Context: an optimization exercise on an open-source flow, tuned for small area and a short achievable clock period. The choices shown serve that exercise and are no tape-out recipe. Where RTL was checked, it was by simulation tests only, not by an equivalence proof against the original. The series may have gaps, and a smaller design here may also do less where the tests do not look. No functional check of the RTL was part of runs 5 to 12.

Run 1, routed clock nets over the placement:
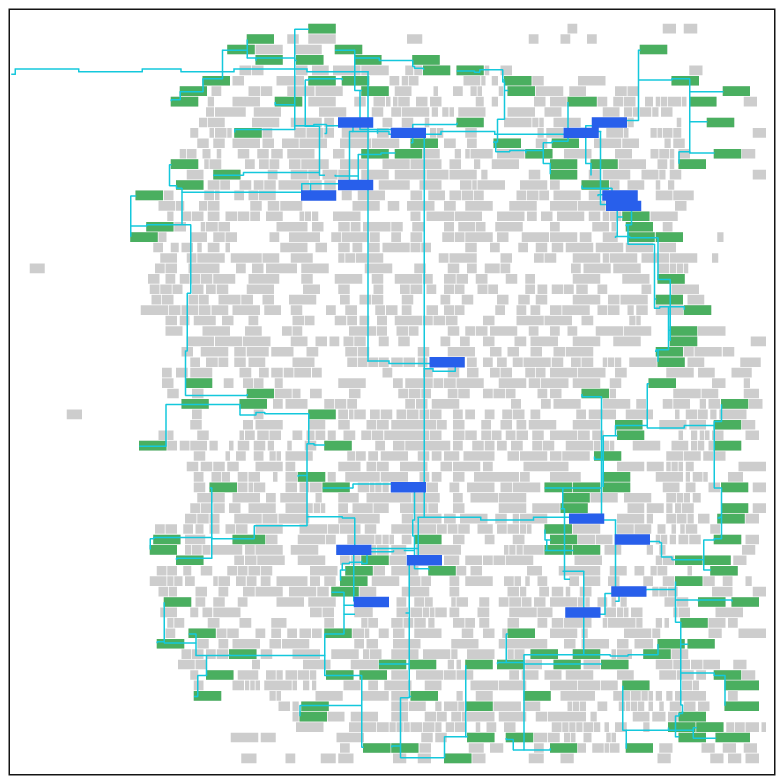
Run 1, layout detail:
Region (90, 90) to (110, 110) µm. Cells in grey, sequential cells in the stronger grey; small squares are vias.
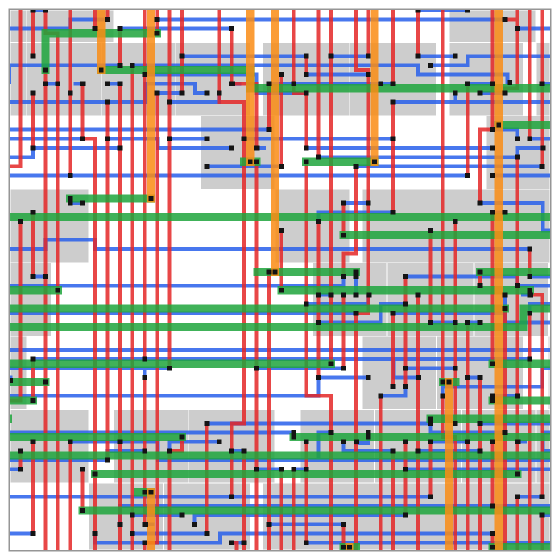
Run 1, wires at chosen ports, followed through buffers:
Scale bar: 50 µm.
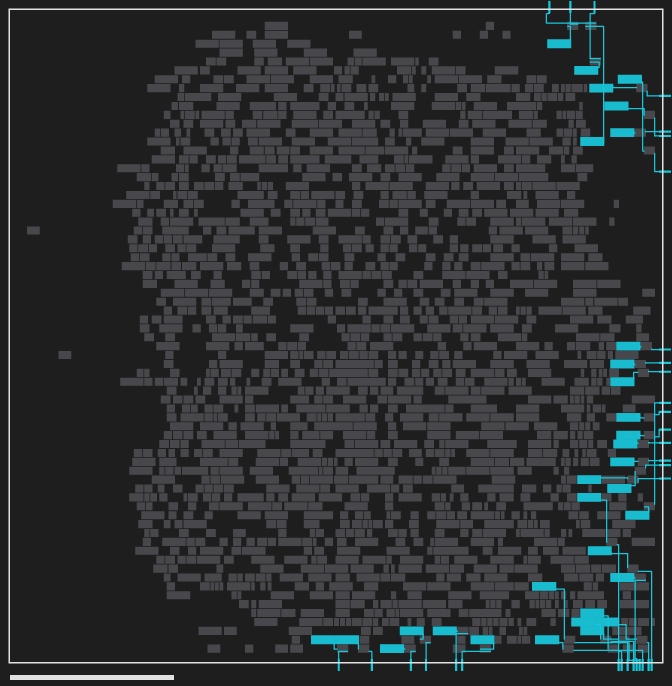
`design/flow/run.sh`:
```
#!/bin/bash
# synth_recipe.tcl (not shown) runs the flow's synth.tcl, then flattens the netlist and writes it again
# the make line also repeats each setting of config.mk as NAME=value (left out here)
make -C /OpenROAD-flow-scripts/flow DESIGN_CONFIG=/design/flow/config.mk WORK_HOME=/design/flow/orfs CLKGATE_MAP_FILE= SYNTH_SCRIPT=/design/flow/synth_recipe.tcl finish
```
`design/flow/constraint.sdc`:
```
create_clock -name core_clock -period 8.0 [get_ports {clk}]
set_input_delay 1.6000 -clock core_clock [delete_from_list [all_inputs] [get_ports {clk}]]
set_output_delay 1.6000 -clock core_clock [all_outputs]
set_load 0.01 [all_outputs]
```
`design/flow/config.mk`:
```
export PLATFORM = sky130hd
export DESIGN_NAME = ex2_1
export DESIGN_NICKNAME = ex2_1
export VERILOG_FILES = /design/flow/design.v
export SDC_FILE = /design/flow/constraint.sdc
export NUM_CORES = 4
export LEC_CHECK = 0
export CAP_MARGIN = 20
export CORE_MARGIN = 2
export CORE_UTILIZATION = 40
export SETUP_SLACK_MARGIN = 4.0
export SLEW_MARGIN = 20
export SYNTH_HIERARCHICAL = 1
export TNS_END_PERCENT = 0
```
`design/flow/design.v`:
```
module ex2_1 (
	      input 		  clk, rst, validi,
	      input [31:0] 	  data_in,
	      output logic 	  valido,
	      output logic [31:0] data_out
	      );
   logic [1:0] 			  cnt;
   always_ff @(posedge clk or posedge rst) begin
      if (rst) begin
	 cnt <= 2'b00;
	 valido <= 1'b0;
      end
      else begin
	 cnt <= validi ? {cnt[1] | cnt[0], ~(cnt[1] | cnt[0])} : 2'b00;
	 valido <= validi & cnt[1];
      end
   end
   logic [31:0] a;
   logic q0;
   logic q1;
   logic q2;
   logic q3;
   logic q4;
   logic q5;
   logic q6;
   logic q7;
   logic q8;
   logic q9;
   logic q10;
   logic q11;
   logic q12;
   logic q13;
   logic q14;
   logic q15;
   logic q16;
   logic q17;
   logic q18;
   logic q19;
   logic q20;
   logic q21;
   logic q22;
   logic q23;
   logic q24;
   logic q25;
   logic q26;
   logic q27;
   logic q28;
   logic q29;
   logic q30;
   logic q31;
   logic q32;
   logic q33;
   logic q34;
   logic q35;
   logic q36;
   logic q37;
   logic q38;
   logic q39;
   logic q40;
   logic q41;
   logic q42;
   logic q43;
   logic q44;
   logic q45;
   logic q46;
   logic q47;
   logic q48;
   logic q49;
   logic q50;
   logic q51;
   logic q52;
   logic q53;
   logic q54;
   logic q55;
   logic q56;
   logic q57;
   logic q58;
   logic q59;
   logic q60;
   logic q61;
   logic q62;
   logic q63;
   logic q64;
   logic q65;
   logic q66;
   logic q67;
   logic q68;
   logic q69;
   logic q70;
   logic q71;
   logic q72;
   logic q73;
   logic q74;
   logic q75;
   logic q76;
   logic q77;
   logic q78;
   logic q79;
   wire bo0, bt0, bn0;
   wire pp1;
   wire pp2;
   wire pp3;
   wire pp4;
   wire pp5;
   wire pp6;
   wire pp7;
   wire pp8;
   wire pp9;
   wire pp10;
   wire pp11;
   wire pp12;
   wire pp13;
   wire pp14;
   wire pp15;
   wire pp16;
   wire pp17;
   wire pp18;
   wire pp19;
   wire pp20;
   wire pp21;
   wire pp22;
   wire pp23;
   wire pp24;
   wire pp25;
   wire pp26;
   wire pp27;
   wire pp28;
   wire pp29;
   wire pp30;
   wire pp31;
   wire pp32;
   wire bo1, bt1, bn1;
   wire pp33;
   wire pp34;
   wire pp35;
   wire pp36;
   wire pp37;
   wire pp38;
   wire pp39;
   wire pp40;
   wire pp41;
   wire pp42;
   wire pp43;
   wire pp44;
   wire pp45;
   wire pp46;
   wire pp47;
   wire pp48;
   wire pp49;
   wire pp50;
   wire pp51;
   wire pp52;
   wire pp53;
   wire pp54;
   wire pp55;
   wire pp56;
   wire pp57;
   wire pp58;
   wire pp59;
   wire pp60;
   wire pp61;
   wire pp62;
   wire bo2, bt2, bn2;
   wire pp63;
   wire pp64;
   wire pp65;
   wire pp66;
   wire pp67;
   wire pp68;
   wire pp69;
   wire pp70;
   wire pp71;
   wire pp72;
   wire pp73;
   wire pp74;
   wire pp75;
   wire pp76;
   wire pp77;
   wire pp78;
   wire pp79;
   wire pp80;
   wire pp81;
   wire pp82;
   wire pp83;
   wire pp84;
   wire pp85;
   wire pp86;
   wire pp87;
   wire pp88;
   wire pp89;
   wire pp90;
   wire bo3, bt3, bn3;
   wire pp91;
   wire pp92;
   wire pp93;
   wire pp94;
   wire pp95;
   wire pp96;
   wire pp97;
   wire pp98;
   wire pp99;
   wire pp100;
   wire pp101;
   wire pp102;
   wire pp103;
   wire pp104;
   wire pp105;
   wire pp106;
   wire pp107;
   wire pp108;
   wire pp109;
   wire pp110;
   wire pp111;
   wire pp112;
   wire pp113;
   wire pp114;
   wire pp115;
   wire pp116;
   wire bo4, bt4, bn4;
   wire pp117;
   wire pp118;
   wire pp119;
   wire pp120;
   wire pp121;
   wire pp122;
   wire pp123;
   wire pp124;
   wire pp125;
   wire pp126;
   wire pp127;
   wire pp128;
   wire pp129;
   wire pp130;
   wire pp131;
   wire pp132;
   wire pp133;
   wire pp134;
   wire pp135;
   wire pp136;
   wire pp137;
   wire pp138;
   wire pp139;
   wire pp140;
   wire bo5, bt5, bn5;
   wire pp141;
   wire pp142;
   wire pp143;
   wire pp144;
   wire pp145;
   wire pp146;
   wire pp147;
   wire pp148;
   wire pp149;
   wire pp150;
   wire pp151;
   wire pp152;
   wire pp153;
   wire pp154;
   wire pp155;
   wire pp156;
   wire pp157;
   wire pp158;
   wire pp159;
   wire pp160;
   wire pp161;
   wire pp162;
   wire bo6, bt6, bn6;
   wire pp163;
   wire pp164;
   wire pp165;
   wire pp166;
   wire pp167;
   wire pp168;
   wire pp169;
   wire pp170;
   wire pp171;
   wire pp172;
   wire pp173;
   wire pp174;
   wire pp175;
   wire pp176;
   wire pp177;
   wire pp178;
   wire pp179;
   wire pp180;
   wire pp181;
   wire pp182;
   wire bo7, bt7, bn7;
   wire pp183;
   wire pp184;
   wire pp185;
   wire pp186;
   wire pp187;
   wire pp188;
   wire pp189;
   wire pp190;
   wire pp191;
   wire pp192;
   wire pp193;
   wire pp194;
   wire pp195;
   wire pp196;
   wire pp197;
   wire pp198;
   wire pp199;
   wire pp200;
   wire bo8, bt8, bn8;
   wire pp201;
   wire pp202;
   wire pp203;
   wire pp204;
   wire pp205;
   wire pp206;
   wire pp207;
   wire pp208;
   wire pp209;
   wire pp210;
   wire pp211;
   wire pp212;
   wire pp213;
   wire pp214;
   wire pp215;
   wire pp216;
   wire bo9, bt9, bn9;
   wire pp217;
   wire pp218;
   wire pp219;
   wire pp220;
   wire pp221;
   wire pp222;
   wire pp223;
   wire pp224;
   wire pp225;
   wire pp226;
   wire pp227;
   wire pp228;
   wire pp229;
   wire pp230;
   wire bo10, bt10, bn10;
   wire pp231;
   wire pp232;
   wire pp233;
   wire pp234;
   wire pp235;
   wire pp236;
   wire pp237;
   wire pp238;
   wire pp239;
   wire pp240;
   wire pp241;
   wire pp242;
   wire bo11, bt11, bn11;
   wire pp243;
   wire pp244;
   wire pp245;
   wire pp246;
   wire pp247;
   wire pp248;
   wire pp249;
   wire pp250;
   wire pp251;
   wire pp252;
   wire bo12, bt12, bn12;
   wire pp253;
   wire pp254;
   wire pp255;
   wire pp256;
   wire pp257;
   wire pp258;
   wire pp259;
   wire pp260;
   wire bo13, bt13, bn13;
   wire pp261;
   wire pp262;
   wire pp263;
   wire pp264;
   wire pp265;
   wire pp266;
   wire bo14, bt14, bn14;
   wire pp267;
   wire pp268;
   wire pp269;
   wire pp270;
   wire bo15, bt15, bn15;
   wire pp271;
   wire pp272;
   wire s273;
   wire c274;
   wire s275;
   wire c276;
   wire s277;
   wire c278;
   wire s279;
   wire c280;
   wire s281;
   wire c282;
   wire s283;
   wire c284;
   wire s285;
   wire c286;
   wire s287;
   wire c288;
   wire s289;
   wire c290;
   wire s291;
   wire c292;
   wire s293;
   wire c294;
   wire s295;
   wire c296;
   wire s297;
   wire c298;
   wire s299;
   wire c300;
   wire s301;
   wire c302;
   wire s303;
   wire c304;
   wire s305;
   wire c306;
   wire s307;
   wire c308;
   wire s309;
   wire c310;
   wire s311;
   wire c312;
   wire s313;
   wire c314;
   wire s315;
   wire c316;
   wire s317;
   wire c318;
   wire s319;
   wire c320;
   wire s321;
   wire c322;
   wire s323;
   wire c324;
   wire s325;
   wire c326;
   wire s327;
   wire c328;
   wire s329;
   wire c330;
   wire s331;
   wire c332;
   wire s333;
   wire c334;
   wire s335;
   wire c336;
   wire s337;
   wire c338;
   wire s339;
   wire c340;
   wire s341;
   wire c342;
   wire s343;
   wire c344;
   wire s345;
   wire c346;
   wire s347;
   wire c348;
   wire s349;
   wire c350;
   wire s351;
   wire c352;
   wire s353;
   wire c354;
   wire s355;
   wire c356;
   wire s357;
   wire c358;
   wire s359;
   wire c360;
   wire s361;
   wire c362;
   wire s363;
   wire c364;
   wire s365;
   wire c366;
   wire s367;
   wire c368;
   wire s369;
   wire c370;
   wire s371;
   wire c372;
   wire s373;
   wire c374;
   wire s375;
   wire c376;
   wire s377;
   wire c378;
   wire s379;
   wire c380;
   wire s381;
   wire c382;
   wire s383;
   wire c384;
   wire s385;
   wire c386;
   wire s387;
   wire c388;
   wire s389;
   wire c390;
   wire s391;
   wire c392;
   wire s393;
   wire c394;
   wire s395;
   wire c396;
   wire s397;
   wire c398;
   wire s399;
   wire c400;
   wire s401;
   wire c402;
   wire s403;
   wire c404;
   wire s405;
   wire c406;
   wire s407;
   wire c408;
   wire s409;
   wire c410;
   wire s411;
   wire c412;
   wire s413;
   wire c414;
   wire s415;
   wire c416;
   wire s417;
   wire c418;
   wire s419;
   wire c420;
   wire s421;
   wire c422;
   wire s423;
   wire c424;
   wire s425;
   wire c426;
   wire s427;
   wire c428;
   wire s429;
   wire c430;
   wire s431;
   wire c432;
   wire s433;
   wire c434;
   wire s435;
   wire c436;
   wire s437;
   wire c438;
   wire s439;
   wire c440;
   wire s441;
   wire c442;
   wire s443;
   wire c444;
   wire s445;
   wire c446;
   wire s447;
   wire c448;
   wire s449;
   wire c450;
   wire s451;
   wire c452;
   wire s453;
   wire c454;
   wire s455;
   wire c456;
   wire s457;
   wire c458;
   wire s459;
   wire c460;
   wire s461;
   wire c462;
   wire s463;
   wire c464;
   wire s465;
   wire c466;
   wire s467;
   wire c468;
   wire s469;
   wire c470;
   wire s471;
   wire c472;
   wire s473;
   wire c474;
   wire s475;
   wire c476;
   wire s477;
   wire c478;
   wire s479;
   wire c480;
   wire s481;
   wire c482;
   wire s483;
   wire c484;
   wire s485;
   wire c486;
   wire s487;
   wire c488;
   wire s489;
   wire c490;
   wire s491;
   wire c492;
   wire s493;
   wire c494;
   wire s495;
   wire c496;
   wire s497;
   wire c498;
   wire s499;
   wire c500;
   wire s501;
   wire c502;
   wire s503;
   wire c504;
   wire s505;
   wire c506;
   wire s507;
   wire c508;
   wire s509;
   wire c510;
   wire s511;
   wire c512;
   wire s513;
   wire c514;
   wire s515;
   wire c516;
   wire s517;
   wire c518;
   wire s519;
   wire c520;
   wire s521;
   wire c522;
   wire s523;
   wire c524;
   wire s525;
   wire c526;
   wire s527;
   wire c528;
   wire s529;
   wire c530;
   wire s531;
   wire c532;
   wire s533;
   wire c534;
   wire s535;
   wire c536;
   wire s537;
   wire c538;
   wire s539;
   wire c540;
   wire s541;
   wire c542;
   wire s543;
   wire c544;
   wire s545;
   wire c546;
   wire s547;
   wire c548;
   wire s549;
   wire c550;
   wire s551;
   wire c552;
   wire s553;
   wire c554;
   wire s555;
   wire c556;
   wire s557;
   wire c558;
   wire s559;
   wire c560;
   wire s561;
   wire c562;
   wire s563;
   wire c564;
   wire s565;
   wire c566;
   wire s567;
   wire c568;
   wire s569;
   wire c570;
   wire s571;
   wire c572;
   wire s573;
   wire c574;
   wire s575;
   wire c576;
   wire s577;
   wire c578;
   wire s579;
   wire c580;
   wire s581;
   wire c582;
   wire s583;
   wire c584;
   wire s585;
   wire c586;
   wire s587;
   wire c588;
   wire s589;
   wire c590;
   wire s591;
   wire c592;
   wire s593;
   wire c594;
   wire s595;
   wire c596;
   wire s597;
   wire c598;
   wire s599;
   wire c600;
   wire s601;
   wire c602;
   wire s603;
   wire c604;
   wire s605;
   wire c606;
   wire s607;
   wire c608;
   wire s609;
   wire c610;
   wire s611;
   wire c612;
   wire s613;
   wire c614;
   wire s615;
   wire c616;
   wire s617;
   wire c618;
   wire s619;
   wire c620;
   wire s621;
   wire c622;
   wire s623;
   wire c624;
   wire s625;
   wire c626;
   wire s627;
   wire c628;
   wire s629;
   wire c630;
   wire s631;
   wire c632;
   wire s633;
   wire c634;
   wire s635;
   wire c636;
   wire s637;
   wire c638;
   wire s639;
   wire c640;
   wire s641;
   wire s642;
   wire s643;
   wire s644;
   wire s645;
   wire s646;
   wire s647;
   wire s648;
   wire s649;
   wire s650;
   wire s651;
   wire s652;
   wire s653;
   wire c654;
   wire s655;
   wire c656;
   wire s657;
   wire c658;
   wire s659;
   wire c660;
   wire s661;
   wire c662;
   wire s663;
   wire c664;
   wire s665;
   wire c666;
   wire s667;
   wire c668;
   wire s669;
   wire c670;
   wire s671;
   wire c672;
   wire s673;
   wire c674;
   wire s675;
   wire c676;
   wire s677;
   wire c678;
   wire s679;
   wire c680;
   wire s681;
   wire c682;
   wire s683;
   wire c684;
   wire s685;
   wire c686;
   wire s687;
   wire c688;
   wire s689;
   wire c690;
   wire s691;
   wire c692;
   wire s693;
   wire c694;
   wire s695;
   wire c696;
   wire s697;
   wire c698;
   wire s699;
   wire c700;
   wire s701;
   wire c702;
   wire s703;
   wire c704;
   wire s705;
   wire c706;
   wire s707;
   wire c708;
   wire s709;
   wire c710;
   wire s711;
   wire c712;
   wire s713;
   wire c714;
   wire s715;
   wire c716;
   wire s717;
   wire c718;
   wire s719;
   wire c720;
   wire s721;
   wire c722;
   wire s723;
   wire c724;
   wire s725;
   wire c726;
   wire s727;
   wire c728;
   wire s729;
   wire c730;
   wire s731;
   wire c732;
   wire s733;
   wire c734;
   wire s735;
   wire s736;
   wire s737;
   wire s738;
   wire c739;
   wire s740;
   wire c741;
   wire s742;
   wire c743;
   wire s744;
   wire c745;
   wire s746;
   wire c747;
   wire s748;
   wire c749;
   wire s750;
   wire c751;
   wire s752;
   wire c753;
   wire s754;
   wire c755;
   wire s756;
   wire c757;
   wire s758;
   wire c759;
   wire s760;
   wire c761;
   wire s762;
   wire c763;
   wire s764;
   wire c765;
   wire s766;
   wire c767;
   wire s768;
   wire c769;
   wire s770;
   wire c771;
   wire s772;
   wire c773;
   wire s774;
   wire c775;
   wire s776;
   wire c777;
   wire s778;
   wire c779;
   wire s780;
   wire c781;
   wire s782;
   wire c783;
   wire s784;
   wire c785;
   wire s786;
   wire c787;
   wire s788;
   wire c789;
   wire s790;
   wire c791;
   wire s792;
   wire c793;
   wire s794;
   wire c795;
   wire s796;
   wire c797;
   wire s798;
   wire c799;
   wire s800;
   wire [31:0] ra, rb;
   always_ff @(posedge clk) begin
      a <= data_in;
      q0 <= bn0;
      q1 <= pp1;
      q2 <= pp2;
      q3 <= s273;
      q4 <= s275;
      q5 <= s279;
      q6 <= s283;
      q7 <= s285;
      q8 <= s287;
      q9 <= c284;
      q10 <= c288;
      q11 <= s291;
      q12 <= c292;
      q13 <= s297;
      q14 <= s301;
      q15 <= s303;
      q16 <= c304;
      q17 <= s311;
      q18 <= c312;
      q19 <= s319;
      q20 <= c320;
      q21 <= s329;
      q22 <= c330;
      q23 <= s339;
      q24 <= c340;
      q25 <= s351;
      q26 <= c352;
      q27 <= s363;
      q28 <= c364;
      q29 <= s377;
      q30 <= c378;
      q31 <= s391;
      q32 <= c390;
      q33 <= s403;
      q34 <= s405;
      q35 <= c392;
      q36 <= c406;
      q37 <= s417;
      q38 <= s419;
      q39 <= s433;
      q40 <= c420;
      q41 <= s435;
      q42 <= s449;
      q43 <= c436;
      q44 <= s451;
      q45 <= s467;
      q46 <= c452;
      q47 <= s469;
      q48 <= s485;
      q49 <= c470;
      q50 <= s487;
      q51 <= s505;
      q52 <= c488;
      q53 <= s507;
      q54 <= s525;
      q55 <= c508;
      q56 <= s527;
      q57 <= s547;
      q58 <= c528;
      q59 <= s549;
      q60 <= c550;
      q61 <= s569;
      q62 <= s571;
      q63 <= s589;
      q64 <= s591;
      q65 <= c570;
      q66 <= c572;
      q67 <= s593;
      q68 <= s611;
      q69 <= s613;
      q70 <= c594;
      q71 <= s615;
      q72 <= s635;
      q73 <= s637;
      q74 <= c616;
      q75 <= s639;
      q76 <= s651;
      q77 <= c638;
      q78 <= s652;
      q79 <= c640;
      data_out <= ra + rb;
   end
   assign bo0 = a[0] ^ 1'b0;
   assign bt0 = (a[1] & ~a[0] & ~1'b0) | (~a[1] & a[0] & 1'b0);
   assign bn0 = a[1] & ~(a[0] & 1'b0);
   assign pp1 = ((bo0 & data_in[0]) | (bt0 & 1'b0)) ^ bn0;
   assign pp2 = ((bo0 & data_in[1]) | (bt0 & data_in[0])) ^ bn0;
   assign pp3 = ((bo0 & data_in[2]) | (bt0 & data_in[1])) ^ bn0;
   assign pp4 = ((bo0 & data_in[3]) | (bt0 & data_in[2])) ^ bn0;
   assign pp5 = ((bo0 & data_in[4]) | (bt0 & data_in[3])) ^ bn0;
   assign pp6 = ((bo0 & data_in[5]) | (bt0 & data_in[4])) ^ bn0;
   assign pp7 = ((bo0 & data_in[6]) | (bt0 & data_in[5])) ^ bn0;
   assign pp8 = ((bo0 & data_in[7]) | (bt0 & data_in[6])) ^ bn0;
   assign pp9 = ((bo0 & data_in[8]) | (bt0 & data_in[7])) ^ bn0;
   assign pp10 = ((bo0 & data_in[9]) | (bt0 & data_in[8])) ^ bn0;
   assign pp11 = ((bo0 & data_in[10]) | (bt0 & data_in[9])) ^ bn0;
   assign pp12 = ((bo0 & data_in[11]) | (bt0 & data_in[10])) ^ bn0;
   assign pp13 = ((bo0 & data_in[12]) | (bt0 & data_in[11])) ^ bn0;
   assign pp14 = ((bo0 & data_in[13]) | (bt0 & data_in[12])) ^ bn0;
   assign pp15 = ((bo0 & data_in[14]) | (bt0 & data_in[13])) ^ bn0;
   assign pp16 = ((bo0 & data_in[15]) | (bt0 & data_in[14])) ^ bn0;
   assign pp17 = ((bo0 & data_in[16]) | (bt0 & data_in[15])) ^ bn0;
   assign pp18 = ((bo0 & data_in[17]) | (bt0 & data_in[16])) ^ bn0;
   assign pp19 = ((bo0 & data_in[18]) | (bt0 & data_in[17])) ^ bn0;
   assign pp20 = ((bo0 & data_in[19]) | (bt0 & data_in[18])) ^ bn0;
   assign pp21 = ((bo0 & data_in[20]) | (bt0 & data_in[19])) ^ bn0;
   assign pp22 = ((bo0 & data_in[21]) | (bt0 & data_in[20])) ^ bn0;
   assign pp23 = ((bo0 & data_in[22]) | (bt0 & data_in[21])) ^ bn0;
   assign pp24 = ((bo0 & data_in[23]) | (bt0 & data_in[22])) ^ bn0;
   assign pp25 = ((bo0 & data_in[24]) | (bt0 & data_in[23])) ^ bn0;
   assign pp26 = ((bo0 & data_in[25]) | (bt0 & data_in[24])) ^ bn0;
   assign pp27 = ((bo0 & data_in[26]) | (bt0 & data_in[25])) ^ bn0;
   assign pp28 = ((bo0 & data_in[27]) | (bt0 & data_in[26])) ^ bn0;
   assign pp29 = ((bo0 & data_in[28]) | (bt0 & data_in[27])) ^ bn0;
   assign pp30 = ((bo0 & data_in[29]) | (bt0 & data_in[28])) ^ bn0;
   assign pp31 = ((bo0 & data_in[30]) | (bt0 & data_in[29])) ^ bn0;
   assign pp32 = ((bo0 & data_in[31]) | (bt0 & data_in[30])) ^ bn0;
   assign bo1 = a[2] ^ a[1];
   assign bt1 = (a[3] & ~a[2] & ~a[1]) | (~a[3] & a[2] & a[1]);
   assign bn1 = a[3] & ~(a[2] & a[1]);
   assign pp33 = ((bo1 & data_in[0]) | (bt1 & 1'b0)) ^ bn1;
   assign pp34 = ((bo1 & data_in[1]) | (bt1 & data_in[0])) ^ bn1;
   assign pp35 = ((bo1 & data_in[2]) | (bt1 & data_in[1])) ^ bn1;
   assign pp36 = ((bo1 & data_in[3]) | (bt1 & data_in[2])) ^ bn1;
   assign pp37 = ((bo1 & data_in[4]) | (bt1 & data_in[3])) ^ bn1;
   assign pp38 = ((bo1 & data_in[5]) | (bt1 & data_in[4])) ^ bn1;
   assign pp39 = ((bo1 & data_in[6]) | (bt1 & data_in[5])) ^ bn1;
   assign pp40 = ((bo1 & data_in[7]) | (bt1 & data_in[6])) ^ bn1;
   assign pp41 = ((bo1 & data_in[8]) | (bt1 & data_in[7])) ^ bn1;
   assign pp42 = ((bo1 & data_in[9]) | (bt1 & data_in[8])) ^ bn1;
   assign pp43 = ((bo1 & data_in[10]) | (bt1 & data_in[9])) ^ bn1;
   assign pp44 = ((bo1 & data_in[11]) | (bt1 & data_in[10])) ^ bn1;
   assign pp45 = ((bo1 & data_in[12]) | (bt1 & data_in[11])) ^ bn1;
   assign pp46 = ((bo1 & data_in[13]) | (bt1 & data_in[12])) ^ bn1;
   assign pp47 = ((bo1 & data_in[14]) | (bt1 & data_in[13])) ^ bn1;
   assign pp48 = ((bo1 & data_in[15]) | (bt1 & data_in[14])) ^ bn1;
   assign pp49 = ((bo1 & data_in[16]) | (bt1 & data_in[15])) ^ bn1;
   assign pp50 = ((bo1 & data_in[17]) | (bt1 & data_in[16])) ^ bn1;
   assign pp51 = ((bo1 & data_in[18]) | (bt1 & data_in[17])) ^ bn1;
   assign pp52 = ((bo1 & data_in[19]) | (bt1 & data_in[18])) ^ bn1;
   assign pp53 = ((bo1 & data_in[20]) | (bt1 & data_in[19])) ^ bn1;
   assign pp54 = ((bo1 & data_in[21]) | (bt1 & data_in[20])) ^ bn1;
   assign pp55 = ((bo1 & data_in[22]) | (bt1 & data_in[21])) ^ bn1;
   assign pp56 = ((bo1 & data_in[23]) | (bt1 & data_in[22])) ^ bn1;
   assign pp57 = ((bo1 & data_in[24]) | (bt1 & data_in[23])) ^ bn1;
   assign pp58 = ((bo1 & data_in[25]) | (bt1 & data_in[24])) ^ bn1;
   assign pp59 = ((bo1 & data_in[26]) | (bt1 & data_in[25])) ^ bn1;
   assign pp60 = ((bo1 & data_in[27]) | (bt1 & data_in[26])) ^ bn1;
   assign pp61 = ((bo1 & data_in[28]) | (bt1 & data_in[27])) ^ bn1;
   assign pp62 = ((bo1 & data_in[29]) | (bt1 & data_in[28])) ^ bn1;
   assign bo2 = a[4] ^ a[3];
   assign bt2 = (a[5] & ~a[4] & ~a[3]) | (~a[5] & a[4] & a[3]);
   assign bn2 = a[5] & ~(a[4] & a[3]);
   assign pp63 = ((bo2 & data_in[0]) | (bt2 & 1'b0)) ^ bn2;
   assign pp64 = ((bo2 & data_in[1]) | (bt2 & data_in[0])) ^ bn2;
   assign pp65 = ((bo2 & data_in[2]) | (bt2 & data_in[1])) ^ bn2;
   assign pp66 = ((bo2 & data_in[3]) | (bt2 & data_in[2])) ^ bn2;
   assign pp67 = ((bo2 & data_in[4]) | (bt2 & data_in[3])) ^ bn2;
   assign pp68 = ((bo2 & data_in[5]) | (bt2 & data_in[4])) ^ bn2;
   assign pp69 = ((bo2 & data_in[6]) | (bt2 & data_in[5])) ^ bn2;
   assign pp70 = ((bo2 & data_in[7]) | (bt2 & data_in[6])) ^ bn2;
   assign pp71 = ((bo2 & data_in[8]) | (bt2 & data_in[7])) ^ bn2;
   assign pp72 = ((bo2 & data_in[9]) | (bt2 & data_in[8])) ^ bn2;
   assign pp73 = ((bo2 & data_in[10]) | (bt2 & data_in[9])) ^ bn2;
   assign pp74 = ((bo2 & data_in[11]) | (bt2 & data_in[10])) ^ bn2;
   assign pp75 = ((bo2 & data_in[12]) | (bt2 & data_in[11])) ^ bn2;
   assign pp76 = ((bo2 & data_in[13]) | (bt2 & data_in[12])) ^ bn2;
   assign pp77 = ((bo2 & data_in[14]) | (bt2 & data_in[13])) ^ bn2;
   assign pp78 = ((bo2 & data_in[15]) | (bt2 & data_in[14])) ^ bn2;
   assign pp79 = ((bo2 & data_in[16]) | (bt2 & data_in[15])) ^ bn2;
   assign pp80 = ((bo2 & data_in[17]) | (bt2 & data_in[16])) ^ bn2;
   assign pp81 = ((bo2 & data_in[18]) | (bt2 & data_in[17])) ^ bn2;
   assign pp82 = ((bo2 & data_in[19]) | (bt2 & data_in[18])) ^ bn2;
   assign pp83 = ((bo2 & data_in[20]) | (bt2 & data_in[19])) ^ bn2;
   assign pp84 = ((bo2 & data_in[21]) | (bt2 & data_in[20])) ^ bn2;
   assign pp85 = ((bo2 & data_in[22]) | (bt2 & data_in[21])) ^ bn2;
   assign pp86 = ((bo2 & data_in[23]) | (bt2 & data_in[22])) ^ bn2;
   assign pp87 = ((bo2 & data_in[24]) | (bt2 & data_in[23])) ^ bn2;
   assign pp88 = ((bo2 & data_in[25]) | (bt2 & data_in[24])) ^ bn2;
   assign pp89 = ((bo2 & data_in[26]) | (bt2 & data_in[25])) ^ bn2;
   assign pp90 = ((bo2 & data_in[27]) | (bt2 & data_in[26])) ^ bn2;
   assign bo3 = a[6] ^ a[5];
   assign bt3 = (a[7] & ~a[6] & ~a[5]) | (~a[7] & a[6] & a[5]);
   assign bn3 = a[7] & ~(a[6] & a[5]);
   assign pp91 = ((bo3 & data_in[0]) | (bt3 & 1'b0)) ^ bn3;
   assign pp92 = ((bo3 & data_in[1]) | (bt3 & data_in[0])) ^ bn3;
   assign pp93 = ((bo3 & data_in[2]) | (bt3 & data_in[1])) ^ bn3;
   assign pp94 = ((bo3 & data_in[3]) | (bt3 & data_in[2])) ^ bn3;
   assign pp95 = ((bo3 & data_in[4]) | (bt3 & data_in[3])) ^ bn3;
   assign pp96 = ((bo3 & data_in[5]) | (bt3 & data_in[4])) ^ bn3;
   assign pp97 = ((bo3 & data_in[6]) | (bt3 & data_in[5])) ^ bn3;
   assign pp98 = ((bo3 & data_in[7]) | (bt3 & data_in[6])) ^ bn3;
   assign pp99 = ((bo3 & data_in[8]) | (bt3 & data_in[7])) ^ bn3;
   assign pp100 = ((bo3 & data_in[9]) | (bt3 & data_in[8])) ^ bn3;
   assign pp101 = ((bo3 & data_in[10]) | (bt3 & data_in[9])) ^ bn3;
   assign pp102 = ((bo3 & data_in[11]) | (bt3 & data_in[10])) ^ bn3;
   assign pp103 = ((bo3 & data_in[12]) | (bt3 & data_in[11])) ^ bn3;
   assign pp104 = ((bo3 & data_in[13]) | (bt3 & data_in[12])) ^ bn3;
   assign pp105 = ((bo3 & data_in[14]) | (bt3 & data_in[13])) ^ bn3;
   assign pp106 = ((bo3 & data_in[15]) | (bt3 & data_in[14])) ^ bn3;
   assign pp107 = ((bo3 & data_in[16]) | (bt3 & data_in[15])) ^ bn3;
   assign pp108 = ((bo3 & data_in[17]) | (bt3 & data_in[16])) ^ bn3;
   assign pp109 = ((bo3 & data_in[18]) | (bt3 & data_in[17])) ^ bn3;
   assign pp110 = ((bo3 & data_in[19]) | (bt3 & data_in[18])) ^ bn3;
   assign pp111 = ((bo3 & data_in[20]) | (bt3 & data_in[19])) ^ bn3;
   assign pp112 = ((bo3 & data_in[21]) | (bt3 & data_in[20])) ^ bn3;
   assign pp113 = ((bo3 & data_in[22]) | (bt3 & data_in[21])) ^ bn3;
   assign pp114 = ((bo3 & data_in[23]) | (bt3 & data_in[22])) ^ bn3;
   assign pp115 = ((bo3 & data_in[24]) | (bt3 & data_in[23])) ^ bn3;
   assign pp116 = ((bo3 & data_in[25]) | (bt3 & data_in[24])) ^ bn3;
   assign bo4 = a[8] ^ a[7];
   assign bt4 = (a[9] & ~a[8] & ~a[7]) | (~a[9] & a[8] & a[7]);
   assign bn4 = a[9] & ~(a[8] & a[7]);
   assign pp117 = ((bo4 & data_in[0]) | (bt4 & 1'b0)) ^ bn4;
   assign pp118 = ((bo4 & data_in[1]) | (bt4 & data_in[0])) ^ bn4;
   assign pp119 = ((bo4 & data_in[2]) | (bt4 & data_in[1])) ^ bn4;
   assign pp120 = ((bo4 & data_in[3]) | (bt4 & data_in[2])) ^ bn4;
   assign pp121 = ((bo4 & data_in[4]) | (bt4 & data_in[3])) ^ bn4;
   assign pp122 = ((bo4 & data_in[5]) | (bt4 & data_in[4])) ^ bn4;
   assign pp123 = ((bo4 & data_in[6]) | (bt4 & data_in[5])) ^ bn4;
   assign pp124 = ((bo4 & data_in[7]) | (bt4 & data_in[6])) ^ bn4;
   assign pp125 = ((bo4 & data_in[8]) | (bt4 & data_in[7])) ^ bn4;
   assign pp126 = ((bo4 & data_in[9]) | (bt4 & data_in[8])) ^ bn4;
   assign pp127 = ((bo4 & data_in[10]) | (bt4 & data_in[9])) ^ bn4;
   assign pp128 = ((bo4 & data_in[11]) | (bt4 & data_in[10])) ^ bn4;
   assign pp129 = ((bo4 & data_in[12]) | (bt4 & data_in[11])) ^ bn4;
   assign pp130 = ((bo4 & data_in[13]) | (bt4 & data_in[12])) ^ bn4;
   assign pp131 = ((bo4 & data_in[14]) | (bt4 & data_in[13])) ^ bn4;
   assign pp132 = ((bo4 & data_in[15]) | (bt4 & data_in[14])) ^ bn4;
   assign pp133 = ((bo4 & data_in[16]) | (bt4 & data_in[15])) ^ bn4;
   assign pp134 = ((bo4 & data_in[17]) | (bt4 & data_in[16])) ^ bn4;
   assign pp135 = ((bo4 & data_in[18]) | (bt4 & data_in[17])) ^ bn4;
   assign pp136 = ((bo4 & data_in[19]) | (bt4 & data_in[18])) ^ bn4;
   assign pp137 = ((bo4 & data_in[20]) | (bt4 & data_in[19])) ^ bn4;
   assign pp138 = ((bo4 & data_in[21]) | (bt4 & data_in[20])) ^ bn4;
   assign pp139 = ((bo4 & data_in[22]) | (bt4 & data_in[21])) ^ bn4;
   assign pp140 = ((bo4 & data_in[23]) | (bt4 & data_in[22])) ^ bn4;
   assign bo5 = a[10] ^ a[9];
   assign bt5 = (a[11] & ~a[10] & ~a[9]) | (~a[11] & a[10] & a[9]);
   assign bn5 = a[11] & ~(a[10] & a[9]);
   assign pp141 = ((bo5 & data_in[0]) | (bt5 & 1'b0)) ^ bn5;
   assign pp142 = ((bo5 & data_in[1]) | (bt5 & data_in[0])) ^ bn5;
   assign pp143 = ((bo5 & data_in[2]) | (bt5 & data_in[1])) ^ bn5;
   assign pp144 = ((bo5 & data_in[3]) | (bt5 & data_in[2])) ^ bn5;
   assign pp145 = ((bo5 & data_in[4]) | (bt5 & data_in[3])) ^ bn5;
   assign pp146 = ((bo5 & data_in[5]) | (bt5 & data_in[4])) ^ bn5;
   assign pp147 = ((bo5 & data_in[6]) | (bt5 & data_in[5])) ^ bn5;
   assign pp148 = ((bo5 & data_in[7]) | (bt5 & data_in[6])) ^ bn5;
   assign pp149 = ((bo5 & data_in[8]) | (bt5 & data_in[7])) ^ bn5;
   assign pp150 = ((bo5 & data_in[9]) | (bt5 & data_in[8])) ^ bn5;
   assign pp151 = ((bo5 & data_in[10]) | (bt5 & data_in[9])) ^ bn5;
   assign pp152 = ((bo5 & data_in[11]) | (bt5 & data_in[10])) ^ bn5;
   assign pp153 = ((bo5 & data_in[12]) | (bt5 & data_in[11])) ^ bn5;
   assign pp154 = ((bo5 & data_in[13]) | (bt5 & data_in[12])) ^ bn5;
   assign pp155 = ((bo5 & data_in[14]) | (bt5 & data_in[13])) ^ bn5;
   assign pp156 = ((bo5 & data_in[15]) | (bt5 & data_in[14])) ^ bn5;
   assign pp157 = ((bo5 & data_in[16]) | (bt5 & data_in[15])) ^ bn5;
   assign pp158 = ((bo5 & data_in[17]) | (bt5 & data_in[16])) ^ bn5;
   assign pp159 = ((bo5 & data_in[18]) | (bt5 & data_in[17])) ^ bn5;
   assign pp160 = ((bo5 & data_in[19]) | (bt5 & data_in[18])) ^ bn5;
   assign pp161 = ((bo5 & data_in[20]) | (bt5 & data_in[19])) ^ bn5;
   assign pp162 = ((bo5 & data_in[21]) | (bt5 & data_in[20])) ^ bn5;
   assign bo6 = a[12] ^ a[11];
   assign bt6 = (a[13] & ~a[12] & ~a[11]) | (~a[13] & a[12] & a[11]);
   assign bn6 = a[13] & ~(a[12] & a[11]);
   assign pp163 = ((bo6 & data_in[0]) | (bt6 & 1'b0)) ^ bn6;
   assign pp164 = ((bo6 & data_in[1]) | (bt6 & data_in[0])) ^ bn6;
   assign pp165 = ((bo6 & data_in[2]) | (bt6 & data_in[1])) ^ bn6;
   assign pp166 = ((bo6 & data_in[3]) | (bt6 & data_in[2])) ^ bn6;
   assign pp167 = ((bo6 & data_in[4]) | (bt6 & data_in[3])) ^ bn6;
   assign pp168 = ((bo6 & data_in[5]) | (bt6 & data_in[4])) ^ bn6;
   assign pp169 = ((bo6 & data_in[6]) | (bt6 & data_in[5])) ^ bn6;
   assign pp170 = ((bo6 & data_in[7]) | (bt6 & data_in[6])) ^ bn6;
   assign pp171 = ((bo6 & data_in[8]) | (bt6 & data_in[7])) ^ bn6;
   assign pp172 = ((bo6 & data_in[9]) | (bt6 & data_in[8])) ^ bn6;
   assign pp173 = ((bo6 & data_in[10]) | (bt6 & data_in[9])) ^ bn6;
   assign pp174 = ((bo6 & data_in[11]) | (bt6 & data_in[10])) ^ bn6;
   assign pp175 = ((bo6 & data_in[12]) | (bt6 & data_in[11])) ^ bn6;
   assign pp176 = ((bo6 & data_in[13]) | (bt6 & data_in[12])) ^ bn6;
   assign pp177 = ((bo6 & data_in[14]) | (bt6 & data_in[13])) ^ bn6;
   assign pp178 = ((bo6 & data_in[15]) | (bt6 & data_in[14])) ^ bn6;
   assign pp179 = ((bo6 & data_in[16]) | (bt6 & data_in[15])) ^ bn6;
   assign pp180 = ((bo6 & data_in[17]) | (bt6 & data_in[16])) ^ bn6;
   assign pp181 = ((bo6 & data_in[18]) | (bt6 & data_in[17])) ^ bn6;
   assign pp182 = ((bo6 & data_in[19]) | (bt6 & data_in[18])) ^ bn6;
   assign bo7 = a[14] ^ a[13];
   assign bt7 = (a[15] & ~a[14] & ~a[13]) | (~a[15] & a[14] & a[13]);
   assign bn7 = a[15] & ~(a[14] & a[13]);
   assign pp183 = ((bo7 & data_in[0]) | (bt7 & 1'b0)) ^ bn7;
   assign pp184 = ((bo7 & data_in[1]) | (bt7 & data_in[0])) ^ bn7;
   assign pp185 = ((bo7 & data_in[2]) | (bt7 & data_in[1])) ^ bn7;
   assign pp186 = ((bo7 & data_in[3]) | (bt7 & data_in[2])) ^ bn7;
   assign pp187 = ((bo7 & data_in[4]) | (bt7 & data_in[3])) ^ bn7;
   assign pp188 = ((bo7 & data_in[5]) | (bt7 & data_in[4])) ^ bn7;
   assign pp189 = ((bo7 & data_in[6]) | (bt7 & data_in[5])) ^ bn7;
   assign pp190 = ((bo7 & data_in[7]) | (bt7 & data_in[6])) ^ bn7;
   assign pp191 = ((bo7 & data_in[8]) | (bt7 & data_in[7])) ^ bn7;
   assign pp192 = ((bo7 & data_in[9]) | (bt7 & data_in[8])) ^ bn7;
   assign pp193 = ((bo7 & data_in[10]) | (bt7 & data_in[9])) ^ bn7;
   assign pp194 = ((bo7 & data_in[11]) | (bt7 & data_in[10])) ^ bn7;
   assign pp195 = ((bo7 & data_in[12]) | (bt7 & data_in[11])) ^ bn7;
   assign pp196 = ((bo7 & data_in[13]) | (bt7 & data_in[12])) ^ bn7;
   assign pp197 = ((bo7 & data_in[14]) | (bt7 & data_in[13])) ^ bn7;
   assign pp198 = ((bo7 & data_in[15]) | (bt7 & data_in[14])) ^ bn7;
   assign pp199 = ((bo7 & data_in[16]) | (bt7 & data_in[15])) ^ bn7;
   assign pp200 = ((bo7 & data_in[17]) | (bt7 & data_in[16])) ^ bn7;
   assign bo8 = a[16] ^ a[15];
   assign bt8 = (a[17] & ~a[16] & ~a[15]) | (~a[17] & a[16] & a[15]);
   assign bn8 = a[17] & ~(a[16] & a[15]);
   assign pp201 = ((bo8 & data_in[0]) | (bt8 & 1'b0)) ^ bn8;
   assign pp202 = ((bo8 & data_in[1]) | (bt8 & data_in[0])) ^ bn8;
   assign pp203 = ((bo8 & data_in[2]) | (bt8 & data_in[1])) ^ bn8;
   assign pp204 = ((bo8 & data_in[3]) | (bt8 & data_in[2])) ^ bn8;
   assign pp205 = ((bo8 & data_in[4]) | (bt8 & data_in[3])) ^ bn8;
   assign pp206 = ((bo8 & data_in[5]) | (bt8 & data_in[4])) ^ bn8;
   assign pp207 = ((bo8 & data_in[6]) | (bt8 & data_in[5])) ^ bn8;
   assign pp208 = ((bo8 & data_in[7]) | (bt8 & data_in[6])) ^ bn8;
   assign pp209 = ((bo8 & data_in[8]) | (bt8 & data_in[7])) ^ bn8;
   assign pp210 = ((bo8 & data_in[9]) | (bt8 & data_in[8])) ^ bn8;
   assign pp211 = ((bo8 & data_in[10]) | (bt8 & data_in[9])) ^ bn8;
   assign pp212 = ((bo8 & data_in[11]) | (bt8 & data_in[10])) ^ bn8;
   assign pp213 = ((bo8 & data_in[12]) | (bt8 & data_in[11])) ^ bn8;
   assign pp214 = ((bo8 & data_in[13]) | (bt8 & data_in[12])) ^ bn8;
   assign pp215 = ((bo8 & data_in[14]) | (bt8 & data_in[13])) ^ bn8;
   assign pp216 = ((bo8 & data_in[15]) | (bt8 & data_in[14])) ^ bn8;
   assign bo9 = a[18] ^ a[17];
   assign bt9 = (a[19] & ~a[18] & ~a[17]) | (~a[19] & a[18] & a[17]);
   assign bn9 = a[19] & ~(a[18] & a[17]);
   assign pp217 = ((bo9 & data_in[0]) | (bt9 & 1'b0)) ^ bn9;
   assign pp218 = ((bo9 & data_in[1]) | (bt9 & data_in[0])) ^ bn9;
   assign pp219 = ((bo9 & data_in[2]) | (bt9 & data_in[1])) ^ bn9;
   assign pp220 = ((bo9 & data_in[3]) | (bt9 & data_in[2])) ^ bn9;
   assign pp221 = ((bo9 & data_in[4]) | (bt9 & data_in[3])) ^ bn9;
   assign pp222 = ((bo9 & data_in[5]) | (bt9 & data_in[4])) ^ bn9;
   assign pp223 = ((bo9 & data_in[6]) | (bt9 & data_in[5])) ^ bn9;
   assign pp224 = ((bo9 & data_in[7]) | (bt9 & data_in[6])) ^ bn9;
   assign pp225 = ((bo9 & data_in[8]) | (bt9 & data_in[7])) ^ bn9;
   assign pp226 = ((bo9 & data_in[9]) | (bt9 & data_in[8])) ^ bn9;
   assign pp227 = ((bo9 & data_in[10]) | (bt9 & data_in[9])) ^ bn9;
   assign pp228 = ((bo9 & data_in[11]) | (bt9 & data_in[10])) ^ bn9;
   assign pp229 = ((bo9 & data_in[12]) | (bt9 & data_in[11])) ^ bn9;
   assign pp230 = ((bo9 & data_in[13]) | (bt9 & data_in[12])) ^ bn9;
   assign bo10 = a[20] ^ a[19];
   assign bt10 = (a[21] & ~a[20] & ~a[19]) | (~a[21] & a[20] & a[19]);
   assign bn10 = a[21] & ~(a[20] & a[19]);
   assign pp231 = ((bo10 & data_in[0]) | (bt10 & 1'b0)) ^ bn10;
   assign pp232 = ((bo10 & data_in[1]) | (bt10 & data_in[0])) ^ bn10;
   assign pp233 = ((bo10 & data_in[2]) | (bt10 & data_in[1])) ^ bn10;
   assign pp234 = ((bo10 & data_in[3]) | (bt10 & data_in[2])) ^ bn10;
   assign pp235 = ((bo10 & data_in[4]) | (bt10 & data_in[3])) ^ bn10;
   assign pp236 = ((bo10 & data_in[5]) | (bt10 & data_in[4])) ^ bn10;
   assign pp237 = ((bo10 & data_in[6]) | (bt10 & data_in[5])) ^ bn10;
   assign pp238 = ((bo10 & data_in[7]) | (bt10 & data_in[6])) ^ bn10;
   assign pp239 = ((bo10 & data_in[8]) | (bt10 & data_in[7])) ^ bn10;
   assign pp240 = ((bo10 & data_in[9]) | (bt10 & data_in[8])) ^ bn10;
   assign pp241 = ((bo10 & data_in[10]) | (bt10 & data_in[9])) ^ bn10;
   assign pp242 = ((bo10 & data_in[11]) | (bt10 & data_in[10])) ^ bn10;
   assign bo11 = a[22] ^ a[21];
   assign bt11 = (a[23] & ~a[22] & ~a[21]) | (~a[23] & a[22] & a[21]);
   assign bn11 = a[23] & ~(a[22] & a[21]);
   assign pp243 = ((bo11 & data_in[0]) | (bt11 & 1'b0)) ^ bn11;
   assign pp244 = ((bo11 & data_in[1]) | (bt11 & data_in[0])) ^ bn11;
   assign pp245 = ((bo11 & data_in[2]) | (bt11 & data_in[1])) ^ bn11;
   assign pp246 = ((bo11 & data_in[3]) | (bt11 & data_in[2])) ^ bn11;
   assign pp247 = ((bo11 & data_in[4]) | (bt11 & data_in[3])) ^ bn11;
   assign pp248 = ((bo11 & data_in[5]) | (bt11 & data_in[4])) ^ bn11;
   assign pp249 = ((bo11 & data_in[6]) | (bt11 & data_in[5])) ^ bn11;
   assign pp250 = ((bo11 & data_in[7]) | (bt11 & data_in[6])) ^ bn11;
   assign pp251 = ((bo11 & data_in[8]) | (bt11 & data_in[7])) ^ bn11;
   assign pp252 = ((bo11 & data_in[9]) | (bt11 & data_in[8])) ^ bn11;
   assign bo12 = a[24] ^ a[23];
   assign bt12 = (a[25] & ~a[24] & ~a[23]) | (~a[25] & a[24] & a[23]);
   assign bn12 = a[25] & ~(a[24] & a[23]);
   assign pp253 = ((bo12 & data_in[0]) | (bt12 & 1'b0)) ^ bn12;
   assign pp254 = ((bo12 & data_in[1]) | (bt12 & data_in[0])) ^ bn12;
   assign pp255 = ((bo12 & data_in[2]) | (bt12 & data_in[1])) ^ bn12;
   assign pp256 = ((bo12 & data_in[3]) | (bt12 & data_in[2])) ^ bn12;
   assign pp257 = ((bo12 & data_in[4]) | (bt12 & data_in[3])) ^ bn12;
   assign pp258 = ((bo12 & data_in[5]) | (bt12 & data_in[4])) ^ bn12;
   assign pp259 = ((bo12 & data_in[6]) | (bt12 & data_in[5])) ^ bn12;
   assign pp260 = ((bo12 & data_in[7]) | (bt12 & data_in[6])) ^ bn12;
   assign bo13 = a[26] ^ a[25];
   assign bt13 = (a[27] & ~a[26] & ~a[25]) | (~a[27] & a[26] & a[25]);
   assign bn13 = a[27] & ~(a[26] & a[25]);
   assign pp261 = ((bo13 & data_in[0]) | (bt13 & 1'b0)) ^ bn13;
   assign pp262 = ((bo13 & data_in[1]) | (bt13 & data_in[0])) ^ bn13;
   assign pp263 = ((bo13 & data_in[2]) | (bt13 & data_in[1])) ^ bn13;
   assign pp264 = ((bo13 & data_in[3]) | (bt13 & data_in[2])) ^ bn13;
   assign pp265 = ((bo13 & data_in[4]) | (bt13 & data_in[3])) ^ bn13;
   assign pp266 = ((bo13 & data_in[5]) | (bt13 & data_in[4])) ^ bn13;
   assign bo14 = a[28] ^ a[27];
   assign bt14 = (a[29] & ~a[28] & ~a[27]) | (~a[29] & a[28] & a[27]);
   assign bn14 = a[29] & ~(a[28] & a[27]);
   assign pp267 = ((bo14 & data_in[0]) | (bt14 & 1'b0)) ^ bn14;
   assign pp268 = ((bo14 & data_in[1]) | (bt14 & data_in[0])) ^ bn14;
   assign pp269 = ((bo14 & data_in[2]) | (bt14 & data_in[1])) ^ bn14;
   assign pp270 = ((bo14 & data_in[3]) | (bt14 & data_in[2])) ^ bn14;
   assign bo15 = a[30] ^ a[29];
   assign bt15 = (a[31] & ~a[30] & ~a[29]) | (~a[31] & a[30] & a[29]);
   assign bn15 = a[31] & ~(a[30] & a[29]);
   assign pp271 = ((bo15 & data_in[0]) | (bt15 & 1'b0)) ^ bn15;
   assign pp272 = ((bo15 & data_in[1]) | (bt15 & data_in[0])) ^ bn15;
   ex2_1_fa us273 (.a(bn1), .b(pp3), .c(pp33), .s(s273), .co(c274));
   ex2_1_fa us275 (.a(pp4), .b(pp34), .c(c274), .s(s275), .co(c276));
   ex2_1_fa us277 (.a(bn2), .b(pp5), .c(pp35), .s(s277), .co(c278));
   ex2_1_fa us279 (.a(pp63), .b(s277), .c(c276), .s(s279), .co(c280));
   ex2_1_fa us281 (.a(pp6), .b(pp36), .c(pp64), .s(s281), .co(c282));
   ex2_1_fa us283 (.a(c278), .b(s281), .c(c280), .s(s283), .co(c284));
   ex2_1_fa us285 (.a(bn3), .b(pp7), .c(pp37), .s(s285), .co(c286));
   ex2_1_fa us287 (.a(pp65), .b(pp91), .c(c282), .s(s287), .co(c288));
   ex2_1_fa us289 (.a(pp8), .b(pp38), .c(pp66), .s(s289), .co(c290));
   ex2_1_fa us291 (.a(pp92), .b(c286), .c(s289), .s(s291), .co(c292));
   ex2_1_fa us293 (.a(bn4), .b(pp9), .c(pp39), .s(s293), .co(c294));
   ex2_1_fa us295 (.a(pp67), .b(pp93), .c(pp117), .s(s295), .co(c296));
   ex2_1_fa us297 (.a(c290), .b(s293), .c(s295), .s(s297), .co(c298));
   ex2_1_fa us299 (.a(pp10), .b(pp40), .c(pp68), .s(s299), .co(c300));
   ex2_1_fa us301 (.a(pp94), .b(pp118), .c(c294), .s(s301), .co(c302));
   ex2_1_fa us303 (.a(c296), .b(s299), .c(c298), .s(s303), .co(c304));
   ex2_1_fa us305 (.a(bn5), .b(pp11), .c(pp41), .s(s305), .co(c306));
   ex2_1_fa us307 (.a(pp69), .b(pp95), .c(pp119), .s(s307), .co(c308));
   ex2_1_fa us309 (.a(pp141), .b(c300), .c(s305), .s(s309), .co(c310));
   ex2_1_fa us311 (.a(s307), .b(c302), .c(s309), .s(s311), .co(c312));
   ex2_1_fa us313 (.a(pp12), .b(pp42), .c(pp70), .s(s313), .co(c314));
   ex2_1_fa us315 (.a(pp96), .b(pp120), .c(pp142), .s(s315), .co(c316));
   ex2_1_fa us317 (.a(c306), .b(c308), .c(s313), .s(s317), .co(c318));
   ex2_1_fa us319 (.a(s315), .b(c310), .c(s317), .s(s319), .co(c320));
   ex2_1_fa us321 (.a(bn6), .b(pp13), .c(pp43), .s(s321), .co(c322));
   ex2_1_fa us323 (.a(pp71), .b(pp97), .c(pp121), .s(s323), .co(c324));
   ex2_1_fa us325 (.a(pp143), .b(pp163), .c(c314), .s(s325), .co(c326));
   ex2_1_fa us327 (.a(c316), .b(s321), .c(s323), .s(s327), .co(c328));
   ex2_1_fa us329 (.a(c318), .b(s325), .c(s327), .s(s329), .co(c330));
   ex2_1_fa us331 (.a(pp14), .b(pp44), .c(pp72), .s(s331), .co(c332));
   ex2_1_fa us333 (.a(pp98), .b(pp122), .c(pp144), .s(s333), .co(c334));
   ex2_1_fa us335 (.a(pp164), .b(c322), .c(c324), .s(s335), .co(c336));
   ex2_1_fa us337 (.a(s331), .b(s333), .c(c326), .s(s337), .co(c338));
   ex2_1_fa us339 (.a(c328), .b(s335), .c(s337), .s(s339), .co(c340));
   ex2_1_fa us341 (.a(bn7), .b(pp15), .c(pp45), .s(s341), .co(c342));
   ex2_1_fa us343 (.a(pp73), .b(pp99), .c(pp123), .s(s343), .co(c344));
   ex2_1_fa us345 (.a(pp145), .b(pp165), .c(pp183), .s(s345), .co(c346));
   ex2_1_fa us347 (.a(c332), .b(c334), .c(s341), .s(s347), .co(c348));
   ex2_1_fa us349 (.a(s343), .b(s345), .c(c336), .s(s349), .co(c350));
   ex2_1_fa us351 (.a(s347), .b(c338), .c(s349), .s(s351), .co(c352));
   ex2_1_fa us353 (.a(pp16), .b(pp46), .c(pp74), .s(s353), .co(c354));
   ex2_1_fa us355 (.a(pp100), .b(pp124), .c(pp146), .s(s355), .co(c356));
   ex2_1_fa us357 (.a(pp166), .b(pp184), .c(c342), .s(s357), .co(c358));
   ex2_1_fa us359 (.a(c344), .b(c346), .c(s353), .s(s359), .co(c360));
   ex2_1_fa us361 (.a(s355), .b(c348), .c(s357), .s(s361), .co(c362));
   ex2_1_fa us363 (.a(s359), .b(c350), .c(s361), .s(s363), .co(c364));
   ex2_1_fa us365 (.a(bn8), .b(pp17), .c(pp47), .s(s365), .co(c366));
   ex2_1_fa us367 (.a(pp75), .b(pp101), .c(pp125), .s(s367), .co(c368));
   ex2_1_fa us369 (.a(pp147), .b(pp167), .c(pp185), .s(s369), .co(c370));
   ex2_1_fa us371 (.a(pp201), .b(c354), .c(c356), .s(s371), .co(c372));
   ex2_1_fa us373 (.a(s365), .b(s367), .c(s369), .s(s373), .co(c374));
   ex2_1_fa us375 (.a(c358), .b(c360), .c(s371), .s(s375), .co(c376));
   ex2_1_fa us377 (.a(s373), .b(c362), .c(s375), .s(s377), .co(c378));
   ex2_1_fa us379 (.a(pp18), .b(pp48), .c(pp76), .s(s379), .co(c380));
   ex2_1_fa us381 (.a(pp102), .b(pp126), .c(pp148), .s(s381), .co(c382));
   ex2_1_fa us383 (.a(pp168), .b(pp186), .c(pp202), .s(s383), .co(c384));
   ex2_1_fa us385 (.a(c366), .b(c368), .c(c370), .s(s385), .co(c386));
   ex2_1_fa us387 (.a(s379), .b(s381), .c(s383), .s(s387), .co(c388));
   ex2_1_fa us389 (.a(c372), .b(c374), .c(s385), .s(s389), .co(c390));
   ex2_1_fa us391 (.a(s387), .b(c376), .c(s389), .s(s391), .co(c392));
   ex2_1_fa us393 (.a(bn9), .b(pp19), .c(pp49), .s(s393), .co(c394));
   ex2_1_fa us395 (.a(pp77), .b(pp103), .c(pp127), .s(s395), .co(c396));
   ex2_1_fa us397 (.a(pp149), .b(pp169), .c(pp187), .s(s397), .co(c398));
   ex2_1_fa us399 (.a(pp203), .b(pp217), .c(c380), .s(s399), .co(c400));
   ex2_1_fa us401 (.a(c382), .b(c384), .c(s393), .s(s401), .co(c402));
   ex2_1_fa us403 (.a(s395), .b(s397), .c(c386), .s(s403), .co(c404));
   ex2_1_fa us405 (.a(c388), .b(s399), .c(s401), .s(s405), .co(c406));
   ex2_1_fa us407 (.a(pp20), .b(pp50), .c(pp78), .s(s407), .co(c408));
   ex2_1_fa us409 (.a(pp104), .b(pp128), .c(pp150), .s(s409), .co(c410));
   ex2_1_fa us411 (.a(pp170), .b(pp188), .c(pp204), .s(s411), .co(c412));
   ex2_1_fa us413 (.a(pp218), .b(c394), .c(c396), .s(s413), .co(c414));
   ex2_1_fa us415 (.a(c398), .b(s407), .c(s409), .s(s415), .co(c416));
   ex2_1_fa us417 (.a(s411), .b(c400), .c(c402), .s(s417), .co(c418));
   ex2_1_fa us419 (.a(s413), .b(s415), .c(c404), .s(s419), .co(c420));
   ex2_1_fa us421 (.a(bn10), .b(pp21), .c(pp51), .s(s421), .co(c422));
   ex2_1_fa us423 (.a(pp79), .b(pp105), .c(pp129), .s(s423), .co(c424));
   ex2_1_fa us425 (.a(pp151), .b(pp171), .c(pp189), .s(s425), .co(c426));
   ex2_1_fa us427 (.a(pp205), .b(pp219), .c(pp231), .s(s427), .co(c428));
   ex2_1_fa us429 (.a(c408), .b(c410), .c(c412), .s(s429), .co(c430));
   ex2_1_fa us431 (.a(s421), .b(s423), .c(s425), .s(s431), .co(c432));
   ex2_1_fa us433 (.a(s427), .b(c414), .c(c416), .s(s433), .co(c434));
   ex2_1_fa us435 (.a(s429), .b(s431), .c(c418), .s(s435), .co(c436));
   ex2_1_fa us437 (.a(pp22), .b(pp52), .c(pp80), .s(s437), .co(c438));
   ex2_1_fa us439 (.a(pp106), .b(pp130), .c(pp152), .s(s439), .co(c440));
   ex2_1_fa us441 (.a(pp172), .b(pp190), .c(pp206), .s(s441), .co(c442));
   ex2_1_fa us443 (.a(pp220), .b(pp232), .c(c422), .s(s443), .co(c444));
   ex2_1_fa us445 (.a(c424), .b(c426), .c(c428), .s(s445), .co(c446));
   ex2_1_fa us447 (.a(s437), .b(s439), .c(s441), .s(s447), .co(c448));
   ex2_1_fa us449 (.a(c430), .b(c432), .c(s443), .s(s449), .co(c450));
   ex2_1_fa us451 (.a(s445), .b(s447), .c(c434), .s(s451), .co(c452));
   ex2_1_fa us453 (.a(bn11), .b(pp23), .c(pp53), .s(s453), .co(c454));
   ex2_1_fa us455 (.a(pp81), .b(pp107), .c(pp131), .s(s455), .co(c456));
   ex2_1_fa us457 (.a(pp153), .b(pp173), .c(pp191), .s(s457), .co(c458));
   ex2_1_fa us459 (.a(pp207), .b(pp221), .c(pp233), .s(s459), .co(c460));
   ex2_1_fa us461 (.a(pp243), .b(c438), .c(c440), .s(s461), .co(c462));
   ex2_1_fa us463 (.a(c442), .b(s453), .c(s455), .s(s463), .co(c464));
   ex2_1_fa us465 (.a(s457), .b(s459), .c(c444), .s(s465), .co(c466));
   ex2_1_fa us467 (.a(c446), .b(c448), .c(s461), .s(s467), .co(c468));
   ex2_1_fa us469 (.a(s463), .b(c450), .c(s465), .s(s469), .co(c470));
   ex2_1_fa us471 (.a(pp24), .b(pp54), .c(pp82), .s(s471), .co(c472));
   ex2_1_fa us473 (.a(pp108), .b(pp132), .c(pp154), .s(s473), .co(c474));
   ex2_1_fa us475 (.a(pp174), .b(pp192), .c(pp208), .s(s475), .co(c476));
   ex2_1_fa us477 (.a(pp222), .b(pp234), .c(pp244), .s(s477), .co(c478));
   ex2_1_fa us479 (.a(c454), .b(c456), .c(c458), .s(s479), .co(c480));
   ex2_1_fa us481 (.a(c460), .b(s471), .c(s473), .s(s481), .co(c482));
   ex2_1_fa us483 (.a(s475), .b(s477), .c(c462), .s(s483), .co(c484));
   ex2_1_fa us485 (.a(c464), .b(s479), .c(s481), .s(s485), .co(c486));
   ex2_1_fa us487 (.a(c466), .b(c468), .c(s483), .s(s487), .co(c488));
   ex2_1_fa us489 (.a(bn12), .b(pp25), .c(pp55), .s(s489), .co(c490));
   ex2_1_fa us491 (.a(pp83), .b(pp109), .c(pp133), .s(s491), .co(c492));
   ex2_1_fa us493 (.a(pp155), .b(pp175), .c(pp193), .s(s493), .co(c494));
   ex2_1_fa us495 (.a(pp209), .b(pp223), .c(pp235), .s(s495), .co(c496));
   ex2_1_fa us497 (.a(pp245), .b(pp253), .c(c472), .s(s497), .co(c498));
   ex2_1_fa us499 (.a(c474), .b(c476), .c(c478), .s(s499), .co(c500));
   ex2_1_fa us501 (.a(s489), .b(s491), .c(s493), .s(s501), .co(c502));
   ex2_1_fa us503 (.a(s495), .b(c480), .c(c482), .s(s503), .co(c504));
   ex2_1_fa us505 (.a(s497), .b(s499), .c(s501), .s(s505), .co(c506));
   ex2_1_fa us507 (.a(c484), .b(c486), .c(s503), .s(s507), .co(c508));
   ex2_1_fa us509 (.a(pp26), .b(pp56), .c(pp84), .s(s509), .co(c510));
   ex2_1_fa us511 (.a(pp110), .b(pp134), .c(pp156), .s(s511), .co(c512));
   ex2_1_fa us513 (.a(pp176), .b(pp194), .c(pp210), .s(s513), .co(c514));
   ex2_1_fa us515 (.a(pp224), .b(pp236), .c(pp246), .s(s515), .co(c516));
   ex2_1_fa us517 (.a(pp254), .b(c490), .c(c492), .s(s517), .co(c518));
   ex2_1_fa us519 (.a(c494), .b(c496), .c(s509), .s(s519), .co(c520));
   ex2_1_fa us521 (.a(s511), .b(s513), .c(s515), .s(s521), .co(c522));
   ex2_1_fa us523 (.a(c498), .b(c500), .c(c502), .s(s523), .co(c524));
   ex2_1_fa us525 (.a(s517), .b(s519), .c(s521), .s(s525), .co(c526));
   ex2_1_fa us527 (.a(c504), .b(c506), .c(s523), .s(s527), .co(c528));
   ex2_1_fa us529 (.a(bn13), .b(pp27), .c(pp57), .s(s529), .co(c530));
   ex2_1_fa us531 (.a(pp85), .b(pp111), .c(pp135), .s(s531), .co(c532));
   ex2_1_fa us533 (.a(pp157), .b(pp177), .c(pp195), .s(s533), .co(c534));
   ex2_1_fa us535 (.a(pp211), .b(pp225), .c(pp237), .s(s535), .co(c536));
   ex2_1_fa us537 (.a(pp247), .b(pp255), .c(pp261), .s(s537), .co(c538));
   ex2_1_fa us539 (.a(c510), .b(c512), .c(c514), .s(s539), .co(c540));
   ex2_1_fa us541 (.a(c516), .b(s529), .c(s531), .s(s541), .co(c542));
   ex2_1_fa us543 (.a(s533), .b(s535), .c(s537), .s(s543), .co(c544));
   ex2_1_fa us545 (.a(c518), .b(c520), .c(c522), .s(s545), .co(c546));
   ex2_1_fa us547 (.a(s539), .b(s541), .c(s543), .s(s547), .co(c548));
   ex2_1_fa us549 (.a(c524), .b(c526), .c(s545), .s(s549), .co(c550));
   ex2_1_fa us551 (.a(pp28), .b(pp58), .c(pp86), .s(s551), .co(c552));
   ex2_1_fa us553 (.a(pp112), .b(pp136), .c(pp158), .s(s553), .co(c554));
   ex2_1_fa us555 (.a(pp178), .b(pp196), .c(pp212), .s(s555), .co(c556));
   ex2_1_fa us557 (.a(pp226), .b(pp238), .c(pp248), .s(s557), .co(c558));
   ex2_1_fa us559 (.a(pp256), .b(pp262), .c(c530), .s(s559), .co(c560));
   ex2_1_fa us561 (.a(c532), .b(c534), .c(c536), .s(s561), .co(c562));
   ex2_1_fa us563 (.a(c538), .b(s551), .c(s553), .s(s563), .co(c564));
   ex2_1_fa us565 (.a(s555), .b(s557), .c(c540), .s(s565), .co(c566));
   ex2_1_fa us567 (.a(c542), .b(c544), .c(s559), .s(s567), .co(c568));
   ex2_1_fa us569 (.a(s561), .b(s563), .c(c546), .s(s569), .co(c570));
   ex2_1_fa us571 (.a(s565), .b(c548), .c(s567), .s(s571), .co(c572));
   ex2_1_fa us573 (.a(bn14), .b(pp29), .c(pp59), .s(s573), .co(c574));
   ex2_1_fa us575 (.a(pp87), .b(pp113), .c(pp137), .s(s575), .co(c576));
   ex2_1_fa us577 (.a(pp159), .b(pp179), .c(pp197), .s(s577), .co(c578));
   ex2_1_fa us579 (.a(pp213), .b(pp227), .c(pp239), .s(s579), .co(c580));
   ex2_1_fa us581 (.a(pp249), .b(pp257), .c(pp263), .s(s581), .co(c582));
   ex2_1_fa us583 (.a(pp267), .b(c552), .c(c554), .s(s583), .co(c584));
   ex2_1_fa us585 (.a(c556), .b(c558), .c(s573), .s(s585), .co(c586));
   ex2_1_fa us587 (.a(s575), .b(s577), .c(s579), .s(s587), .co(c588));
   ex2_1_fa us589 (.a(s581), .b(c560), .c(c562), .s(s589), .co(c590));
   ex2_1_fa us591 (.a(c564), .b(s583), .c(s585), .s(s591), .co(c592));
   ex2_1_fa us593 (.a(s587), .b(c566), .c(c568), .s(s593), .co(c594));
   ex2_1_fa us595 (.a(pp30), .b(pp60), .c(pp88), .s(s595), .co(c596));
   ex2_1_fa us597 (.a(pp114), .b(pp138), .c(pp160), .s(s597), .co(c598));
   ex2_1_fa us599 (.a(pp180), .b(pp198), .c(pp214), .s(s599), .co(c600));
   ex2_1_fa us601 (.a(pp228), .b(pp240), .c(pp250), .s(s601), .co(c602));
   ex2_1_fa us603 (.a(pp258), .b(pp264), .c(pp268), .s(s603), .co(c604));
   ex2_1_fa us605 (.a(c574), .b(c576), .c(c578), .s(s605), .co(c606));
   ex2_1_fa us607 (.a(c580), .b(c582), .c(s595), .s(s607), .co(c608));
   ex2_1_fa us609 (.a(s597), .b(s599), .c(s601), .s(s609), .co(c610));
   ex2_1_fa us611 (.a(s603), .b(c584), .c(c586), .s(s611), .co(c612));
   ex2_1_fa us613 (.a(c588), .b(s605), .c(s607), .s(s613), .co(c614));
   ex2_1_fa us615 (.a(s609), .b(c590), .c(c592), .s(s615), .co(c616));
   ex2_1_fa us617 (.a(bn15), .b(pp31), .c(pp61), .s(s617), .co(c618));
   ex2_1_fa us619 (.a(pp89), .b(pp115), .c(pp139), .s(s619), .co(c620));
   ex2_1_fa us621 (.a(pp161), .b(pp181), .c(pp199), .s(s621), .co(c622));
   ex2_1_fa us623 (.a(pp215), .b(pp229), .c(pp241), .s(s623), .co(c624));
   ex2_1_fa us625 (.a(pp251), .b(pp259), .c(pp265), .s(s625), .co(c626));
   ex2_1_fa us627 (.a(pp269), .b(pp271), .c(c596), .s(s627), .co(c628));
   ex2_1_fa us629 (.a(c598), .b(c600), .c(c602), .s(s629), .co(c630));
   ex2_1_fa us631 (.a(c604), .b(s617), .c(s619), .s(s631), .co(c632));
   ex2_1_fa us633 (.a(s621), .b(s623), .c(s625), .s(s633), .co(c634));
   ex2_1_fa us635 (.a(c606), .b(c608), .c(c610), .s(s635), .co(c636));
   ex2_1_fa us637 (.a(s627), .b(s629), .c(s631), .s(s637), .co(c638));
   ex2_1_fa us639 (.a(s633), .b(c612), .c(c614), .s(s639), .co(c640));
   assign s641 = pp32 ^ pp62 ^ pp90;
   assign s642 = pp116 ^ pp140 ^ pp162;
   assign s643 = pp182 ^ pp200 ^ pp216;
   assign s644 = pp230 ^ pp242 ^ pp252;
   assign s645 = pp260 ^ pp266 ^ pp270;
   assign s646 = pp272 ^ c618 ^ c620;
   assign s647 = c622 ^ c624 ^ c626;
   assign s648 = s641 ^ s642 ^ s643;
   assign s649 = s644 ^ s645 ^ c628;
   assign s650 = c630 ^ s646 ^ s647;
   assign s651 = s648 ^ c632 ^ c634;
   assign s652 = s649 ^ s650 ^ c636;
   ex2_1_ha us653 (.a(q7), .b(q8), .s(s653), .co(c654));
   ex2_1_ha us655 (.a(q10), .b(q11), .s(s655), .co(c656));
   ex2_1_ha us657 (.a(q12), .b(q13), .s(s657), .co(c658));
   ex2_1_ha us659 (.a(q14), .b(q15), .s(s659), .co(c660));
   ex2_1_ha us661 (.a(q16), .b(q17), .s(s661), .co(c662));
   ex2_1_ha us663 (.a(q18), .b(q19), .s(s663), .co(c664));
   ex2_1_ha us665 (.a(q20), .b(q21), .s(s665), .co(c666));
   ex2_1_ha us667 (.a(q22), .b(q23), .s(s667), .co(c668));
   ex2_1_ha us669 (.a(q24), .b(q25), .s(s669), .co(c670));
   ex2_1_ha us671 (.a(q26), .b(q27), .s(s671), .co(c672));
   ex2_1_ha us673 (.a(q28), .b(q29), .s(s673), .co(c674));
   ex2_1_ha us675 (.a(q30), .b(q31), .s(s675), .co(c676));
   ex2_1_fa us677 (.a(q32), .b(q33), .c(q34), .s(s677), .co(c678));
   ex2_1_ha us679 (.a(q35), .b(c676), .s(s679), .co(c680));
   ex2_1_fa us681 (.a(q36), .b(q37), .c(q38), .s(s681), .co(c682));
   ex2_1_ha us683 (.a(c680), .b(c678), .s(s683), .co(c684));
   ex2_1_fa us685 (.a(q39), .b(q40), .c(q41), .s(s685), .co(c686));
   ex2_1_ha us687 (.a(c682), .b(s685), .s(s687), .co(c688));
   ex2_1_fa us689 (.a(q42), .b(q43), .c(q44), .s(s689), .co(c690));
   ex2_1_ha us691 (.a(c686), .b(s689), .s(s691), .co(c692));
   ex2_1_fa us693 (.a(q45), .b(q46), .c(q47), .s(s693), .co(c694));
   ex2_1_ha us695 (.a(c690), .b(s693), .s(s695), .co(c696));
   ex2_1_fa us697 (.a(q48), .b(q49), .c(q50), .s(s697), .co(c698));
   ex2_1_ha us699 (.a(c694), .b(s697), .s(s699), .co(c700));
   ex2_1_fa us701 (.a(q51), .b(q52), .c(q53), .s(s701), .co(c702));
   ex2_1_ha us703 (.a(c698), .b(s701), .s(s703), .co(c704));
   ex2_1_fa us705 (.a(q54), .b(q55), .c(q56), .s(s705), .co(c706));
   ex2_1_ha us707 (.a(c702), .b(s705), .s(s707), .co(c708));
   ex2_1_fa us709 (.a(q57), .b(q58), .c(q59), .s(s709), .co(c710));
   ex2_1_ha us711 (.a(c706), .b(s709), .s(s711), .co(c712));
   ex2_1_fa us713 (.a(q60), .b(q61), .c(q62), .s(s713), .co(c714));
   ex2_1_ha us715 (.a(c710), .b(s713), .s(s715), .co(c716));
   ex2_1_fa us717 (.a(q63), .b(q64), .c(q65), .s(s717), .co(c718));
   ex2_1_fa us719 (.a(q66), .b(q67), .c(c714), .s(s719), .co(c720));
   ex2_1_ha us721 (.a(s717), .b(c716), .s(s721), .co(c722));
   ex2_1_fa us723 (.a(q68), .b(q69), .c(q70), .s(s723), .co(c724));
   ex2_1_fa us725 (.a(q71), .b(c718), .c(s723), .s(s725), .co(c726));
   ex2_1_ha us727 (.a(c720), .b(c722), .s(s727), .co(c728));
   ex2_1_fa us729 (.a(q72), .b(q73), .c(q74), .s(s729), .co(c730));
   ex2_1_fa us731 (.a(q75), .b(c724), .c(s729), .s(s731), .co(c732));
   ex2_1_ha us733 (.a(c726), .b(s731), .s(s733), .co(c734));
   assign s735 = q76 ^ q77 ^ q78;
   assign s736 = q79 ^ c730 ^ s735;
   assign s737 = s736 ^ c732;
   ex2_1_fa us738 (.a(q0), .b(q1), .c(data_in[0]), .s(s738), .co(c739));
   ex2_1_ha us740 (.a(q2), .b(data_in[1]), .s(s740), .co(c741));
   ex2_1_ha us742 (.a(q3), .b(data_in[2]), .s(s742), .co(c743));
   ex2_1_ha us744 (.a(q4), .b(data_in[3]), .s(s744), .co(c745));
   ex2_1_ha us746 (.a(q5), .b(data_in[4]), .s(s746), .co(c747));
   ex2_1_ha us748 (.a(q6), .b(data_in[5]), .s(s748), .co(c749));
   ex2_1_fa us750 (.a(q9), .b(s653), .c(data_in[6]), .s(s750), .co(c751));
   ex2_1_fa us752 (.a(c654), .b(s655), .c(data_in[7]), .s(s752), .co(c753));
   ex2_1_fa us754 (.a(c656), .b(s657), .c(data_in[8]), .s(s754), .co(c755));
   ex2_1_fa us756 (.a(c658), .b(s659), .c(data_in[9]), .s(s756), .co(c757));
   ex2_1_fa us758 (.a(c660), .b(s661), .c(data_in[10]), .s(s758), .co(c759));
   ex2_1_fa us760 (.a(c662), .b(s663), .c(data_in[11]), .s(s760), .co(c761));
   ex2_1_fa us762 (.a(c664), .b(s665), .c(data_in[12]), .s(s762), .co(c763));
   ex2_1_fa us764 (.a(c666), .b(s667), .c(data_in[13]), .s(s764), .co(c765));
   ex2_1_fa us766 (.a(c668), .b(s669), .c(data_in[14]), .s(s766), .co(c767));
   ex2_1_fa us768 (.a(c670), .b(s671), .c(data_in[15]), .s(s768), .co(c769));
   ex2_1_fa us770 (.a(c672), .b(s673), .c(data_in[16]), .s(s770), .co(c771));
   ex2_1_fa us772 (.a(c674), .b(s675), .c(data_in[17]), .s(s772), .co(c773));
   ex2_1_fa us774 (.a(s677), .b(s679), .c(data_in[18]), .s(s774), .co(c775));
   ex2_1_fa us776 (.a(s681), .b(s683), .c(data_in[19]), .s(s776), .co(c777));
   ex2_1_fa us778 (.a(c684), .b(s687), .c(data_in[20]), .s(s778), .co(c779));
   ex2_1_fa us780 (.a(c688), .b(s691), .c(data_in[21]), .s(s780), .co(c781));
   ex2_1_fa us782 (.a(c692), .b(s695), .c(data_in[22]), .s(s782), .co(c783));
   ex2_1_fa us784 (.a(c696), .b(s699), .c(data_in[23]), .s(s784), .co(c785));
   ex2_1_fa us786 (.a(c700), .b(s703), .c(data_in[24]), .s(s786), .co(c787));
   ex2_1_fa us788 (.a(c704), .b(s707), .c(data_in[25]), .s(s788), .co(c789));
   ex2_1_fa us790 (.a(c708), .b(s711), .c(data_in[26]), .s(s790), .co(c791));
   ex2_1_fa us792 (.a(c712), .b(s715), .c(data_in[27]), .s(s792), .co(c793));
   ex2_1_fa us794 (.a(s719), .b(s721), .c(data_in[28]), .s(s794), .co(c795));
   ex2_1_fa us796 (.a(s725), .b(s727), .c(data_in[29]), .s(s796), .co(c797));
   ex2_1_fa us798 (.a(c728), .b(s733), .c(data_in[30]), .s(s798), .co(c799));
   assign s800 = s737 ^ c734 ^ data_in[31];
   assign ra = {c799, c797, c795, c793, c791, c789, c787, c785, c783, c781, c779, c777, c775, c773, c771, c769, c767, c765, c763, c761, c759, c757, c755, c753, c751, c749, c747, c745, c743, c741, c739, s738};
   assign rb = {s800, s798, s796, s794, s792, s790, s788, s786, s784, s782, s780, s778, s776, s774, s772, s770, s768, s766, s764, s762, s760, s758, s756, s754, s752, s750, s748, s746, s744, s742, s740, 1'b0};
endmodule
module ex2_1_fa (input a, b, c, output s, co);
   assign s = a ^ b ^ c;
   assign co = (a & b) | (c & (a ^ b));
endmodule
module ex2_1_ha (input a, b, output s, co);
   assign s = a ^ b;
   assign co = a & b;
endmodule
```
==> out/summary.txt, run 1 <==
WL per Instance: 25.3 µm
Post-CTS Setup Bufs: 32
post-route minimum period: 4.05 ns
Hold Crit Class: reg2reg
fin crit share: 50.6%
Cell variety after synth: 52
post-synth top area share: 29.8%
grt met1 use: 35.1%
Worst EP arrival: 4.34 ns
max-cap violations: 0
asr flop ratio synth: 2.04%
crit path kind: in2reg
status: finished clean
flop2flop setup slack: 4.04 ns
mux contribution to synthesized area: 0.0656%
clock buffer depth: 2
cts hold-fix bufs: 0
R2R Path End: q78
DP Cell Count: 1950
fraction of synthesized cell area in xor and xnor cells: 18.9%
sequential fraction of total cell area: 16.3%
NonClk Buf Share: 9.41%
most instantiated library cell after synthesis: xnor2_1
Pre-antenna DRT Iters: 7
pin count of the biggest net entering global routing: 64
Worst setup EP type: flip-flop
final setup vio count: 0
register area: 2960 µm²
Crit Reg-Reg Startpoint: a[1]
Post-Synth Adder-Cell Area: 35.9%
Final Util: 48.2%
global-route wire length before repair: 77300 µm
ys flop type: dfxtp_1
fraction of layout cells with a size suffix above 1: 16.0%
Synth Area in Compound Gates: 17.5%
Critical Path Start: data_in[0]
Slew @ Worst Pin: 1.08 ns
PostCTS Resize Cnt: 251
GRT Overall Usage: 26.7%
Yosys reg bits: 147
YS warnings: 7
hold depth: 1
FF-to-FF path depth: 13
Layout clock area frac: 3.33%
most common cell after layout, fill and taps aside: xnor2_1
Row Count: 71
largest class: multi-input gates
Nets: 1843
CP required: 8.30 ns
#MultiIn Comb: 1136
Final Hold Fails: 0
RD Place Congestion: 0.883
CTS Buf Count: 17
routed vias/inst: 5.86
Post-synth EDFFs: 0
die width: 199 µm
Seq/Total Area, Yosys: 19.4%
WHS: 0.447 ns
Synth area leaders: fa_1 30%, dfxtp_1 19%, xnor2_1 17%, a22oi_1 11%, ha_1 6.1%
grt met3 use: 6.99%
Buf/Inv on CP: 2
Max Freq: 247 MHz
critical-path cell list: clkdlybuf4s15_2 > buf_12 > fa_1 > ha_2 > fa_2 > a211oi_2 > o21ai_0 > o211ai_1 > a21oi_4 > o21ai_2 > nor2_1 > o22ai_1 > xnor2_1
Stages on worst setup path: 13
delay-heaviest family, CP: compound AO/OA/AOI/OAI gates
critical path's slowest cell: fa_2
Non-CTS buffers: 153
pre-CTS setup slack: 2.40 ns
DR iter-0 viols: 1245
final setup TNS: 0 ns
clk_buf instances: 19
crit-path max cell delay: 0.38 ns
CP endpoint: data_out[31]
Synth Instances: 1455
RSZ-0062 raised after global routing: yes
CTS Sinks: 147
multi-input combinational area share: 66.2%
met1 wire length: 20700 µm
Layout area overhead: 19.0%
CTS tree: built
DP HPWL: 33600 µm
Logic inverters: 51
fin worst setup slack: 3.95 ns
Hold Startpoint: cnt[0]
Slew Limit Fails: 0
Slew HR: 27.4%
-- 'routed clock nets over the placement' (at the start) --
Key: blue = cells driving clock nets [count 17]; green = flip-flops [count 147]; cyan = clock wires [length 2430 µm]
There are 18 routed clock nets.
clock network latency to the later pin of the worst-skew pair: 0.45 ns

-- 'layout detail' (at the start) --
Key: orange = met4; blue = met1; green = met3; red = met2
24 logic cells have their middle in the window. Most frequent: a22oi_1 (11), xnor2_1 (7), buf_4 (3). Sequential cells in the window: 0.

-- 'wires at chosen ports, followed through buffers' (at the start) --
Key: cyan = data_out [bits 32, direction output, edge 15 bottom, 14 right, 3 top, end cells 32, buffers 32, wire 582 µm]
Port-buffer cells: 67
top-level I/O count: 68

Run 1, congestion heat map:
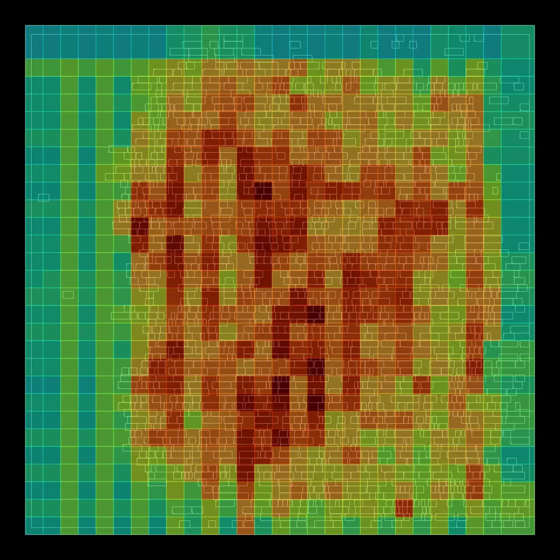

==> run 2: changes to the inputs <==
--- a/design/flow/config.mk
+++ b/design/flow/config.mk
@@ -7,8 +7,8 @@
 export LEC_CHECK = 0
 export CAP_MARGIN = 20
 export CORE_MARGIN = 2
-export CORE_UTILIZATION = 40
-export SETUP_SLACK_MARGIN = 4.0
+export CORE_UTILIZATION = 70
+export SETUP_SLACK_MARGIN = 4.4
 export SLEW_MARGIN = 20
 export SYNTH_HIERARCHICAL = 1
 export TNS_END_PERCENT = 0
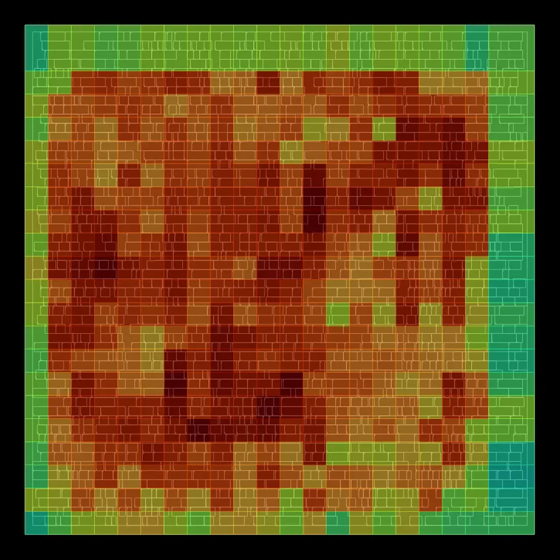
Run 2: congestion heat map
grt met1 use: 57.2%
global routing's busiest layer: met2
WL per Instance: 29.6 µm
GRT Overall Usage: 46.6%
grt met3 use: 19.4%

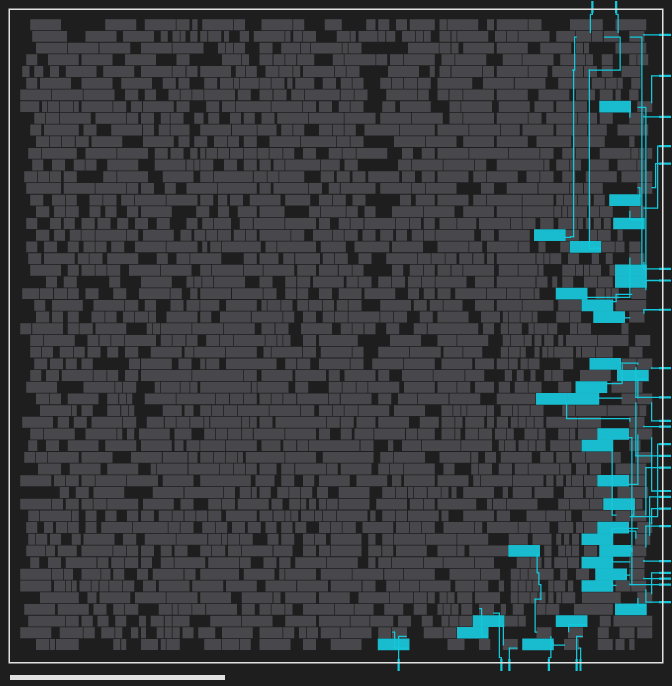
Run 2: wires at chosen ports, followed through buffers
Scale bar: 50 µm.
Key: cyan = data_out [bits 32, direction output, edge 24 right, 6 bottom, 2 top, end cells 32, buffers 32, wire 697 µm]

==> out/summary.txt, run 2 <==
status: finished clean
CP required: 8.38 ns
Synth area leaders: fa_1 30%, dfxtp_1 19%, xnor2_1 17%, a22oi_1 11%, ha_1 6.1%
Seq/Total Area, Yosys: 19.4%
delay-heaviest family, CP: adder cells
CTS tree: built
fin crit share: 51.6%
most instantiated library cell after synthesis: xnor2_1
fraction of layout cells with a size suffix above 1: 15.2%
Slew @ Worst Pin: 0.785 ns
critical-path cell list: buf_2 > inv_1 > a21oi_2 > a21oi_2 > fa_2 > fa_2 > fa_2 > xnor2_2 > xnor2_2 > xnor2_1 > xnor2_1 > xnor2_1 > xnor2_1
Final Cell Area: 17700 µm²
Row Count: 54
CTS Buf Count: 17
Crit Reg-Reg Startpoint: a[3]
largest class: multi-input gates
mux contribution to synthesized area: 0.0656%
Synth Area in Compound Gates: 17.5%
Yosys reg bits: 147
WHS: 0.434 ns
NonClk Buf Share: 9.10%
post-synth top area share: 29.8%
fin worst setup slack: 3.87 ns
Nets: 1833
Worst setup EP type: flip-flop
post-route minimum period: 4.13 ns
die width: 152 µm
Post-Synth Adder-Cell Area: 35.9%
Slew Limit Fails: 0
Logic inverters: 51
PostCTS Resize Cnt: 243
highest metal used: met4
Stages on worst setup path: 13
Hold Startpoint: cnt[0]
asr flop ratio synth: 2.04%
top-level I/O count: 68
Slew HR: 47.6%
RSZ-0062 raised after global routing: yes
Cell variety after synth: 52
max-cap violations: 0
clk_buf instances: 17
RD Place Congestion: 0.963
ys flop type: dfxtp_1
Layout clock area frac: 3.44%
via count: 12800
Post-synth EDFFs: 0
global-route wire length before repair: 76700 µm
final setup TNS: 0 ns
cts hold-fix bufs: 0
R2R Path End: q78
Final Util: 81.8%
clock buffer depth: 2
register area: 2960 µm²
Pre-antenna DRT Iters: 7
Worst EP arrival: 4.50 ns
FF-to-FF path depth: 13
final setup vio count: 0
crit path kind: in2reg
Port-buffer cells: 67
met1 wire length: 18300 µm
Critical Path Start: data_in[28]
hold depth: 1
Final Hold Fails: 0
fraction of synthesized cell area in xor and xnor cells: 18.9%
critical path's slowest cell: fa_2
Synth Instances: 1455
most common cell after layout, fill and taps aside: xnor2_1
routed vias/inst: 7.12
Layout area overhead: 15.9%
multi-input combinational area share: 67.5%
Max Freq: 242 MHz
#MultiIn Comb: 1136
pin count of the biggest net entering global routing: 64
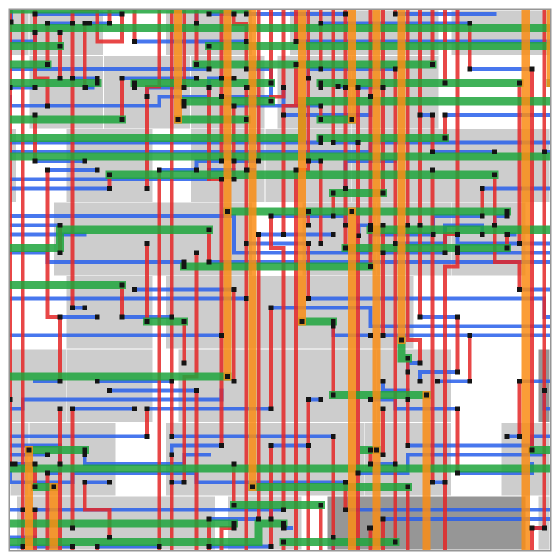
Run 2: layout detail
Region (66, 66) to (86, 86) µm. Cells in grey, sequential cells in the stronger grey; small squares are vias.
Key: orange = met4; green = met3; red = met2; blue = met1
27 logic cells have their middle in the window. Netlist names of flops here include q34 (1). Sequential cells in the window: 1. Most frequent: a22oi_1 (10), xnor2_1 (9), fa_1 (5).

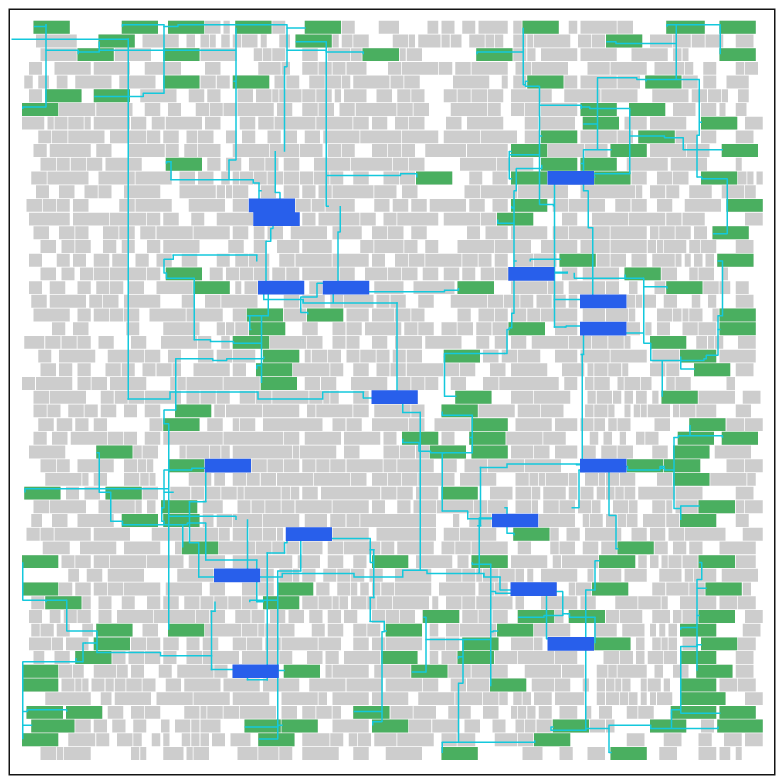
Run 2: routed clock nets over the placement
Key: blue = cells driving clock nets [count 17]; cyan = clock wires [length 2380 µm]; green = flip-flops [count 147]
There are 18 routed clock nets.
clock network latency to the later pin of the worst-skew pair: 0.46 ns
Worst Skew: 0.0151 ns

Run 2, M3 wires:
Scale bar: 50 µm.
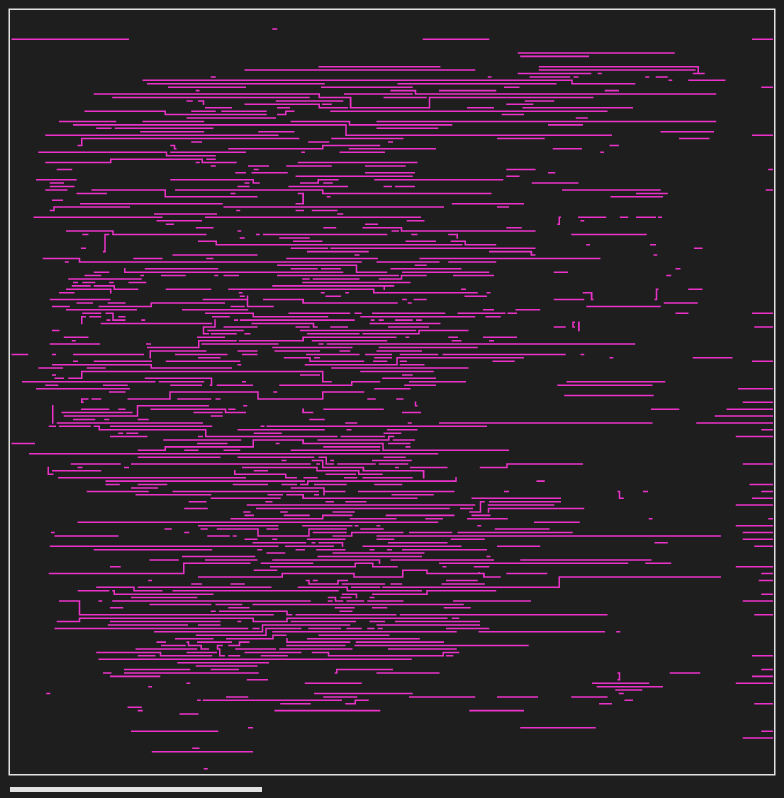

==> run 3: changes to the inputs <==
--- a/design/flow/config.mk
+++ b/design/flow/config.mk
@@ -7,7 +7,7 @@
 export LEC_CHECK = 0
 export CAP_MARGIN = 20
 export CORE_MARGIN = 2
-export CORE_UTILIZATION = 70
+export CORE_UTILIZATION = 55
 export SETUP_SLACK_MARGIN = 4.4
 export SLEW_MARGIN = 20
 export SYNTH_HIERARCHICAL = 1
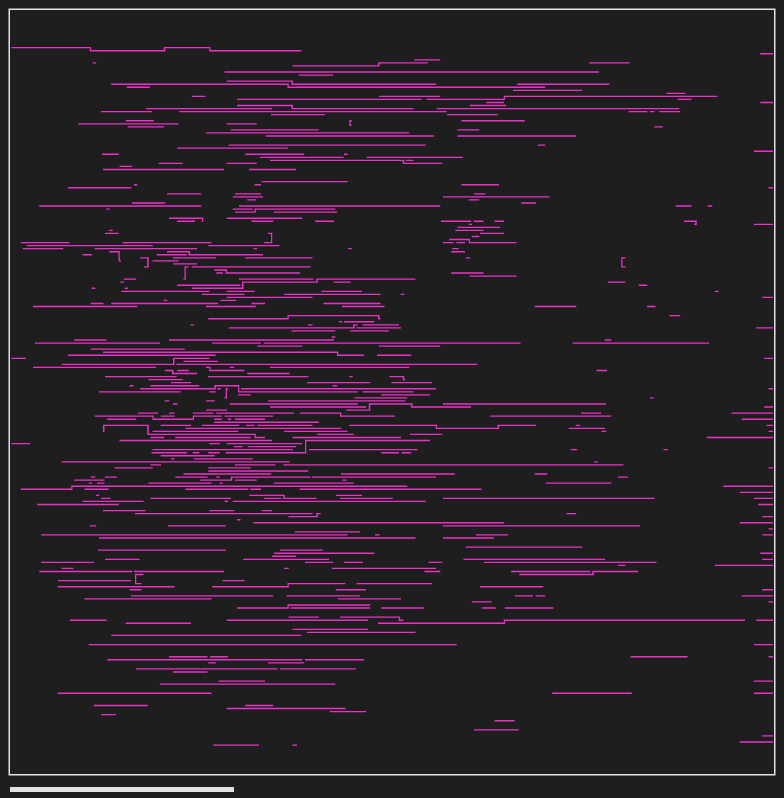
Run 3: M3 wires
Scale bar: 50 µm.
240 nets have wire on it. The wires run mostly horizontal. The layer holds 12% of the routed length. The longest straight run is 83.3 µm.
grt met3 use: 9.85%
via count: 12000
DRT Wirelength: 52100 µm

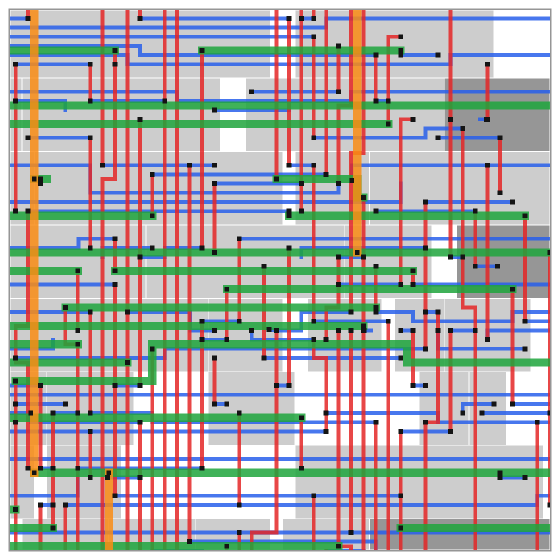
Run 3: layout detail
Region (75, 75) to (95, 95) µm. Cells in grey, sequential cells in the stronger grey; small squares are vias.
Key: orange = met4; green = met3; red = met2; blue = met1
22 logic cells have their middle in the window. Most frequent: fa_1 (7), xnor2_1 (4), a22oi_1 (4). Netlist names of flops here include q45 (1). Sequential cells in the window: 1.

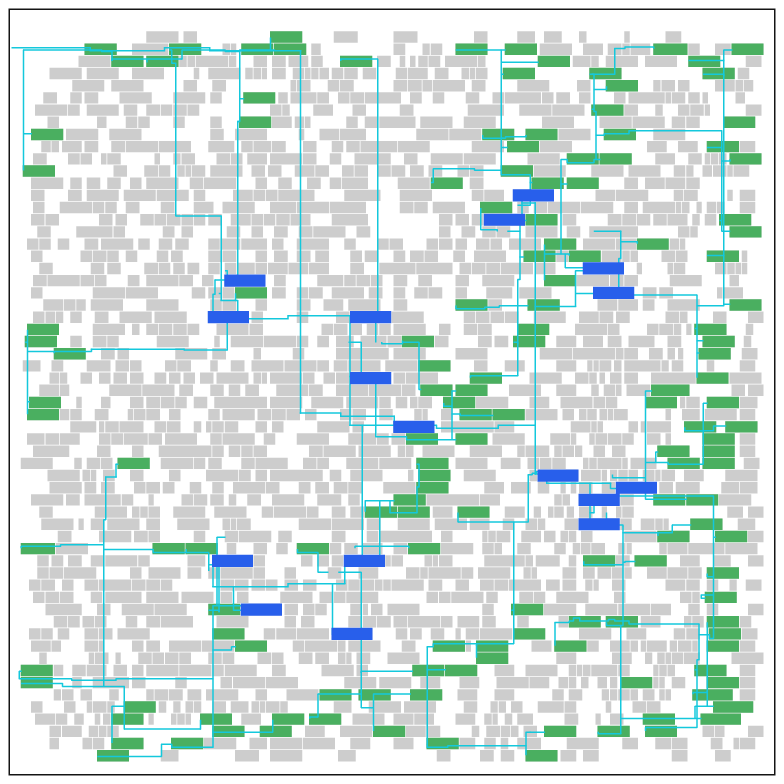
Run 3: routed clock nets over the placement
Key: green = flip-flops [count 147]; blue = cells driving clock nets [count 17]; cyan = clock wires [length 2490 µm]
There are 18 routed clock nets.
clock network latency to the later pin of the worst-skew pair: 0.44 ns
Worst Skew: 0.0193 ns

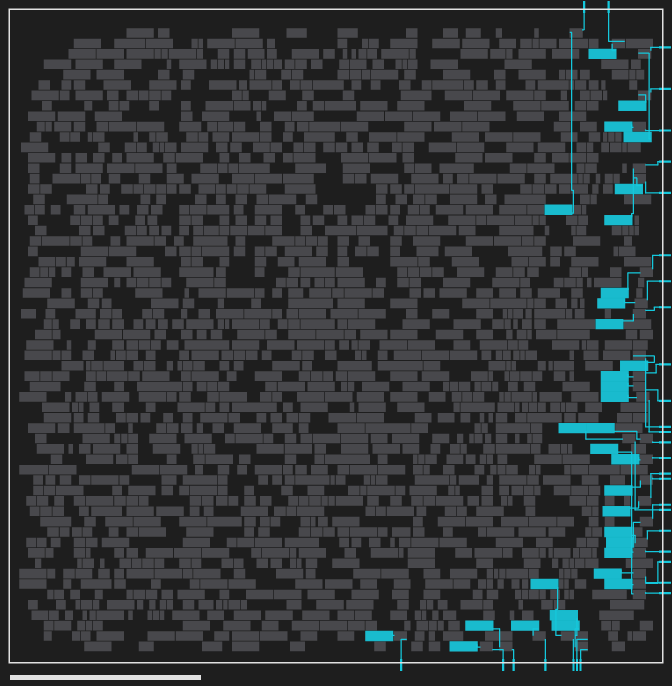
Run 3: wires at chosen ports, followed through buffers
Scale bar: 50 µm.
Key: cyan = data_out [bits 32, direction output, edge 23 right, 7 bottom, 2 top, end cells 32, buffers 32, wire 474 µm]

==> out/summary.txt, run 3 <==
grt met1 use: 53.0%
sequential fraction of total cell area: 16.6%
num tapcells: 372
pin count of the biggest net entering global routing: 64
Filler cells: 2130
main combinational cell family by area after synthesis: adder cells
Pre-antenna DRT Iters: 6
fin worst setup slack: 3.92 ns
multi-input combinational area share: 66.9%
die width: 171 µm
met3 WL: 6080 µm
NonClk Buf Share: 9.61%
crit path kind: in2reg
Clock Root Buffer: clkbuf_16
Setup crit start kind: input port
vias in the first global route: 12000
DR iter-0 viols: 1468
die span in y: 171 µm
CP required: 8.30 ns
delay-heaviest family, CP: adder cells
hold depth: 1
RD Place Congestion: 0.922
commonest non-fill, non-tap cells in the layout: 294 x xnor2_1, 208 x a22oi_1, 205 x fa_1, 141 x dfxtp_1, 88 x a21oi_1
Post-CTS Setup Bufs: 27
critical-path cell list: buf_6 > buf_12 > buf_4 > a22oi_1 > xnor2_1 > fa_1 > fa_1 > fa_1 > fa_1
post-route minimum period: 4.08 ns
CTS Sinks: 147
Row Count: 60
register area: 2960 µm²
highest metal used: met4
Critical Path Fanout Max: 9
Cell variety after synth: 52
asr flop ratio synth: 2.04%
post-route ant nets: 0
Ant. Diodes: 1
Synth area leaders: fa_1 30%, dfxtp_1 19%, xnor2_1 17%, a22oi_1 11%, ha_1 6.1%
Nets: 1840
Buf/Inv on CP: 3
Slew HR: 40.5%
DP HPWL: 34200 µm
mux contribution to synthesized area: 0.0656%
global-route wire length before repair: 77400 µm
Synth Area in Compound Gates: 17.5%
Yosys reg bits: 147
critical path's slowest cell: fa_1
simple-gate share of the synthesized area: 3.93%
Critical Path Start: data_in[10]
Final Cell Area: 17900 µm²
fraction of layout cells with a size suffix above 1: 15.4%
Hold Startpoint: cnt[0]
met1 wire length: 22000 µm
GRT Overall Usage: 36.9%
biggest registers after layout: a (32), data_out (32), cnt (2)
final setup vio count: 0
final setup TNS: 0 ns
Hold Crit Class: reg2reg
Slew @ Worst Pin: 0.892 ns
fraction of synthesized cell area in xor and xnor cells: 18.9%
Synth Instances: 1455
CTS tree: built
M2 GR Usage: 52.6%
Slew Limit Fails: 0
Worst EP arrival: 4.38 ns
Layout clock area frac: 3.21%
Post-synth top cells: 303 x xnor2_1, 227 x fa_1, 225 x a22oi_1
most common cell after layout, fill and taps aside: xnor2_1
status: finished clean
largest class: multi-input gates
Post-Synth Adder-Cell Area: 35.9%
WHS: 0.440 ns
clock buffer depth: 2
max-cap violations: 0
most instantiated library cell after synthesis: xnor2_1
fin crit share: 51.0%
flop2flop setup slack: 4.01 ns
Die ar.: 29100 µm²
Final Hold Fails: 0
area leader, netlist: fa_1
DP Cell Count: 1814
post-synth top area share: 29.8%
YS warnings: 7
grt ovf: 0
crit-path max cell delay: 0.49 ns
Worst setup EP type: flip-flop
WL per Instance: 27.6 µm
ys flop type: dfxtp_1
routed vias/inst: 6.38
PostCTS Resize Cnt: 291
Layout area overhead: 17.1%
Max Freq: 245 MHz
final cell count without fillers: 1889
Area after DPL: 16300 µm²
DRC violations left: 0
Stages on worst setup path: 9
Port-buffer cells: 67
FF-to-FF path depth: 13
wire length on met2: 21800 µm
top-level I/O count: 68
CP endpoint: q50
#MultiIn Comb: 1136
Worst Hold Path EP: cnt[0]
pre-CTS setup slack: 2.48 ns
CTS Buf Count: 17
global routing's busiest layer: met1
Non-CTS buffers: 150
RSZ-0062 raised after global routing: yes
Crit Reg-Reg Startpoint: a[7]
Initial Util: 56.3%
Logic inverters: 51
Post-synth EDFFs: 0
cts hold-fix bufs: 0
FF+latch count: 147
R2R Path End: q78
Seq/Total Area, Yosys: 19.4%
Final Util: 66.0%
clk_buf instances: 18
Run 3, congestion heat map:
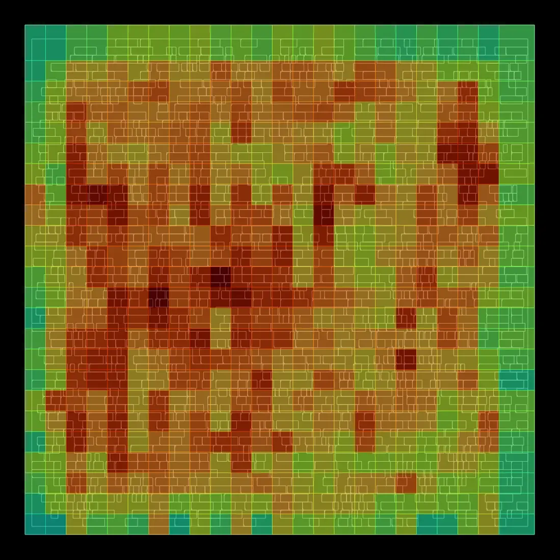

==> run 4: changes to the inputs <==
--- a/design/flow/config.mk
+++ b/design/flow/config.mk
@@ -7,7 +7,7 @@
 export LEC_CHECK = 0
 export CAP_MARGIN = 20
 export CORE_MARGIN = 2
-export CORE_UTILIZATION = 55
+export CORE_UTILIZATION = 40
 export SETUP_SLACK_MARGIN = 4.4
 export SLEW_MARGIN = 20
 export SYNTH_HIERARCHICAL = 1
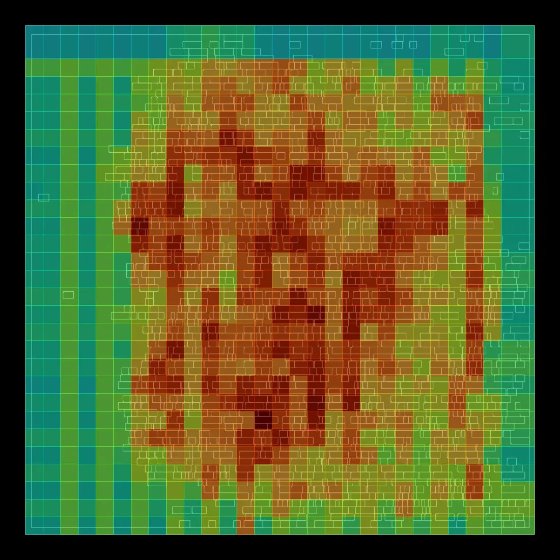
Run 4: congestion heat map
M2 GR Usage: 41.6%
WL per Instance: 25.2 µm
GRT Overall Usage: 26.8%

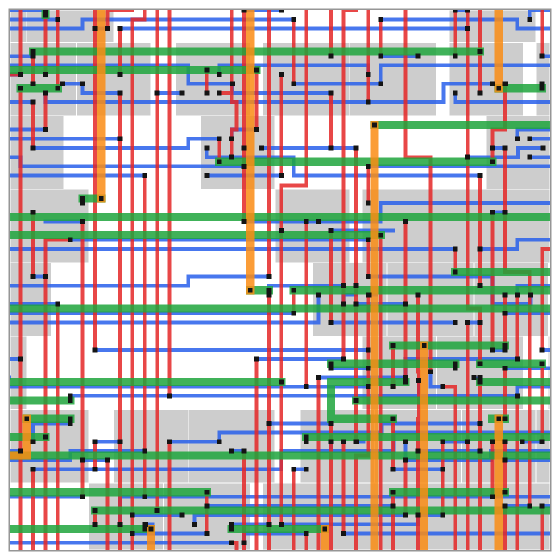
Run 4: layout detail
Region (90, 90) to (110, 110) µm. Cells in grey, sequential cells in the stronger grey; small squares are vias.
Key: red = met2; blue = met1; orange = met4; green = met3
Sequential cells in the window: 0. Most frequent: a22oi_1 (11), xnor2_1 (7), buf_4 (4). 25 logic cells have their middle in the window.

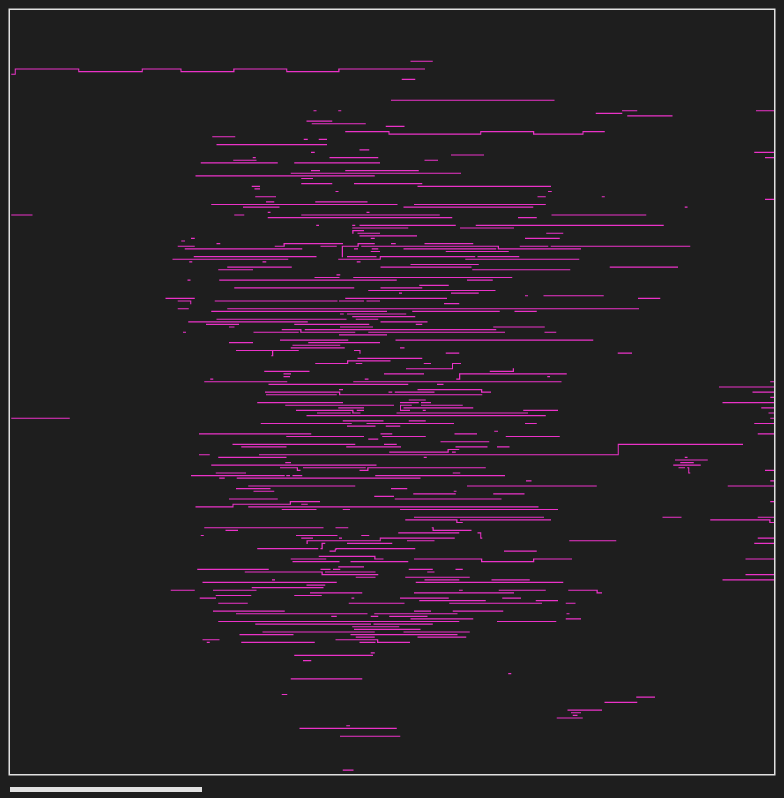
Run 4: M3 wires
Scale bar: 50 µm.
The layer carries 5380 µm of wire. The wires run mostly horizontal. The longest straight run is 107 µm.
via count: 11900
grt met3 use: 6.51%
DRT Wirelength: 51400 µm

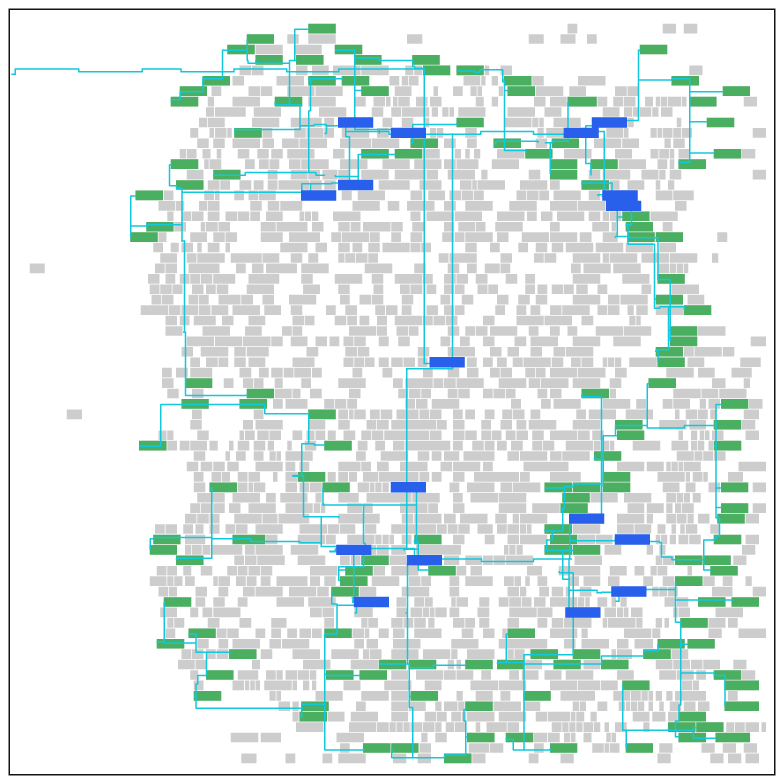
Run 4: routed clock nets over the placement
Key: green = flip-flops [count 147]; blue = cells driving clock nets [count 17]; cyan = clock wires [length 2450 µm]
There are 18 routed clock nets. Position of the flops: widely spread.
Worst Skew: 0.0186 ns
clock network latency to the later pin of the worst-skew pair: 0.45 ns

==> out/summary.txt, run 4 <==
status: finished clean
mux contribution to synthesized area: 0.0656%
YS warnings: 7
CP required: 8.30 ns
Post-Synth Adder-Cell Area: 35.9%
crit path kind: in2reg
Row Count: 71
pin count of the biggest net entering global routing: 64
clock buffer depth: 2
Post-CTS Setup Bufs: 44
simple-gate share of the synthesized area: 3.93%
CTS tree: built
Crit Reg-Reg Startpoint: a[1]
fraction of layout cells with a size suffix above 1: 16.2%
routed vias/inst: 5.86
wire length on met2: 23100 µm
clk_buf instances: 19
global routing's busiest layer: met2
Slew Limit Fails: 0
flop2flop setup slack: 4.04 ns
hold depth: 1
PostCTS Resize Cnt: 267
post-synth top area share: 29.8%
RSZ-0062 raised after global routing: yes
crit-path max cell delay: 0.59 ns
DP HPWL: 33600 µm
Hold Crit Class: reg2reg
Synth area leaders: fa_1 30%, dfxtp_1 19%, xnor2_1 17%, a22oi_1 11%, ha_1 6.1%
Critical Path Start: data_in[13]
FF-to-FF path depth: 14
register area: 2960 µm²
cts hold-fix bufs: 0
FF+latch count: 147
top-level I/O count: 68
delay-heaviest family, CP: adder cells
Initial Util: 40.5%
Synth Instances: 1455
highest metal used: met5
met3 WL: 5380 µm
sequential fraction of total cell area: 16.3%
Seq/Total Area, Yosys: 19.4%
multi-input combinational area share: 65.9%
num tapcells: 511
Final Cell Area: 18200 µm²
critical path's slowest cell: fa_1
most instantiated library cell after synthesis: xnor2_1
#MultiIn Comb: 1136
global-route wire length before repair: 77600 µm
Final Hold Fails: 0
post-route ant nets: 0
R2R Path End: q78
main combinational cell family by area after synthesis: adder cells
critical-path cell list: buf_4 > buf_12 > buf_4 > a22oi_1 > xnor2_1 > fa_1 > fa_1 > fa_1 > fa_1
fin crit share: 50.5%
Logic inverters: 51
Slew @ Worst Pin: 1.10 ns
Yosys reg bits: 147
ys flop type: dfxtp_1
Worst EP arrival: 4.35 ns
Layout area overhead: 19.2%
DRC violations left: 0
Non-CTS buffers: 161
Cell variety after synth: 52
Final Util: 48.3%
final setup vio count: 0
Synth Area in Compound Gates: 17.5%
commonest non-fill, non-tap cells in the layout: 293 x xnor2_1, 209 x fa_1, 204 x a22oi_1, 142 x dfxtp_1, 88 x a21oi_1
Ant. Diodes: 0
RD Place Congestion: 0.883
final setup TNS: 0 ns
Nets: 1851
Run 4, wires at chosen ports, followed through buffers:
Scale bar: 50 µm.
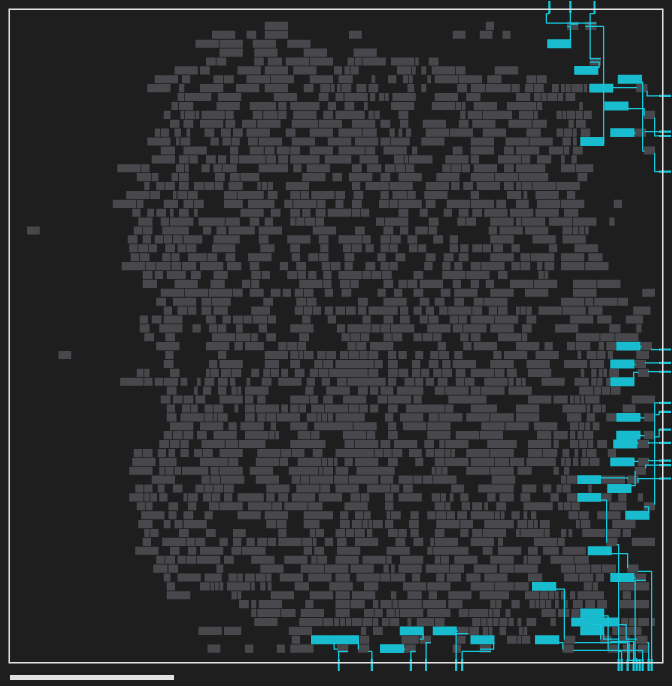

==> run 5: changes to the inputs <==
--- a/design/flow/design.v
+++ b/design/flow/design.v
@@ -913,6 +913,98 @@
    wire c799;
    wire s800;
    wire [31:0] ra, rb;
+   wire [31:0] g0, p0, sum;
+   wire xg1, xp1;
+   wire xg2, xp2;
+   wire xg3, xp3;
+   wire xg4, xp4;
+   wire xg5, xp5;
+   wire xg6, xp6;
+   wire xg7, xp7;
+   wire xg8, xp8;
+   wire xg9, xp9;
+   wire xg10, xp10;
+   wire xg11, xp11;
+   wire xg12, xp12;
+   wire xg13, xp13;
+   wire xg14, xp14;
+   wire xg15, xp15;
+   wire xg16, xp16;
+   wire xg17, xp17;
+   wire xg18, xp18;
+   wire xg19, xp19;
+   wire xg20, xp20;
+   wire xg21, xp21;
+   wire xg22, xp22;
+   wire xg23, xp23;
+   wire xg24, xp24;
+   wire xg25, xp25;
+   wire xg26, xp26;
+   wire xg27, xp27;
+   wire xg28, xp28;
+   wire xg29, xp29;
+   wire xg30, xp30;
+   wire xg31, xp31;
+   wire gi32, pi32;
+   wire xg33, xp33;
+   wire xg34, xp34;
+   wire xg35, xp35;
+   wire xg36, xp36;
+   wire xg37, xp37;
+   wire xg38, xp38;
+   wire xg39, xp39;
+   wire xg40, xp40;
+   wire xg41, xp41;
+   wire xg42, xp42;
+   wire xg43, xp43;
+   wire xg44, xp44;
+   wire xg45, xp45;
+   wire xg46, xp46;
+   wire xg47, xp47;
+   wire gi48, pi48;
+   wire xg49, xp49;
+   wire xg50, xp50;
+   wire xg51, xp51;
+   wire xg52, xp52;
+   wire xg53, xp53;
+   wire xg54, xp54;
+   wire xg55, xp55;
+   wire xg56, xp56;
+   wire xg57, xp57;
+   wire xg58, xp58;
+   wire xg59, xp59;
+   wire xg60, xp60;
+   wire xg61, xp61;
+   wire gi62, pi62;
+   wire xg63, xp63;
+   wire gi64, pi64;
+   wire xg65, xp65;
+   wire xg66, xp66;
+   wire xg67, xp67;
+   wire xg68, xp68;
+   wire xg69, xp69;
+   wire xg70, xp70;
+   wire xg71, xp71;
+   wire xg72, xp72;
+   wire xg73, xp73;
+   wire xg74, xp74;
+   wire xg75, xp75;
+   wire xg76, xp76;
+   wire xg77, xp77;
+   wire gi78, pi78;
+   wire xg79, xp79;
+   wire gi80, pi80;
+   wire xg81, xp81;
+   wire gi82, pi82;
+   wire xg83, xp83;
+   wire gi84, pi84;
+   wire xg85, xp85;
+   wire gi86, pi86;
+   wire xg87, xp87;
+   wire gi88, pi88;
+   wire xg89, xp89;
+   wire gi90, pi90;
+   wire xg91, xp91;
    always_ff @(posedge clk) begin
       a <= data_in;
       q0 <= bn0;
@@ -995,7 +1087,7 @@
       q77 <= c638;
       q78 <= s652;
       q79 <= c640;
-      data_out <= ra + rb;
+      data_out <= sum;
    end
    assign bo0 = a[0] ^ 1'b0;
    assign bt0 = (a[1] & ~a[0] & ~1'b0) | (~a[1] & a[0] & 1'b0);
@@ -1591,6 +1683,142 @@
    assign s800 = s737 ^ c734 ^ data_in[31];
    assign ra = {c799, c797, c795, c793, c791, c789, c787, c785, c783, c781, c779, c777, c775, c773, c771, c769, c767, c765, c763, c761, c759, c757, c755, c753, c751, c749, c747, c745, c743, c741, c739, s738};
    assign rb = {s800, s798, s796, s794, s792, s790, s788, s786, s784, s782, s780, s778, s776, s774, s772, s770, s768, s766, s764, s762, s760, s758, s756, s754, s752, s750, s748, s746, s744, s742, s740, 1'b0};
+   assign g0 = ra & rb;
+   assign p0 = ra ^ rb;
+   ex2_1_pgi ug1 (.gh(g0[1]), .ph(p0[1]), .gl(g0[0]), .pl(1'b1), .gn(xg1), .pn(xp1));
+   ex2_1_pgi ug2 (.gh(g0[3]), .ph(p0[3]), .gl(g0[2]), .pl(p0[2]), .gn(xg2), .pn(xp2));
+   ex2_1_pgi ug3 (.gh(g0[5]), .ph(p0[5]), .gl(g0[4]), .pl(p0[4]), .gn(xg3), .pn(xp3));
+   ex2_1_pgi ug4 (.gh(g0[7]), .ph(p0[7]), .gl(g0[6]), .pl(p0[6]), .gn(xg4), .pn(xp4));
+   ex2_1_pgi ug5 (.gh(g0[9]), .ph(p0[9]), .gl(g0[8]), .pl(p0[8]), .gn(xg5), .pn(xp5));
+   ex2_1_pgi ug6 (.gh(g0[11]), .ph(p0[11]), .gl(g0[10]), .pl(p0[10]), .gn(xg6), .pn(xp6));
+   ex2_1_pgi ug7 (.gh(g0[13]), .ph(p0[13]), .gl(g0[12]), .pl(p0[12]), .gn(xg7), .pn(xp7));
+   ex2_1_pgi ug8 (.gh(g0[15]), .ph(p0[15]), .gl(g0[14]), .pl(p0[14]), .gn(xg8), .pn(xp8));
+   ex2_1_pgi ug9 (.gh(g0[17]), .ph(p0[17]), .gl(g0[16]), .pl(p0[16]), .gn(xg9), .pn(xp9));
+   ex2_1_pgi ug10 (.gh(g0[19]), .ph(p0[19]), .gl(g0[18]), .pl(p0[18]), .gn(xg10), .pn(xp10));
+   ex2_1_pgi ug11 (.gh(g0[21]), .ph(p0[21]), .gl(g0[20]), .pl(p0[20]), .gn(xg11), .pn(xp11));
+   ex2_1_pgi ug12 (.gh(g0[23]), .ph(p0[23]), .gl(g0[22]), .pl(p0[22]), .gn(xg12), .pn(xp12));
+   ex2_1_pgi ug13 (.gh(g0[25]), .ph(p0[25]), .gl(g0[24]), .pl(p0[24]), .gn(xg13), .pn(xp13));
+   ex2_1_pgi ug14 (.gh(g0[27]), .ph(p0[27]), .gl(g0[26]), .pl(p0[26]), .gn(xg14), .pn(xp14));
+   ex2_1_pgi ug15 (.gh(g0[29]), .ph(p0[29]), .gl(g0[28]), .pl(p0[28]), .gn(xg15), .pn(xp15));
+   ex2_1_pgi ug16 (.gh(g0[31]), .ph(p0[31]), .gl(g0[30]), .pl(p0[30]), .gn(xg16), .pn(xp16));
+   ex2_1_pgn ug17 (.gnh(xg2), .pnh(xp2), .gnl(xg1), .pnl(1'b0), .g(xg17), .p(xp17));
+   ex2_1_pgn ug18 (.gnh(xg3), .pnh(xp3), .gnl(xg2), .pnl(xp2), .g(xg18), .p(xp18));
+   ex2_1_pgn ug19 (.gnh(xg4), .pnh(xp4), .gnl(xg3), .pnl(xp3), .g(xg19), .p(xp19));
+   ex2_1_pgn ug20 (.gnh(xg5), .pnh(xp5), .gnl(xg4), .pnl(xp4), .g(xg20), .p(xp20));
+   ex2_1_pgn ug21 (.gnh(xg6), .pnh(xp6), .gnl(xg5), .pnl(xp5), .g(xg21), .p(xp21));
+   ex2_1_pgn ug22 (.gnh(xg7), .pnh(xp7), .gnl(xg6), .pnl(xp6), .g(xg22), .p(xp22));
+   ex2_1_pgn ug23 (.gnh(xg8), .pnh(xp8), .gnl(xg7), .pnl(xp7), .g(xg23), .p(xp23));
+   ex2_1_pgn ug24 (.gnh(xg9), .pnh(xp9), .gnl(xg8), .pnl(xp8), .g(xg24), .p(xp24));
+   ex2_1_pgn ug25 (.gnh(xg10), .pnh(xp10), .gnl(xg9), .pnl(xp9), .g(xg25), .p(xp25));
+   ex2_1_pgn ug26 (.gnh(xg11), .pnh(xp11), .gnl(xg10), .pnl(xp10), .g(xg26), .p(xp26));
+   ex2_1_pgn ug27 (.gnh(xg12), .pnh(xp12), .gnl(xg11), .pnl(xp11), .g(xg27), .p(xp27));
+   ex2_1_pgn ug28 (.gnh(xg13), .pnh(xp13), .gnl(xg12), .pnl(xp12), .g(xg28), .p(xp28));
+   ex2_1_pgn ug29 (.gnh(xg14), .pnh(xp14), .gnl(xg13), .pnl(xp13), .g(xg29), .p(xp29));
+   ex2_1_pgn ug30 (.gnh(xg15), .pnh(xp15), .gnl(xg14), .pnl(xp14), .g(xg30), .p(xp30));
+   ex2_1_pgn ug31 (.gnh(xg16), .pnh(xp16), .gnl(xg15), .pnl(xp15), .g(xg31), .p(xp31));
+   assign gi32 = ~xg1;
+   assign pi32 = ~xp1;
+   ex2_1_pgi ug33 (.gh(xg18), .ph(xp18), .gl(gi32), .pl(1'b1), .gn(xg33), .pn(xp33));
+   ex2_1_pgi ug34 (.gh(xg19), .ph(xp19), .gl(xg17), .pl(1'b1), .gn(xg34), .pn(xp34));
+   ex2_1_pgi ug35 (.gh(xg20), .ph(xp20), .gl(xg18), .pl(xp18), .gn(xg35), .pn(xp35));
+   ex2_1_pgi ug36 (.gh(xg21), .ph(xp21), .gl(xg19), .pl(xp19), .gn(xg36), .pn(xp36));
+   ex2_1_pgi ug37 (.gh(xg22), .ph(xp22), .gl(xg20), .pl(xp20), .gn(xg37), .pn(xp37));
+   ex2_1_pgi ug38 (.gh(xg23), .ph(xp23), .gl(xg21), .pl(xp21), .gn(xg38), .pn(xp38));
+   ex2_1_pgi ug39 (.gh(xg24), .ph(xp24), .gl(xg22), .pl(xp22), .gn(xg39), .pn(xp39));
+   ex2_1_pgi ug40 (.gh(xg25), .ph(xp25), .gl(xg23), .pl(xp23), .gn(xg40), .pn(xp40));
+   ex2_1_pgi ug41 (.gh(xg26), .ph(xp26), .gl(xg24), .pl(xp24), .gn(xg41), .pn(xp41));
+   ex2_1_pgi ug42 (.gh(xg27), .ph(xp27), .gl(xg25), .pl(xp25), .gn(xg42), .pn(xp42));
+   ex2_1_pgi ug43 (.gh(xg28), .ph(xp28), .gl(xg26), .pl(xp26), .gn(xg43), .pn(xp43));
+   ex2_1_pgi ug44 (.gh(xg29), .ph(xp29), .gl(xg27), .pl(xp27), .gn(xg44), .pn(xp44));
+   ex2_1_pgi ug45 (.gh(xg30), .ph(xp30), .gl(xg28), .pl(xp28), .gn(xg45), .pn(xp45));
+   ex2_1_pgi ug46 (.gh(xg31), .ph(xp31), .gl(xg29), .pl(xp29), .gn(xg46), .pn(xp46));
+   ex2_1_pgn ug47 (.gnh(xg35), .pnh(xp35), .gnl(xg1), .pnl(1'b0), .g(xg47), .p(xp47));
+   assign gi48 = ~xg17;
+   assign pi48 = ~xp17;
+   ex2_1_pgn ug49 (.gnh(xg36), .pnh(xp36), .gnl(gi48), .pnl(1'b0), .g(xg49), .p(xp49));
+   ex2_1_pgn ug50 (.gnh(xg37), .pnh(xp37), .gnl(xg33), .pnl(1'b0), .g(xg50), .p(xp50));
+   ex2_1_pgn ug51 (.gnh(xg38), .pnh(xp38), .gnl(xg34), .pnl(1'b0), .g(xg51), .p(xp51));
+   ex2_1_pgn ug52 (.gnh(xg39), .pnh(xp39), .gnl(xg35), .pnl(xp35), .g(xg52), .p(xp52));
+   ex2_1_pgn ug53 (.gnh(xg40), .pnh(xp40), .gnl(xg36), .pnl(xp36), .g(xg53), .p(xp53));
+   ex2_1_pgn ug54 (.gnh(xg41), .pnh(xp41), .gnl(xg37), .pnl(xp37), .g(xg54), .p(xp54));
+   ex2_1_pgn ug55 (.gnh(xg42), .pnh(xp42), .gnl(xg38), .pnl(xp38), .g(xg55), .p(xp55));
+   ex2_1_pgn ug56 (.gnh(xg43), .pnh(xp43), .gnl(xg39), .pnl(xp39), .g(xg56), .p(xp56));
+   ex2_1_pgn ug57 (.gnh(xg44), .pnh(xp44), .gnl(xg40), .pnl(xp40), .g(xg57), .p(xp57));
+   ex2_1_pgn ug58 (.gnh(xg45), .pnh(xp45), .gnl(xg41), .pnl(xp41), .g(xg58), .p(xp58));
+   ex2_1_pgn ug59 (.gnh(xg46), .pnh(xp46), .gnl(xg42), .pnl(xp42), .g(xg59), .p(xp59));
+   ex2_1_pgi ug60 (.gh(xg52), .ph(xp52), .gl(gi32), .pl(1'b1), .gn(xg60), .pn(xp60));
+   ex2_1_pgi ug61 (.gh(xg53), .ph(xp53), .gl(xg17), .pl(1'b1), .gn(xg61), .pn(xp61));
+   assign gi62 = ~xg33;
+   assign pi62 = ~xp33;
+   ex2_1_pgi ug63 (.gh(xg54), .ph(xp54), .gl(gi62), .pl(1'b1), .gn(xg63), .pn(xp63));
+   assign gi64 = ~xg34;
+   assign pi64 = ~xp34;
+   ex2_1_pgi ug65 (.gh(xg55), .ph(xp55), .gl(gi64), .pl(1'b1), .gn(xg65), .pn(xp65));
+   ex2_1_pgi ug66 (.gh(xg56), .ph(xp56), .gl(xg47), .pl(1'b1), .gn(xg66), .pn(xp66));
+   ex2_1_pgi ug67 (.gh(xg57), .ph(xp57), .gl(xg49), .pl(1'b1), .gn(xg67), .pn(xp67));
+   ex2_1_pgi ug68 (.gh(xg58), .ph(xp58), .gl(xg50), .pl(1'b1), .gn(xg68), .pn(xp68));
+   ex2_1_pgi ug69 (.gh(xg59), .ph(xp59), .gl(xg51), .pl(1'b1), .gn(xg69), .pn(xp69));
+   ex2_1_pgi ug70 (.gh(g0[2]), .ph(p0[2]), .gl(gi32), .pl(1'b1), .gn(xg70), .pn(xp70));
+   ex2_1_pgi ug71 (.gh(g0[4]), .ph(p0[4]), .gl(xg17), .pl(1'b1), .gn(xg71), .pn(xp71));
+   ex2_1_pgi ug72 (.gh(g0[6]), .ph(p0[6]), .gl(gi62), .pl(1'b1), .gn(xg72), .pn(xp72));
+   ex2_1_pgi ug73 (.gh(g0[8]), .ph(p0[8]), .gl(gi64), .pl(1'b1), .gn(xg73), .pn(xp73));
+   ex2_1_pgi ug74 (.gh(g0[10]), .ph(p0[10]), .gl(xg47), .pl(1'b1), .gn(xg74), .pn(xp74));
+   ex2_1_pgi ug75 (.gh(g0[12]), .ph(p0[12]), .gl(xg49), .pl(1'b1), .gn(xg75), .pn(xp75));
+   ex2_1_pgi ug76 (.gh(g0[14]), .ph(p0[14]), .gl(xg50), .pl(1'b1), .gn(xg76), .pn(xp76));
+   ex2_1_pgi ug77 (.gh(g0[16]), .ph(p0[16]), .gl(xg51), .pl(1'b1), .gn(xg77), .pn(xp77));
+   assign gi78 = ~xg60;
+   assign pi78 = ~xp60;
+   ex2_1_pgi ug79 (.gh(g0[18]), .ph(p0[18]), .gl(gi78), .pl(1'b1), .gn(xg79), .pn(xp79));
+   assign gi80 = ~xg61;
+   assign pi80 = ~xp61;
+   ex2_1_pgi ug81 (.gh(g0[20]), .ph(p0[20]), .gl(gi80), .pl(1'b1), .gn(xg81), .pn(xp81));
+   assign gi82 = ~xg63;
+   assign pi82 = ~xp63;
+   ex2_1_pgi ug83 (.gh(g0[22]), .ph(p0[22]), .gl(gi82), .pl(1'b1), .gn(xg83), .pn(xp83));
+   assign gi84 = ~xg65;
+   assign pi84 = ~xp65;
+   ex2_1_pgi ug85 (.gh(g0[24]), .ph(p0[24]), .gl(gi84), .pl(1'b1), .gn(xg85), .pn(xp85));
+   assign gi86 = ~xg66;
+   assign pi86 = ~xp66;
+   ex2_1_pgi ug87 (.gh(g0[26]), .ph(p0[26]), .gl(gi86), .pl(1'b1), .gn(xg87), .pn(xp87));
+   assign gi88 = ~xg67;
+   assign pi88 = ~xp67;
+   ex2_1_pgi ug89 (.gh(g0[28]), .ph(p0[28]), .gl(gi88), .pl(1'b1), .gn(xg89), .pn(xp89));
+   assign gi90 = ~xg68;
+   assign pi90 = ~xp68;
+   ex2_1_pgi ug91 (.gh(g0[30]), .ph(p0[30]), .gl(gi90), .pl(1'b1), .gn(xg91), .pn(xp91));
+   assign sum[0] = p0[0];
+   assign sum[1] = p0[1] ^ g0[0];
+   assign sum[2] = p0[2] ^ ~xg1;
+   assign sum[3] = p0[3] ^ ~xg70;
+   assign sum[4] = p0[4] ^ xg17;
+   assign sum[5] = p0[5] ^ ~xg71;
+   assign sum[6] = p0[6] ^ ~xg33;
+   assign sum[7] = p0[7] ^ ~xg72;
+   assign sum[8] = p0[8] ^ ~xg34;
+   assign sum[9] = p0[9] ^ ~xg73;
+   assign sum[10] = p0[10] ^ xg47;
+   assign sum[11] = p0[11] ^ ~xg74;
+   assign sum[12] = p0[12] ^ xg49;
+   assign sum[13] = p0[13] ^ ~xg75;
+   assign sum[14] = p0[14] ^ xg50;
+   assign sum[15] = p0[15] ^ ~xg76;
+   assign sum[16] = p0[16] ^ xg51;
+   assign sum[17] = p0[17] ^ ~xg77;
+   assign sum[18] = p0[18] ^ ~xg60;
+   assign sum[19] = p0[19] ^ ~xg79;
+   assign sum[20] = p0[20] ^ ~xg61;
+   assign sum[21] = p0[21] ^ ~xg81;
+   assign sum[22] = p0[22] ^ ~xg63;
+   assign sum[23] = p0[23] ^ ~xg83;
+   assign sum[24] = p0[24] ^ ~xg65;
+   assign sum[25] = p0[25] ^ ~xg85;
+   assign sum[26] = p0[26] ^ ~xg66;
+   assign sum[27] = p0[27] ^ ~xg87;
+   assign sum[28] = p0[28] ^ ~xg67;
+   assign sum[29] = p0[29] ^ ~xg89;
+   assign sum[30] = p0[30] ^ ~xg68;
+   assign sum[31] = p0[31] ^ ~xg91;
 endmodule
 module ex2_1_fa (input a, b, c, output s, co);
    assign s = a ^ b ^ c;
@@ -1600,3 +1828,11 @@
    assign s = a ^ b;
    assign co = a & b;
 endmodule
+module ex2_1_pgi (input gh, ph, gl, pl, output gn, pn);
+   assign gn = ~(gh | (ph & gl));
+   assign pn = ~(ph & pl);
+endmodule
+module ex2_1_pgn (input gnh, pnh, gnl, pnl, output g, p);
+   assign g = ~(gnh & (pnh | gnl));
+   assign p = ~(pnh | pnl);
+endmodule
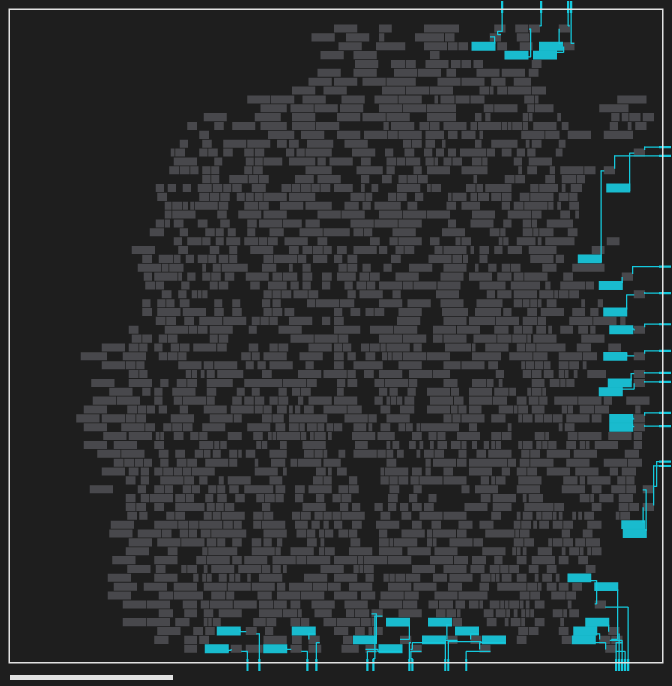
Run 5: wires at chosen ports, followed through buffers
Scale bar: 50 µm.
Key: cyan = data_out [bits 32, direction output, edge 16 bottom, 12 right, 4 top, end cells 32, buffers 32, wire 492 µm]

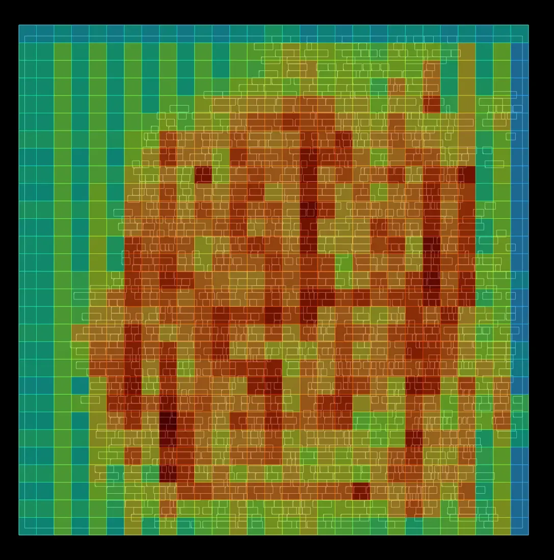
Run 5: congestion heat map
grt met3 use: 5.08%
grt met1 use: 34.4%
Final Util: 47.7%

==> out/summary.txt, run 5 <==
Critical Path Fanout Max: 15
GRT Overall Usage: 25.6%
Synth Instances: 1438
CTS Sinks: 147
pin count of the biggest net entering global routing: 64
NonClk Buf Share: 8.52%
Setup crit start kind: input port
Hold Crit Class: reg2reg
initial antenna violation count: 1
multi-input combinational area share: 67.0%
Slew @ Worst Pin: 0.860 ns
Critical Path Start: data_in[19]
Worst Hold Path EP: cnt[0]
delay-heaviest family, CP: adder cells
Non-CTS buffers: 147
R2R Path End: data_out[31]
cts hold-fix bufs: 0
Nets: 1818
Stages on worst setup path: 11
num tapcells: 511
routed vias/inst: 5.79
CTS tree: built
RSZ-0062 raised after global routing: yes
met1 wire length: 20800 µm
cell mode on critical path: xnor3_1
global routing's busiest layer: met2
Port-buffer cells: 67
die span in y: 200 µm
largest class: multi-input gates
WHS: 0.437 ns
Worst EP arrival: 4.44 ns
Core Region: 37800 µm²
PostCTS Resize Cnt: 275
Logic inverters: 53
Worst Skew: 0.0218 ns
biggest registers after layout: a (32), data_out (32), cnt (2)
final setup TNS: 0 ns
fraction of layout cells with a size suffix above 1: 19.1%
Ant. Diodes: 0
Pre-antenna DRT Iters: 6
top-level I/O count: 68
sequential fraction of total cell area: 16.5%
Clock Root Buffer: clkbuf_16
wire length on met2: 23600 µm
global-route wire length before repair: 76800 µm
clock buffer depth: 2
Post-CTS Setup Bufs: 34
fin worst setup slack: 3.90 ns
Initial Util: 40.8%
Filler cells: 3461
Max Freq: 244 MHz
M2 GR Usage: 40.7%
Worst setup EP type: flip-flop
Reg clk slew, reported paths: 0.08 ns
vias in the first global route: 12000
crit path kind: in2reg
DRT Wirelength: 50700 µm
highest metal used: met4
final setup vio count: 0
most common cell after layout, fill and taps aside: xnor2_1
Final Cell Area: 18000 µm²
post-route ant nets: 0
via count: 11600
Multi-input gate area: 12100 µm²
Crit Reg-Reg Startpoint: q57
grt ovf: 0
crit-path max cell delay: 0.49 ns
pre-CTS setup slack: 2.37 ns
FF+latch count: 147
htree depth: 4
Hold Startpoint: cnt[0]
Buf/Inv on CP: 1
Final Hold Fails: 0
Synth Area per Inst: 10.7 µm²
DP HPWL: 35800 µm
DR iter-0 viols: 1285
Slew Limit Fails: 0
RD Place Congestion: 0.928
DRC violations left: 0
fin crit share: 51.2%
max-cap violations: 0
Area after DPL: 16600 µm²
final cell count without fillers: 2006
Synth Cell Area: 15400 µm²
#MultiIn Comb: 1116
clk_buf instances: 19
met3 WL: 4330 µm
CP required: 8.35 ns
Row Count: 71
die width: 200 µm
post-route minimum period: 4.10 ns
YS warnings: 7
critical path's slowest cell: fa_1
status: finished clean
FF-to-FF path depth: 17
Layout clock area frac: 3.27%
Layout area overhead: 16.9%
CTS Buf Count: 17
Die ar.: 40100 µm²
DP Cell Count: 1934
hold depth: 1
flop2flop setup slack: 3.98 ns
CP endpoint: q78
WL per Instance: 25.3 µm
critical-path cell list: buf_6 > a22oi_2 > xnor2_2 > fa_1 > fa_2 > fa_2 > xnor2_2 > xnor3_1 > xnor3_1 > xnor3_1 > xnor3_1
Slew HR: 42.7%
commonest non-fill, non-tap cells in the layout: 279 x xnor2_1, 208 x fa_1, 203 x a22oi_1, 142 x dfxtp_1, 72 x ha_1
register area: 2960 µm²
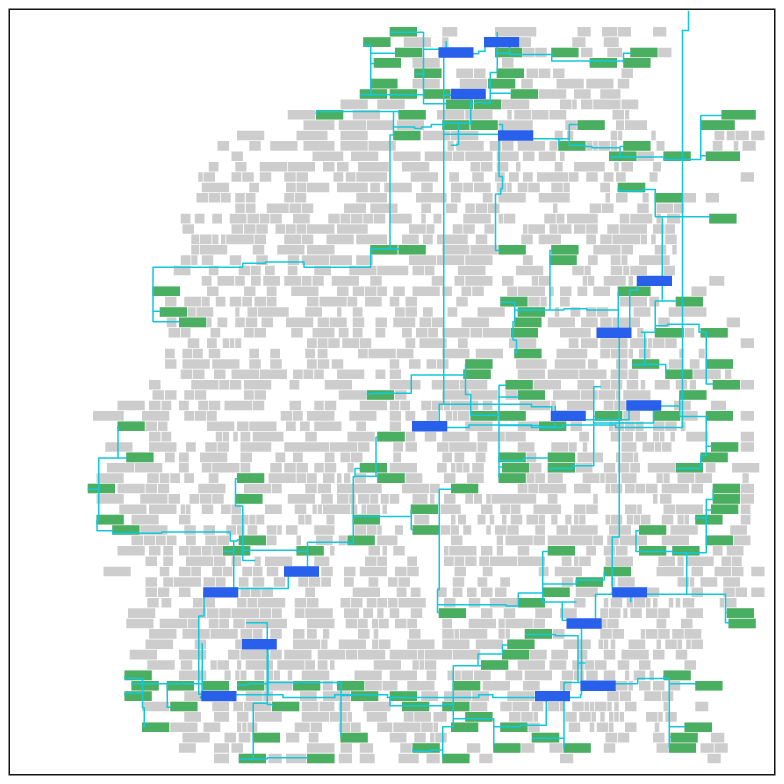
Run 5: routed clock nets over the placement
Key: green = flip-flops [count 147]; blue = cells driving clock nets [count 17]; cyan = clock wires [length 2440 µm]
There are 18 routed clock nets.
clock network latency to the later pin of the worst-skew pair: 0.46 ns

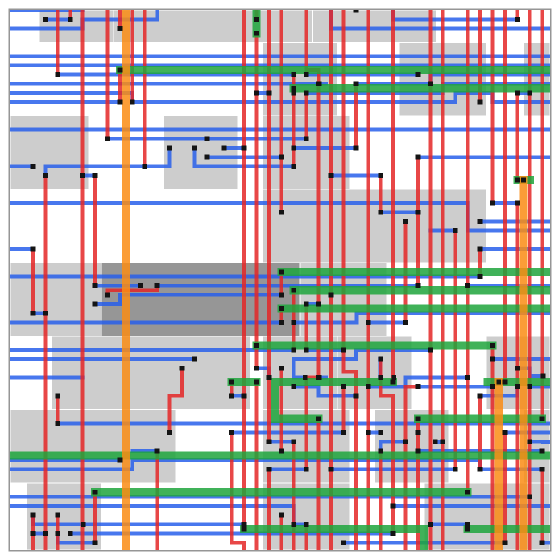
Run 5: layout detail
Region (90, 90) to (110, 110) µm. Cells in grey, sequential cells in the stronger grey; small squares are vias.
Key: red = met2; green = met3; blue = met1; orange = met4
Most frequent: a22oi_1 (7), xnor2_1 (5), fa_1 (2). Netlist names of flops here include q50 (1). 17 logic cells have their middle in the window. Sequential cells in the window: 1.

Run 5, M3 wires:
Scale bar: 50 µm.
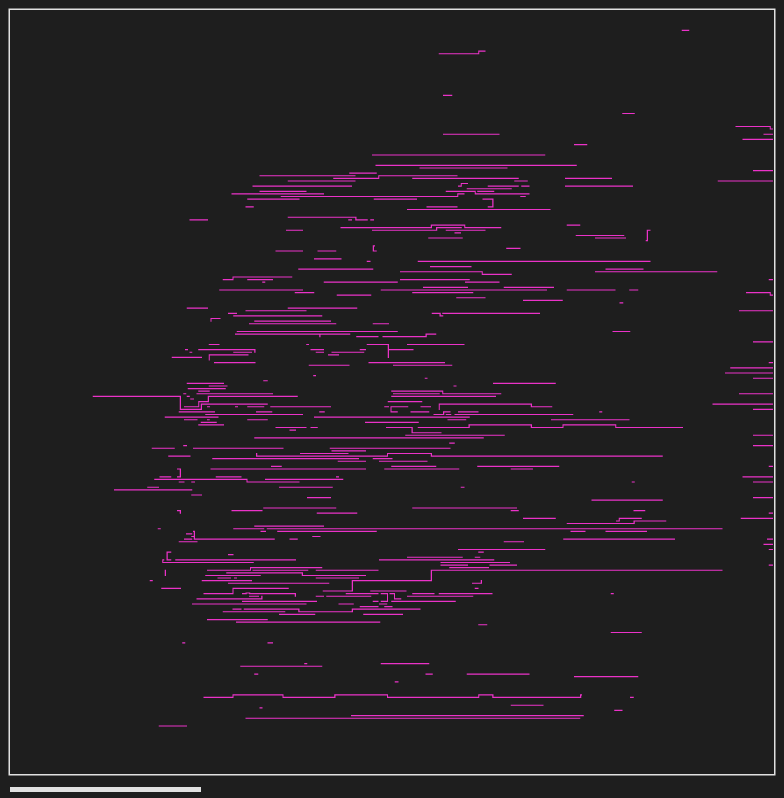

==> run 6: changes to the inputs <==
--- a/design/flow/design.v
+++ b/design/flow/design.v
@@ -771,33 +771,33 @@
    wire s657;
    wire c658;
    wire s659;
-   wire c660;
-   wire s661;
-   wire c662;
-   wire s663;
-   wire c664;
-   wire s665;
-   wire c666;
-   wire s667;
-   wire c668;
-   wire s669;
-   wire c670;
-   wire s671;
-   wire c672;
-   wire s673;
-   wire c674;
-   wire s675;
-   wire c676;
-   wire s677;
-   wire c678;
-   wire s679;
-   wire c680;
-   wire s681;
-   wire c682;
-   wire s683;
-   wire c684;
-   wire s685;
-   wire c686;
+   wire s660;
+   wire c661;
+   wire s662;
+   wire c663;
+   wire s664;
+   wire c665;
+   wire s666;
+   wire c667;
+   wire s668;
+   wire c669;
+   wire s670;
+   wire c671;
+   wire s672;
+   wire c673;
+   wire s674;
+   wire c675;
+   wire s676;
+   wire c677;
+   wire s678;
+   wire c679;
+   wire s680;
+   wire c681;
+   wire s682;
+   wire c683;
+   wire s684;
+   wire c685;
+   wire s686;
    wire s687;
    wire c688;
    wire s689;
@@ -847,7 +847,7 @@
    wire s733;
    wire c734;
    wire s735;
-   wire s736;
+   wire c736;
    wire s737;
    wire s738;
    wire c739;
@@ -1605,82 +1605,82 @@
    assign s650 = c630 ^ s646 ^ s647;
    assign s651 = s648 ^ c632 ^ c634;
    assign s652 = s649 ^ s650 ^ c636;
-   ex2_1_ha us653 (.a(q7), .b(q8), .s(s653), .co(c654));
-   ex2_1_ha us655 (.a(q10), .b(q11), .s(s655), .co(c656));
-   ex2_1_ha us657 (.a(q12), .b(q13), .s(s657), .co(c658));
-   ex2_1_ha us659 (.a(q14), .b(q15), .s(s659), .co(c660));
-   ex2_1_ha us661 (.a(q16), .b(q17), .s(s661), .co(c662));
-   ex2_1_ha us663 (.a(q18), .b(q19), .s(s663), .co(c664));
-   ex2_1_ha us665 (.a(q20), .b(q21), .s(s665), .co(c666));
-   ex2_1_ha us667 (.a(q22), .b(q23), .s(s667), .co(c668));
-   ex2_1_ha us669 (.a(q24), .b(q25), .s(s669), .co(c670));
-   ex2_1_ha us671 (.a(q26), .b(q27), .s(s671), .co(c672));
-   ex2_1_ha us673 (.a(q28), .b(q29), .s(s673), .co(c674));
-   ex2_1_ha us675 (.a(q30), .b(q31), .s(s675), .co(c676));
-   ex2_1_fa us677 (.a(q32), .b(q33), .c(q34), .s(s677), .co(c678));
-   ex2_1_ha us679 (.a(q35), .b(c676), .s(s679), .co(c680));
-   ex2_1_fa us681 (.a(q36), .b(q37), .c(q38), .s(s681), .co(c682));
-   ex2_1_ha us683 (.a(c680), .b(c678), .s(s683), .co(c684));
-   ex2_1_fa us685 (.a(q39), .b(q40), .c(q41), .s(s685), .co(c686));
-   ex2_1_ha us687 (.a(c682), .b(s685), .s(s687), .co(c688));
-   ex2_1_fa us689 (.a(q42), .b(q43), .c(q44), .s(s689), .co(c690));
-   ex2_1_ha us691 (.a(c686), .b(s689), .s(s691), .co(c692));
-   ex2_1_fa us693 (.a(q45), .b(q46), .c(q47), .s(s693), .co(c694));
-   ex2_1_ha us695 (.a(c690), .b(s693), .s(s695), .co(c696));
-   ex2_1_fa us697 (.a(q48), .b(q49), .c(q50), .s(s697), .co(c698));
-   ex2_1_ha us699 (.a(c694), .b(s697), .s(s699), .co(c700));
-   ex2_1_fa us701 (.a(q51), .b(q52), .c(q53), .s(s701), .co(c702));
-   ex2_1_ha us703 (.a(c698), .b(s701), .s(s703), .co(c704));
-   ex2_1_fa us705 (.a(q54), .b(q55), .c(q56), .s(s705), .co(c706));
-   ex2_1_ha us707 (.a(c702), .b(s705), .s(s707), .co(c708));
-   ex2_1_fa us709 (.a(q57), .b(q58), .c(q59), .s(s709), .co(c710));
-   ex2_1_ha us711 (.a(c706), .b(s709), .s(s711), .co(c712));
-   ex2_1_fa us713 (.a(q60), .b(q61), .c(q62), .s(s713), .co(c714));
-   ex2_1_ha us715 (.a(c710), .b(s713), .s(s715), .co(c716));
-   ex2_1_fa us717 (.a(q63), .b(q64), .c(q65), .s(s717), .co(c718));
-   ex2_1_fa us719 (.a(q66), .b(q67), .c(c714), .s(s719), .co(c720));
-   ex2_1_ha us721 (.a(s717), .b(c716), .s(s721), .co(c722));
-   ex2_1_fa us723 (.a(q68), .b(q69), .c(q70), .s(s723), .co(c724));
-   ex2_1_fa us725 (.a(q71), .b(c718), .c(s723), .s(s725), .co(c726));
-   ex2_1_ha us727 (.a(c720), .b(c722), .s(s727), .co(c728));
-   ex2_1_fa us729 (.a(q72), .b(q73), .c(q74), .s(s729), .co(c730));
-   ex2_1_fa us731 (.a(q75), .b(c724), .c(s729), .s(s731), .co(c732));
-   ex2_1_ha us733 (.a(c726), .b(s731), .s(s733), .co(c734));
-   assign s735 = q76 ^ q77 ^ q78;
-   assign s736 = q79 ^ c730 ^ s735;
-   assign s737 = s736 ^ c732;
+   ex2_1_ha us653 (.a(q63), .b(q64), .s(s653), .co(c654));
+   ex2_1_ha us655 (.a(q68), .b(q69), .s(s655), .co(c656));
+   ex2_1_ha us657 (.a(q72), .b(q73), .s(s657), .co(c658));
+   assign s659 = q76 ^ q77;
+   ex2_1_ha us660 (.a(q32), .b(q33), .s(s660), .co(c661));
+   ex2_1_ha us662 (.a(q36), .b(q37), .s(s662), .co(c663));
+   ex2_1_ha us664 (.a(q39), .b(q40), .s(s664), .co(c665));
+   ex2_1_ha us666 (.a(q42), .b(q43), .s(s666), .co(c667));
+   ex2_1_ha us668 (.a(q45), .b(q46), .s(s668), .co(c669));
+   ex2_1_ha us670 (.a(q48), .b(q49), .s(s670), .co(c671));
+   ex2_1_ha us672 (.a(q51), .b(q52), .s(s672), .co(c673));
+   ex2_1_ha us674 (.a(q54), .b(q55), .s(s674), .co(c675));
+   ex2_1_ha us676 (.a(q57), .b(q58), .s(s676), .co(c677));
+   ex2_1_ha us678 (.a(q60), .b(q61), .s(s678), .co(c679));
+   ex2_1_fa us680 (.a(q65), .b(q66), .c(q67), .s(s680), .co(c681));
+   ex2_1_fa us682 (.a(q70), .b(q71), .c(c654), .s(s682), .co(c683));
+   ex2_1_fa us684 (.a(q74), .b(q75), .c(c656), .s(s684), .co(c685));
+   assign s686 = q78 ^ q79 ^ c658;
+   ex2_1_ha us687 (.a(q7), .b(q8), .s(s687), .co(c688));
+   ex2_1_ha us689 (.a(q10), .b(q11), .s(s689), .co(c690));
+   ex2_1_ha us691 (.a(q12), .b(q13), .s(s691), .co(c692));
+   ex2_1_ha us693 (.a(q14), .b(q15), .s(s693), .co(c694));
+   ex2_1_ha us695 (.a(q16), .b(q17), .s(s695), .co(c696));
+   ex2_1_ha us697 (.a(q18), .b(q19), .s(s697), .co(c698));
+   ex2_1_ha us699 (.a(q20), .b(q21), .s(s699), .co(c700));
+   ex2_1_ha us701 (.a(q22), .b(q23), .s(s701), .co(c702));
+   ex2_1_ha us703 (.a(q24), .b(q25), .s(s703), .co(c704));
+   ex2_1_ha us705 (.a(q26), .b(q27), .s(s705), .co(c706));
+   ex2_1_ha us707 (.a(q28), .b(q29), .s(s707), .co(c708));
+   ex2_1_ha us709 (.a(q30), .b(q31), .s(s709), .co(c710));
+   ex2_1_fa us711 (.a(q34), .b(q35), .c(s660), .s(s711), .co(c712));
+   ex2_1_fa us713 (.a(q38), .b(c661), .c(s662), .s(s713), .co(c714));
+   ex2_1_fa us715 (.a(q41), .b(c663), .c(s664), .s(s715), .co(c716));
+   ex2_1_fa us717 (.a(q44), .b(c665), .c(s666), .s(s717), .co(c718));
+   ex2_1_fa us719 (.a(q47), .b(c667), .c(s668), .s(s719), .co(c720));
+   ex2_1_fa us721 (.a(q50), .b(c669), .c(s670), .s(s721), .co(c722));
+   ex2_1_fa us723 (.a(q53), .b(c671), .c(s672), .s(s723), .co(c724));
+   ex2_1_fa us725 (.a(q56), .b(c673), .c(s674), .s(s725), .co(c726));
+   ex2_1_fa us727 (.a(q59), .b(c675), .c(s676), .s(s727), .co(c728));
+   ex2_1_fa us729 (.a(q62), .b(c677), .c(s678), .s(s729), .co(c730));
+   ex2_1_fa us731 (.a(c679), .b(s653), .c(s680), .s(s731), .co(c732));
+   ex2_1_fa us733 (.a(s655), .b(c681), .c(s682), .s(s733), .co(c734));
+   ex2_1_fa us735 (.a(s657), .b(c683), .c(s684), .s(s735), .co(c736));
+   assign s737 = s659 ^ c685 ^ s686;
    ex2_1_fa us738 (.a(q0), .b(q1), .c(data_in[0]), .s(s738), .co(c739));
    ex2_1_ha us740 (.a(q2), .b(data_in[1]), .s(s740), .co(c741));
    ex2_1_ha us742 (.a(q3), .b(data_in[2]), .s(s742), .co(c743));
    ex2_1_ha us744 (.a(q4), .b(data_in[3]), .s(s744), .co(c745));
    ex2_1_ha us746 (.a(q5), .b(data_in[4]), .s(s746), .co(c747));
    ex2_1_ha us748 (.a(q6), .b(data_in[5]), .s(s748), .co(c749));
-   ex2_1_fa us750 (.a(q9), .b(s653), .c(data_in[6]), .s(s750), .co(c751));
-   ex2_1_fa us752 (.a(c654), .b(s655), .c(data_in[7]), .s(s752), .co(c753));
-   ex2_1_fa us754 (.a(c656), .b(s657), .c(data_in[8]), .s(s754), .co(c755));
-   ex2_1_fa us756 (.a(c658), .b(s659), .c(data_in[9]), .s(s756), .co(c757));
-   ex2_1_fa us758 (.a(c660), .b(s661), .c(data_in[10]), .s(s758), .co(c759));
-   ex2_1_fa us760 (.a(c662), .b(s663), .c(data_in[11]), .s(s760), .co(c761));
-   ex2_1_fa us762 (.a(c664), .b(s665), .c(data_in[12]), .s(s762), .co(c763));
-   ex2_1_fa us764 (.a(c666), .b(s667), .c(data_in[13]), .s(s764), .co(c765));
-   ex2_1_fa us766 (.a(c668), .b(s669), .c(data_in[14]), .s(s766), .co(c767));
-   ex2_1_fa us768 (.a(c670), .b(s671), .c(data_in[15]), .s(s768), .co(c769));
-   ex2_1_fa us770 (.a(c672), .b(s673), .c(data_in[16]), .s(s770), .co(c771));
-   ex2_1_fa us772 (.a(c674), .b(s675), .c(data_in[17]), .s(s772), .co(c773));
-   ex2_1_fa us774 (.a(s677), .b(s679), .c(data_in[18]), .s(s774), .co(c775));
-   ex2_1_fa us776 (.a(s681), .b(s683), .c(data_in[19]), .s(s776), .co(c777));
-   ex2_1_fa us778 (.a(c684), .b(s687), .c(data_in[20]), .s(s778), .co(c779));
-   ex2_1_fa us780 (.a(c688), .b(s691), .c(data_in[21]), .s(s780), .co(c781));
-   ex2_1_fa us782 (.a(c692), .b(s695), .c(data_in[22]), .s(s782), .co(c783));
-   ex2_1_fa us784 (.a(c696), .b(s699), .c(data_in[23]), .s(s784), .co(c785));
-   ex2_1_fa us786 (.a(c700), .b(s703), .c(data_in[24]), .s(s786), .co(c787));
-   ex2_1_fa us788 (.a(c704), .b(s707), .c(data_in[25]), .s(s788), .co(c789));
-   ex2_1_fa us790 (.a(c708), .b(s711), .c(data_in[26]), .s(s790), .co(c791));
-   ex2_1_fa us792 (.a(c712), .b(s715), .c(data_in[27]), .s(s792), .co(c793));
-   ex2_1_fa us794 (.a(s719), .b(s721), .c(data_in[28]), .s(s794), .co(c795));
-   ex2_1_fa us796 (.a(s725), .b(s727), .c(data_in[29]), .s(s796), .co(c797));
-   ex2_1_fa us798 (.a(c728), .b(s733), .c(data_in[30]), .s(s798), .co(c799));
-   assign s800 = s737 ^ c734 ^ data_in[31];
+   ex2_1_fa us750 (.a(s687), .b(q9), .c(data_in[6]), .s(s750), .co(c751));
+   ex2_1_fa us752 (.a(c688), .b(s689), .c(data_in[7]), .s(s752), .co(c753));
+   ex2_1_fa us754 (.a(c690), .b(s691), .c(data_in[8]), .s(s754), .co(c755));
+   ex2_1_fa us756 (.a(c692), .b(s693), .c(data_in[9]), .s(s756), .co(c757));
+   ex2_1_fa us758 (.a(c694), .b(s695), .c(data_in[10]), .s(s758), .co(c759));
+   ex2_1_fa us760 (.a(c696), .b(s697), .c(data_in[11]), .s(s760), .co(c761));
+   ex2_1_fa us762 (.a(c698), .b(s699), .c(data_in[12]), .s(s762), .co(c763));
+   ex2_1_fa us764 (.a(c700), .b(s701), .c(data_in[13]), .s(s764), .co(c765));
+   ex2_1_fa us766 (.a(c702), .b(s703), .c(data_in[14]), .s(s766), .co(c767));
+   ex2_1_fa us768 (.a(c704), .b(s705), .c(data_in[15]), .s(s768), .co(c769));
+   ex2_1_fa us770 (.a(c706), .b(s707), .c(data_in[16]), .s(s770), .co(c771));
+   ex2_1_fa us772 (.a(c708), .b(s709), .c(data_in[17]), .s(s772), .co(c773));
+   ex2_1_fa us774 (.a(c710), .b(s711), .c(data_in[18]), .s(s774), .co(c775));
+   ex2_1_fa us776 (.a(c712), .b(s713), .c(data_in[19]), .s(s776), .co(c777));
+   ex2_1_fa us778 (.a(c714), .b(s715), .c(data_in[20]), .s(s778), .co(c779));
+   ex2_1_fa us780 (.a(c716), .b(s717), .c(data_in[21]), .s(s780), .co(c781));
+   ex2_1_fa us782 (.a(c718), .b(s719), .c(data_in[22]), .s(s782), .co(c783));
+   ex2_1_fa us784 (.a(c720), .b(s721), .c(data_in[23]), .s(s784), .co(c785));
+   ex2_1_fa us786 (.a(c722), .b(s723), .c(data_in[24]), .s(s786), .co(c787));
+   ex2_1_fa us788 (.a(c724), .b(s725), .c(data_in[25]), .s(s788), .co(c789));
+   ex2_1_fa us790 (.a(c726), .b(s727), .c(data_in[26]), .s(s790), .co(c791));
+   ex2_1_fa us792 (.a(c728), .b(s729), .c(data_in[27]), .s(s792), .co(c793));
+   ex2_1_fa us794 (.a(c730), .b(s731), .c(data_in[28]), .s(s794), .co(c795));
+   ex2_1_fa us796 (.a(c732), .b(s733), .c(data_in[29]), .s(s796), .co(c797));
+   ex2_1_fa us798 (.a(c734), .b(s735), .c(data_in[30]), .s(s798), .co(c799));
+   assign s800 = c736 ^ s737 ^ data_in[31];
    assign ra = {c799, c797, c795, c793, c791, c789, c787, c785, c783, c781, c779, c777, c775, c773, c771, c769, c767, c765, c763, c761, c759, c757, c755, c753, c751, c749, c747, c745, c743, c741, c739, s738};
    assign rb = {s800, s798, s796, s794, s792, s790, s788, s786, s784, s782, s780, s778, s776, s774, s772, s770, s768, s766, s764, s762, s760, s758, s756, s754, s752, s750, s748, s746, s744, s742, s740, 1'b0};
    assign g0 = ra & rb;
@@ -1788,37 +1788,37 @@
    assign pi90 = ~xp68;
    ex2_1_pgi ug91 (.gh(g0[30]), .ph(p0[30]), .gl(gi90), .pl(1'b1), .gn(xg91), .pn(xp91));
    assign sum[0] = p0[0];
-   assign sum[1] = p0[1] ^ g0[0];
-   assign sum[2] = p0[2] ^ ~xg1;
-   assign sum[3] = p0[3] ^ ~xg70;
-   assign sum[4] = p0[4] ^ xg17;
-   assign sum[5] = p0[5] ^ ~xg71;
-   assign sum[6] = p0[6] ^ ~xg33;
-   assign sum[7] = p0[7] ^ ~xg72;
-   assign sum[8] = p0[8] ^ ~xg34;
-   assign sum[9] = p0[9] ^ ~xg73;
-   assign sum[10] = p0[10] ^ xg47;
-   assign sum[11] = p0[11] ^ ~xg74;
-   assign sum[12] = p0[12] ^ xg49;
-   assign sum[13] = p0[13] ^ ~xg75;
-   assign sum[14] = p0[14] ^ xg50;
-   assign sum[15] = p0[15] ^ ~xg76;
-   assign sum[16] = p0[16] ^ xg51;
-   assign sum[17] = p0[17] ^ ~xg77;
-   assign sum[18] = p0[18] ^ ~xg60;
-   assign sum[19] = p0[19] ^ ~xg79;
-   assign sum[20] = p0[20] ^ ~xg61;
-   assign sum[21] = p0[21] ^ ~xg81;
-   assign sum[22] = p0[22] ^ ~xg63;
-   assign sum[23] = p0[23] ^ ~xg83;
-   assign sum[24] = p0[24] ^ ~xg65;
-   assign sum[25] = p0[25] ^ ~xg85;
-   assign sum[26] = p0[26] ^ ~xg66;
-   assign sum[27] = p0[27] ^ ~xg87;
-   assign sum[28] = p0[28] ^ ~xg67;
-   assign sum[29] = p0[29] ^ ~xg89;
-   assign sum[30] = p0[30] ^ ~xg68;
-   assign sum[31] = p0[31] ^ ~xg91;
+   ex2_1_x us1 (.a(p0[1]), .b(g0[0]), .y(sum[1]));
+   ex2_1_xn us2 (.a(p0[2]), .b(xg1), .y(sum[2]));
+   ex2_1_xn us3 (.a(p0[3]), .b(xg70), .y(sum[3]));
+   ex2_1_x us4 (.a(p0[4]), .b(xg17), .y(sum[4]));
+   ex2_1_xn us5 (.a(p0[5]), .b(xg71), .y(sum[5]));
+   ex2_1_xn us6 (.a(p0[6]), .b(xg33), .y(sum[6]));
+   ex2_1_xn us7 (.a(p0[7]), .b(xg72), .y(sum[7]));
+   ex2_1_xn us8 (.a(p0[8]), .b(xg34), .y(sum[8]));
+   ex2_1_xn us9 (.a(p0[9]), .b(xg73), .y(sum[9]));
+   ex2_1_x us10 (.a(p0[10]), .b(xg47), .y(sum[10]));
+   ex2_1_xn us11 (.a(p0[11]), .b(xg74), .y(sum[11]));
+   ex2_1_x us12 (.a(p0[12]), .b(xg49), .y(sum[12]));
+   ex2_1_xn us13 (.a(p0[13]), .b(xg75), .y(sum[13]));
+   ex2_1_x us14 (.a(p0[14]), .b(xg50), .y(sum[14]));
+   ex2_1_xn us15 (.a(p0[15]), .b(xg76), .y(sum[15]));
+   ex2_1_x us16 (.a(p0[16]), .b(xg51), .y(sum[16]));
+   ex2_1_xn us17 (.a(p0[17]), .b(xg77), .y(sum[17]));
+   ex2_1_xn us18 (.a(p0[18]), .b(xg60), .y(sum[18]));
+   ex2_1_xn us19 (.a(p0[19]), .b(xg79), .y(sum[19]));
+   ex2_1_xn us20 (.a(p0[20]), .b(xg61), .y(sum[20]));
+   ex2_1_xn us21 (.a(p0[21]), .b(xg81), .y(sum[21]));
+   ex2_1_xn us22 (.a(p0[22]), .b(xg63), .y(sum[22]));
+   ex2_1_xn us23 (.a(p0[23]), .b(xg83), .y(sum[23]));
+   ex2_1_xn us24 (.a(p0[24]), .b(xg65), .y(sum[24]));
+   ex2_1_xn us25 (.a(p0[25]), .b(xg85), .y(sum[25]));
+   ex2_1_xn us26 (.a(p0[26]), .b(xg66), .y(sum[26]));
+   ex2_1_xn us27 (.a(p0[27]), .b(xg87), .y(sum[27]));
+   ex2_1_xn us28 (.a(p0[28]), .b(xg67), .y(sum[28]));
+   ex2_1_xn us29 (.a(p0[29]), .b(xg89), .y(sum[29]));
+   ex2_1_xn us30 (.a(p0[30]), .b(xg68), .y(sum[30]));
+   ex2_1_xn us31 (.a(p0[31]), .b(xg91), .y(sum[31]));
 endmodule
 module ex2_1_fa (input a, b, c, output s, co);
    assign s = a ^ b ^ c;
@@ -1836,3 +1836,9 @@
    assign g = ~(gnh & (pnh | gnl));
    assign p = ~(pnh | pnl);
 endmodule
+module ex2_1_x (input a, b, output y);
+   assign y = a ^ b;
+endmodule
+module ex2_1_xn (input a, b, output y);
+   assign y = ~(a ^ b);
+endmodule
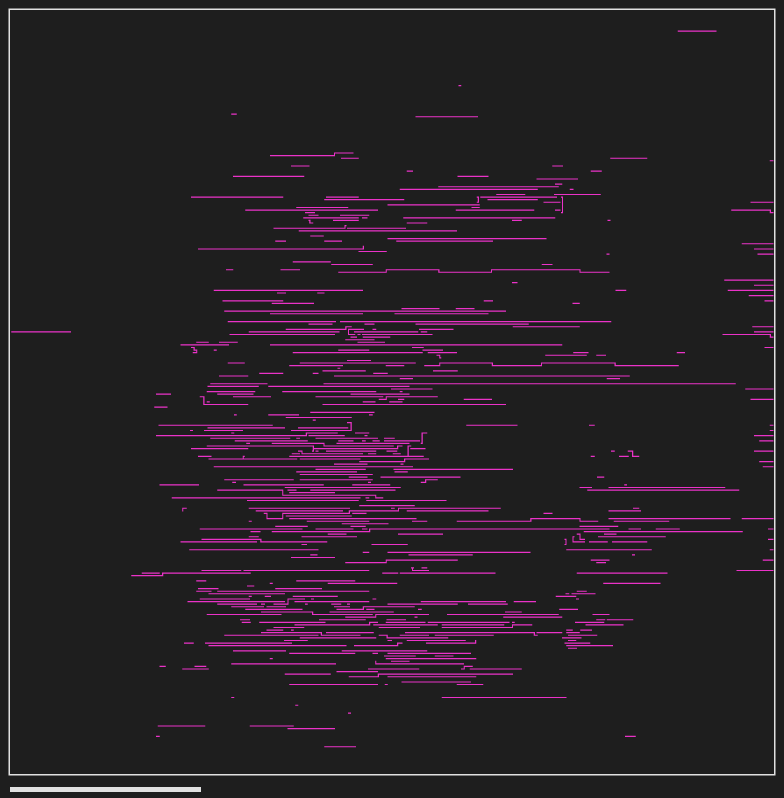
Run 6: M3 wires
Scale bar: 50 µm.
The layer holds 11% of the routed length. The longest straight run is 108 µm. The wires run mostly horizontal. 238 nets have wire on it. The layer carries 5760 µm of wire.
via count: 12100
DRT Wirelength: 54000 µm

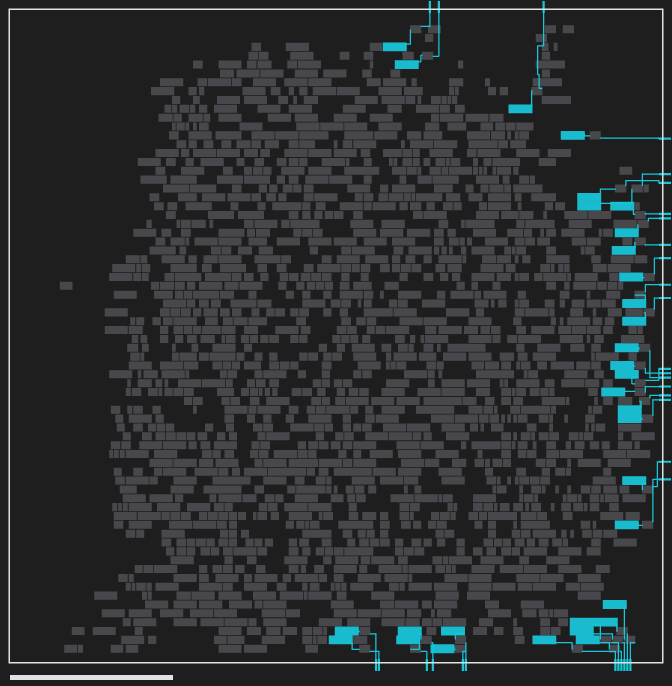
Run 6: wires at chosen ports, followed through buffers
Scale bar: 50 µm.
Key: cyan = data_out [bits 32, direction output, edge 17 right, 12 bottom, 3 top, end cells 32, buffers 32, wire 405 µm]

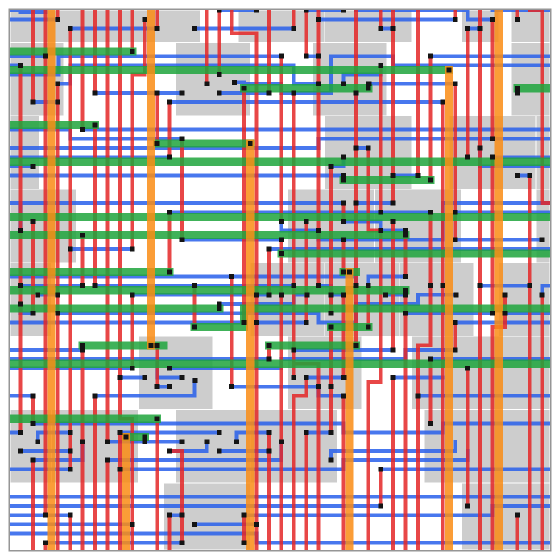
Run 6: layout detail
Region (90, 90) to (110, 110) µm. Cells in grey, sequential cells in the stronger grey; small squares are vias.
Key: blue = met1; red = met2; orange = met4; green = met3
Sequential cells in the window: 0. Most frequent: a22oi_1 (11), xnor2_1 (9), fa_1 (2). 22 logic cells have their middle in the window.

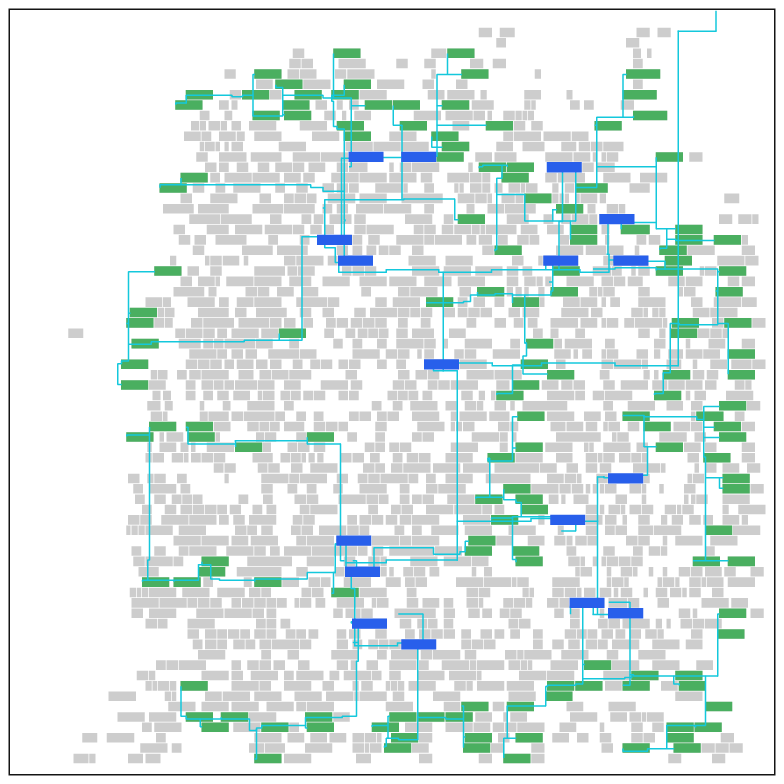
Run 6: routed clock nets over the placement
Key: cyan = clock wires [length 2360 µm]; green = flip-flops [count 147]; blue = cells driving clock nets [count 17]
Position of the flops: widely spread.
Worst Skew: 0.0141 ns

==> out/summary.txt, run 6 <==
fin crit share: 52.3%
sequential fraction of total cell area: 16.2%
grt met3 use: 6.05%
Layout area overhead: 18.3%
M2 GR Usage: 42.5%
Area after DPL: 16600 µm²
clock buffer depth: 2
R2R Path End: q78
RSZ-0062 raised after global routing: yes
Synth Cell Area: 15400 µm²
Reg clk slew, reported paths: 0.06 ns
grt ovf: 0
register area: 2960 µm²
die span in y: 200 µm
RD Place Congestion: 0.909
Max Freq: 239 MHz
Slew HR: 37.4%
Die ar.: 40100 µm²
Slew @ Worst Pin: 0.939 ns
post-route minimum period: 4.18 ns
met1 wire length: 21300 µm
Stages on worst setup path: 8
final setup TNS: 0 ns
Synth Area per Inst: 10.7 µm²
Filler cells: 3448
critical path's slowest cell: fa_1
CTS Sinks: 147
global routing's busiest layer: met2
cts hold-fix bufs: 0
YS warnings: 7
WL per Instance: 26.8 µm
highest metal used: met4
CTS tree: built
Slew Limit Fails: 0
Ant. Diodes: 0
DRC violations left: 0
Synth Instances: 1442
fin worst setup slack: 3.82 ns
#MultiIn Comb: 1121
Critical Path Fanout Max: 29
Worst Hold Path EP: cnt[0]
met3 WL: 5760 µm
PostCTS Resize Cnt: 235
delay-heaviest family, CP: adder cells
CTS Buf Count: 17
Final Util: 48.2%
final setup vio count: 0
largest class: multi-input gates
routed vias/inst: 6.00
Pre-antenna DRT Iters: 9
flop2flop setup slack: 3.87 ns
post-route ant nets: 0
Non-CTS buffers: 150
top-level I/O count: 68
Setup crit start kind: input port
biggest registers after layout: a (32), data_out (32), cnt (2)
cell mode on critical path: fa_1
DP HPWL: 35800 µm
WHS: 0.435 ns
Hold Crit Class: reg2reg
initial antenna violation count: 0
Buf/Inv on CP: 2
Final Hold Fails: 0
Worst EP arrival: 4.50 ns
final cell count without fillers: 2014
Row Count: 71
NonClk Buf Share: 9.56%
grt met1 use: 35.8%
GRT Overall Usage: 27.0%
Clock Root Buffer: clkbuf_16
num tapcells: 511
Layout clock area frac: 3.32%
DP Cell Count: 1937
FF-to-FF path depth: 11
global-route wire length before repair: 80300 µm
status: finished clean
most common cell after layout, fill and taps aside: xnor2_1
Initial Util: 40.8%
CP endpoint: q50
DR iter-0 viols: 1444
Nets: 1826
vias in the first global route: 12400
critical-path cell list: clkdlybuf4s15_2 > buf_8 > a22oi_1 > xnor2_1 > fa_1 > fa_1 > fa_1 > fa_1
crit path kind: in2reg
max-cap violations: 0
pin count of the biggest net entering global routing: 64
Critical Path Start: data_in[1]
multi-input combinational area share: 66.2%
Run 6, congestion heat map:
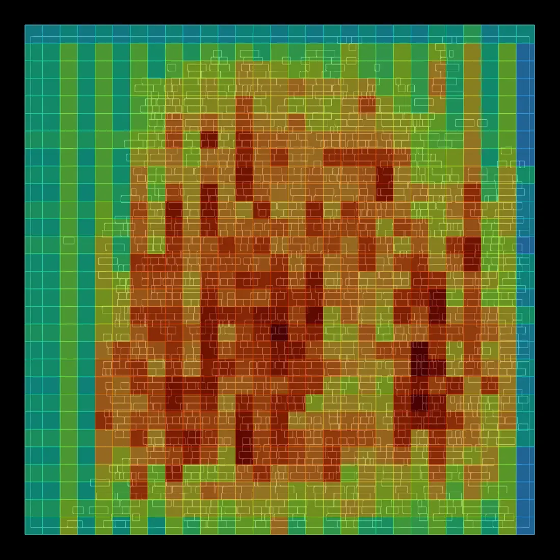

==> run 7: changes to the inputs <==
--- a/design/flow/design.v
+++ b/design/flow/design.v
@@ -799,58 +799,58 @@
    wire c685;
    wire s686;
    wire s687;
-   wire c688;
-   wire s689;
-   wire c690;
-   wire s691;
-   wire c692;
-   wire s693;
-   wire c694;
-   wire s695;
-   wire c696;
-   wire s697;
-   wire c698;
-   wire s699;
-   wire c700;
-   wire s701;
-   wire c702;
-   wire s703;
-   wire c704;
-   wire s705;
-   wire c706;
-   wire s707;
-   wire c708;
-   wire s709;
-   wire c710;
-   wire s711;
-   wire c712;
-   wire s713;
-   wire c714;
-   wire s715;
-   wire c716;
-   wire s717;
-   wire c718;
-   wire s719;
-   wire c720;
-   wire s721;
-   wire c722;
-   wire s723;
-   wire c724;
-   wire s725;
-   wire c726;
-   wire s727;
-   wire c728;
-   wire s729;
-   wire c730;
-   wire s731;
-   wire c732;
-   wire s733;
-   wire c734;
-   wire s735;
-   wire c736;
-   wire s737;
+   wire s688;
+   wire c689;
+   wire s690;
+   wire c691;
+   wire s692;
+   wire c693;
+   wire s694;
+   wire c695;
+   wire s696;
+   wire c697;
+   wire s698;
+   wire c699;
+   wire s700;
+   wire c701;
+   wire s702;
+   wire c703;
+   wire s704;
+   wire c705;
+   wire s706;
+   wire c707;
+   wire s708;
+   wire c709;
+   wire s710;
+   wire c711;
+   wire s712;
+   wire c713;
+   wire s714;
+   wire c715;
+   wire s716;
+   wire c717;
+   wire s718;
+   wire c719;
+   wire s720;
+   wire c721;
+   wire s722;
+   wire c723;
+   wire s724;
+   wire c725;
+   wire s726;
+   wire c727;
+   wire s728;
+   wire c729;
+   wire s730;
+   wire c731;
+   wire s732;
+   wire c733;
+   wire s734;
+   wire c735;
+   wire s736;
+   wire c737;
    wire s738;
-   wire c739;
+   wire s739;
    wire s740;
    wire c741;
    wire s742;
@@ -912,6 +912,9 @@
    wire s798;
    wire c799;
    wire s800;
+   wire c801;
+   wire s802;
+   wire s803;
    wire [31:0] ra, rb;
    wire [31:0] g0, p0, sum;
    wire xg1, xp1;
@@ -1083,10 +1086,10 @@
       q73 <= s637;
       q74 <= c616;
       q75 <= s639;
-      q76 <= s651;
-      q77 <= c638;
-      q78 <= s652;
-      q79 <= c640;
+      q76 <= s650;
+      q77 <= s651;
+      q78 <= c640;
+      q79 <= s652;
       data_out <= sum;
    end
    assign bo0 = a[0] ^ 1'b0;
@@ -1593,18 +1596,18 @@
    ex2_1_fa us635 (.a(c606), .b(c608), .c(c610), .s(s635), .co(c636));
    ex2_1_fa us637 (.a(s627), .b(s629), .c(s631), .s(s637), .co(c638));
    ex2_1_fa us639 (.a(s633), .b(c612), .c(c614), .s(s639), .co(c640));
-   assign s641 = pp32 ^ pp62 ^ pp90;
-   assign s642 = pp116 ^ pp140 ^ pp162;
-   assign s643 = pp182 ^ pp200 ^ pp216;
-   assign s644 = pp230 ^ pp242 ^ pp252;
-   assign s645 = pp260 ^ pp266 ^ pp270;
-   assign s646 = pp272 ^ c618 ^ c620;
-   assign s647 = c622 ^ c624 ^ c626;
-   assign s648 = s641 ^ s642 ^ s643;
-   assign s649 = s644 ^ s645 ^ c628;
-   assign s650 = c630 ^ s646 ^ s647;
-   assign s651 = s648 ^ c632 ^ c634;
-   assign s652 = s649 ^ s650 ^ c636;
+   ex2_1_fa us641 (.a(pp32), .b(pp62), .c(pp90), .s(s641), .co());
+   ex2_1_fa us642 (.a(pp116), .b(pp140), .c(pp162), .s(s642), .co());
+   ex2_1_fa us643 (.a(pp182), .b(pp200), .c(pp216), .s(s643), .co());
+   ex2_1_fa us644 (.a(pp230), .b(pp242), .c(pp252), .s(s644), .co());
+   ex2_1_fa us645 (.a(pp260), .b(pp266), .c(pp270), .s(s645), .co());
+   ex2_1_fa us646 (.a(pp272), .b(c618), .c(c620), .s(s646), .co());
+   ex2_1_fa us647 (.a(c622), .b(c624), .c(c626), .s(s647), .co());
+   ex2_1_fa us648 (.a(s641), .b(s642), .c(s643), .s(s648), .co());
+   ex2_1_fa us649 (.a(s644), .b(s645), .c(c628), .s(s649), .co());
+   ex2_1_fa us650 (.a(c630), .b(c632), .c(c634), .s(s650), .co());
+   ex2_1_fa us651 (.a(s646), .b(s647), .c(s648), .s(s651), .co());
+   ex2_1_fa us652 (.a(c636), .b(s649), .c(c638), .s(s652), .co());
    ex2_1_ha us653 (.a(q63), .b(q64), .s(s653), .co(c654));
    ex2_1_ha us655 (.a(q68), .b(q69), .s(s655), .co(c656));
    ex2_1_ha us657 (.a(q72), .b(q73), .s(s657), .co(c658));
@@ -1622,67 +1625,70 @@
    ex2_1_fa us680 (.a(q65), .b(q66), .c(q67), .s(s680), .co(c681));
    ex2_1_fa us682 (.a(q70), .b(q71), .c(c654), .s(s682), .co(c683));
    ex2_1_fa us684 (.a(q74), .b(q75), .c(c656), .s(s684), .co(c685));
-   assign s686 = q78 ^ q79 ^ c658;
-   ex2_1_ha us687 (.a(q7), .b(q8), .s(s687), .co(c688));
-   ex2_1_ha us689 (.a(q10), .b(q11), .s(s689), .co(c690));
-   ex2_1_ha us691 (.a(q12), .b(q13), .s(s691), .co(c692));
-   ex2_1_ha us693 (.a(q14), .b(q15), .s(s693), .co(c694));
-   ex2_1_ha us695 (.a(q16), .b(q17), .s(s695), .co(c696));
-   ex2_1_ha us697 (.a(q18), .b(q19), .s(s697), .co(c698));
-   ex2_1_ha us699 (.a(q20), .b(q21), .s(s699), .co(c700));
-   ex2_1_ha us701 (.a(q22), .b(q23), .s(s701), .co(c702));
-   ex2_1_ha us703 (.a(q24), .b(q25), .s(s703), .co(c704));
-   ex2_1_ha us705 (.a(q26), .b(q27), .s(s705), .co(c706));
-   ex2_1_ha us707 (.a(q28), .b(q29), .s(s707), .co(c708));
-   ex2_1_ha us709 (.a(q30), .b(q31), .s(s709), .co(c710));
-   ex2_1_fa us711 (.a(q34), .b(q35), .c(s660), .s(s711), .co(c712));
-   ex2_1_fa us713 (.a(q38), .b(c661), .c(s662), .s(s713), .co(c714));
-   ex2_1_fa us715 (.a(q41), .b(c663), .c(s664), .s(s715), .co(c716));
-   ex2_1_fa us717 (.a(q44), .b(c665), .c(s666), .s(s717), .co(c718));
-   ex2_1_fa us719 (.a(q47), .b(c667), .c(s668), .s(s719), .co(c720));
-   ex2_1_fa us721 (.a(q50), .b(c669), .c(s670), .s(s721), .co(c722));
-   ex2_1_fa us723 (.a(q53), .b(c671), .c(s672), .s(s723), .co(c724));
-   ex2_1_fa us725 (.a(q56), .b(c673), .c(s674), .s(s725), .co(c726));
-   ex2_1_fa us727 (.a(q59), .b(c675), .c(s676), .s(s727), .co(c728));
-   ex2_1_fa us729 (.a(q62), .b(c677), .c(s678), .s(s729), .co(c730));
-   ex2_1_fa us731 (.a(c679), .b(s653), .c(s680), .s(s731), .co(c732));
-   ex2_1_fa us733 (.a(s655), .b(c681), .c(s682), .s(s733), .co(c734));
-   ex2_1_fa us735 (.a(s657), .b(c683), .c(s684), .s(s735), .co(c736));
-   assign s737 = s659 ^ c685 ^ s686;
-   ex2_1_fa us738 (.a(q0), .b(q1), .c(data_in[0]), .s(s738), .co(c739));
-   ex2_1_ha us740 (.a(q2), .b(data_in[1]), .s(s740), .co(c741));
-   ex2_1_ha us742 (.a(q3), .b(data_in[2]), .s(s742), .co(c743));
-   ex2_1_ha us744 (.a(q4), .b(data_in[3]), .s(s744), .co(c745));
-   ex2_1_ha us746 (.a(q5), .b(data_in[4]), .s(s746), .co(c747));
-   ex2_1_ha us748 (.a(q6), .b(data_in[5]), .s(s748), .co(c749));
-   ex2_1_fa us750 (.a(s687), .b(q9), .c(data_in[6]), .s(s750), .co(c751));
-   ex2_1_fa us752 (.a(c688), .b(s689), .c(data_in[7]), .s(s752), .co(c753));
-   ex2_1_fa us754 (.a(c690), .b(s691), .c(data_in[8]), .s(s754), .co(c755));
-   ex2_1_fa us756 (.a(c692), .b(s693), .c(data_in[9]), .s(s756), .co(c757));
-   ex2_1_fa us758 (.a(c694), .b(s695), .c(data_in[10]), .s(s758), .co(c759));
-   ex2_1_fa us760 (.a(c696), .b(s697), .c(data_in[11]), .s(s760), .co(c761));
-   ex2_1_fa us762 (.a(c698), .b(s699), .c(data_in[12]), .s(s762), .co(c763));
-   ex2_1_fa us764 (.a(c700), .b(s701), .c(data_in[13]), .s(s764), .co(c765));
-   ex2_1_fa us766 (.a(c702), .b(s703), .c(data_in[14]), .s(s766), .co(c767));
-   ex2_1_fa us768 (.a(c704), .b(s705), .c(data_in[15]), .s(s768), .co(c769));
-   ex2_1_fa us770 (.a(c706), .b(s707), .c(data_in[16]), .s(s770), .co(c771));
-   ex2_1_fa us772 (.a(c708), .b(s709), .c(data_in[17]), .s(s772), .co(c773));
-   ex2_1_fa us774 (.a(c710), .b(s711), .c(data_in[18]), .s(s774), .co(c775));
-   ex2_1_fa us776 (.a(c712), .b(s713), .c(data_in[19]), .s(s776), .co(c777));
-   ex2_1_fa us778 (.a(c714), .b(s715), .c(data_in[20]), .s(s778), .co(c779));
-   ex2_1_fa us780 (.a(c716), .b(s717), .c(data_in[21]), .s(s780), .co(c781));
-   ex2_1_fa us782 (.a(c718), .b(s719), .c(data_in[22]), .s(s782), .co(c783));
-   ex2_1_fa us784 (.a(c720), .b(s721), .c(data_in[23]), .s(s784), .co(c785));
-   ex2_1_fa us786 (.a(c722), .b(s723), .c(data_in[24]), .s(s786), .co(c787));
-   ex2_1_fa us788 (.a(c724), .b(s725), .c(data_in[25]), .s(s788), .co(c789));
-   ex2_1_fa us790 (.a(c726), .b(s727), .c(data_in[26]), .s(s790), .co(c791));
-   ex2_1_fa us792 (.a(c728), .b(s729), .c(data_in[27]), .s(s792), .co(c793));
-   ex2_1_fa us794 (.a(c730), .b(s731), .c(data_in[28]), .s(s794), .co(c795));
-   ex2_1_fa us796 (.a(c732), .b(s733), .c(data_in[29]), .s(s796), .co(c797));
-   ex2_1_fa us798 (.a(c734), .b(s735), .c(data_in[30]), .s(s798), .co(c799));
-   assign s800 = c736 ^ s737 ^ data_in[31];
-   assign ra = {c799, c797, c795, c793, c791, c789, c787, c785, c783, c781, c779, c777, c775, c773, c771, c769, c767, c765, c763, c761, c759, c757, c755, c753, c751, c749, c747, c745, c743, c741, c739, s738};
-   assign rb = {s800, s798, s796, s794, s792, s790, s788, s786, s784, s782, s780, s778, s776, s774, s772, s770, s768, s766, s764, s762, s760, s758, s756, s754, s752, s750, s748, s746, s744, s742, s740, 1'b0};
+   assign s686 = q78 ^ q79;
+   assign s687 = c658 ^ s686;
+   ex2_1_ha us688 (.a(q7), .b(q8), .s(s688), .co(c689));
+   ex2_1_ha us690 (.a(q10), .b(q11), .s(s690), .co(c691));
+   ex2_1_ha us692 (.a(q12), .b(q13), .s(s692), .co(c693));
+   ex2_1_ha us694 (.a(q14), .b(q15), .s(s694), .co(c695));
+   ex2_1_ha us696 (.a(q16), .b(q17), .s(s696), .co(c697));
+   ex2_1_ha us698 (.a(q18), .b(q19), .s(s698), .co(c699));
+   ex2_1_ha us700 (.a(q20), .b(q21), .s(s700), .co(c701));
+   ex2_1_ha us702 (.a(q22), .b(q23), .s(s702), .co(c703));
+   ex2_1_ha us704 (.a(q24), .b(q25), .s(s704), .co(c705));
+   ex2_1_ha us706 (.a(q26), .b(q27), .s(s706), .co(c707));
+   ex2_1_ha us708 (.a(q28), .b(q29), .s(s708), .co(c709));
+   ex2_1_ha us710 (.a(q30), .b(q31), .s(s710), .co(c711));
+   ex2_1_fa us712 (.a(q34), .b(q35), .c(s660), .s(s712), .co(c713));
+   ex2_1_fa us714 (.a(q38), .b(c661), .c(s662), .s(s714), .co(c715));
+   ex2_1_fa us716 (.a(q41), .b(c663), .c(s664), .s(s716), .co(c717));
+   ex2_1_fa us718 (.a(q44), .b(c665), .c(s666), .s(s718), .co(c719));
+   ex2_1_fa us720 (.a(q47), .b(c667), .c(s668), .s(s720), .co(c721));
+   ex2_1_fa us722 (.a(q50), .b(c669), .c(s670), .s(s722), .co(c723));
+   ex2_1_fa us724 (.a(q53), .b(c671), .c(s672), .s(s724), .co(c725));
+   ex2_1_fa us726 (.a(q56), .b(c673), .c(s674), .s(s726), .co(c727));
+   ex2_1_fa us728 (.a(q59), .b(c675), .c(s676), .s(s728), .co(c729));
+   ex2_1_fa us730 (.a(q62), .b(c677), .c(s678), .s(s730), .co(c731));
+   ex2_1_fa us732 (.a(c679), .b(s653), .c(s680), .s(s732), .co(c733));
+   ex2_1_fa us734 (.a(s655), .b(c681), .c(s682), .s(s734), .co(c735));
+   ex2_1_fa us736 (.a(s657), .b(c683), .c(s684), .s(s736), .co(c737));
+   assign s738 = s659 ^ s687;
+   assign s739 = c685 ^ s738;
+   ex2_1_fa us740 (.a(q0), .b(q1), .c(data_in[0]), .s(s740), .co(c741));
+   ex2_1_ha us742 (.a(q2), .b(data_in[1]), .s(s742), .co(c743));
+   ex2_1_ha us744 (.a(q3), .b(data_in[2]), .s(s744), .co(c745));
+   ex2_1_ha us746 (.a(q4), .b(data_in[3]), .s(s746), .co(c747));
+   ex2_1_ha us748 (.a(q5), .b(data_in[4]), .s(s748), .co(c749));
+   ex2_1_ha us750 (.a(q6), .b(data_in[5]), .s(s750), .co(c751));
+   ex2_1_fa us752 (.a(s688), .b(q9), .c(data_in[6]), .s(s752), .co(c753));
+   ex2_1_fa us754 (.a(c689), .b(s690), .c(data_in[7]), .s(s754), .co(c755));
+   ex2_1_fa us756 (.a(c691), .b(s692), .c(data_in[8]), .s(s756), .co(c757));
+   ex2_1_fa us758 (.a(c693), .b(s694), .c(data_in[9]), .s(s758), .co(c759));
+   ex2_1_fa us760 (.a(c695), .b(s696), .c(data_in[10]), .s(s760), .co(c761));
+   ex2_1_fa us762 (.a(c697), .b(s698), .c(data_in[11]), .s(s762), .co(c763));
+   ex2_1_fa us764 (.a(c699), .b(s700), .c(data_in[12]), .s(s764), .co(c765));
+   ex2_1_fa us766 (.a(c701), .b(s702), .c(data_in[13]), .s(s766), .co(c767));
+   ex2_1_fa us768 (.a(c703), .b(s704), .c(data_in[14]), .s(s768), .co(c769));
+   ex2_1_fa us770 (.a(c705), .b(s706), .c(data_in[15]), .s(s770), .co(c771));
+   ex2_1_fa us772 (.a(c707), .b(s708), .c(data_in[16]), .s(s772), .co(c773));
+   ex2_1_fa us774 (.a(c709), .b(s710), .c(data_in[17]), .s(s774), .co(c775));
+   ex2_1_fa us776 (.a(c711), .b(s712), .c(data_in[18]), .s(s776), .co(c777));
+   ex2_1_fa us778 (.a(c713), .b(s714), .c(data_in[19]), .s(s778), .co(c779));
+   ex2_1_fa us780 (.a(c715), .b(s716), .c(data_in[20]), .s(s780), .co(c781));
+   ex2_1_fa us782 (.a(c717), .b(s718), .c(data_in[21]), .s(s782), .co(c783));
+   ex2_1_fa us784 (.a(c719), .b(s720), .c(data_in[22]), .s(s784), .co(c785));
+   ex2_1_fa us786 (.a(c721), .b(s722), .c(data_in[23]), .s(s786), .co(c787));
+   ex2_1_fa us788 (.a(c723), .b(s724), .c(data_in[24]), .s(s788), .co(c789));
+   ex2_1_fa us790 (.a(c725), .b(s726), .c(data_in[25]), .s(s790), .co(c791));
+   ex2_1_fa us792 (.a(c727), .b(s728), .c(data_in[26]), .s(s792), .co(c793));
+   ex2_1_fa us794 (.a(c729), .b(s730), .c(data_in[27]), .s(s794), .co(c795));
+   ex2_1_fa us796 (.a(c731), .b(s732), .c(data_in[28]), .s(s796), .co(c797));
+   ex2_1_fa us798 (.a(c733), .b(s734), .c(data_in[29]), .s(s798), .co(c799));
+   ex2_1_fa us800 (.a(c735), .b(s736), .c(data_in[30]), .s(s800), .co(c801));
+   assign s802 = s739 ^ data_in[31];
+   assign s803 = c737 ^ s802;
+   assign ra = {c801, c799, c797, c795, c793, c791, c789, c787, c785, c783, c781, c779, c777, c775, c773, c771, c769, c767, c765, c763, c761, c759, c757, c755, c753, c751, c749, c747, c745, c743, c741, s740};
+   assign rb = {s803, s800, s798, s796, s794, s792, s790, s788, s786, s784, s782, s780, s778, s776, s774, s772, s770, s768, s766, s764, s762, s760, s758, s756, s754, s752, s750, s748, s746, s744, s742, 1'b0};
    assign g0 = ra & rb;
    assign p0 = ra ^ rb;
    ex2_1_pgi ug1 (.gh(g0[1]), .ph(p0[1]), .gl(g0[0]), .pl(1'b1), .gn(xg1), .pn(xp1));
==> design/flow/flow/run.sh (new file) <==
#!/bin/bash
# The standard layout, except that the port buffers are plain buf_2 cells rather
# than the delay cells buffer_ports picks by default. make's full output goes to flow_make.log.
set -euo pipefail
bash standard.sh "BUFFER_PORTS_ARGS=-buffer_cell sky130_fd_sc_hd__buf_2" finish > flow_make.log 2>&1
==> design/flow/standard.sh (new file) <==
#!/bin/bash
# synth_recipe.tcl (not shown) runs the flow's synth.tcl, then flattens the netlist and writes it again
# the make line also repeats each setting of config.mk as NAME=value (left out here)
make -C /OpenROAD-flow-scripts/flow DESIGN_CONFIG=/design/flow/config.mk WORK_HOME=/design/flow/orfs CLKGATE_MAP_FILE= SYNTH_SCRIPT=/design/flow/synth_recipe.tcl "${@:-finish}"
removed: design/flow/run.sh
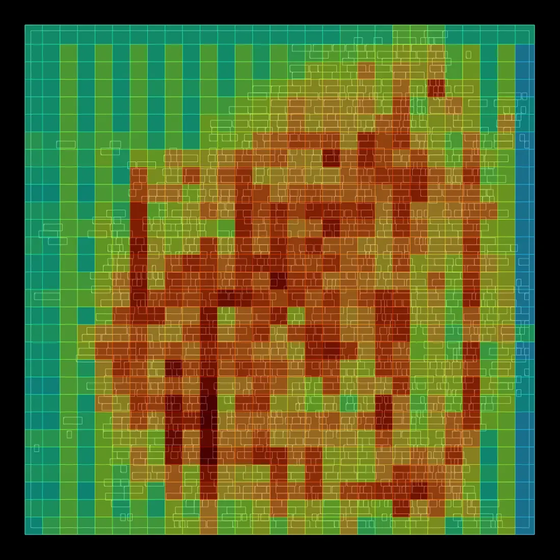
Run 7: congestion heat map
WL per Instance: 25.4 µm
M2 GR Usage: 37.5%
grt met1 use: 32.6%
grt met3 use: 8.33%
Final Util: 48.1%

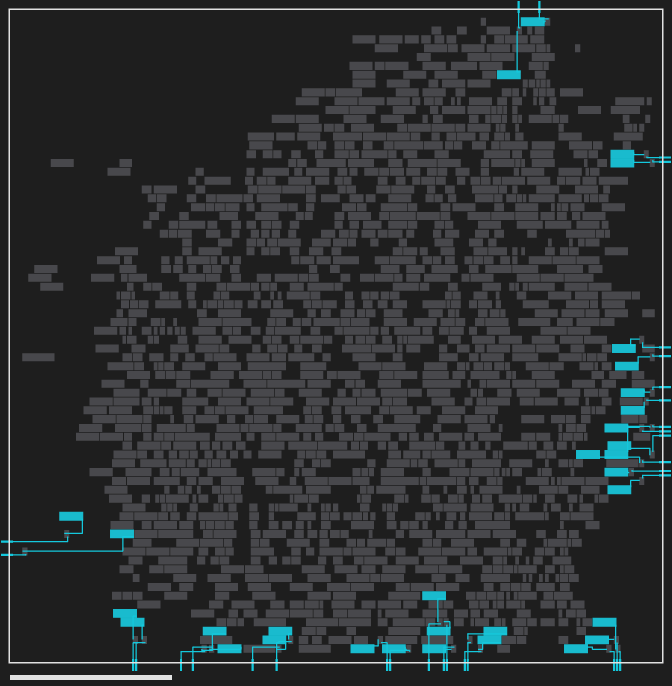
Run 7: wires at chosen ports, followed through buffers
Scale bar: 50 µm.
Key: cyan = data_out [bits 32, direction output, edge 16 bottom, 12 right, 2 left, 2 top, end cells 32, buffers 32, wire 469 µm]

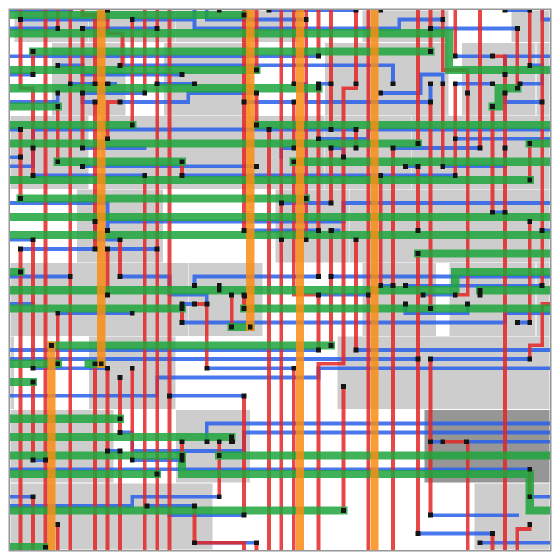
Run 7: layout detail
Region (90, 90) to (110, 110) µm. Cells in grey, sequential cells in the stronger grey; small squares are vias.
Key: green = met3; red = met2; orange = met4; blue = met1
Most frequent: a22oi_1 (6), xnor2_1 (6), fa_2 (3). 20 logic cells have their middle in the window. Netlist names of flops here include q49 (1). Sequential cells in the window: 1.

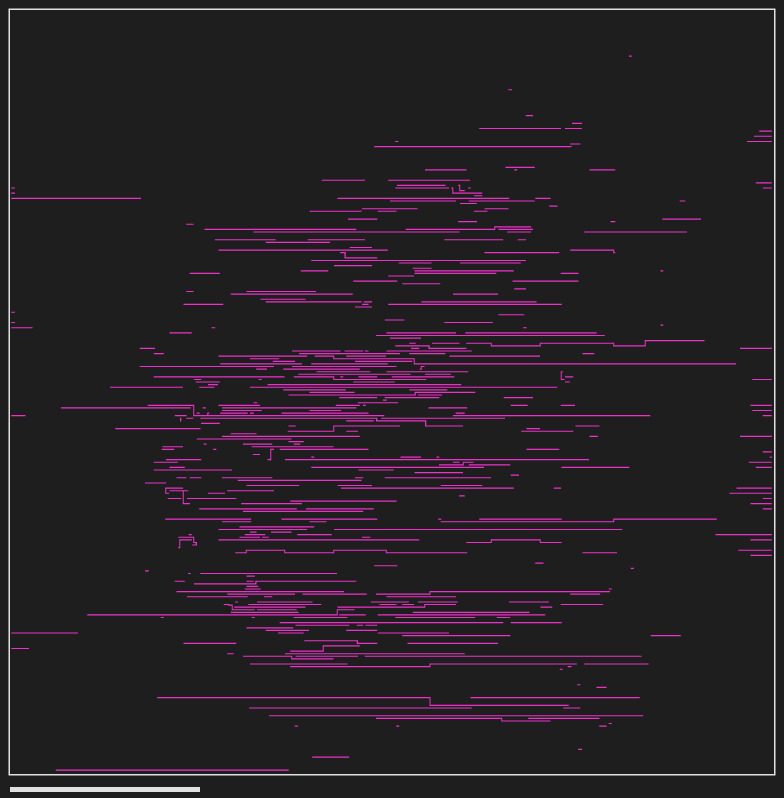
Run 7: M3 wires
Scale bar: 50 µm.
The wires run mostly horizontal. The longest straight run is 98.0 µm. The layer carries 5660 µm of wire.
DRT Wirelength: 50500 µm
via count: 11500

==> out/summary.txt, run 7 <==
CTS Buf Count: 17
Slew @ Worst Pin: 0.744 ns
Max Freq: 268 MHz
multi-input combinational area share: 68.0%
register area: 2960 µm²
Non-CTS buffers: 112
RSZ-0062 raised after global routing: yes
sequential fraction of total cell area: 16.0%
CTS tree: built
Setup crit start kind: input port
Final Hold Fails: 0
critical-path cell list: buf_6 > a22oi_2 > xnor2_1 > fa_1 > fa_2 > fa_1 > fa_1
#MultiIn Comb: 1118
post-route minimum period: 3.73 ns
delay-heaviest family, CP: adder cells
global-route wire length before repair: 74300 µm
met3 WL: 5660 µm
Synth Instances: 1442
Slew Limit Fails: 0
cts hold-fix bufs: 0
status: finished clean
grt ovf: 0
biggest registers after layout: a (32), data_out (32), cnt (2)
final cell count without fillers: 1983
Slew HR: 50.3%
die width: 201 µm
post-route ant nets: 0
htree depth: 4
CP required: 8.33 ns
Hold Crit Class: reg2reg
vias in the first global route: 11900
FF+latch count: 147
Worst setup EP type: flip-flop
Pre-antenna DRT Iters: 6
most common cell after layout, fill and taps aside: xnor2_1
Reg clk slew, reported paths: 0.06 ns
die span in y: 201 µm
met1 wire length: 20200 µm
hold depth: 1
YS warnings: 7
top-level I/O count: 68
num tapcells: 518
GRT Overall Usage: 24.8%
pin count of the biggest net entering global routing: 64
Buf/Inv on CP: 1
clk_buf instances: 20
Final Cell Area: 18500 µm²
Nets: 1800
largest class: multi-input gates
CP endpoint: q62
flop2flop setup slack: 4.43 ns
Die ar.: 40300 µm²
NonClk Buf Share: 7.93%
Layout clock area frac: 3.25%
fin crit share: 46.7%
Run 7, routed clock nets over the placement:
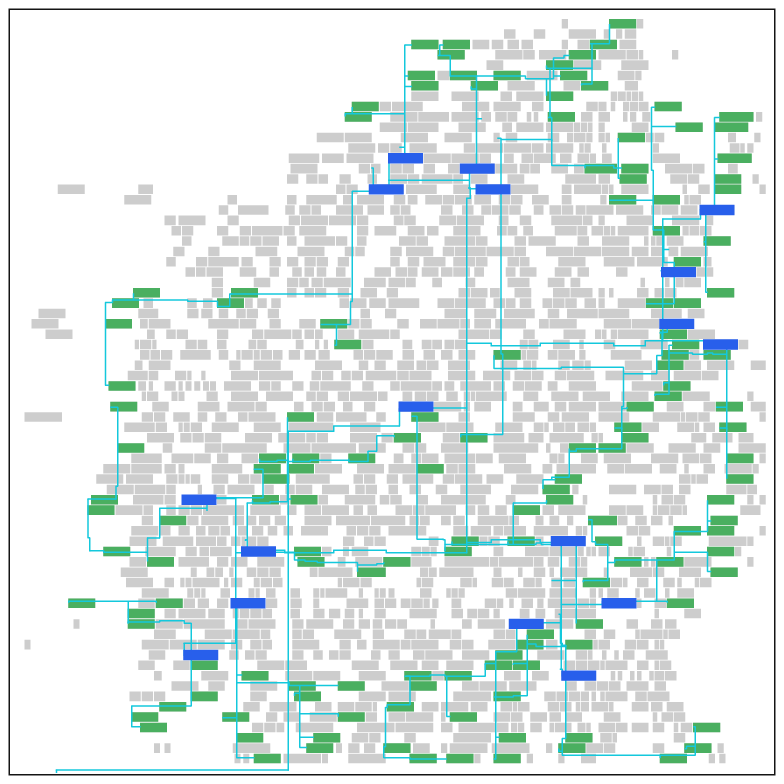

==> run 8: changes to the inputs <==
--- a/design/flow/config.mk
+++ b/design/flow/config.mk
@@ -8,7 +8,7 @@
 export CAP_MARGIN = 20
 export CORE_MARGIN = 2
 export CORE_UTILIZATION = 40
-export SETUP_SLACK_MARGIN = 4.4
+export SETUP_SLACK_MARGIN = 4.0
 export SLEW_MARGIN = 20
 export SYNTH_HIERARCHICAL = 1
 export TNS_END_PERCENT = 0
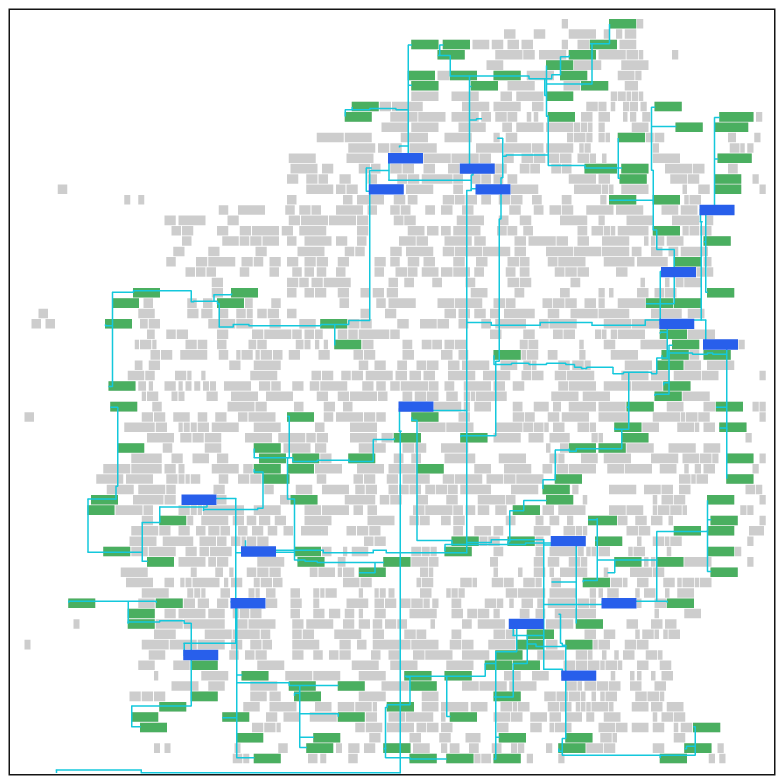
Run 8: routed clock nets over the placement
Key: blue = cells driving clock nets [count 17]; cyan = clock wires [length 2510 µm]; green = flip-flops [count 147]
There are 18 routed clock nets. Position of the flops: widely spread.
Worst Skew: 0.0186 ns

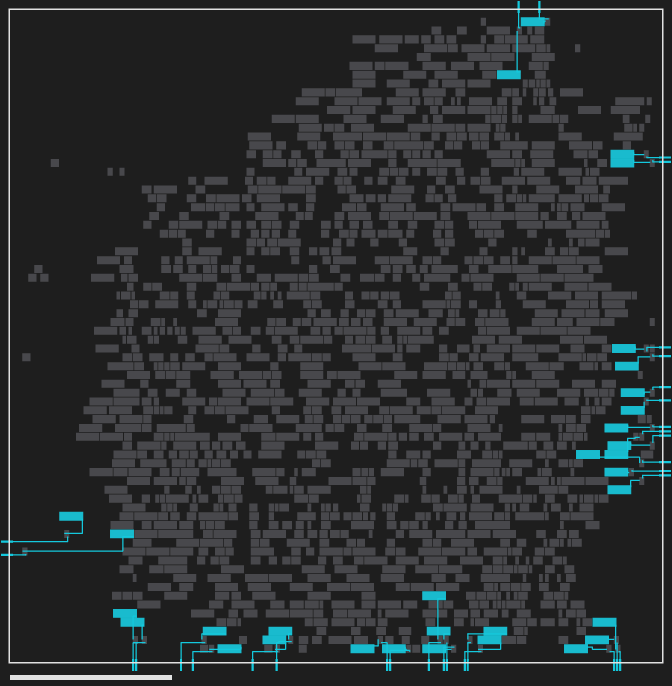
Run 8: wires at chosen ports, followed through buffers
Scale bar: 50 µm.
Key: cyan = data_out [bits 32, direction output, edge 16 bottom, 12 right, 2 left, 2 top, end cells 32, buffers 32, wire 448 µm]

==> out/summary.txt, run 8 <==
status: finished clean
Initial Util: 40.3%
most common cell after layout, fill and taps aside: xnor2_1
crit-path max cell delay: 0.58 ns
cell mode on critical path: fa_1
Slew HR: 26.4%
Layout clock area frac: 3.56%
DP Cell Count: 1919
fin worst setup slack: 4.01 ns
htree depth: 4
Reg clk slew, reported paths: 0.07 ns
RSZ-0062 raised after global routing: yes
DP HPWL: 32700 µm
Port-buffer cells: 67
wire length on met2: 20800 µm
fraction of layout cells with a size suffix above 1: 17.2%
NonClk Buf Share: 3.02%
DR iter-0 viols: 1032
Worst setup EP type: flip-flop
die width: 201 µm
Layout area overhead: 8.99%
largest class: multi-input gates
biggest registers after layout: a (32), data_out (32), cnt (2)
pin count of the biggest net entering global routing: 64
CTS Buf Count: 17
DRC violations left: 0
grt ovf: 0
final cell count without fillers: 1952
global routing's busiest layer: met2
critical-path cell list: buf_2 > a22oi_1 > xnor2_1 > fa_1 > fa_2 > fa_1 > fa_1
R2R Path End: q50
num tapcells: 518
CTS tree: built
max-cap violations: 0
Crit Reg-Reg Startpoint: a[1]
Pre-antenna DRT Iters: 6
CTS Sinks: 147
Logic inverters: 56
Hold Startpoint: cnt[0]
Clock Root Buffer: clkbuf_16
flop2flop setup slack: 4.03 ns
Critical Path Start: data_in[19]
cts hold-fix bufs: 0
CP required: 8.33 ns
Setup crit start kind: input port
YS warnings: 7
Die ar.: 40300 µm²
Nets: 1769
delay-heaviest family, CP: adder cells
Area after DPL: 16200 µm²
Row Count: 72
highest metal used: met4
Post-CTS Setup Bufs: 0
FF-to-FF path depth: 10
clock buffer depth: 2
Ant. Diodes: 0
post-route ant nets: 0
top-level I/O count: 68
Buf/Inv on CP: 1
routed vias/inst: 5.66
PostCTS Resize Cnt: 24
FF+latch count: 147
met1 wire length: 19700 µm
Core Region: 38500 µm²
Non-CTS buffers: 81
Hold Crit Class: reg2reg
clock network latency to the later pin of the worst-skew pair: 0.46 ns
crit path kind: in2reg
met3 WL: 4260 µm
global-route wire length before repair: 71100 µm
Final Cell Area: 16900 µm²
Slew @ Worst Pin: 1.10 ns
WHS: 0.435 ns
multi-input combinational area share: 70.8%
Critical Path Fanout Max: 15
Worst Hold Path EP: cnt[0]
initial antenna violation count: 0
#MultiIn Comb: 1118
Worst EP arrival: 4.32 ns
Slew Limit Fails: 0
vias in the first global route: 11600
Multi-input gate area: 11900 µm²
final setup TNS: 0 ns
Synth Instances: 1442
post-route minimum period: 3.99 ns
register area: 2960 µm²
critical path's slowest cell: fa_1
Synth Cell Area: 15500 µm²
Stages on worst setup path: 7
RD Place Congestion: 0.899
commonest non-fill, non-tap cells in the layout: 286 x xnor2_1, 217 x fa_1, 208 x a22oi_1, 142 x dfxtp_1, 74 x ha_1
Final Hold Fails: 0
CP endpoint: q59
Filler cells: 3633
hold depth: 1
final setup vio count: 0
Synth Area per Inst: 10.7 µm²
clk_buf instances: 20
die span in y: 201 µm
fin crit share: 49.8%
sequential fraction of total cell area: 17.5%
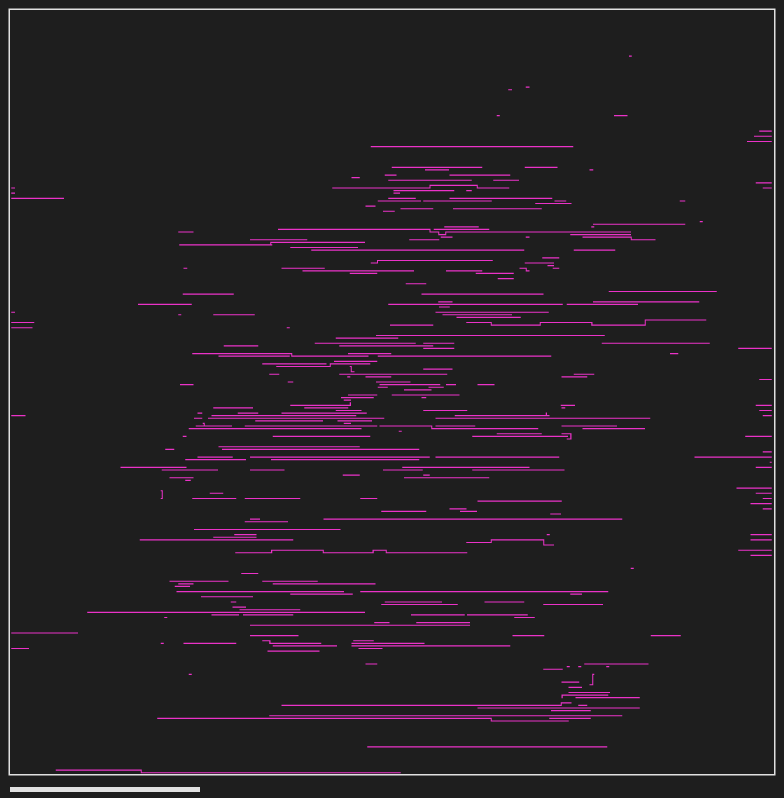
Run 8: M3 wires
Scale bar: 50 µm.
The layer holds 9.3% of the routed length. 171 nets have wire on it. The longest straight run is 92.5 µm. The wires run mostly horizontal. The layer carries 4260 µm of wire.
grt met3 use: 6.70%
via count: 11000
DRT Wirelength: 46000 µm

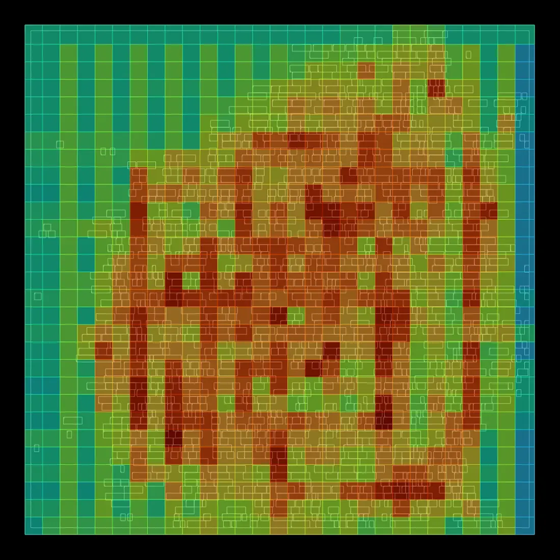
Run 8: congestion heat map
GRT Overall Usage: 23.4%
WL per Instance: 23.6 µm
grt met1 use: 31.9%
Final Util: 43.9%

Run 8, layout detail:
Region (90, 90) to (110, 110) µm. Cells in grey, sequential cells in the stronger grey; small squares are vias.
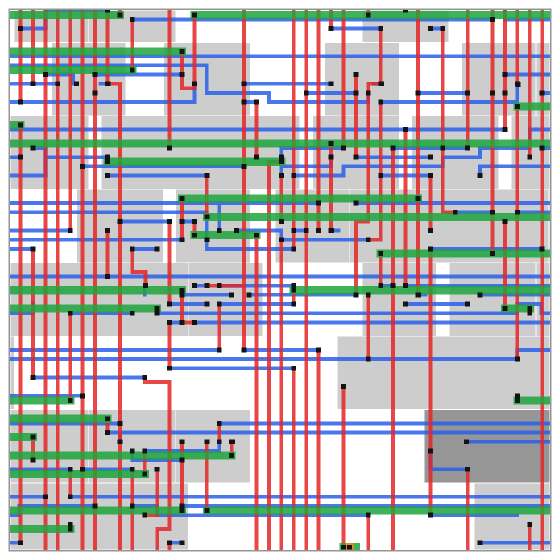

--- run 9: outline of the changes from run 8 ---
design/flow/design.v: 1850 -> 1876 lines; modules unchanged: 4
  ex2_1: edited, 1828 -> 1860 lines
  removed: ex2_1_x, ex2_1_xn
==> design/flow/run.sh (new file) <==
#!/bin/bash
# synth_recipe.tcl (not shown) runs the flow's synth.tcl, then flattens the netlist and writes it again
# the make line also repeats each setting of config.mk as NAME=value (left out here)
make -C /OpenROAD-flow-scripts/flow DESIGN_CONFIG=/design/flow/config.mk WORK_HOME=/design/flow/orfs CLKGATE_MAP_FILE= SYNTH_SCRIPT=/design/flow/synth_recipe.tcl finish
--- a/design/flow/config.mk
+++ b/design/flow/config.mk
@@ -9,5 +9,5 @@
 export CORE_MARGIN = 2
 export CORE_UTILIZATION = 40
-export SETUP_SLACK_MARGIN = 4.0
+export SETUP_SLACK_MARGIN = 4.4
 export SLEW_MARGIN = 20
 export SYNTH_HIERARCHICAL = 1
removed: design/flow/flow/run.sh
removed: design/flow/standard.sh
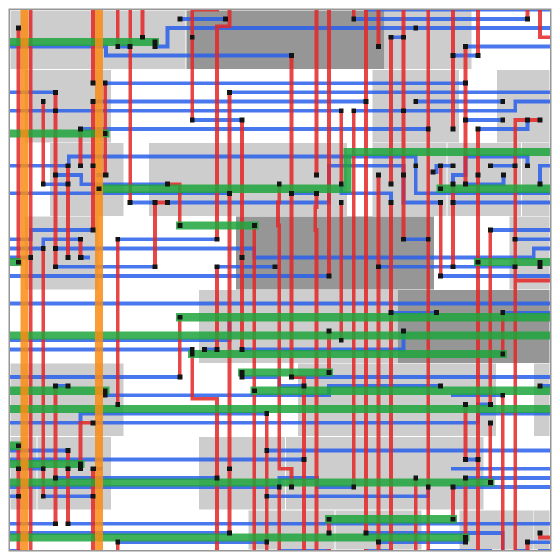
Run 9: layout detail
Region (91, 91) to (111, 111) µm. Cells in grey, sequential cells in the stronger grey; small squares are vias.
Key: red = met2; blue = met1; orange = met4; green = met3
Sequential cells in the window: 3. 23 logic cells have their middle in the window. Most frequent: a22oi_1 (8), xnor2_1 (6), fa_1 (6).

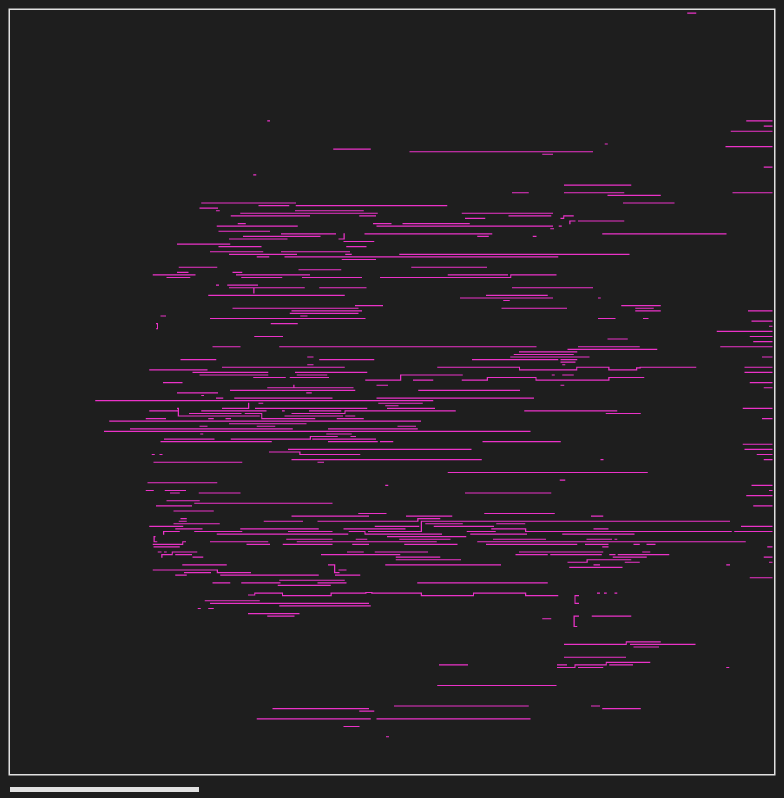
Run 9: M3 wires
Scale bar: 50 µm.
The wires run mostly horizontal. The longest straight run is 113 µm.
DRT Wirelength: 50700 µm
via count: 11600
grt met3 use: 5.41%

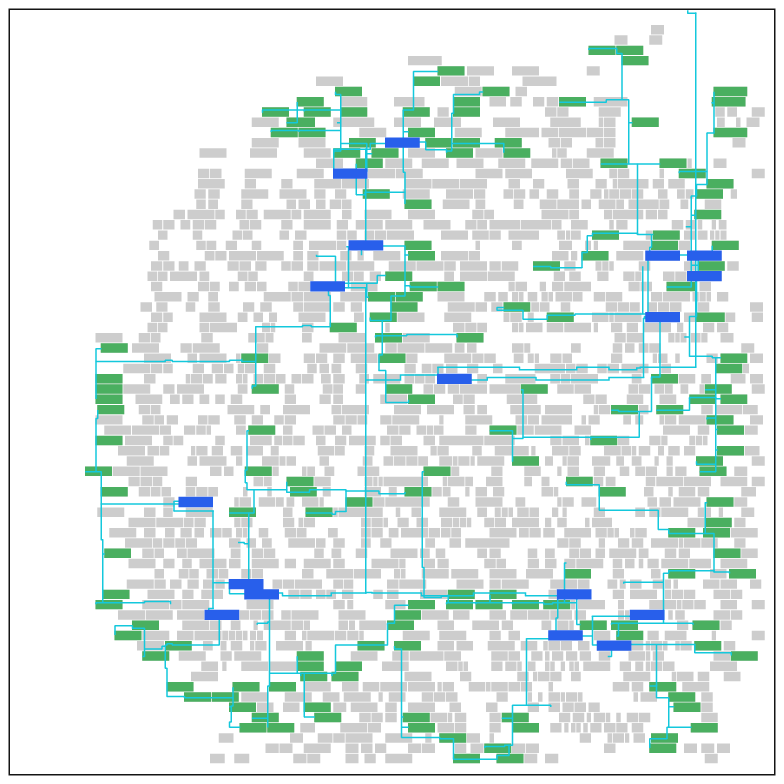
Run 9: routed clock nets over the placement
Key: blue = cells driving clock nets [count 17]; green = flip-flops [count 166]; cyan = clock wires [length 2500 µm]
Position of the flops: widely spread. There are 18 routed clock nets.
Worst Skew: 0.0175 ns

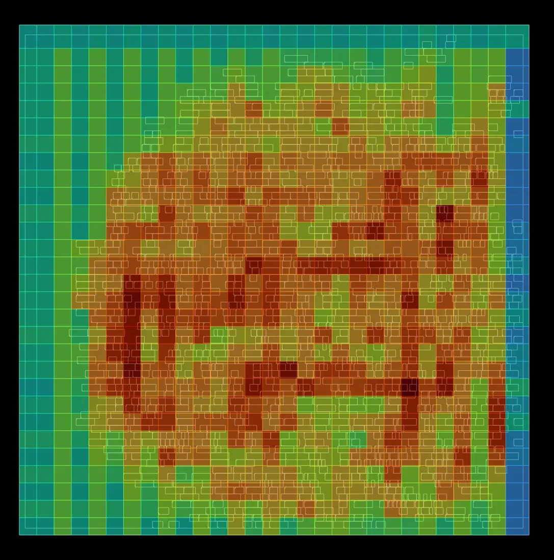
Run 9: congestion heat map
grt met1 use: 35.1%
WL per Instance: 25.4 µm
GRT Overall Usage: 25.1%
Final Util: 46.4%

==> out/summary.txt, run 9 <==
status: finished clean
CTS Buf Count: 17
global-route wire length before repair: 76100 µm
multi-input combinational area share: 66.5%
initial antenna violation count: 0
#MultiIn Comb: 1117
crit path kind: in2reg
DP HPWL: 34800 µm
delay-heaviest family, CP: XOR/XNOR gates
most common cell after layout, fill and taps aside: xnor2_1
cts hold-fix bufs: 0
RSZ-0062 raised after global routing: yes
Worst EP arrival: 4.72 ns
Filler cells: 3579
global routing's busiest layer: met2
fraction of layout cells with a size suffix above 1: 13.4%
met1 wire length: 21300 µm
vias in the first global route: 11900
critical path's slowest cell: fa_1
wire length on met2: 22800 µm
routed vias/inst: 5.84
Final Cell Area: 18000 µm²
Critical Path Fanout Max: 18
flop2flop setup slack: 3.64 ns
top-level I/O count: 68
htree depth: 4
DP Cell Count: 1954
sequential fraction of total cell area: 18.6%
pre-CTS setup slack: 2.65 ns
Clock Root Buffer: clkbuf_16
Final Hold Fails: 0
post-route minimum period: 4.38 ns
RD Place Congestion: 0.908
pin count of the biggest net entering global routing: 64
fin worst setup slack: 3.62 ns
biggest registers after layout: a (32), data_out (32), cnt (2)
Nets: 1801
Critical Path Start: data_in[16]
Slew HR: 17.9%
final setup TNS: 0 ns
register area: 3340 µm²
clock network latency to the later pin of the worst-skew pair: 0.46 ns
WHS: 0.432 ns
Post-CTS Setup Bufs: 2
critical-path cell list: clkdlybuf4s50_1 > buf_6 > a22oi_2 > xnor2_1 > fa_1 > fa_2 > xnor2_1 > xnor3_1 > xnor3_1 > xnor3_1 > xnor3_1
Buf/Inv on CP: 2
FF+latch count: 166
Logic inverters: 51
die width: 202 µm
largest class: multi-input gates
CP endpoint: q97
Row Count: 72
fin crit share: 54.7%
Port-buffer cells: 67
Worst setup EP type: flip-flop
commonest non-fill, non-tap cells in the layout: 291 x xnor2_1, 221 x fa_1, 215 x a22oi_1, 160 x dfxtp_1, 70 x ha_1
max-cap violations: 0
final cell count without fillers: 1996
Area after DPL: 16900 µm²
R2R Path End: data_out[31]
Synth Instances: 1458
Non-CTS buffers: 112
Core Region: 38700 µm²
Ant. Diodes: 0
Die ar.: 41000 µm²
CTS Sinks: 166
FF-to-FF path depth: 18
hold depth: 1
crit-path max cell delay: 0.51 ns
DR iter-0 viols: 1388
Layout clock area frac: 3.09%
Layout area overhead: 14.0%
Stages on worst setup path: 11
Pre-antenna DRT Iters: 5
Max Freq: 229 MHz
Multi-input gate area: 11900 µm²
num tapcells: 518
met3 WL: 4970 µm
clk_buf instances: 18
highest metal used: met4
Worst Hold Path EP: cnt[0]
Crit Reg-Reg Startpoint: q76
Slew @ Worst Pin: 1.23 ns
grt ovf: 0
NonClk Buf Share: 7.08%
PostCTS Resize Cnt: 81
CTS tree: built
die span in y: 202 µm
Slew Limit Fails: 0
final setup vio count: 0
Synth Cell Area: 15800 µm²
Setup crit start kind: input port
Initial Util: 40.7%
cell mode on critical path: xnor3_1
clock buffer depth: 2
Hold Startpoint: cnt[0]
Run 9, wires at chosen ports, followed through buffers:
Scale bar: 50 µm.
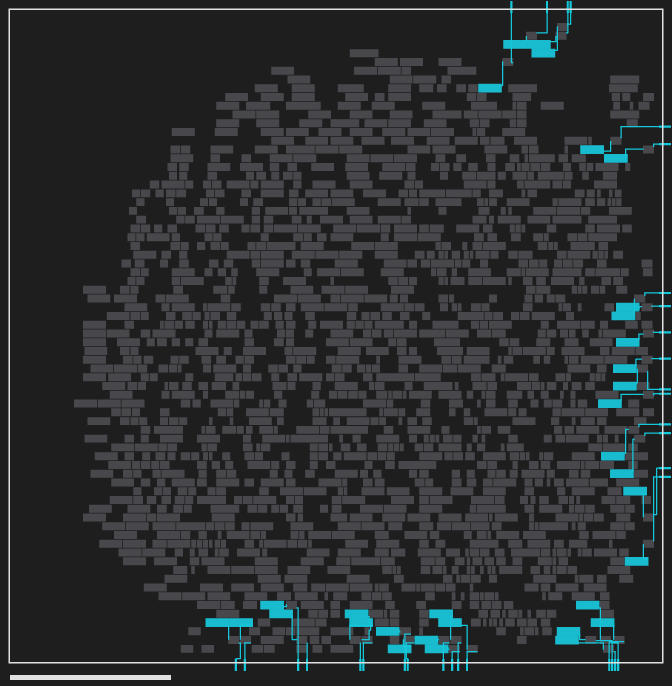

==> run 10: changes to the inputs <==
--- a/design/flow/design.v
+++ b/design/flow/design.v
@@ -932,98 +932,6 @@
    wire c799;
    wire s800;
    wire [31:0] ra, rb;
-   wire [31:0] g0, p0, sum;
-   wire xg1, xp1;
-   wire xg2, xp2;
-   wire xg3, xp3;
-   wire xg4, xp4;
-   wire xg5, xp5;
-   wire xg6, xp6;
-   wire xg7, xp7;
-   wire xg8, xp8;
-   wire xg9, xp9;
-   wire xg10, xp10;
-   wire xg11, xp11;
-   wire xg12, xp12;
-   wire xg13, xp13;
-   wire xg14, xp14;
-   wire xg15, xp15;
-   wire xg16, xp16;
-   wire xg17, xp17;
-   wire xg18, xp18;
-   wire xg19, xp19;
-   wire xg20, xp20;
-   wire xg21, xp21;
-   wire xg22, xp22;
-   wire xg23, xp23;
-   wire xg24, xp24;
-   wire xg25, xp25;
-   wire xg26, xp26;
-   wire xg27, xp27;
-   wire xg28, xp28;
-   wire xg29, xp29;
-   wire xg30, xp30;
-   wire xg31, xp31;
-   wire gi32, pi32;
-   wire xg33, xp33;
-   wire xg34, xp34;
-   wire xg35, xp35;
-   wire xg36, xp36;
-   wire xg37, xp37;
-   wire xg38, xp38;
-   wire xg39, xp39;
-   wire xg40, xp40;
-   wire xg41, xp41;
-   wire xg42, xp42;
-   wire xg43, xp43;
-   wire xg44, xp44;
-   wire xg45, xp45;
-   wire xg46, xp46;
-   wire xg47, xp47;
-   wire gi48, pi48;
-   wire xg49, xp49;
-   wire xg50, xp50;
-   wire xg51, xp51;
-   wire xg52, xp52;
-   wire xg53, xp53;
-   wire xg54, xp54;
-   wire xg55, xp55;
-   wire xg56, xp56;
-   wire xg57, xp57;
-   wire xg58, xp58;
-   wire xg59, xp59;
-   wire xg60, xp60;
-   wire xg61, xp61;
-   wire gi62, pi62;
-   wire xg63, xp63;
-   wire gi64, pi64;
-   wire xg65, xp65;
-   wire xg66, xp66;
-   wire xg67, xp67;
-   wire xg68, xp68;
-   wire xg69, xp69;
-   wire xg70, xp70;
-   wire xg71, xp71;
-   wire xg72, xp72;
-   wire xg73, xp73;
-   wire xg74, xp74;
-   wire xg75, xp75;
-   wire xg76, xp76;
-   wire xg77, xp77;
-   wire gi78, pi78;
-   wire xg79, xp79;
-   wire gi80, pi80;
-   wire xg81, xp81;
-   wire gi82, pi82;
-   wire xg83, xp83;
-   wire gi84, pi84;
-   wire xg85, xp85;
-   wire gi86, pi86;
-   wire xg87, xp87;
-   wire gi88, pi88;
-   wire xg89, xp89;
-   wire gi90, pi90;
-   wire xg91, xp91;
    always_ff @(posedge clk) begin
       a <= data_in;
       q0 <= bn0;
@@ -1125,7 +1033,7 @@
       q96 <= c604;
       q97 <= s617;
       q98 <= c606;
-      data_out <= sum;
+      data_out <= ra + rb;
    end
    assign bo0 = a[0] ^ 1'b0;
    assign bt0 = (a[1] & ~a[0] & ~1'b0) | (~a[1] & a[0] & 1'b0);
@@ -1721,142 +1629,6 @@
    assign s800 = s737 ^ c733 ^ data_in[31];
    assign ra = {c799, c797, c795, c793, c791, c789, c787, c785, c783, c781, c779, c777, c775, c773, c771, c769, c767, c765, c763, c761, c759, c757, c755, c753, c751, c749, c747, c745, c743, c741, c739, s738};
    assign rb = {s800, s798, s796, s794, s792, s790, s788, s786, s784, s782, s780, s778, s776, s774, s772, s770, s768, s766, s764, s762, s760, s758, s756, s754, s752, s750, s748, s746, s744, s742, s740, 1'b0};
-   assign g0 = ra & rb;
-   assign p0 = ra ^ rb;
-   ex2_1_pgi ug1 (.gh(g0[1]), .ph(p0[1]), .gl(g0[0]), .pl(1'b1), .gn(xg1), .pn(xp1));
-   ex2_1_pgi ug2 (.gh(g0[3]), .ph(p0[3]), .gl(g0[2]), .pl(p0[2]), .gn(xg2), .pn(xp2));
-   ex2_1_pgi ug3 (.gh(g0[5]), .ph(p0[5]), .gl(g0[4]), .pl(p0[4]), .gn(xg3), .pn(xp3));
-   ex2_1_pgi ug4 (.gh(g0[7]), .ph(p0[7]), .gl(g0[6]), .pl(p0[6]), .gn(xg4), .pn(xp4));
-   ex2_1_pgi ug5 (.gh(g0[9]), .ph(p0[9]), .gl(g0[8]), .pl(p0[8]), .gn(xg5), .pn(xp5));
-   ex2_1_pgi ug6 (.gh(g0[11]), .ph(p0[11]), .gl(g0[10]), .pl(p0[10]), .gn(xg6), .pn(xp6));
-   ex2_1_pgi ug7 (.gh(g0[13]), .ph(p0[13]), .gl(g0[12]), .pl(p0[12]), .gn(xg7), .pn(xp7));
-   ex2_1_pgi ug8 (.gh(g0[15]), .ph(p0[15]), .gl(g0[14]), .pl(p0[14]), .gn(xg8), .pn(xp8));
-   ex2_1_pgi ug9 (.gh(g0[17]), .ph(p0[17]), .gl(g0[16]), .pl(p0[16]), .gn(xg9), .pn(xp9));
-   ex2_1_pgi ug10 (.gh(g0[19]), .ph(p0[19]), .gl(g0[18]), .pl(p0[18]), .gn(xg10), .pn(xp10));
-   ex2_1_pgi ug11 (.gh(g0[21]), .ph(p0[21]), .gl(g0[20]), .pl(p0[20]), .gn(xg11), .pn(xp11));
-   ex2_1_pgi ug12 (.gh(g0[23]), .ph(p0[23]), .gl(g0[22]), .pl(p0[22]), .gn(xg12), .pn(xp12));
-   ex2_1_pgi ug13 (.gh(g0[25]), .ph(p0[25]), .gl(g0[24]), .pl(p0[24]), .gn(xg13), .pn(xp13));
-   ex2_1_pgi ug14 (.gh(g0[27]), .ph(p0[27]), .gl(g0[26]), .pl(p0[26]), .gn(xg14), .pn(xp14));
-   ex2_1_pgi ug15 (.gh(g0[29]), .ph(p0[29]), .gl(g0[28]), .pl(p0[28]), .gn(xg15), .pn(xp15));
-   ex2_1_pgi ug16 (.gh(g0[31]), .ph(p0[31]), .gl(g0[30]), .pl(p0[30]), .gn(xg16), .pn(xp16));
-   ex2_1_pgn ug17 (.gnh(xg2), .pnh(xp2), .gnl(xg1), .pnl(1'b0), .g(xg17), .p(xp17));
-   ex2_1_pgn ug18 (.gnh(xg3), .pnh(xp3), .gnl(xg2), .pnl(xp2), .g(xg18), .p(xp18));
-   ex2_1_pgn ug19 (.gnh(xg4), .pnh(xp4), .gnl(xg3), .pnl(xp3), .g(xg19), .p(xp19));
-   ex2_1_pgn ug20 (.gnh(xg5), .pnh(xp5), .gnl(xg4), .pnl(xp4), .g(xg20), .p(xp20));
-   ex2_1_pgn ug21 (.gnh(xg6), .pnh(xp6), .gnl(xg5), .pnl(xp5), .g(xg21), .p(xp21));
-   ex2_1_pgn ug22 (.gnh(xg7), .pnh(xp7), .gnl(xg6), .pnl(xp6), .g(xg22), .p(xp22));
-   ex2_1_pgn ug23 (.gnh(xg8), .pnh(xp8), .gnl(xg7), .pnl(xp7), .g(xg23), .p(xp23));
-   ex2_1_pgn ug24 (.gnh(xg9), .pnh(xp9), .gnl(xg8), .pnl(xp8), .g(xg24), .p(xp24));
-   ex2_1_pgn ug25 (.gnh(xg10), .pnh(xp10), .gnl(xg9), .pnl(xp9), .g(xg25), .p(xp25));
-   ex2_1_pgn ug26 (.gnh(xg11), .pnh(xp11), .gnl(xg10), .pnl(xp10), .g(xg26), .p(xp26));
-   ex2_1_pgn ug27 (.gnh(xg12), .pnh(xp12), .gnl(xg11), .pnl(xp11), .g(xg27), .p(xp27));
-   ex2_1_pgn ug28 (.gnh(xg13), .pnh(xp13), .gnl(xg12), .pnl(xp12), .g(xg28), .p(xp28));
-   ex2_1_pgn ug29 (.gnh(xg14), .pnh(xp14), .gnl(xg13), .pnl(xp13), .g(xg29), .p(xp29));
-   ex2_1_pgn ug30 (.gnh(xg15), .pnh(xp15), .gnl(xg14), .pnl(xp14), .g(xg30), .p(xp30));
-   ex2_1_pgn ug31 (.gnh(xg16), .pnh(xp16), .gnl(xg15), .pnl(xp15), .g(xg31), .p(xp31));
-   assign gi32 = ~xg1;
-   assign pi32 = ~xp1;
-   ex2_1_pgi ug33 (.gh(xg18), .ph(xp18), .gl(gi32), .pl(1'b1), .gn(xg33), .pn(xp33));
-   ex2_1_pgi ug34 (.gh(xg19), .ph(xp19), .gl(xg17), .pl(1'b1), .gn(xg34), .pn(xp34));
-   ex2_1_pgi ug35 (.gh(xg20), .ph(xp20), .gl(xg18), .pl(xp18), .gn(xg35), .pn(xp35));
-   ex2_1_pgi ug36 (.gh(xg21), .ph(xp21), .gl(xg19), .pl(xp19), .gn(xg36), .pn(xp36));
-   ex2_1_pgi ug37 (.gh(xg22), .ph(xp22), .gl(xg20), .pl(xp20), .gn(xg37), .pn(xp37));
-   ex2_1_pgi ug38 (.gh(xg23), .ph(xp23), .gl(xg21), .pl(xp21), .gn(xg38), .pn(xp38));
-   ex2_1_pgi ug39 (.gh(xg24), .ph(xp24), .gl(xg22), .pl(xp22), .gn(xg39), .pn(xp39));
-   ex2_1_pgi ug40 (.gh(xg25), .ph(xp25), .gl(xg23), .pl(xp23), .gn(xg40), .pn(xp40));
-   ex2_1_pgi ug41 (.gh(xg26), .ph(xp26), .gl(xg24), .pl(xp24), .gn(xg41), .pn(xp41));
-   ex2_1_pgi ug42 (.gh(xg27), .ph(xp27), .gl(xg25), .pl(xp25), .gn(xg42), .pn(xp42));
-   ex2_1_pgi ug43 (.gh(xg28), .ph(xp28), .gl(xg26), .pl(xp26), .gn(xg43), .pn(xp43));
-   ex2_1_pgi ug44 (.gh(xg29), .ph(xp29), .gl(xg27), .pl(xp27), .gn(xg44), .pn(xp44));
-   ex2_1_pgi ug45 (.gh(xg30), .ph(xp30), .gl(xg28), .pl(xp28), .gn(xg45), .pn(xp45));
-   ex2_1_pgi ug46 (.gh(xg31), .ph(xp31), .gl(xg29), .pl(xp29), .gn(xg46), .pn(xp46));
-   ex2_1_pgn ug47 (.gnh(xg35), .pnh(xp35), .gnl(xg1), .pnl(1'b0), .g(xg47), .p(xp47));
-   assign gi48 = ~xg17;
-   assign pi48 = ~xp17;
-   ex2_1_pgn ug49 (.gnh(xg36), .pnh(xp36), .gnl(gi48), .pnl(1'b0), .g(xg49), .p(xp49));
-   ex2_1_pgn ug50 (.gnh(xg37), .pnh(xp37), .gnl(xg33), .pnl(1'b0), .g(xg50), .p(xp50));
-   ex2_1_pgn ug51 (.gnh(xg38), .pnh(xp38), .gnl(xg34), .pnl(1'b0), .g(xg51), .p(xp51));
-   ex2_1_pgn ug52 (.gnh(xg39), .pnh(xp39), .gnl(xg35), .pnl(xp35), .g(xg52), .p(xp52));
-   ex2_1_pgn ug53 (.gnh(xg40), .pnh(xp40), .gnl(xg36), .pnl(xp36), .g(xg53), .p(xp53));
-   ex2_1_pgn ug54 (.gnh(xg41), .pnh(xp41), .gnl(xg37), .pnl(xp37), .g(xg54), .p(xp54));
-   ex2_1_pgn ug55 (.gnh(xg42), .pnh(xp42), .gnl(xg38), .pnl(xp38), .g(xg55), .p(xp55));
-   ex2_1_pgn ug56 (.gnh(xg43), .pnh(xp43), .gnl(xg39), .pnl(xp39), .g(xg56), .p(xp56));
-   ex2_1_pgn ug57 (.gnh(xg44), .pnh(xp44), .gnl(xg40), .pnl(xp40), .g(xg57), .p(xp57));
-   ex2_1_pgn ug58 (.gnh(xg45), .pnh(xp45), .gnl(xg41), .pnl(xp41), .g(xg58), .p(xp58));
-   ex2_1_pgn ug59 (.gnh(xg46), .pnh(xp46), .gnl(xg42), .pnl(xp42), .g(xg59), .p(xp59));
-   ex2_1_pgi ug60 (.gh(xg52), .ph(xp52), .gl(gi32), .pl(1'b1), .gn(xg60), .pn(xp60));
-   ex2_1_pgi ug61 (.gh(xg53), .ph(xp53), .gl(xg17), .pl(1'b1), .gn(xg61), .pn(xp61));
-   assign gi62 = ~xg33;
-   assign pi62 = ~xp33;
-   ex2_1_pgi ug63 (.gh(xg54), .ph(xp54), .gl(gi62), .pl(1'b1), .gn(xg63), .pn(xp63));
-   assign gi64 = ~xg34;
-   assign pi64 = ~xp34;
-   ex2_1_pgi ug65 (.gh(xg55), .ph(xp55), .gl(gi64), .pl(1'b1), .gn(xg65), .pn(xp65));
-   ex2_1_pgi ug66 (.gh(xg56), .ph(xp56), .gl(xg47), .pl(1'b1), .gn(xg66), .pn(xp66));
-   ex2_1_pgi ug67 (.gh(xg57), .ph(xp57), .gl(xg49), .pl(1'b1), .gn(xg67), .pn(xp67));
-   ex2_1_pgi ug68 (.gh(xg58), .ph(xp58), .gl(xg50), .pl(1'b1), .gn(xg68), .pn(xp68));
-   ex2_1_pgi ug69 (.gh(xg59), .ph(xp59), .gl(xg51), .pl(1'b1), .gn(xg69), .pn(xp69));
-   ex2_1_pgi ug70 (.gh(g0[2]), .ph(p0[2]), .gl(gi32), .pl(1'b1), .gn(xg70), .pn(xp70));
-   ex2_1_pgi ug71 (.gh(g0[4]), .ph(p0[4]), .gl(xg17), .pl(1'b1), .gn(xg71), .pn(xp71));
-   ex2_1_pgi ug72 (.gh(g0[6]), .ph(p0[6]), .gl(gi62), .pl(1'b1), .gn(xg72), .pn(xp72));
-   ex2_1_pgi ug73 (.gh(g0[8]), .ph(p0[8]), .gl(gi64), .pl(1'b1), .gn(xg73), .pn(xp73));
-   ex2_1_pgi ug74 (.gh(g0[10]), .ph(p0[10]), .gl(xg47), .pl(1'b1), .gn(xg74), .pn(xp74));
-   ex2_1_pgi ug75 (.gh(g0[12]), .ph(p0[12]), .gl(xg49), .pl(1'b1), .gn(xg75), .pn(xp75));
-   ex2_1_pgi ug76 (.gh(g0[14]), .ph(p0[14]), .gl(xg50), .pl(1'b1), .gn(xg76), .pn(xp76));
-   ex2_1_pgi ug77 (.gh(g0[16]), .ph(p0[16]), .gl(xg51), .pl(1'b1), .gn(xg77), .pn(xp77));
-   assign gi78 = ~xg60;
-   assign pi78 = ~xp60;
-   ex2_1_pgi ug79 (.gh(g0[18]), .ph(p0[18]), .gl(gi78), .pl(1'b1), .gn(xg79), .pn(xp79));
-   assign gi80 = ~xg61;
-   assign pi80 = ~xp61;
-   ex2_1_pgi ug81 (.gh(g0[20]), .ph(p0[20]), .gl(gi80), .pl(1'b1), .gn(xg81), .pn(xp81));
-   assign gi82 = ~xg63;
-   assign pi82 = ~xp63;
-   ex2_1_pgi ug83 (.gh(g0[22]), .ph(p0[22]), .gl(gi82), .pl(1'b1), .gn(xg83), .pn(xp83));
-   assign gi84 = ~xg65;
-   assign pi84 = ~xp65;
-   ex2_1_pgi ug85 (.gh(g0[24]), .ph(p0[24]), .gl(gi84), .pl(1'b1), .gn(xg85), .pn(xp85));
-   assign gi86 = ~xg66;
-   assign pi86 = ~xp66;
-   ex2_1_pgi ug87 (.gh(g0[26]), .ph(p0[26]), .gl(gi86), .pl(1'b1), .gn(xg87), .pn(xp87));
-   assign gi88 = ~xg67;
-   assign pi88 = ~xp67;
-   ex2_1_pgi ug89 (.gh(g0[28]), .ph(p0[28]), .gl(gi88), .pl(1'b1), .gn(xg89), .pn(xp89));
-   assign gi90 = ~xg68;
-   assign pi90 = ~xp68;
-   ex2_1_pgi ug91 (.gh(g0[30]), .ph(p0[30]), .gl(gi90), .pl(1'b1), .gn(xg91), .pn(xp91));
-   assign sum[0] = p0[0];
-   assign sum[1] = p0[1] ^ g0[0];
-   assign sum[2] = p0[2] ^ ~xg1;
-   assign sum[3] = p0[3] ^ ~xg70;
-   assign sum[4] = p0[4] ^ xg17;
-   assign sum[5] = p0[5] ^ ~xg71;
-   assign sum[6] = p0[6] ^ ~xg33;
-   assign sum[7] = p0[7] ^ ~xg72;
-   assign sum[8] = p0[8] ^ ~xg34;
-   assign sum[9] = p0[9] ^ ~xg73;
-   assign sum[10] = p0[10] ^ xg47;
-   assign sum[11] = p0[11] ^ ~xg74;
-   assign sum[12] = p0[12] ^ xg49;
-   assign sum[13] = p0[13] ^ ~xg75;
-   assign sum[14] = p0[14] ^ xg50;
-   assign sum[15] = p0[15] ^ ~xg76;
-   assign sum[16] = p0[16] ^ xg51;
-   assign sum[17] = p0[17] ^ ~xg77;
-   assign sum[18] = p0[18] ^ ~xg60;
-   assign sum[19] = p0[19] ^ ~xg79;
-   assign sum[20] = p0[20] ^ ~xg61;
-   assign sum[21] = p0[21] ^ ~xg81;
-   assign sum[22] = p0[22] ^ ~xg63;
-   assign sum[23] = p0[23] ^ ~xg83;
-   assign sum[24] = p0[24] ^ ~xg65;
-   assign sum[25] = p0[25] ^ ~xg85;
-   assign sum[26] = p0[26] ^ ~xg66;
-   assign sum[27] = p0[27] ^ ~xg87;
-   assign sum[28] = p0[28] ^ ~xg67;
-   assign sum[29] = p0[29] ^ ~xg89;
-   assign sum[30] = p0[30] ^ ~xg68;
-   assign sum[31] = p0[31] ^ ~xg91;
 endmodule
 module ex2_1_fa (input a, b, c, output s, co);
    assign s = a ^ b ^ c;
@@ -1866,11 +1638,3 @@
    assign s = a ^ b;
    assign co = a & b;
 endmodule
-module ex2_1_pgi (input gh, ph, gl, pl, output gn, pn);
-   assign gn = ~(gh | (ph & gl));
-   assign pn = ~(ph & pl);
-endmodule
-module ex2_1_pgn (input gnh, pnh, gnl, pnl, output g, p);
-   assign g = ~(gnh & (pnh | gnl));
-   assign p = ~(pnh | pnl);
-endmodule
--- a/design/flow/config.mk
+++ b/design/flow/config.mk
@@ -8,7 +8,7 @@
 export CAP_MARGIN = 20
 export CORE_MARGIN = 2
 export CORE_UTILIZATION = 40
-export SETUP_SLACK_MARGIN = 4.4
+export SETUP_SLACK_MARGIN = 4.2
 export SLEW_MARGIN = 20
 export SYNTH_HIERARCHICAL = 1
 export TNS_END_PERCENT = 0
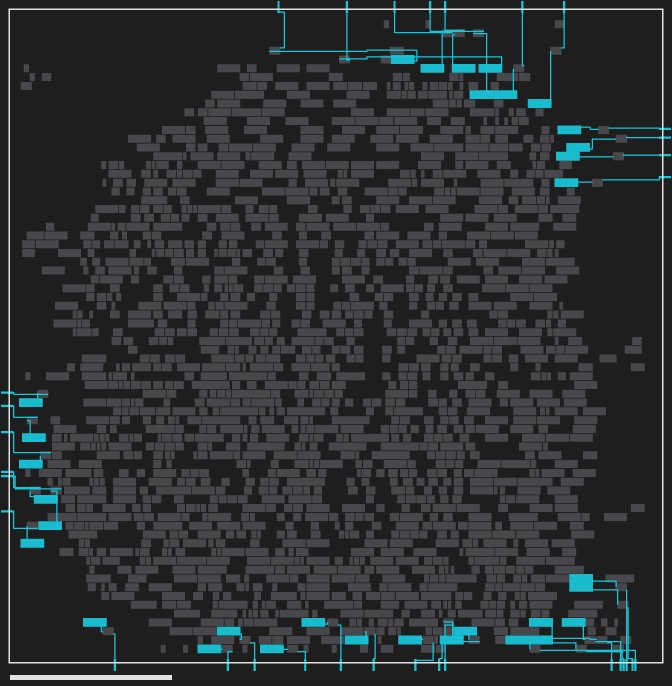
Run 10: wires at chosen ports, followed through buffers
Scale bar: 50 µm.
Key: cyan = data_out [bits 32, direction output, edge 15 bottom, 7 top, 6 left, 4 right, end cells 32, buffers 32, wire 816 µm]

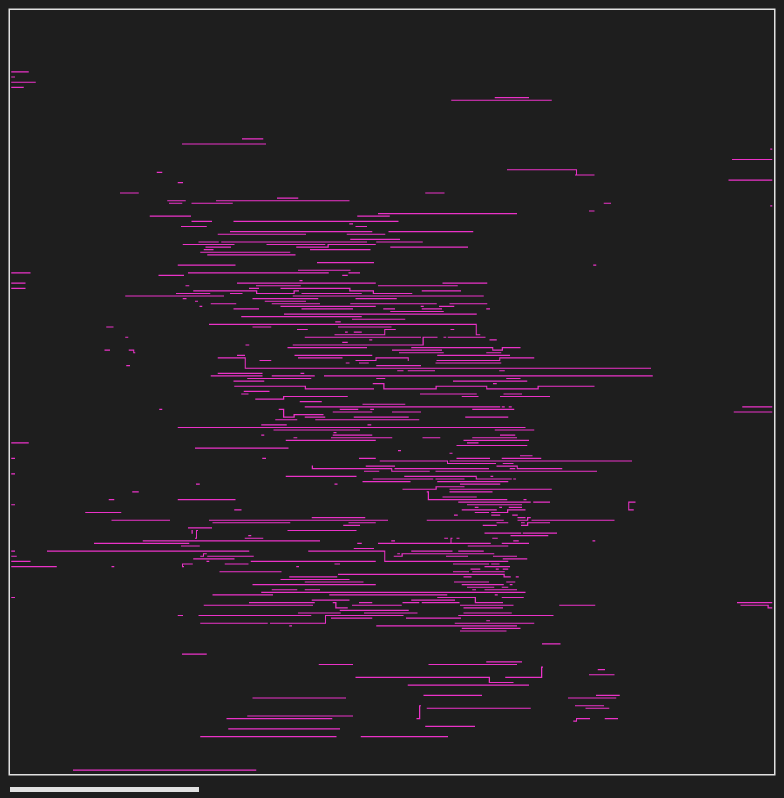
Run 10: M3 wires
Scale bar: 50 µm.
The layer holds 9.7% of the routed length. The layer carries 4990 µm of wire.
grt met3 use: 5.23%
DRT Wirelength: 51200 µm
via count: 12000

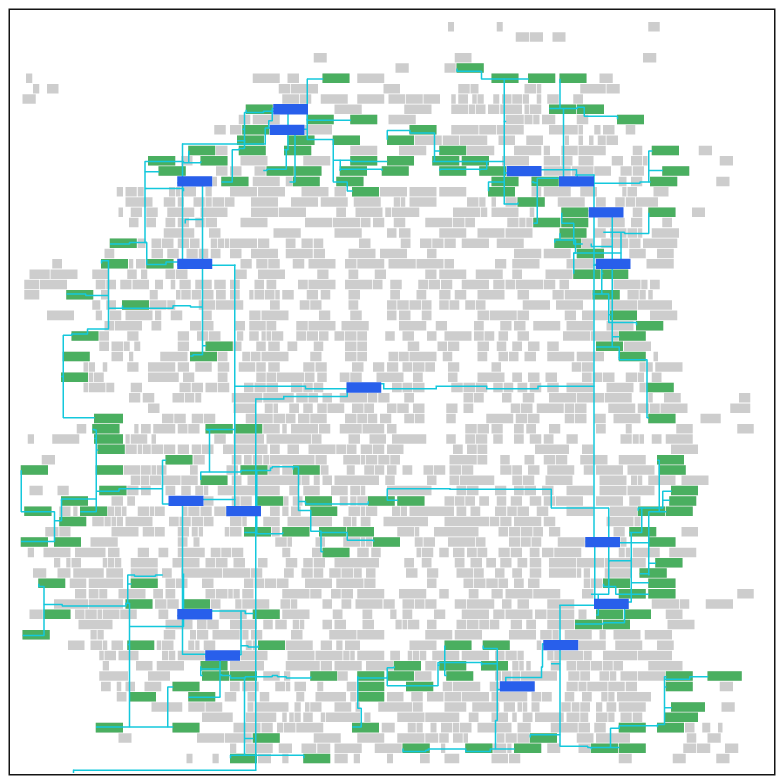
Run 10: routed clock nets over the placement
Key: cyan = clock wires [length 2560 µm]; green = flip-flops [count 166]; blue = cells driving clock nets [count 17]
There are 18 routed clock nets.
Worst Skew: 0.0138 ns

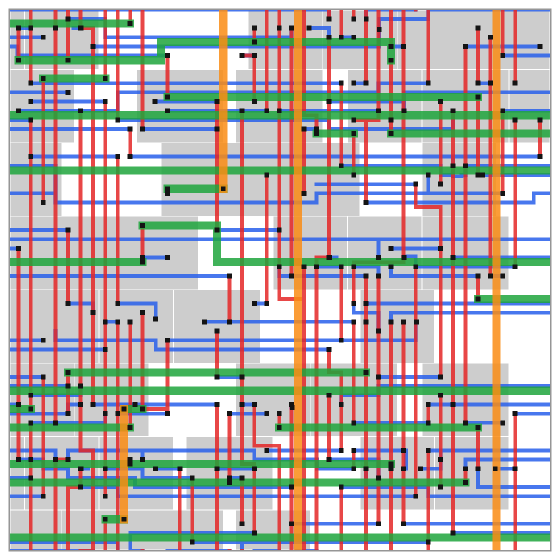
Run 10: layout detail
Region (91, 91) to (111, 111) µm. Cells in grey, sequential cells in the stronger grey; small squares are vias.
Key: red = met2; orange = met4; green = met3; blue = met1
Most frequent: a22oi_1 (17), xnor2_1 (11), fa_1 (2). Sequential cells in the window: 0. 32 logic cells have their middle in the window.

==> out/summary.txt, run 10 <==
status: finished clean
Nets: 1867
final setup vio count: 0
Yosys reg bits: 166
largest class: multi-input gates
NonClk Buf Share: 10.9%
DP HPWL: 31900 µm
area leader, netlist: fa_1
crit path kind: in2reg
CTS Buf Count: 17
routed vias/inst: 5.83
vias in the first global route: 12400
delay-heaviest family, CP: compound AO/OA/AOI/OAI gates
Setup crit start kind: input port
simple-gate share of the synthesized area: 3.80%
CP required: 8.38 ns
main combinational cell family by area after synthesis: adder cells
Clock Root Buffer: clkbuf_16
global routing's busiest layer: met2
flop2flop setup slack: 4.16 ns
Port-buffer cells: 67
Post-synth EDFFs: 0
fraction of layout cells with a size suffix above 1: 16.8%
grt met1 use: 34.6%
Critical Path Fanout Max: 2
RD Place Congestion: 0.897
Die ar.: 40700 µm²
Filler cells: 3508
fin worst setup slack: 4.05 ns
Core Region: 38600 µm²
DP Cell Count: 1957
wire length on met2: 23100 µm
Post-synth top cells: 298 x xnor2_1, 227 x fa_1, 225 x a22oi_1
FF-to-FF path depth: 14
Seq/Total Area, Yosys: 21.4%
Worst EP arrival: 4.33 ns
Non-CTS buffers: 176
Crit Reg-Reg Startpoint: q53
clock buffer depth: 2
Critical Path Start: data_in[0]
FF+latch count: 166
#MultiIn Comb: 1118
fraction of synthesized cell area in xor and xnor cells: 18.4%
commonest non-fill, non-tap cells in the layout: 295 x xnor2_1, 216 x fa_1, 215 x a22oi_1, 161 x dfxtp_1, 73 x a21oi_1
ys flop type: dfxtp_1
Hold Startpoint: cnt[0]
GRT Overall Usage: 25.4%
Stages on worst setup path: 16
Area after DPL: 16800 µm²
CP endpoint: data_out[23]
grt ovf: 0
Reg clk slew, reported paths: 0.06 ns
fin crit share: 49.3%
most common cell after layout, fill and taps aside: xnor2_1
Synth area leaders: fa_1 29%, dfxtp_1 21%, xnor2_1 17%, a22oi_1 11%, ha_1 6.0%
pin count of the biggest net entering global routing: 65
post-synth top area share: 29.1%
max-cap violations: 0
Worst Hold Path EP: cnt[0]
Synth Area in Compound Gates: 17.0%
biggest registers after layout: a (32), data_out (32), cnt (2)
Ant. Diodes: 0
Row Count: 72
clk_buf instances: 19
sequential fraction of total cell area: 17.6%
met3 WL: 4990 µm
Layout area overhead: 21.2%
multi-input combinational area share: 63.9%
Max Freq: 253 MHz
die span in y: 202 µm
crit-path max cell delay: 0.38 ns
Cell variety after synth: 57
CTS Sinks: 166
Worst setup EP type: flip-flop
M2 GR Usage: 39.2%
final cell count without fillers: 2060
Slew Limit Fails: 0
Post-Synth Adder-Cell Area: 35.1%
Final Hold Fails: 0
die width: 202 µm
initial antenna violation count: 0
WL per Instance: 24.9 µm
Synth Cell Area: 15600 µm²
Synth Instances: 1458
Run 10, congestion heat map:
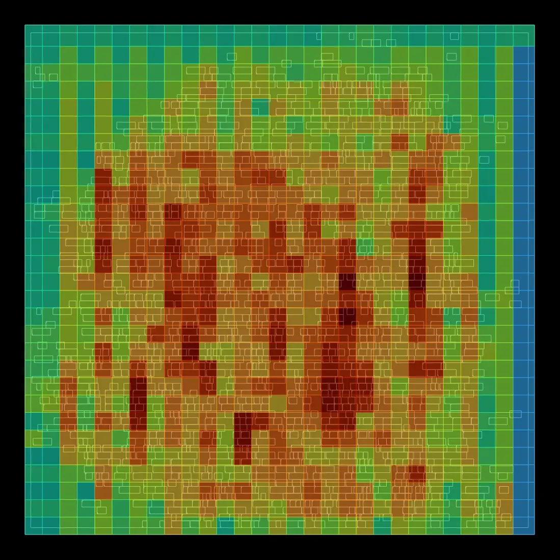

## Run 11: large edit since run 10, in outline
design/flow/design.v: 1640 -> 1906 lines; modules unchanged: 2
  ex2_1: edited, 1632 -> 1884 lines
  ex2_1_pgi: new, 4 lines
  ex2_1_pgn: new, 4 lines
  ex2_1_x: new, 3 lines
  ex2_1_xn: new, 3 lines
==> module ex2_1_pgi as of run 11 <==
module ex2_1_pgi (input gh, ph, gl, pl, output gn, pn);
   assign gn = ~(gh | (ph & gl));
   assign pn = ~(ph & pl);
endmodule
==> module ex2_1_pgn as of run 11 <==
module ex2_1_pgn (input gnh, pnh, gnl, pnl, output g, p);
   assign g = ~(gnh & (pnh | gnl));
   assign p = ~(pnh | pnl);
endmodule
==> module ex2_1_x as of run 11 <==
module ex2_1_x (input a, b, output y);
   assign y = a ^ b;
endmodule
==> module ex2_1_xn as of run 11 <==
module ex2_1_xn (input a, b, output y);
   assign y = ~(a ^ b);
endmodule
--- a/design/flow/config.mk
+++ b/design/flow/config.mk
@@ -9,5 +9,5 @@
 export CORE_MARGIN = 2
 export CORE_UTILIZATION = 40
-export SETUP_SLACK_MARGIN = 4.2
+export SETUP_SLACK_MARGIN = 4.4
 export SLEW_MARGIN = 20
 export SYNTH_HIERARCHICAL = 1
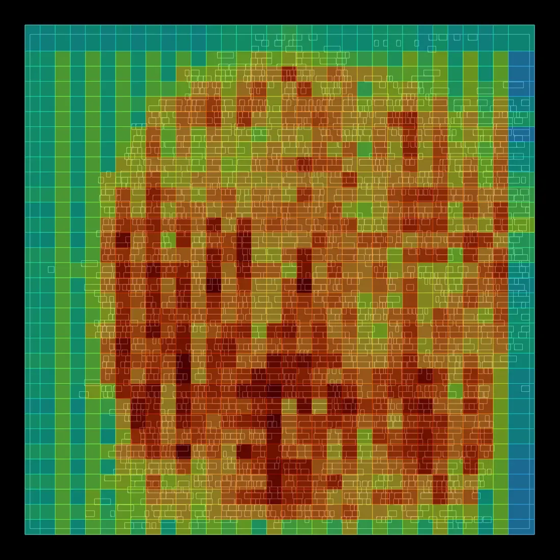
Run 11: congestion heat map
grt met1 use: 37.3%
grt met3 use: 5.33%
Final Util: 45.8%

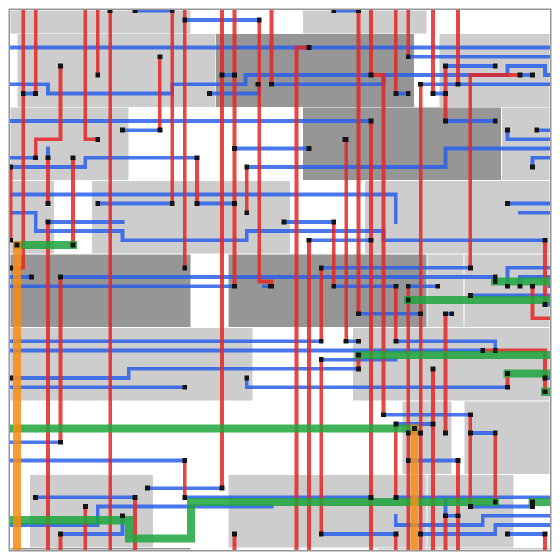
Run 11: layout detail
Region (106, 106) to (126, 126) µm. Cells in grey, sequential cells in the stronger grey; small squares are vias.
Key: blue = met1; red = met2; orange = met4; green = met3
18 logic cells have their middle in the window. Sequential cells in the window: 4. Most frequent: fa_1 (6), dfxtp_1 (4), ha_1 (2).

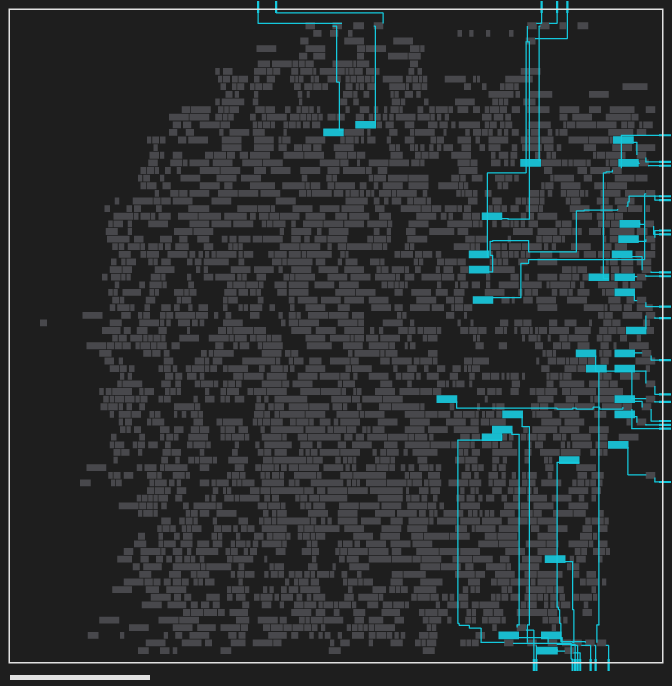
Run 11: wires at chosen ports, followed through buffers
Scale bar: 50 µm.
Key: cyan = data_out [bits 32, direction output, edge 18 right, 9 bottom, 5 top, end cells 32, buffers 32, wire 1500 µm]

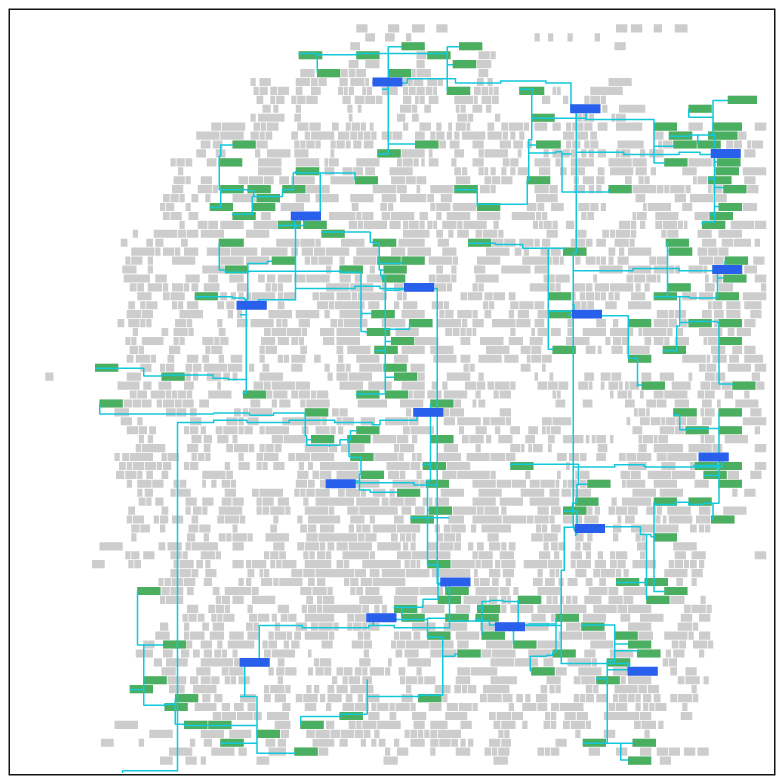
Run 11: routed clock nets over the placement
Key: blue = cells driving clock nets [count 17]; green = flip-flops [count 163]; cyan = clock wires [length 2920 µm]
Position of the flops: widely spread.

==> out/summary.txt, run 11 <==
status: finished clean
Worst Skew: 0.0198 ns
cts hold-fix bufs: 0
CP endpoint: q72
crit-path max cell delay: 0.55 ns
YS warnings: 7
Critical Path Fanout Max: 11
Final Cell Area: 23600 µm²
CTS Sinks: 163
Non-CTS buffers: 151
Multi-input gate area: 16700 µm²
DRC violations left: 0
Worst setup EP type: flip-flop
Hold Startpoint: cnt[0]
Area after DPL: 21700 µm²
Stages on worst setup path: 7
Die ar.: 54200 µm²
Slew @ Worst Pin: 0.999 ns
Synth Cell Area: 20900 µm²
max-cap violations: 0
cell mode on critical path: fa_1
WHS: 0.429 ns
flop2flop setup slack: 4.37 ns
Row Count: 83
final cell count without fillers: 2869
htree depth: 4
DP Cell Count: 2804
Final Hold Fails: 0
Initial Util: 40.6%
#MultiIn Comb: 1794
vias in the first global route: 18300
Slew HR: 33.4%
fraction of layout cells with a size suffix above 1: 19.4%
via count: 19200
pre-CTS setup slack: 2.90 ns
Layout clock area frac: 2.36%
wire length on met2: 36100 µm
die span in y: 233 µm
critical path's slowest cell: fa_1
num tapcells: 680
CTS tree: built
routed vias/inst: 6.71
most common cell after layout, fill and taps aside: a21oi_1
RD Place Congestion: 0.870
sequential fraction of total cell area: 13.9%
clock network latency to the later pin of the worst-skew pair: 0.51 ns
final setup vio count: 0
crit path kind: in2reg
hold depth: 1
Max Freq: 267 MHz
fin worst setup slack: 4.26 ns
final setup TNS: 0 ns
top-level I/O count: 68
met3 WL: 7460 µm
Setup crit start kind: input port
FF-to-FF path depth: 13
largest class: multi-input gates
Layout area overhead: 12.6%
Hold Crit Class: reg2reg
highest metal used: met4
biggest registers after layout: a (32), data_out (32), cnt (2)
Core Region: 51500 µm²
PostCTS Resize Cnt: 192
DP HPWL: 46300 µm
Ant. Diodes: 3
R2R Path End: data_out[31]
fin crit share: 46.7%
commonest non-fill, non-tap cells in the layout: 277 x a21oi_1, 218 x and3_1, 204 x fa_1, 189 x o211a_1, 162 x o21ai_1
met1 wire length: 32300 µm
FF+latch count: 163
Synth Instances: 2320
DRT Wirelength: 80200 µm
Slew Limit Fails: 0
Logic inverters: 47
critical-path cell list: buf_2 > bufbuf_16 > o211a_1 > a211oi_4 > fa_2 > fa_1 > fa_1
RSZ-0062 raised after global routing: yes
Worst Hold Path EP: cnt[0]
global-route wire length before repair: 116000 µm
Port-buffer cells: 67
clock buffer depth: 2
register area: 3280 µm²
Pre-antenna DRT Iters: 6
grt ovf: 0
WL per Instance: 28.0 µm
post-route minimum period: 3.74 ns
clk_buf instances: 23
Clock Root Buffer: clkbuf_16
Post-CTS Setup Bufs: 3
CP required: 8.37 ns
Buf/Inv on CP: 2
Nets: 2510
GRT Overall Usage: 28.6%
M2 GR Usage: 45.2%
Synth Area per Inst: 9.02 µm²
Filler cells: 4850
multi-input combinational area share: 71.0%
Reg clk slew, reported paths: 0.07 ns
CTS Buf Count: 17
DR iter-0 viols: 2146
NonClk Buf Share: 8.28%
Worst EP arrival: 4.11 ns
initial antenna violation count: 4
Crit Reg-Reg Startpoint: q80
delay-heaviest family, CP: adder cells
global routing's busiest layer: met2
pin count of the biggest net entering global routing: 78
Critical Path Start: data_in[9]
post-route ant nets: 0
Run 11, M3 wires:
Scale bar: 50 µm.
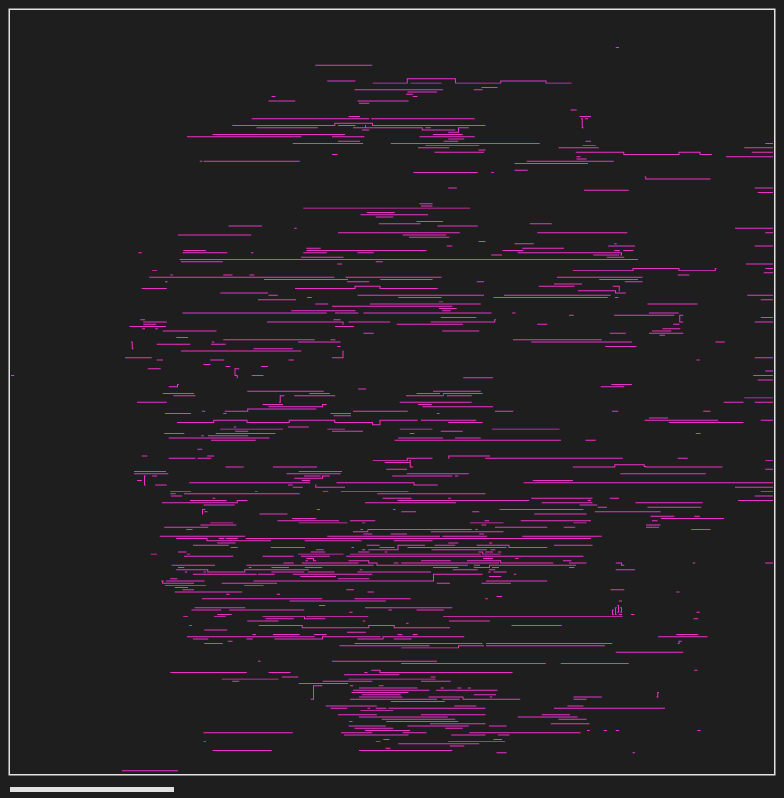

==> run 12: too many edits to list; what changed since run 11 <==
design/flow/design.v: 1906 -> 1906 lines; modules unchanged: 6
  ex2_1: edited, 1884 -> 1884 lines
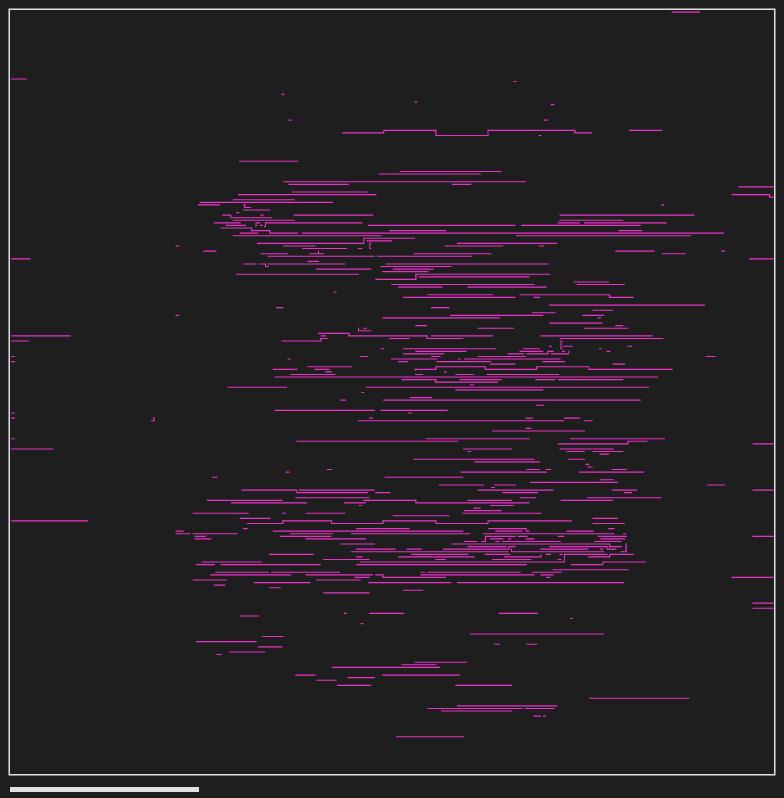
Run 12: M3 wires
Scale bar: 50 µm.
The layer holds 9.3% of the routed length. The wires run mostly horizontal. 206 nets have wire on it.
grt met3 use: 5.64%
via count: 11900
DRT Wirelength: 52200 µm

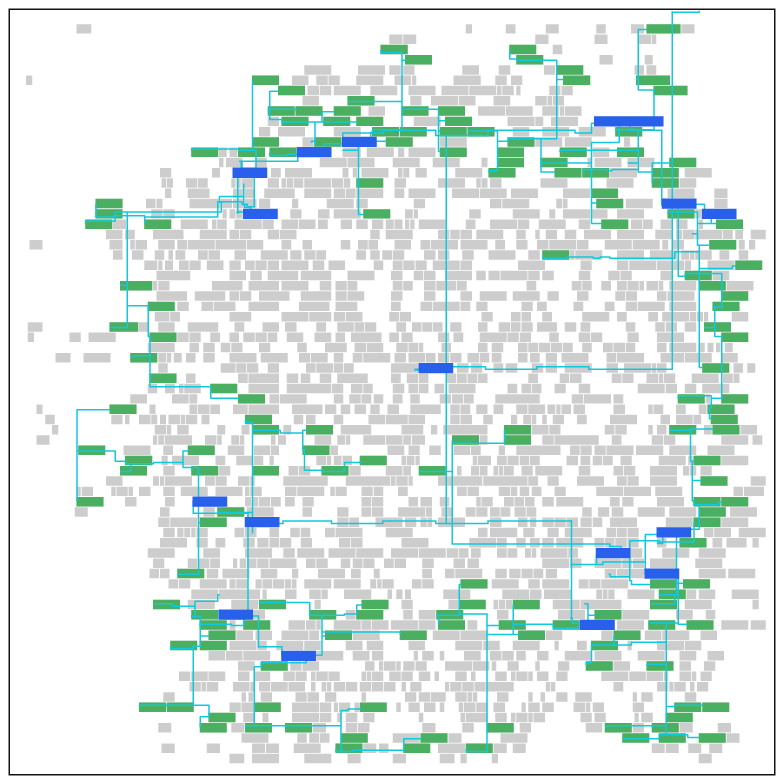
Run 12: routed clock nets over the placement
Key: green = flip-flops [count 163]; blue = cells driving clock nets [count 17]; cyan = clock wires [length 2570 µm]
Position of the flops: widely spread.
Worst Skew: 0.0166 ns
clock network latency to the later pin of the worst-skew pair: 0.47 ns

==> out/summary.txt, run 12 <==
DR iter-0 viols: 1289
CTS Sinks: 163
Row Count: 72
initial antenna violation count: 0
Area after DPL: 17000 µm²
RD Place Congestion: 0.936
clk_buf instances: 20
pre-CTS setup slack: 2.62 ns
fin crit share: 50.8%
grt ovf: 0
Synth Cell Area: 15700 µm²
fin worst setup slack: 3.94 ns
#MultiIn Comb: 1119
largest class: multi-input gates
Layout clock area frac: 3.19%
DP HPWL: 34900 µm
wire length on met2: 23700 µm
cell mode on critical path: a21oi_2
met1 wire length: 21100 µm
YS warnings: 7
Buf/Inv on CP: 4
Port-buffer cells: 67
Slew Limit Fails: 0
DP Cell Count: 1966
Non-CTS buffers: 159
sequential fraction of total cell area: 17.7%
pin count of the biggest net entering global routing: 64
Final Cell Area: 18500 µm²
multi-input combinational area share: 64.8%
global routing's busiest layer: met2
Worst Hold Path EP: cnt[0]
FF-to-FF path depth: 13
Final Hold Fails: 0
final setup TNS: 0 ns
M2 GR Usage: 40.8%
Logic inverters: 54
Pre-antenna DRT Iters: 6
Synth Area per Inst: 10.8 µm²
met3 WL: 4860 µm
most common cell after layout, fill and taps aside: xnor2_1
critical path's slowest cell: a21oi_2
Final Util: 47.8%
cts hold-fix bufs: 0
commonest non-fill, non-tap cells in the layout: 278 x xnor2_1, 213 x fa_1, 200 x a22oi_1, 158 x dfxtp_1, 75 x ha_1
CTS tree: built
Hold Startpoint: cnt[0]
Reg clk slew, reported paths: 0.07 ns
DRC violations left: 0
FF+latch count: 163
flop2flop setup slack: 4.02 ns
global-route wire length before repair: 78900 µm
NonClk Buf Share: 9.66%
highest metal used: met4
die span in y: 202 µm
Hold Crit Class: reg2reg
R2R Path End: q94
Critical Path Fanout Max: 18
status: finished clean
biggest registers after layout: a (32), data_out (32), cnt (2)
Worst EP arrival: 4.45 ns
Max Freq: 246 MHz
vias in the first global route: 12500
Ant. Diodes: 0
crit-path max cell delay: 0.40 ns
top-level I/O count: 68
hold depth: 1
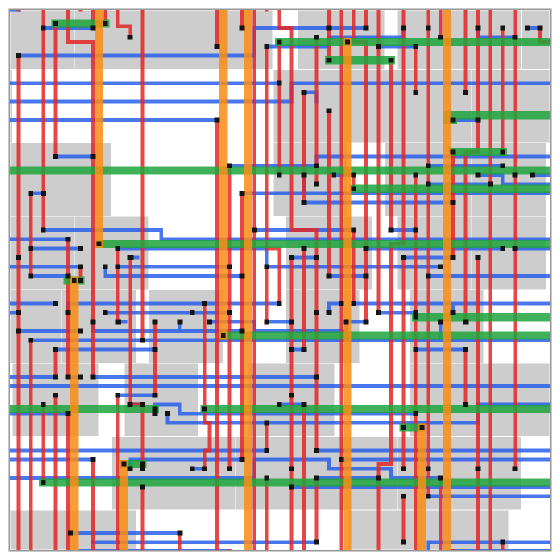
Run 12: layout detail
Region (91, 91) to (111, 111) µm. Cells in grey, sequential cells in the stronger grey; small squares are vias.
Key: red = met2; blue = met1; orange = met4; green = met3
27 logic cells have their middle in the window. Most frequent: a22oi_1 (7), xnor2_1 (7), buf_4 (4). Sequential cells in the window: 0.

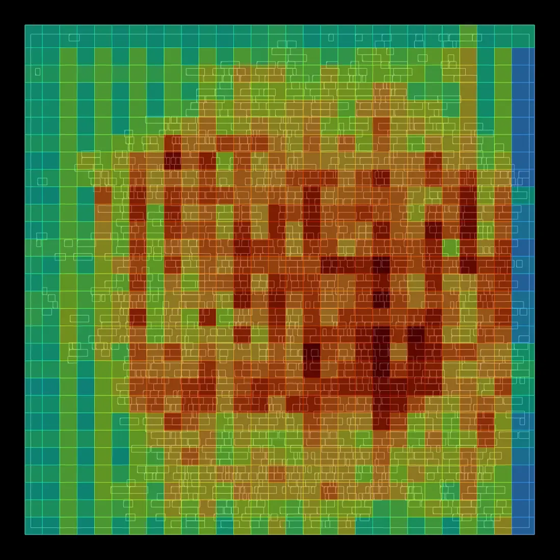
Run 12: congestion heat map
grt met1 use: 34.6%
WL per Instance: 25.5 µm

## re-timing with driven ports
The flow's constraints put no driver on any port. The routed layouts listed below were extracted and timed again, unchanged, in two steps. Step 1 assumes that a clkbuf_16 drives the clock port and a buf_2 every other input. Step 2, shift: input delay + t, output delay - t, t = (earliest + latest rising clock arrival at the registers) / 2. This alone moves slack from input paths to output paths. Slacks: ideal ports / drivers / drivers and shift; pairs: ideal ports / drivers.
run	t, ns	slack for setup (ns)	worst setup path at the end	worst data-port slew with drivers (ns)	pins driven straight from the clock port
run 1	0.492	3.954 / 3.982 / 3.490	input to register	0.11	1
run 2	0.499	3.873 / 3.877 / 3.377	input to register	0.08	1
run 3	0.484	3.921 / 3.938 / 3.454	input to register	0.07	1
run 4	0.495	3.957 / 3.989 / 3.494	input to register	0.10	1
run 5	0.506	3.901 / 3.915 / 3.409	input to register	0.07	1
run 6	0.497	3.817 / 3.828 / 3.331	input to register	0.09	1
run 7	0.502	4.266 / 4.217 / 3.716	input to register	0.20	1
run 8	0.500	4.014 / 4.018 / 3.518	input to register	0.04	1
run 9	0.502	3.624 / 3.643 / 3.149	input to register	0.04	1
run 10	0.508	4.055 / 4.068 / 3.560	input to register	0.05	1
run 11	0.560	4.261 / 4.296 / 3.736	input to register	0.09	1
run 12	0.514	3.939 / 3.958 / 3.444	input to register	0.06	1
After both steps setup and hold are still met in every run listed. The setup slack of run 7, which loses most, moves by -0.049 ns with the drivers and by -0.550 ns with both steps.
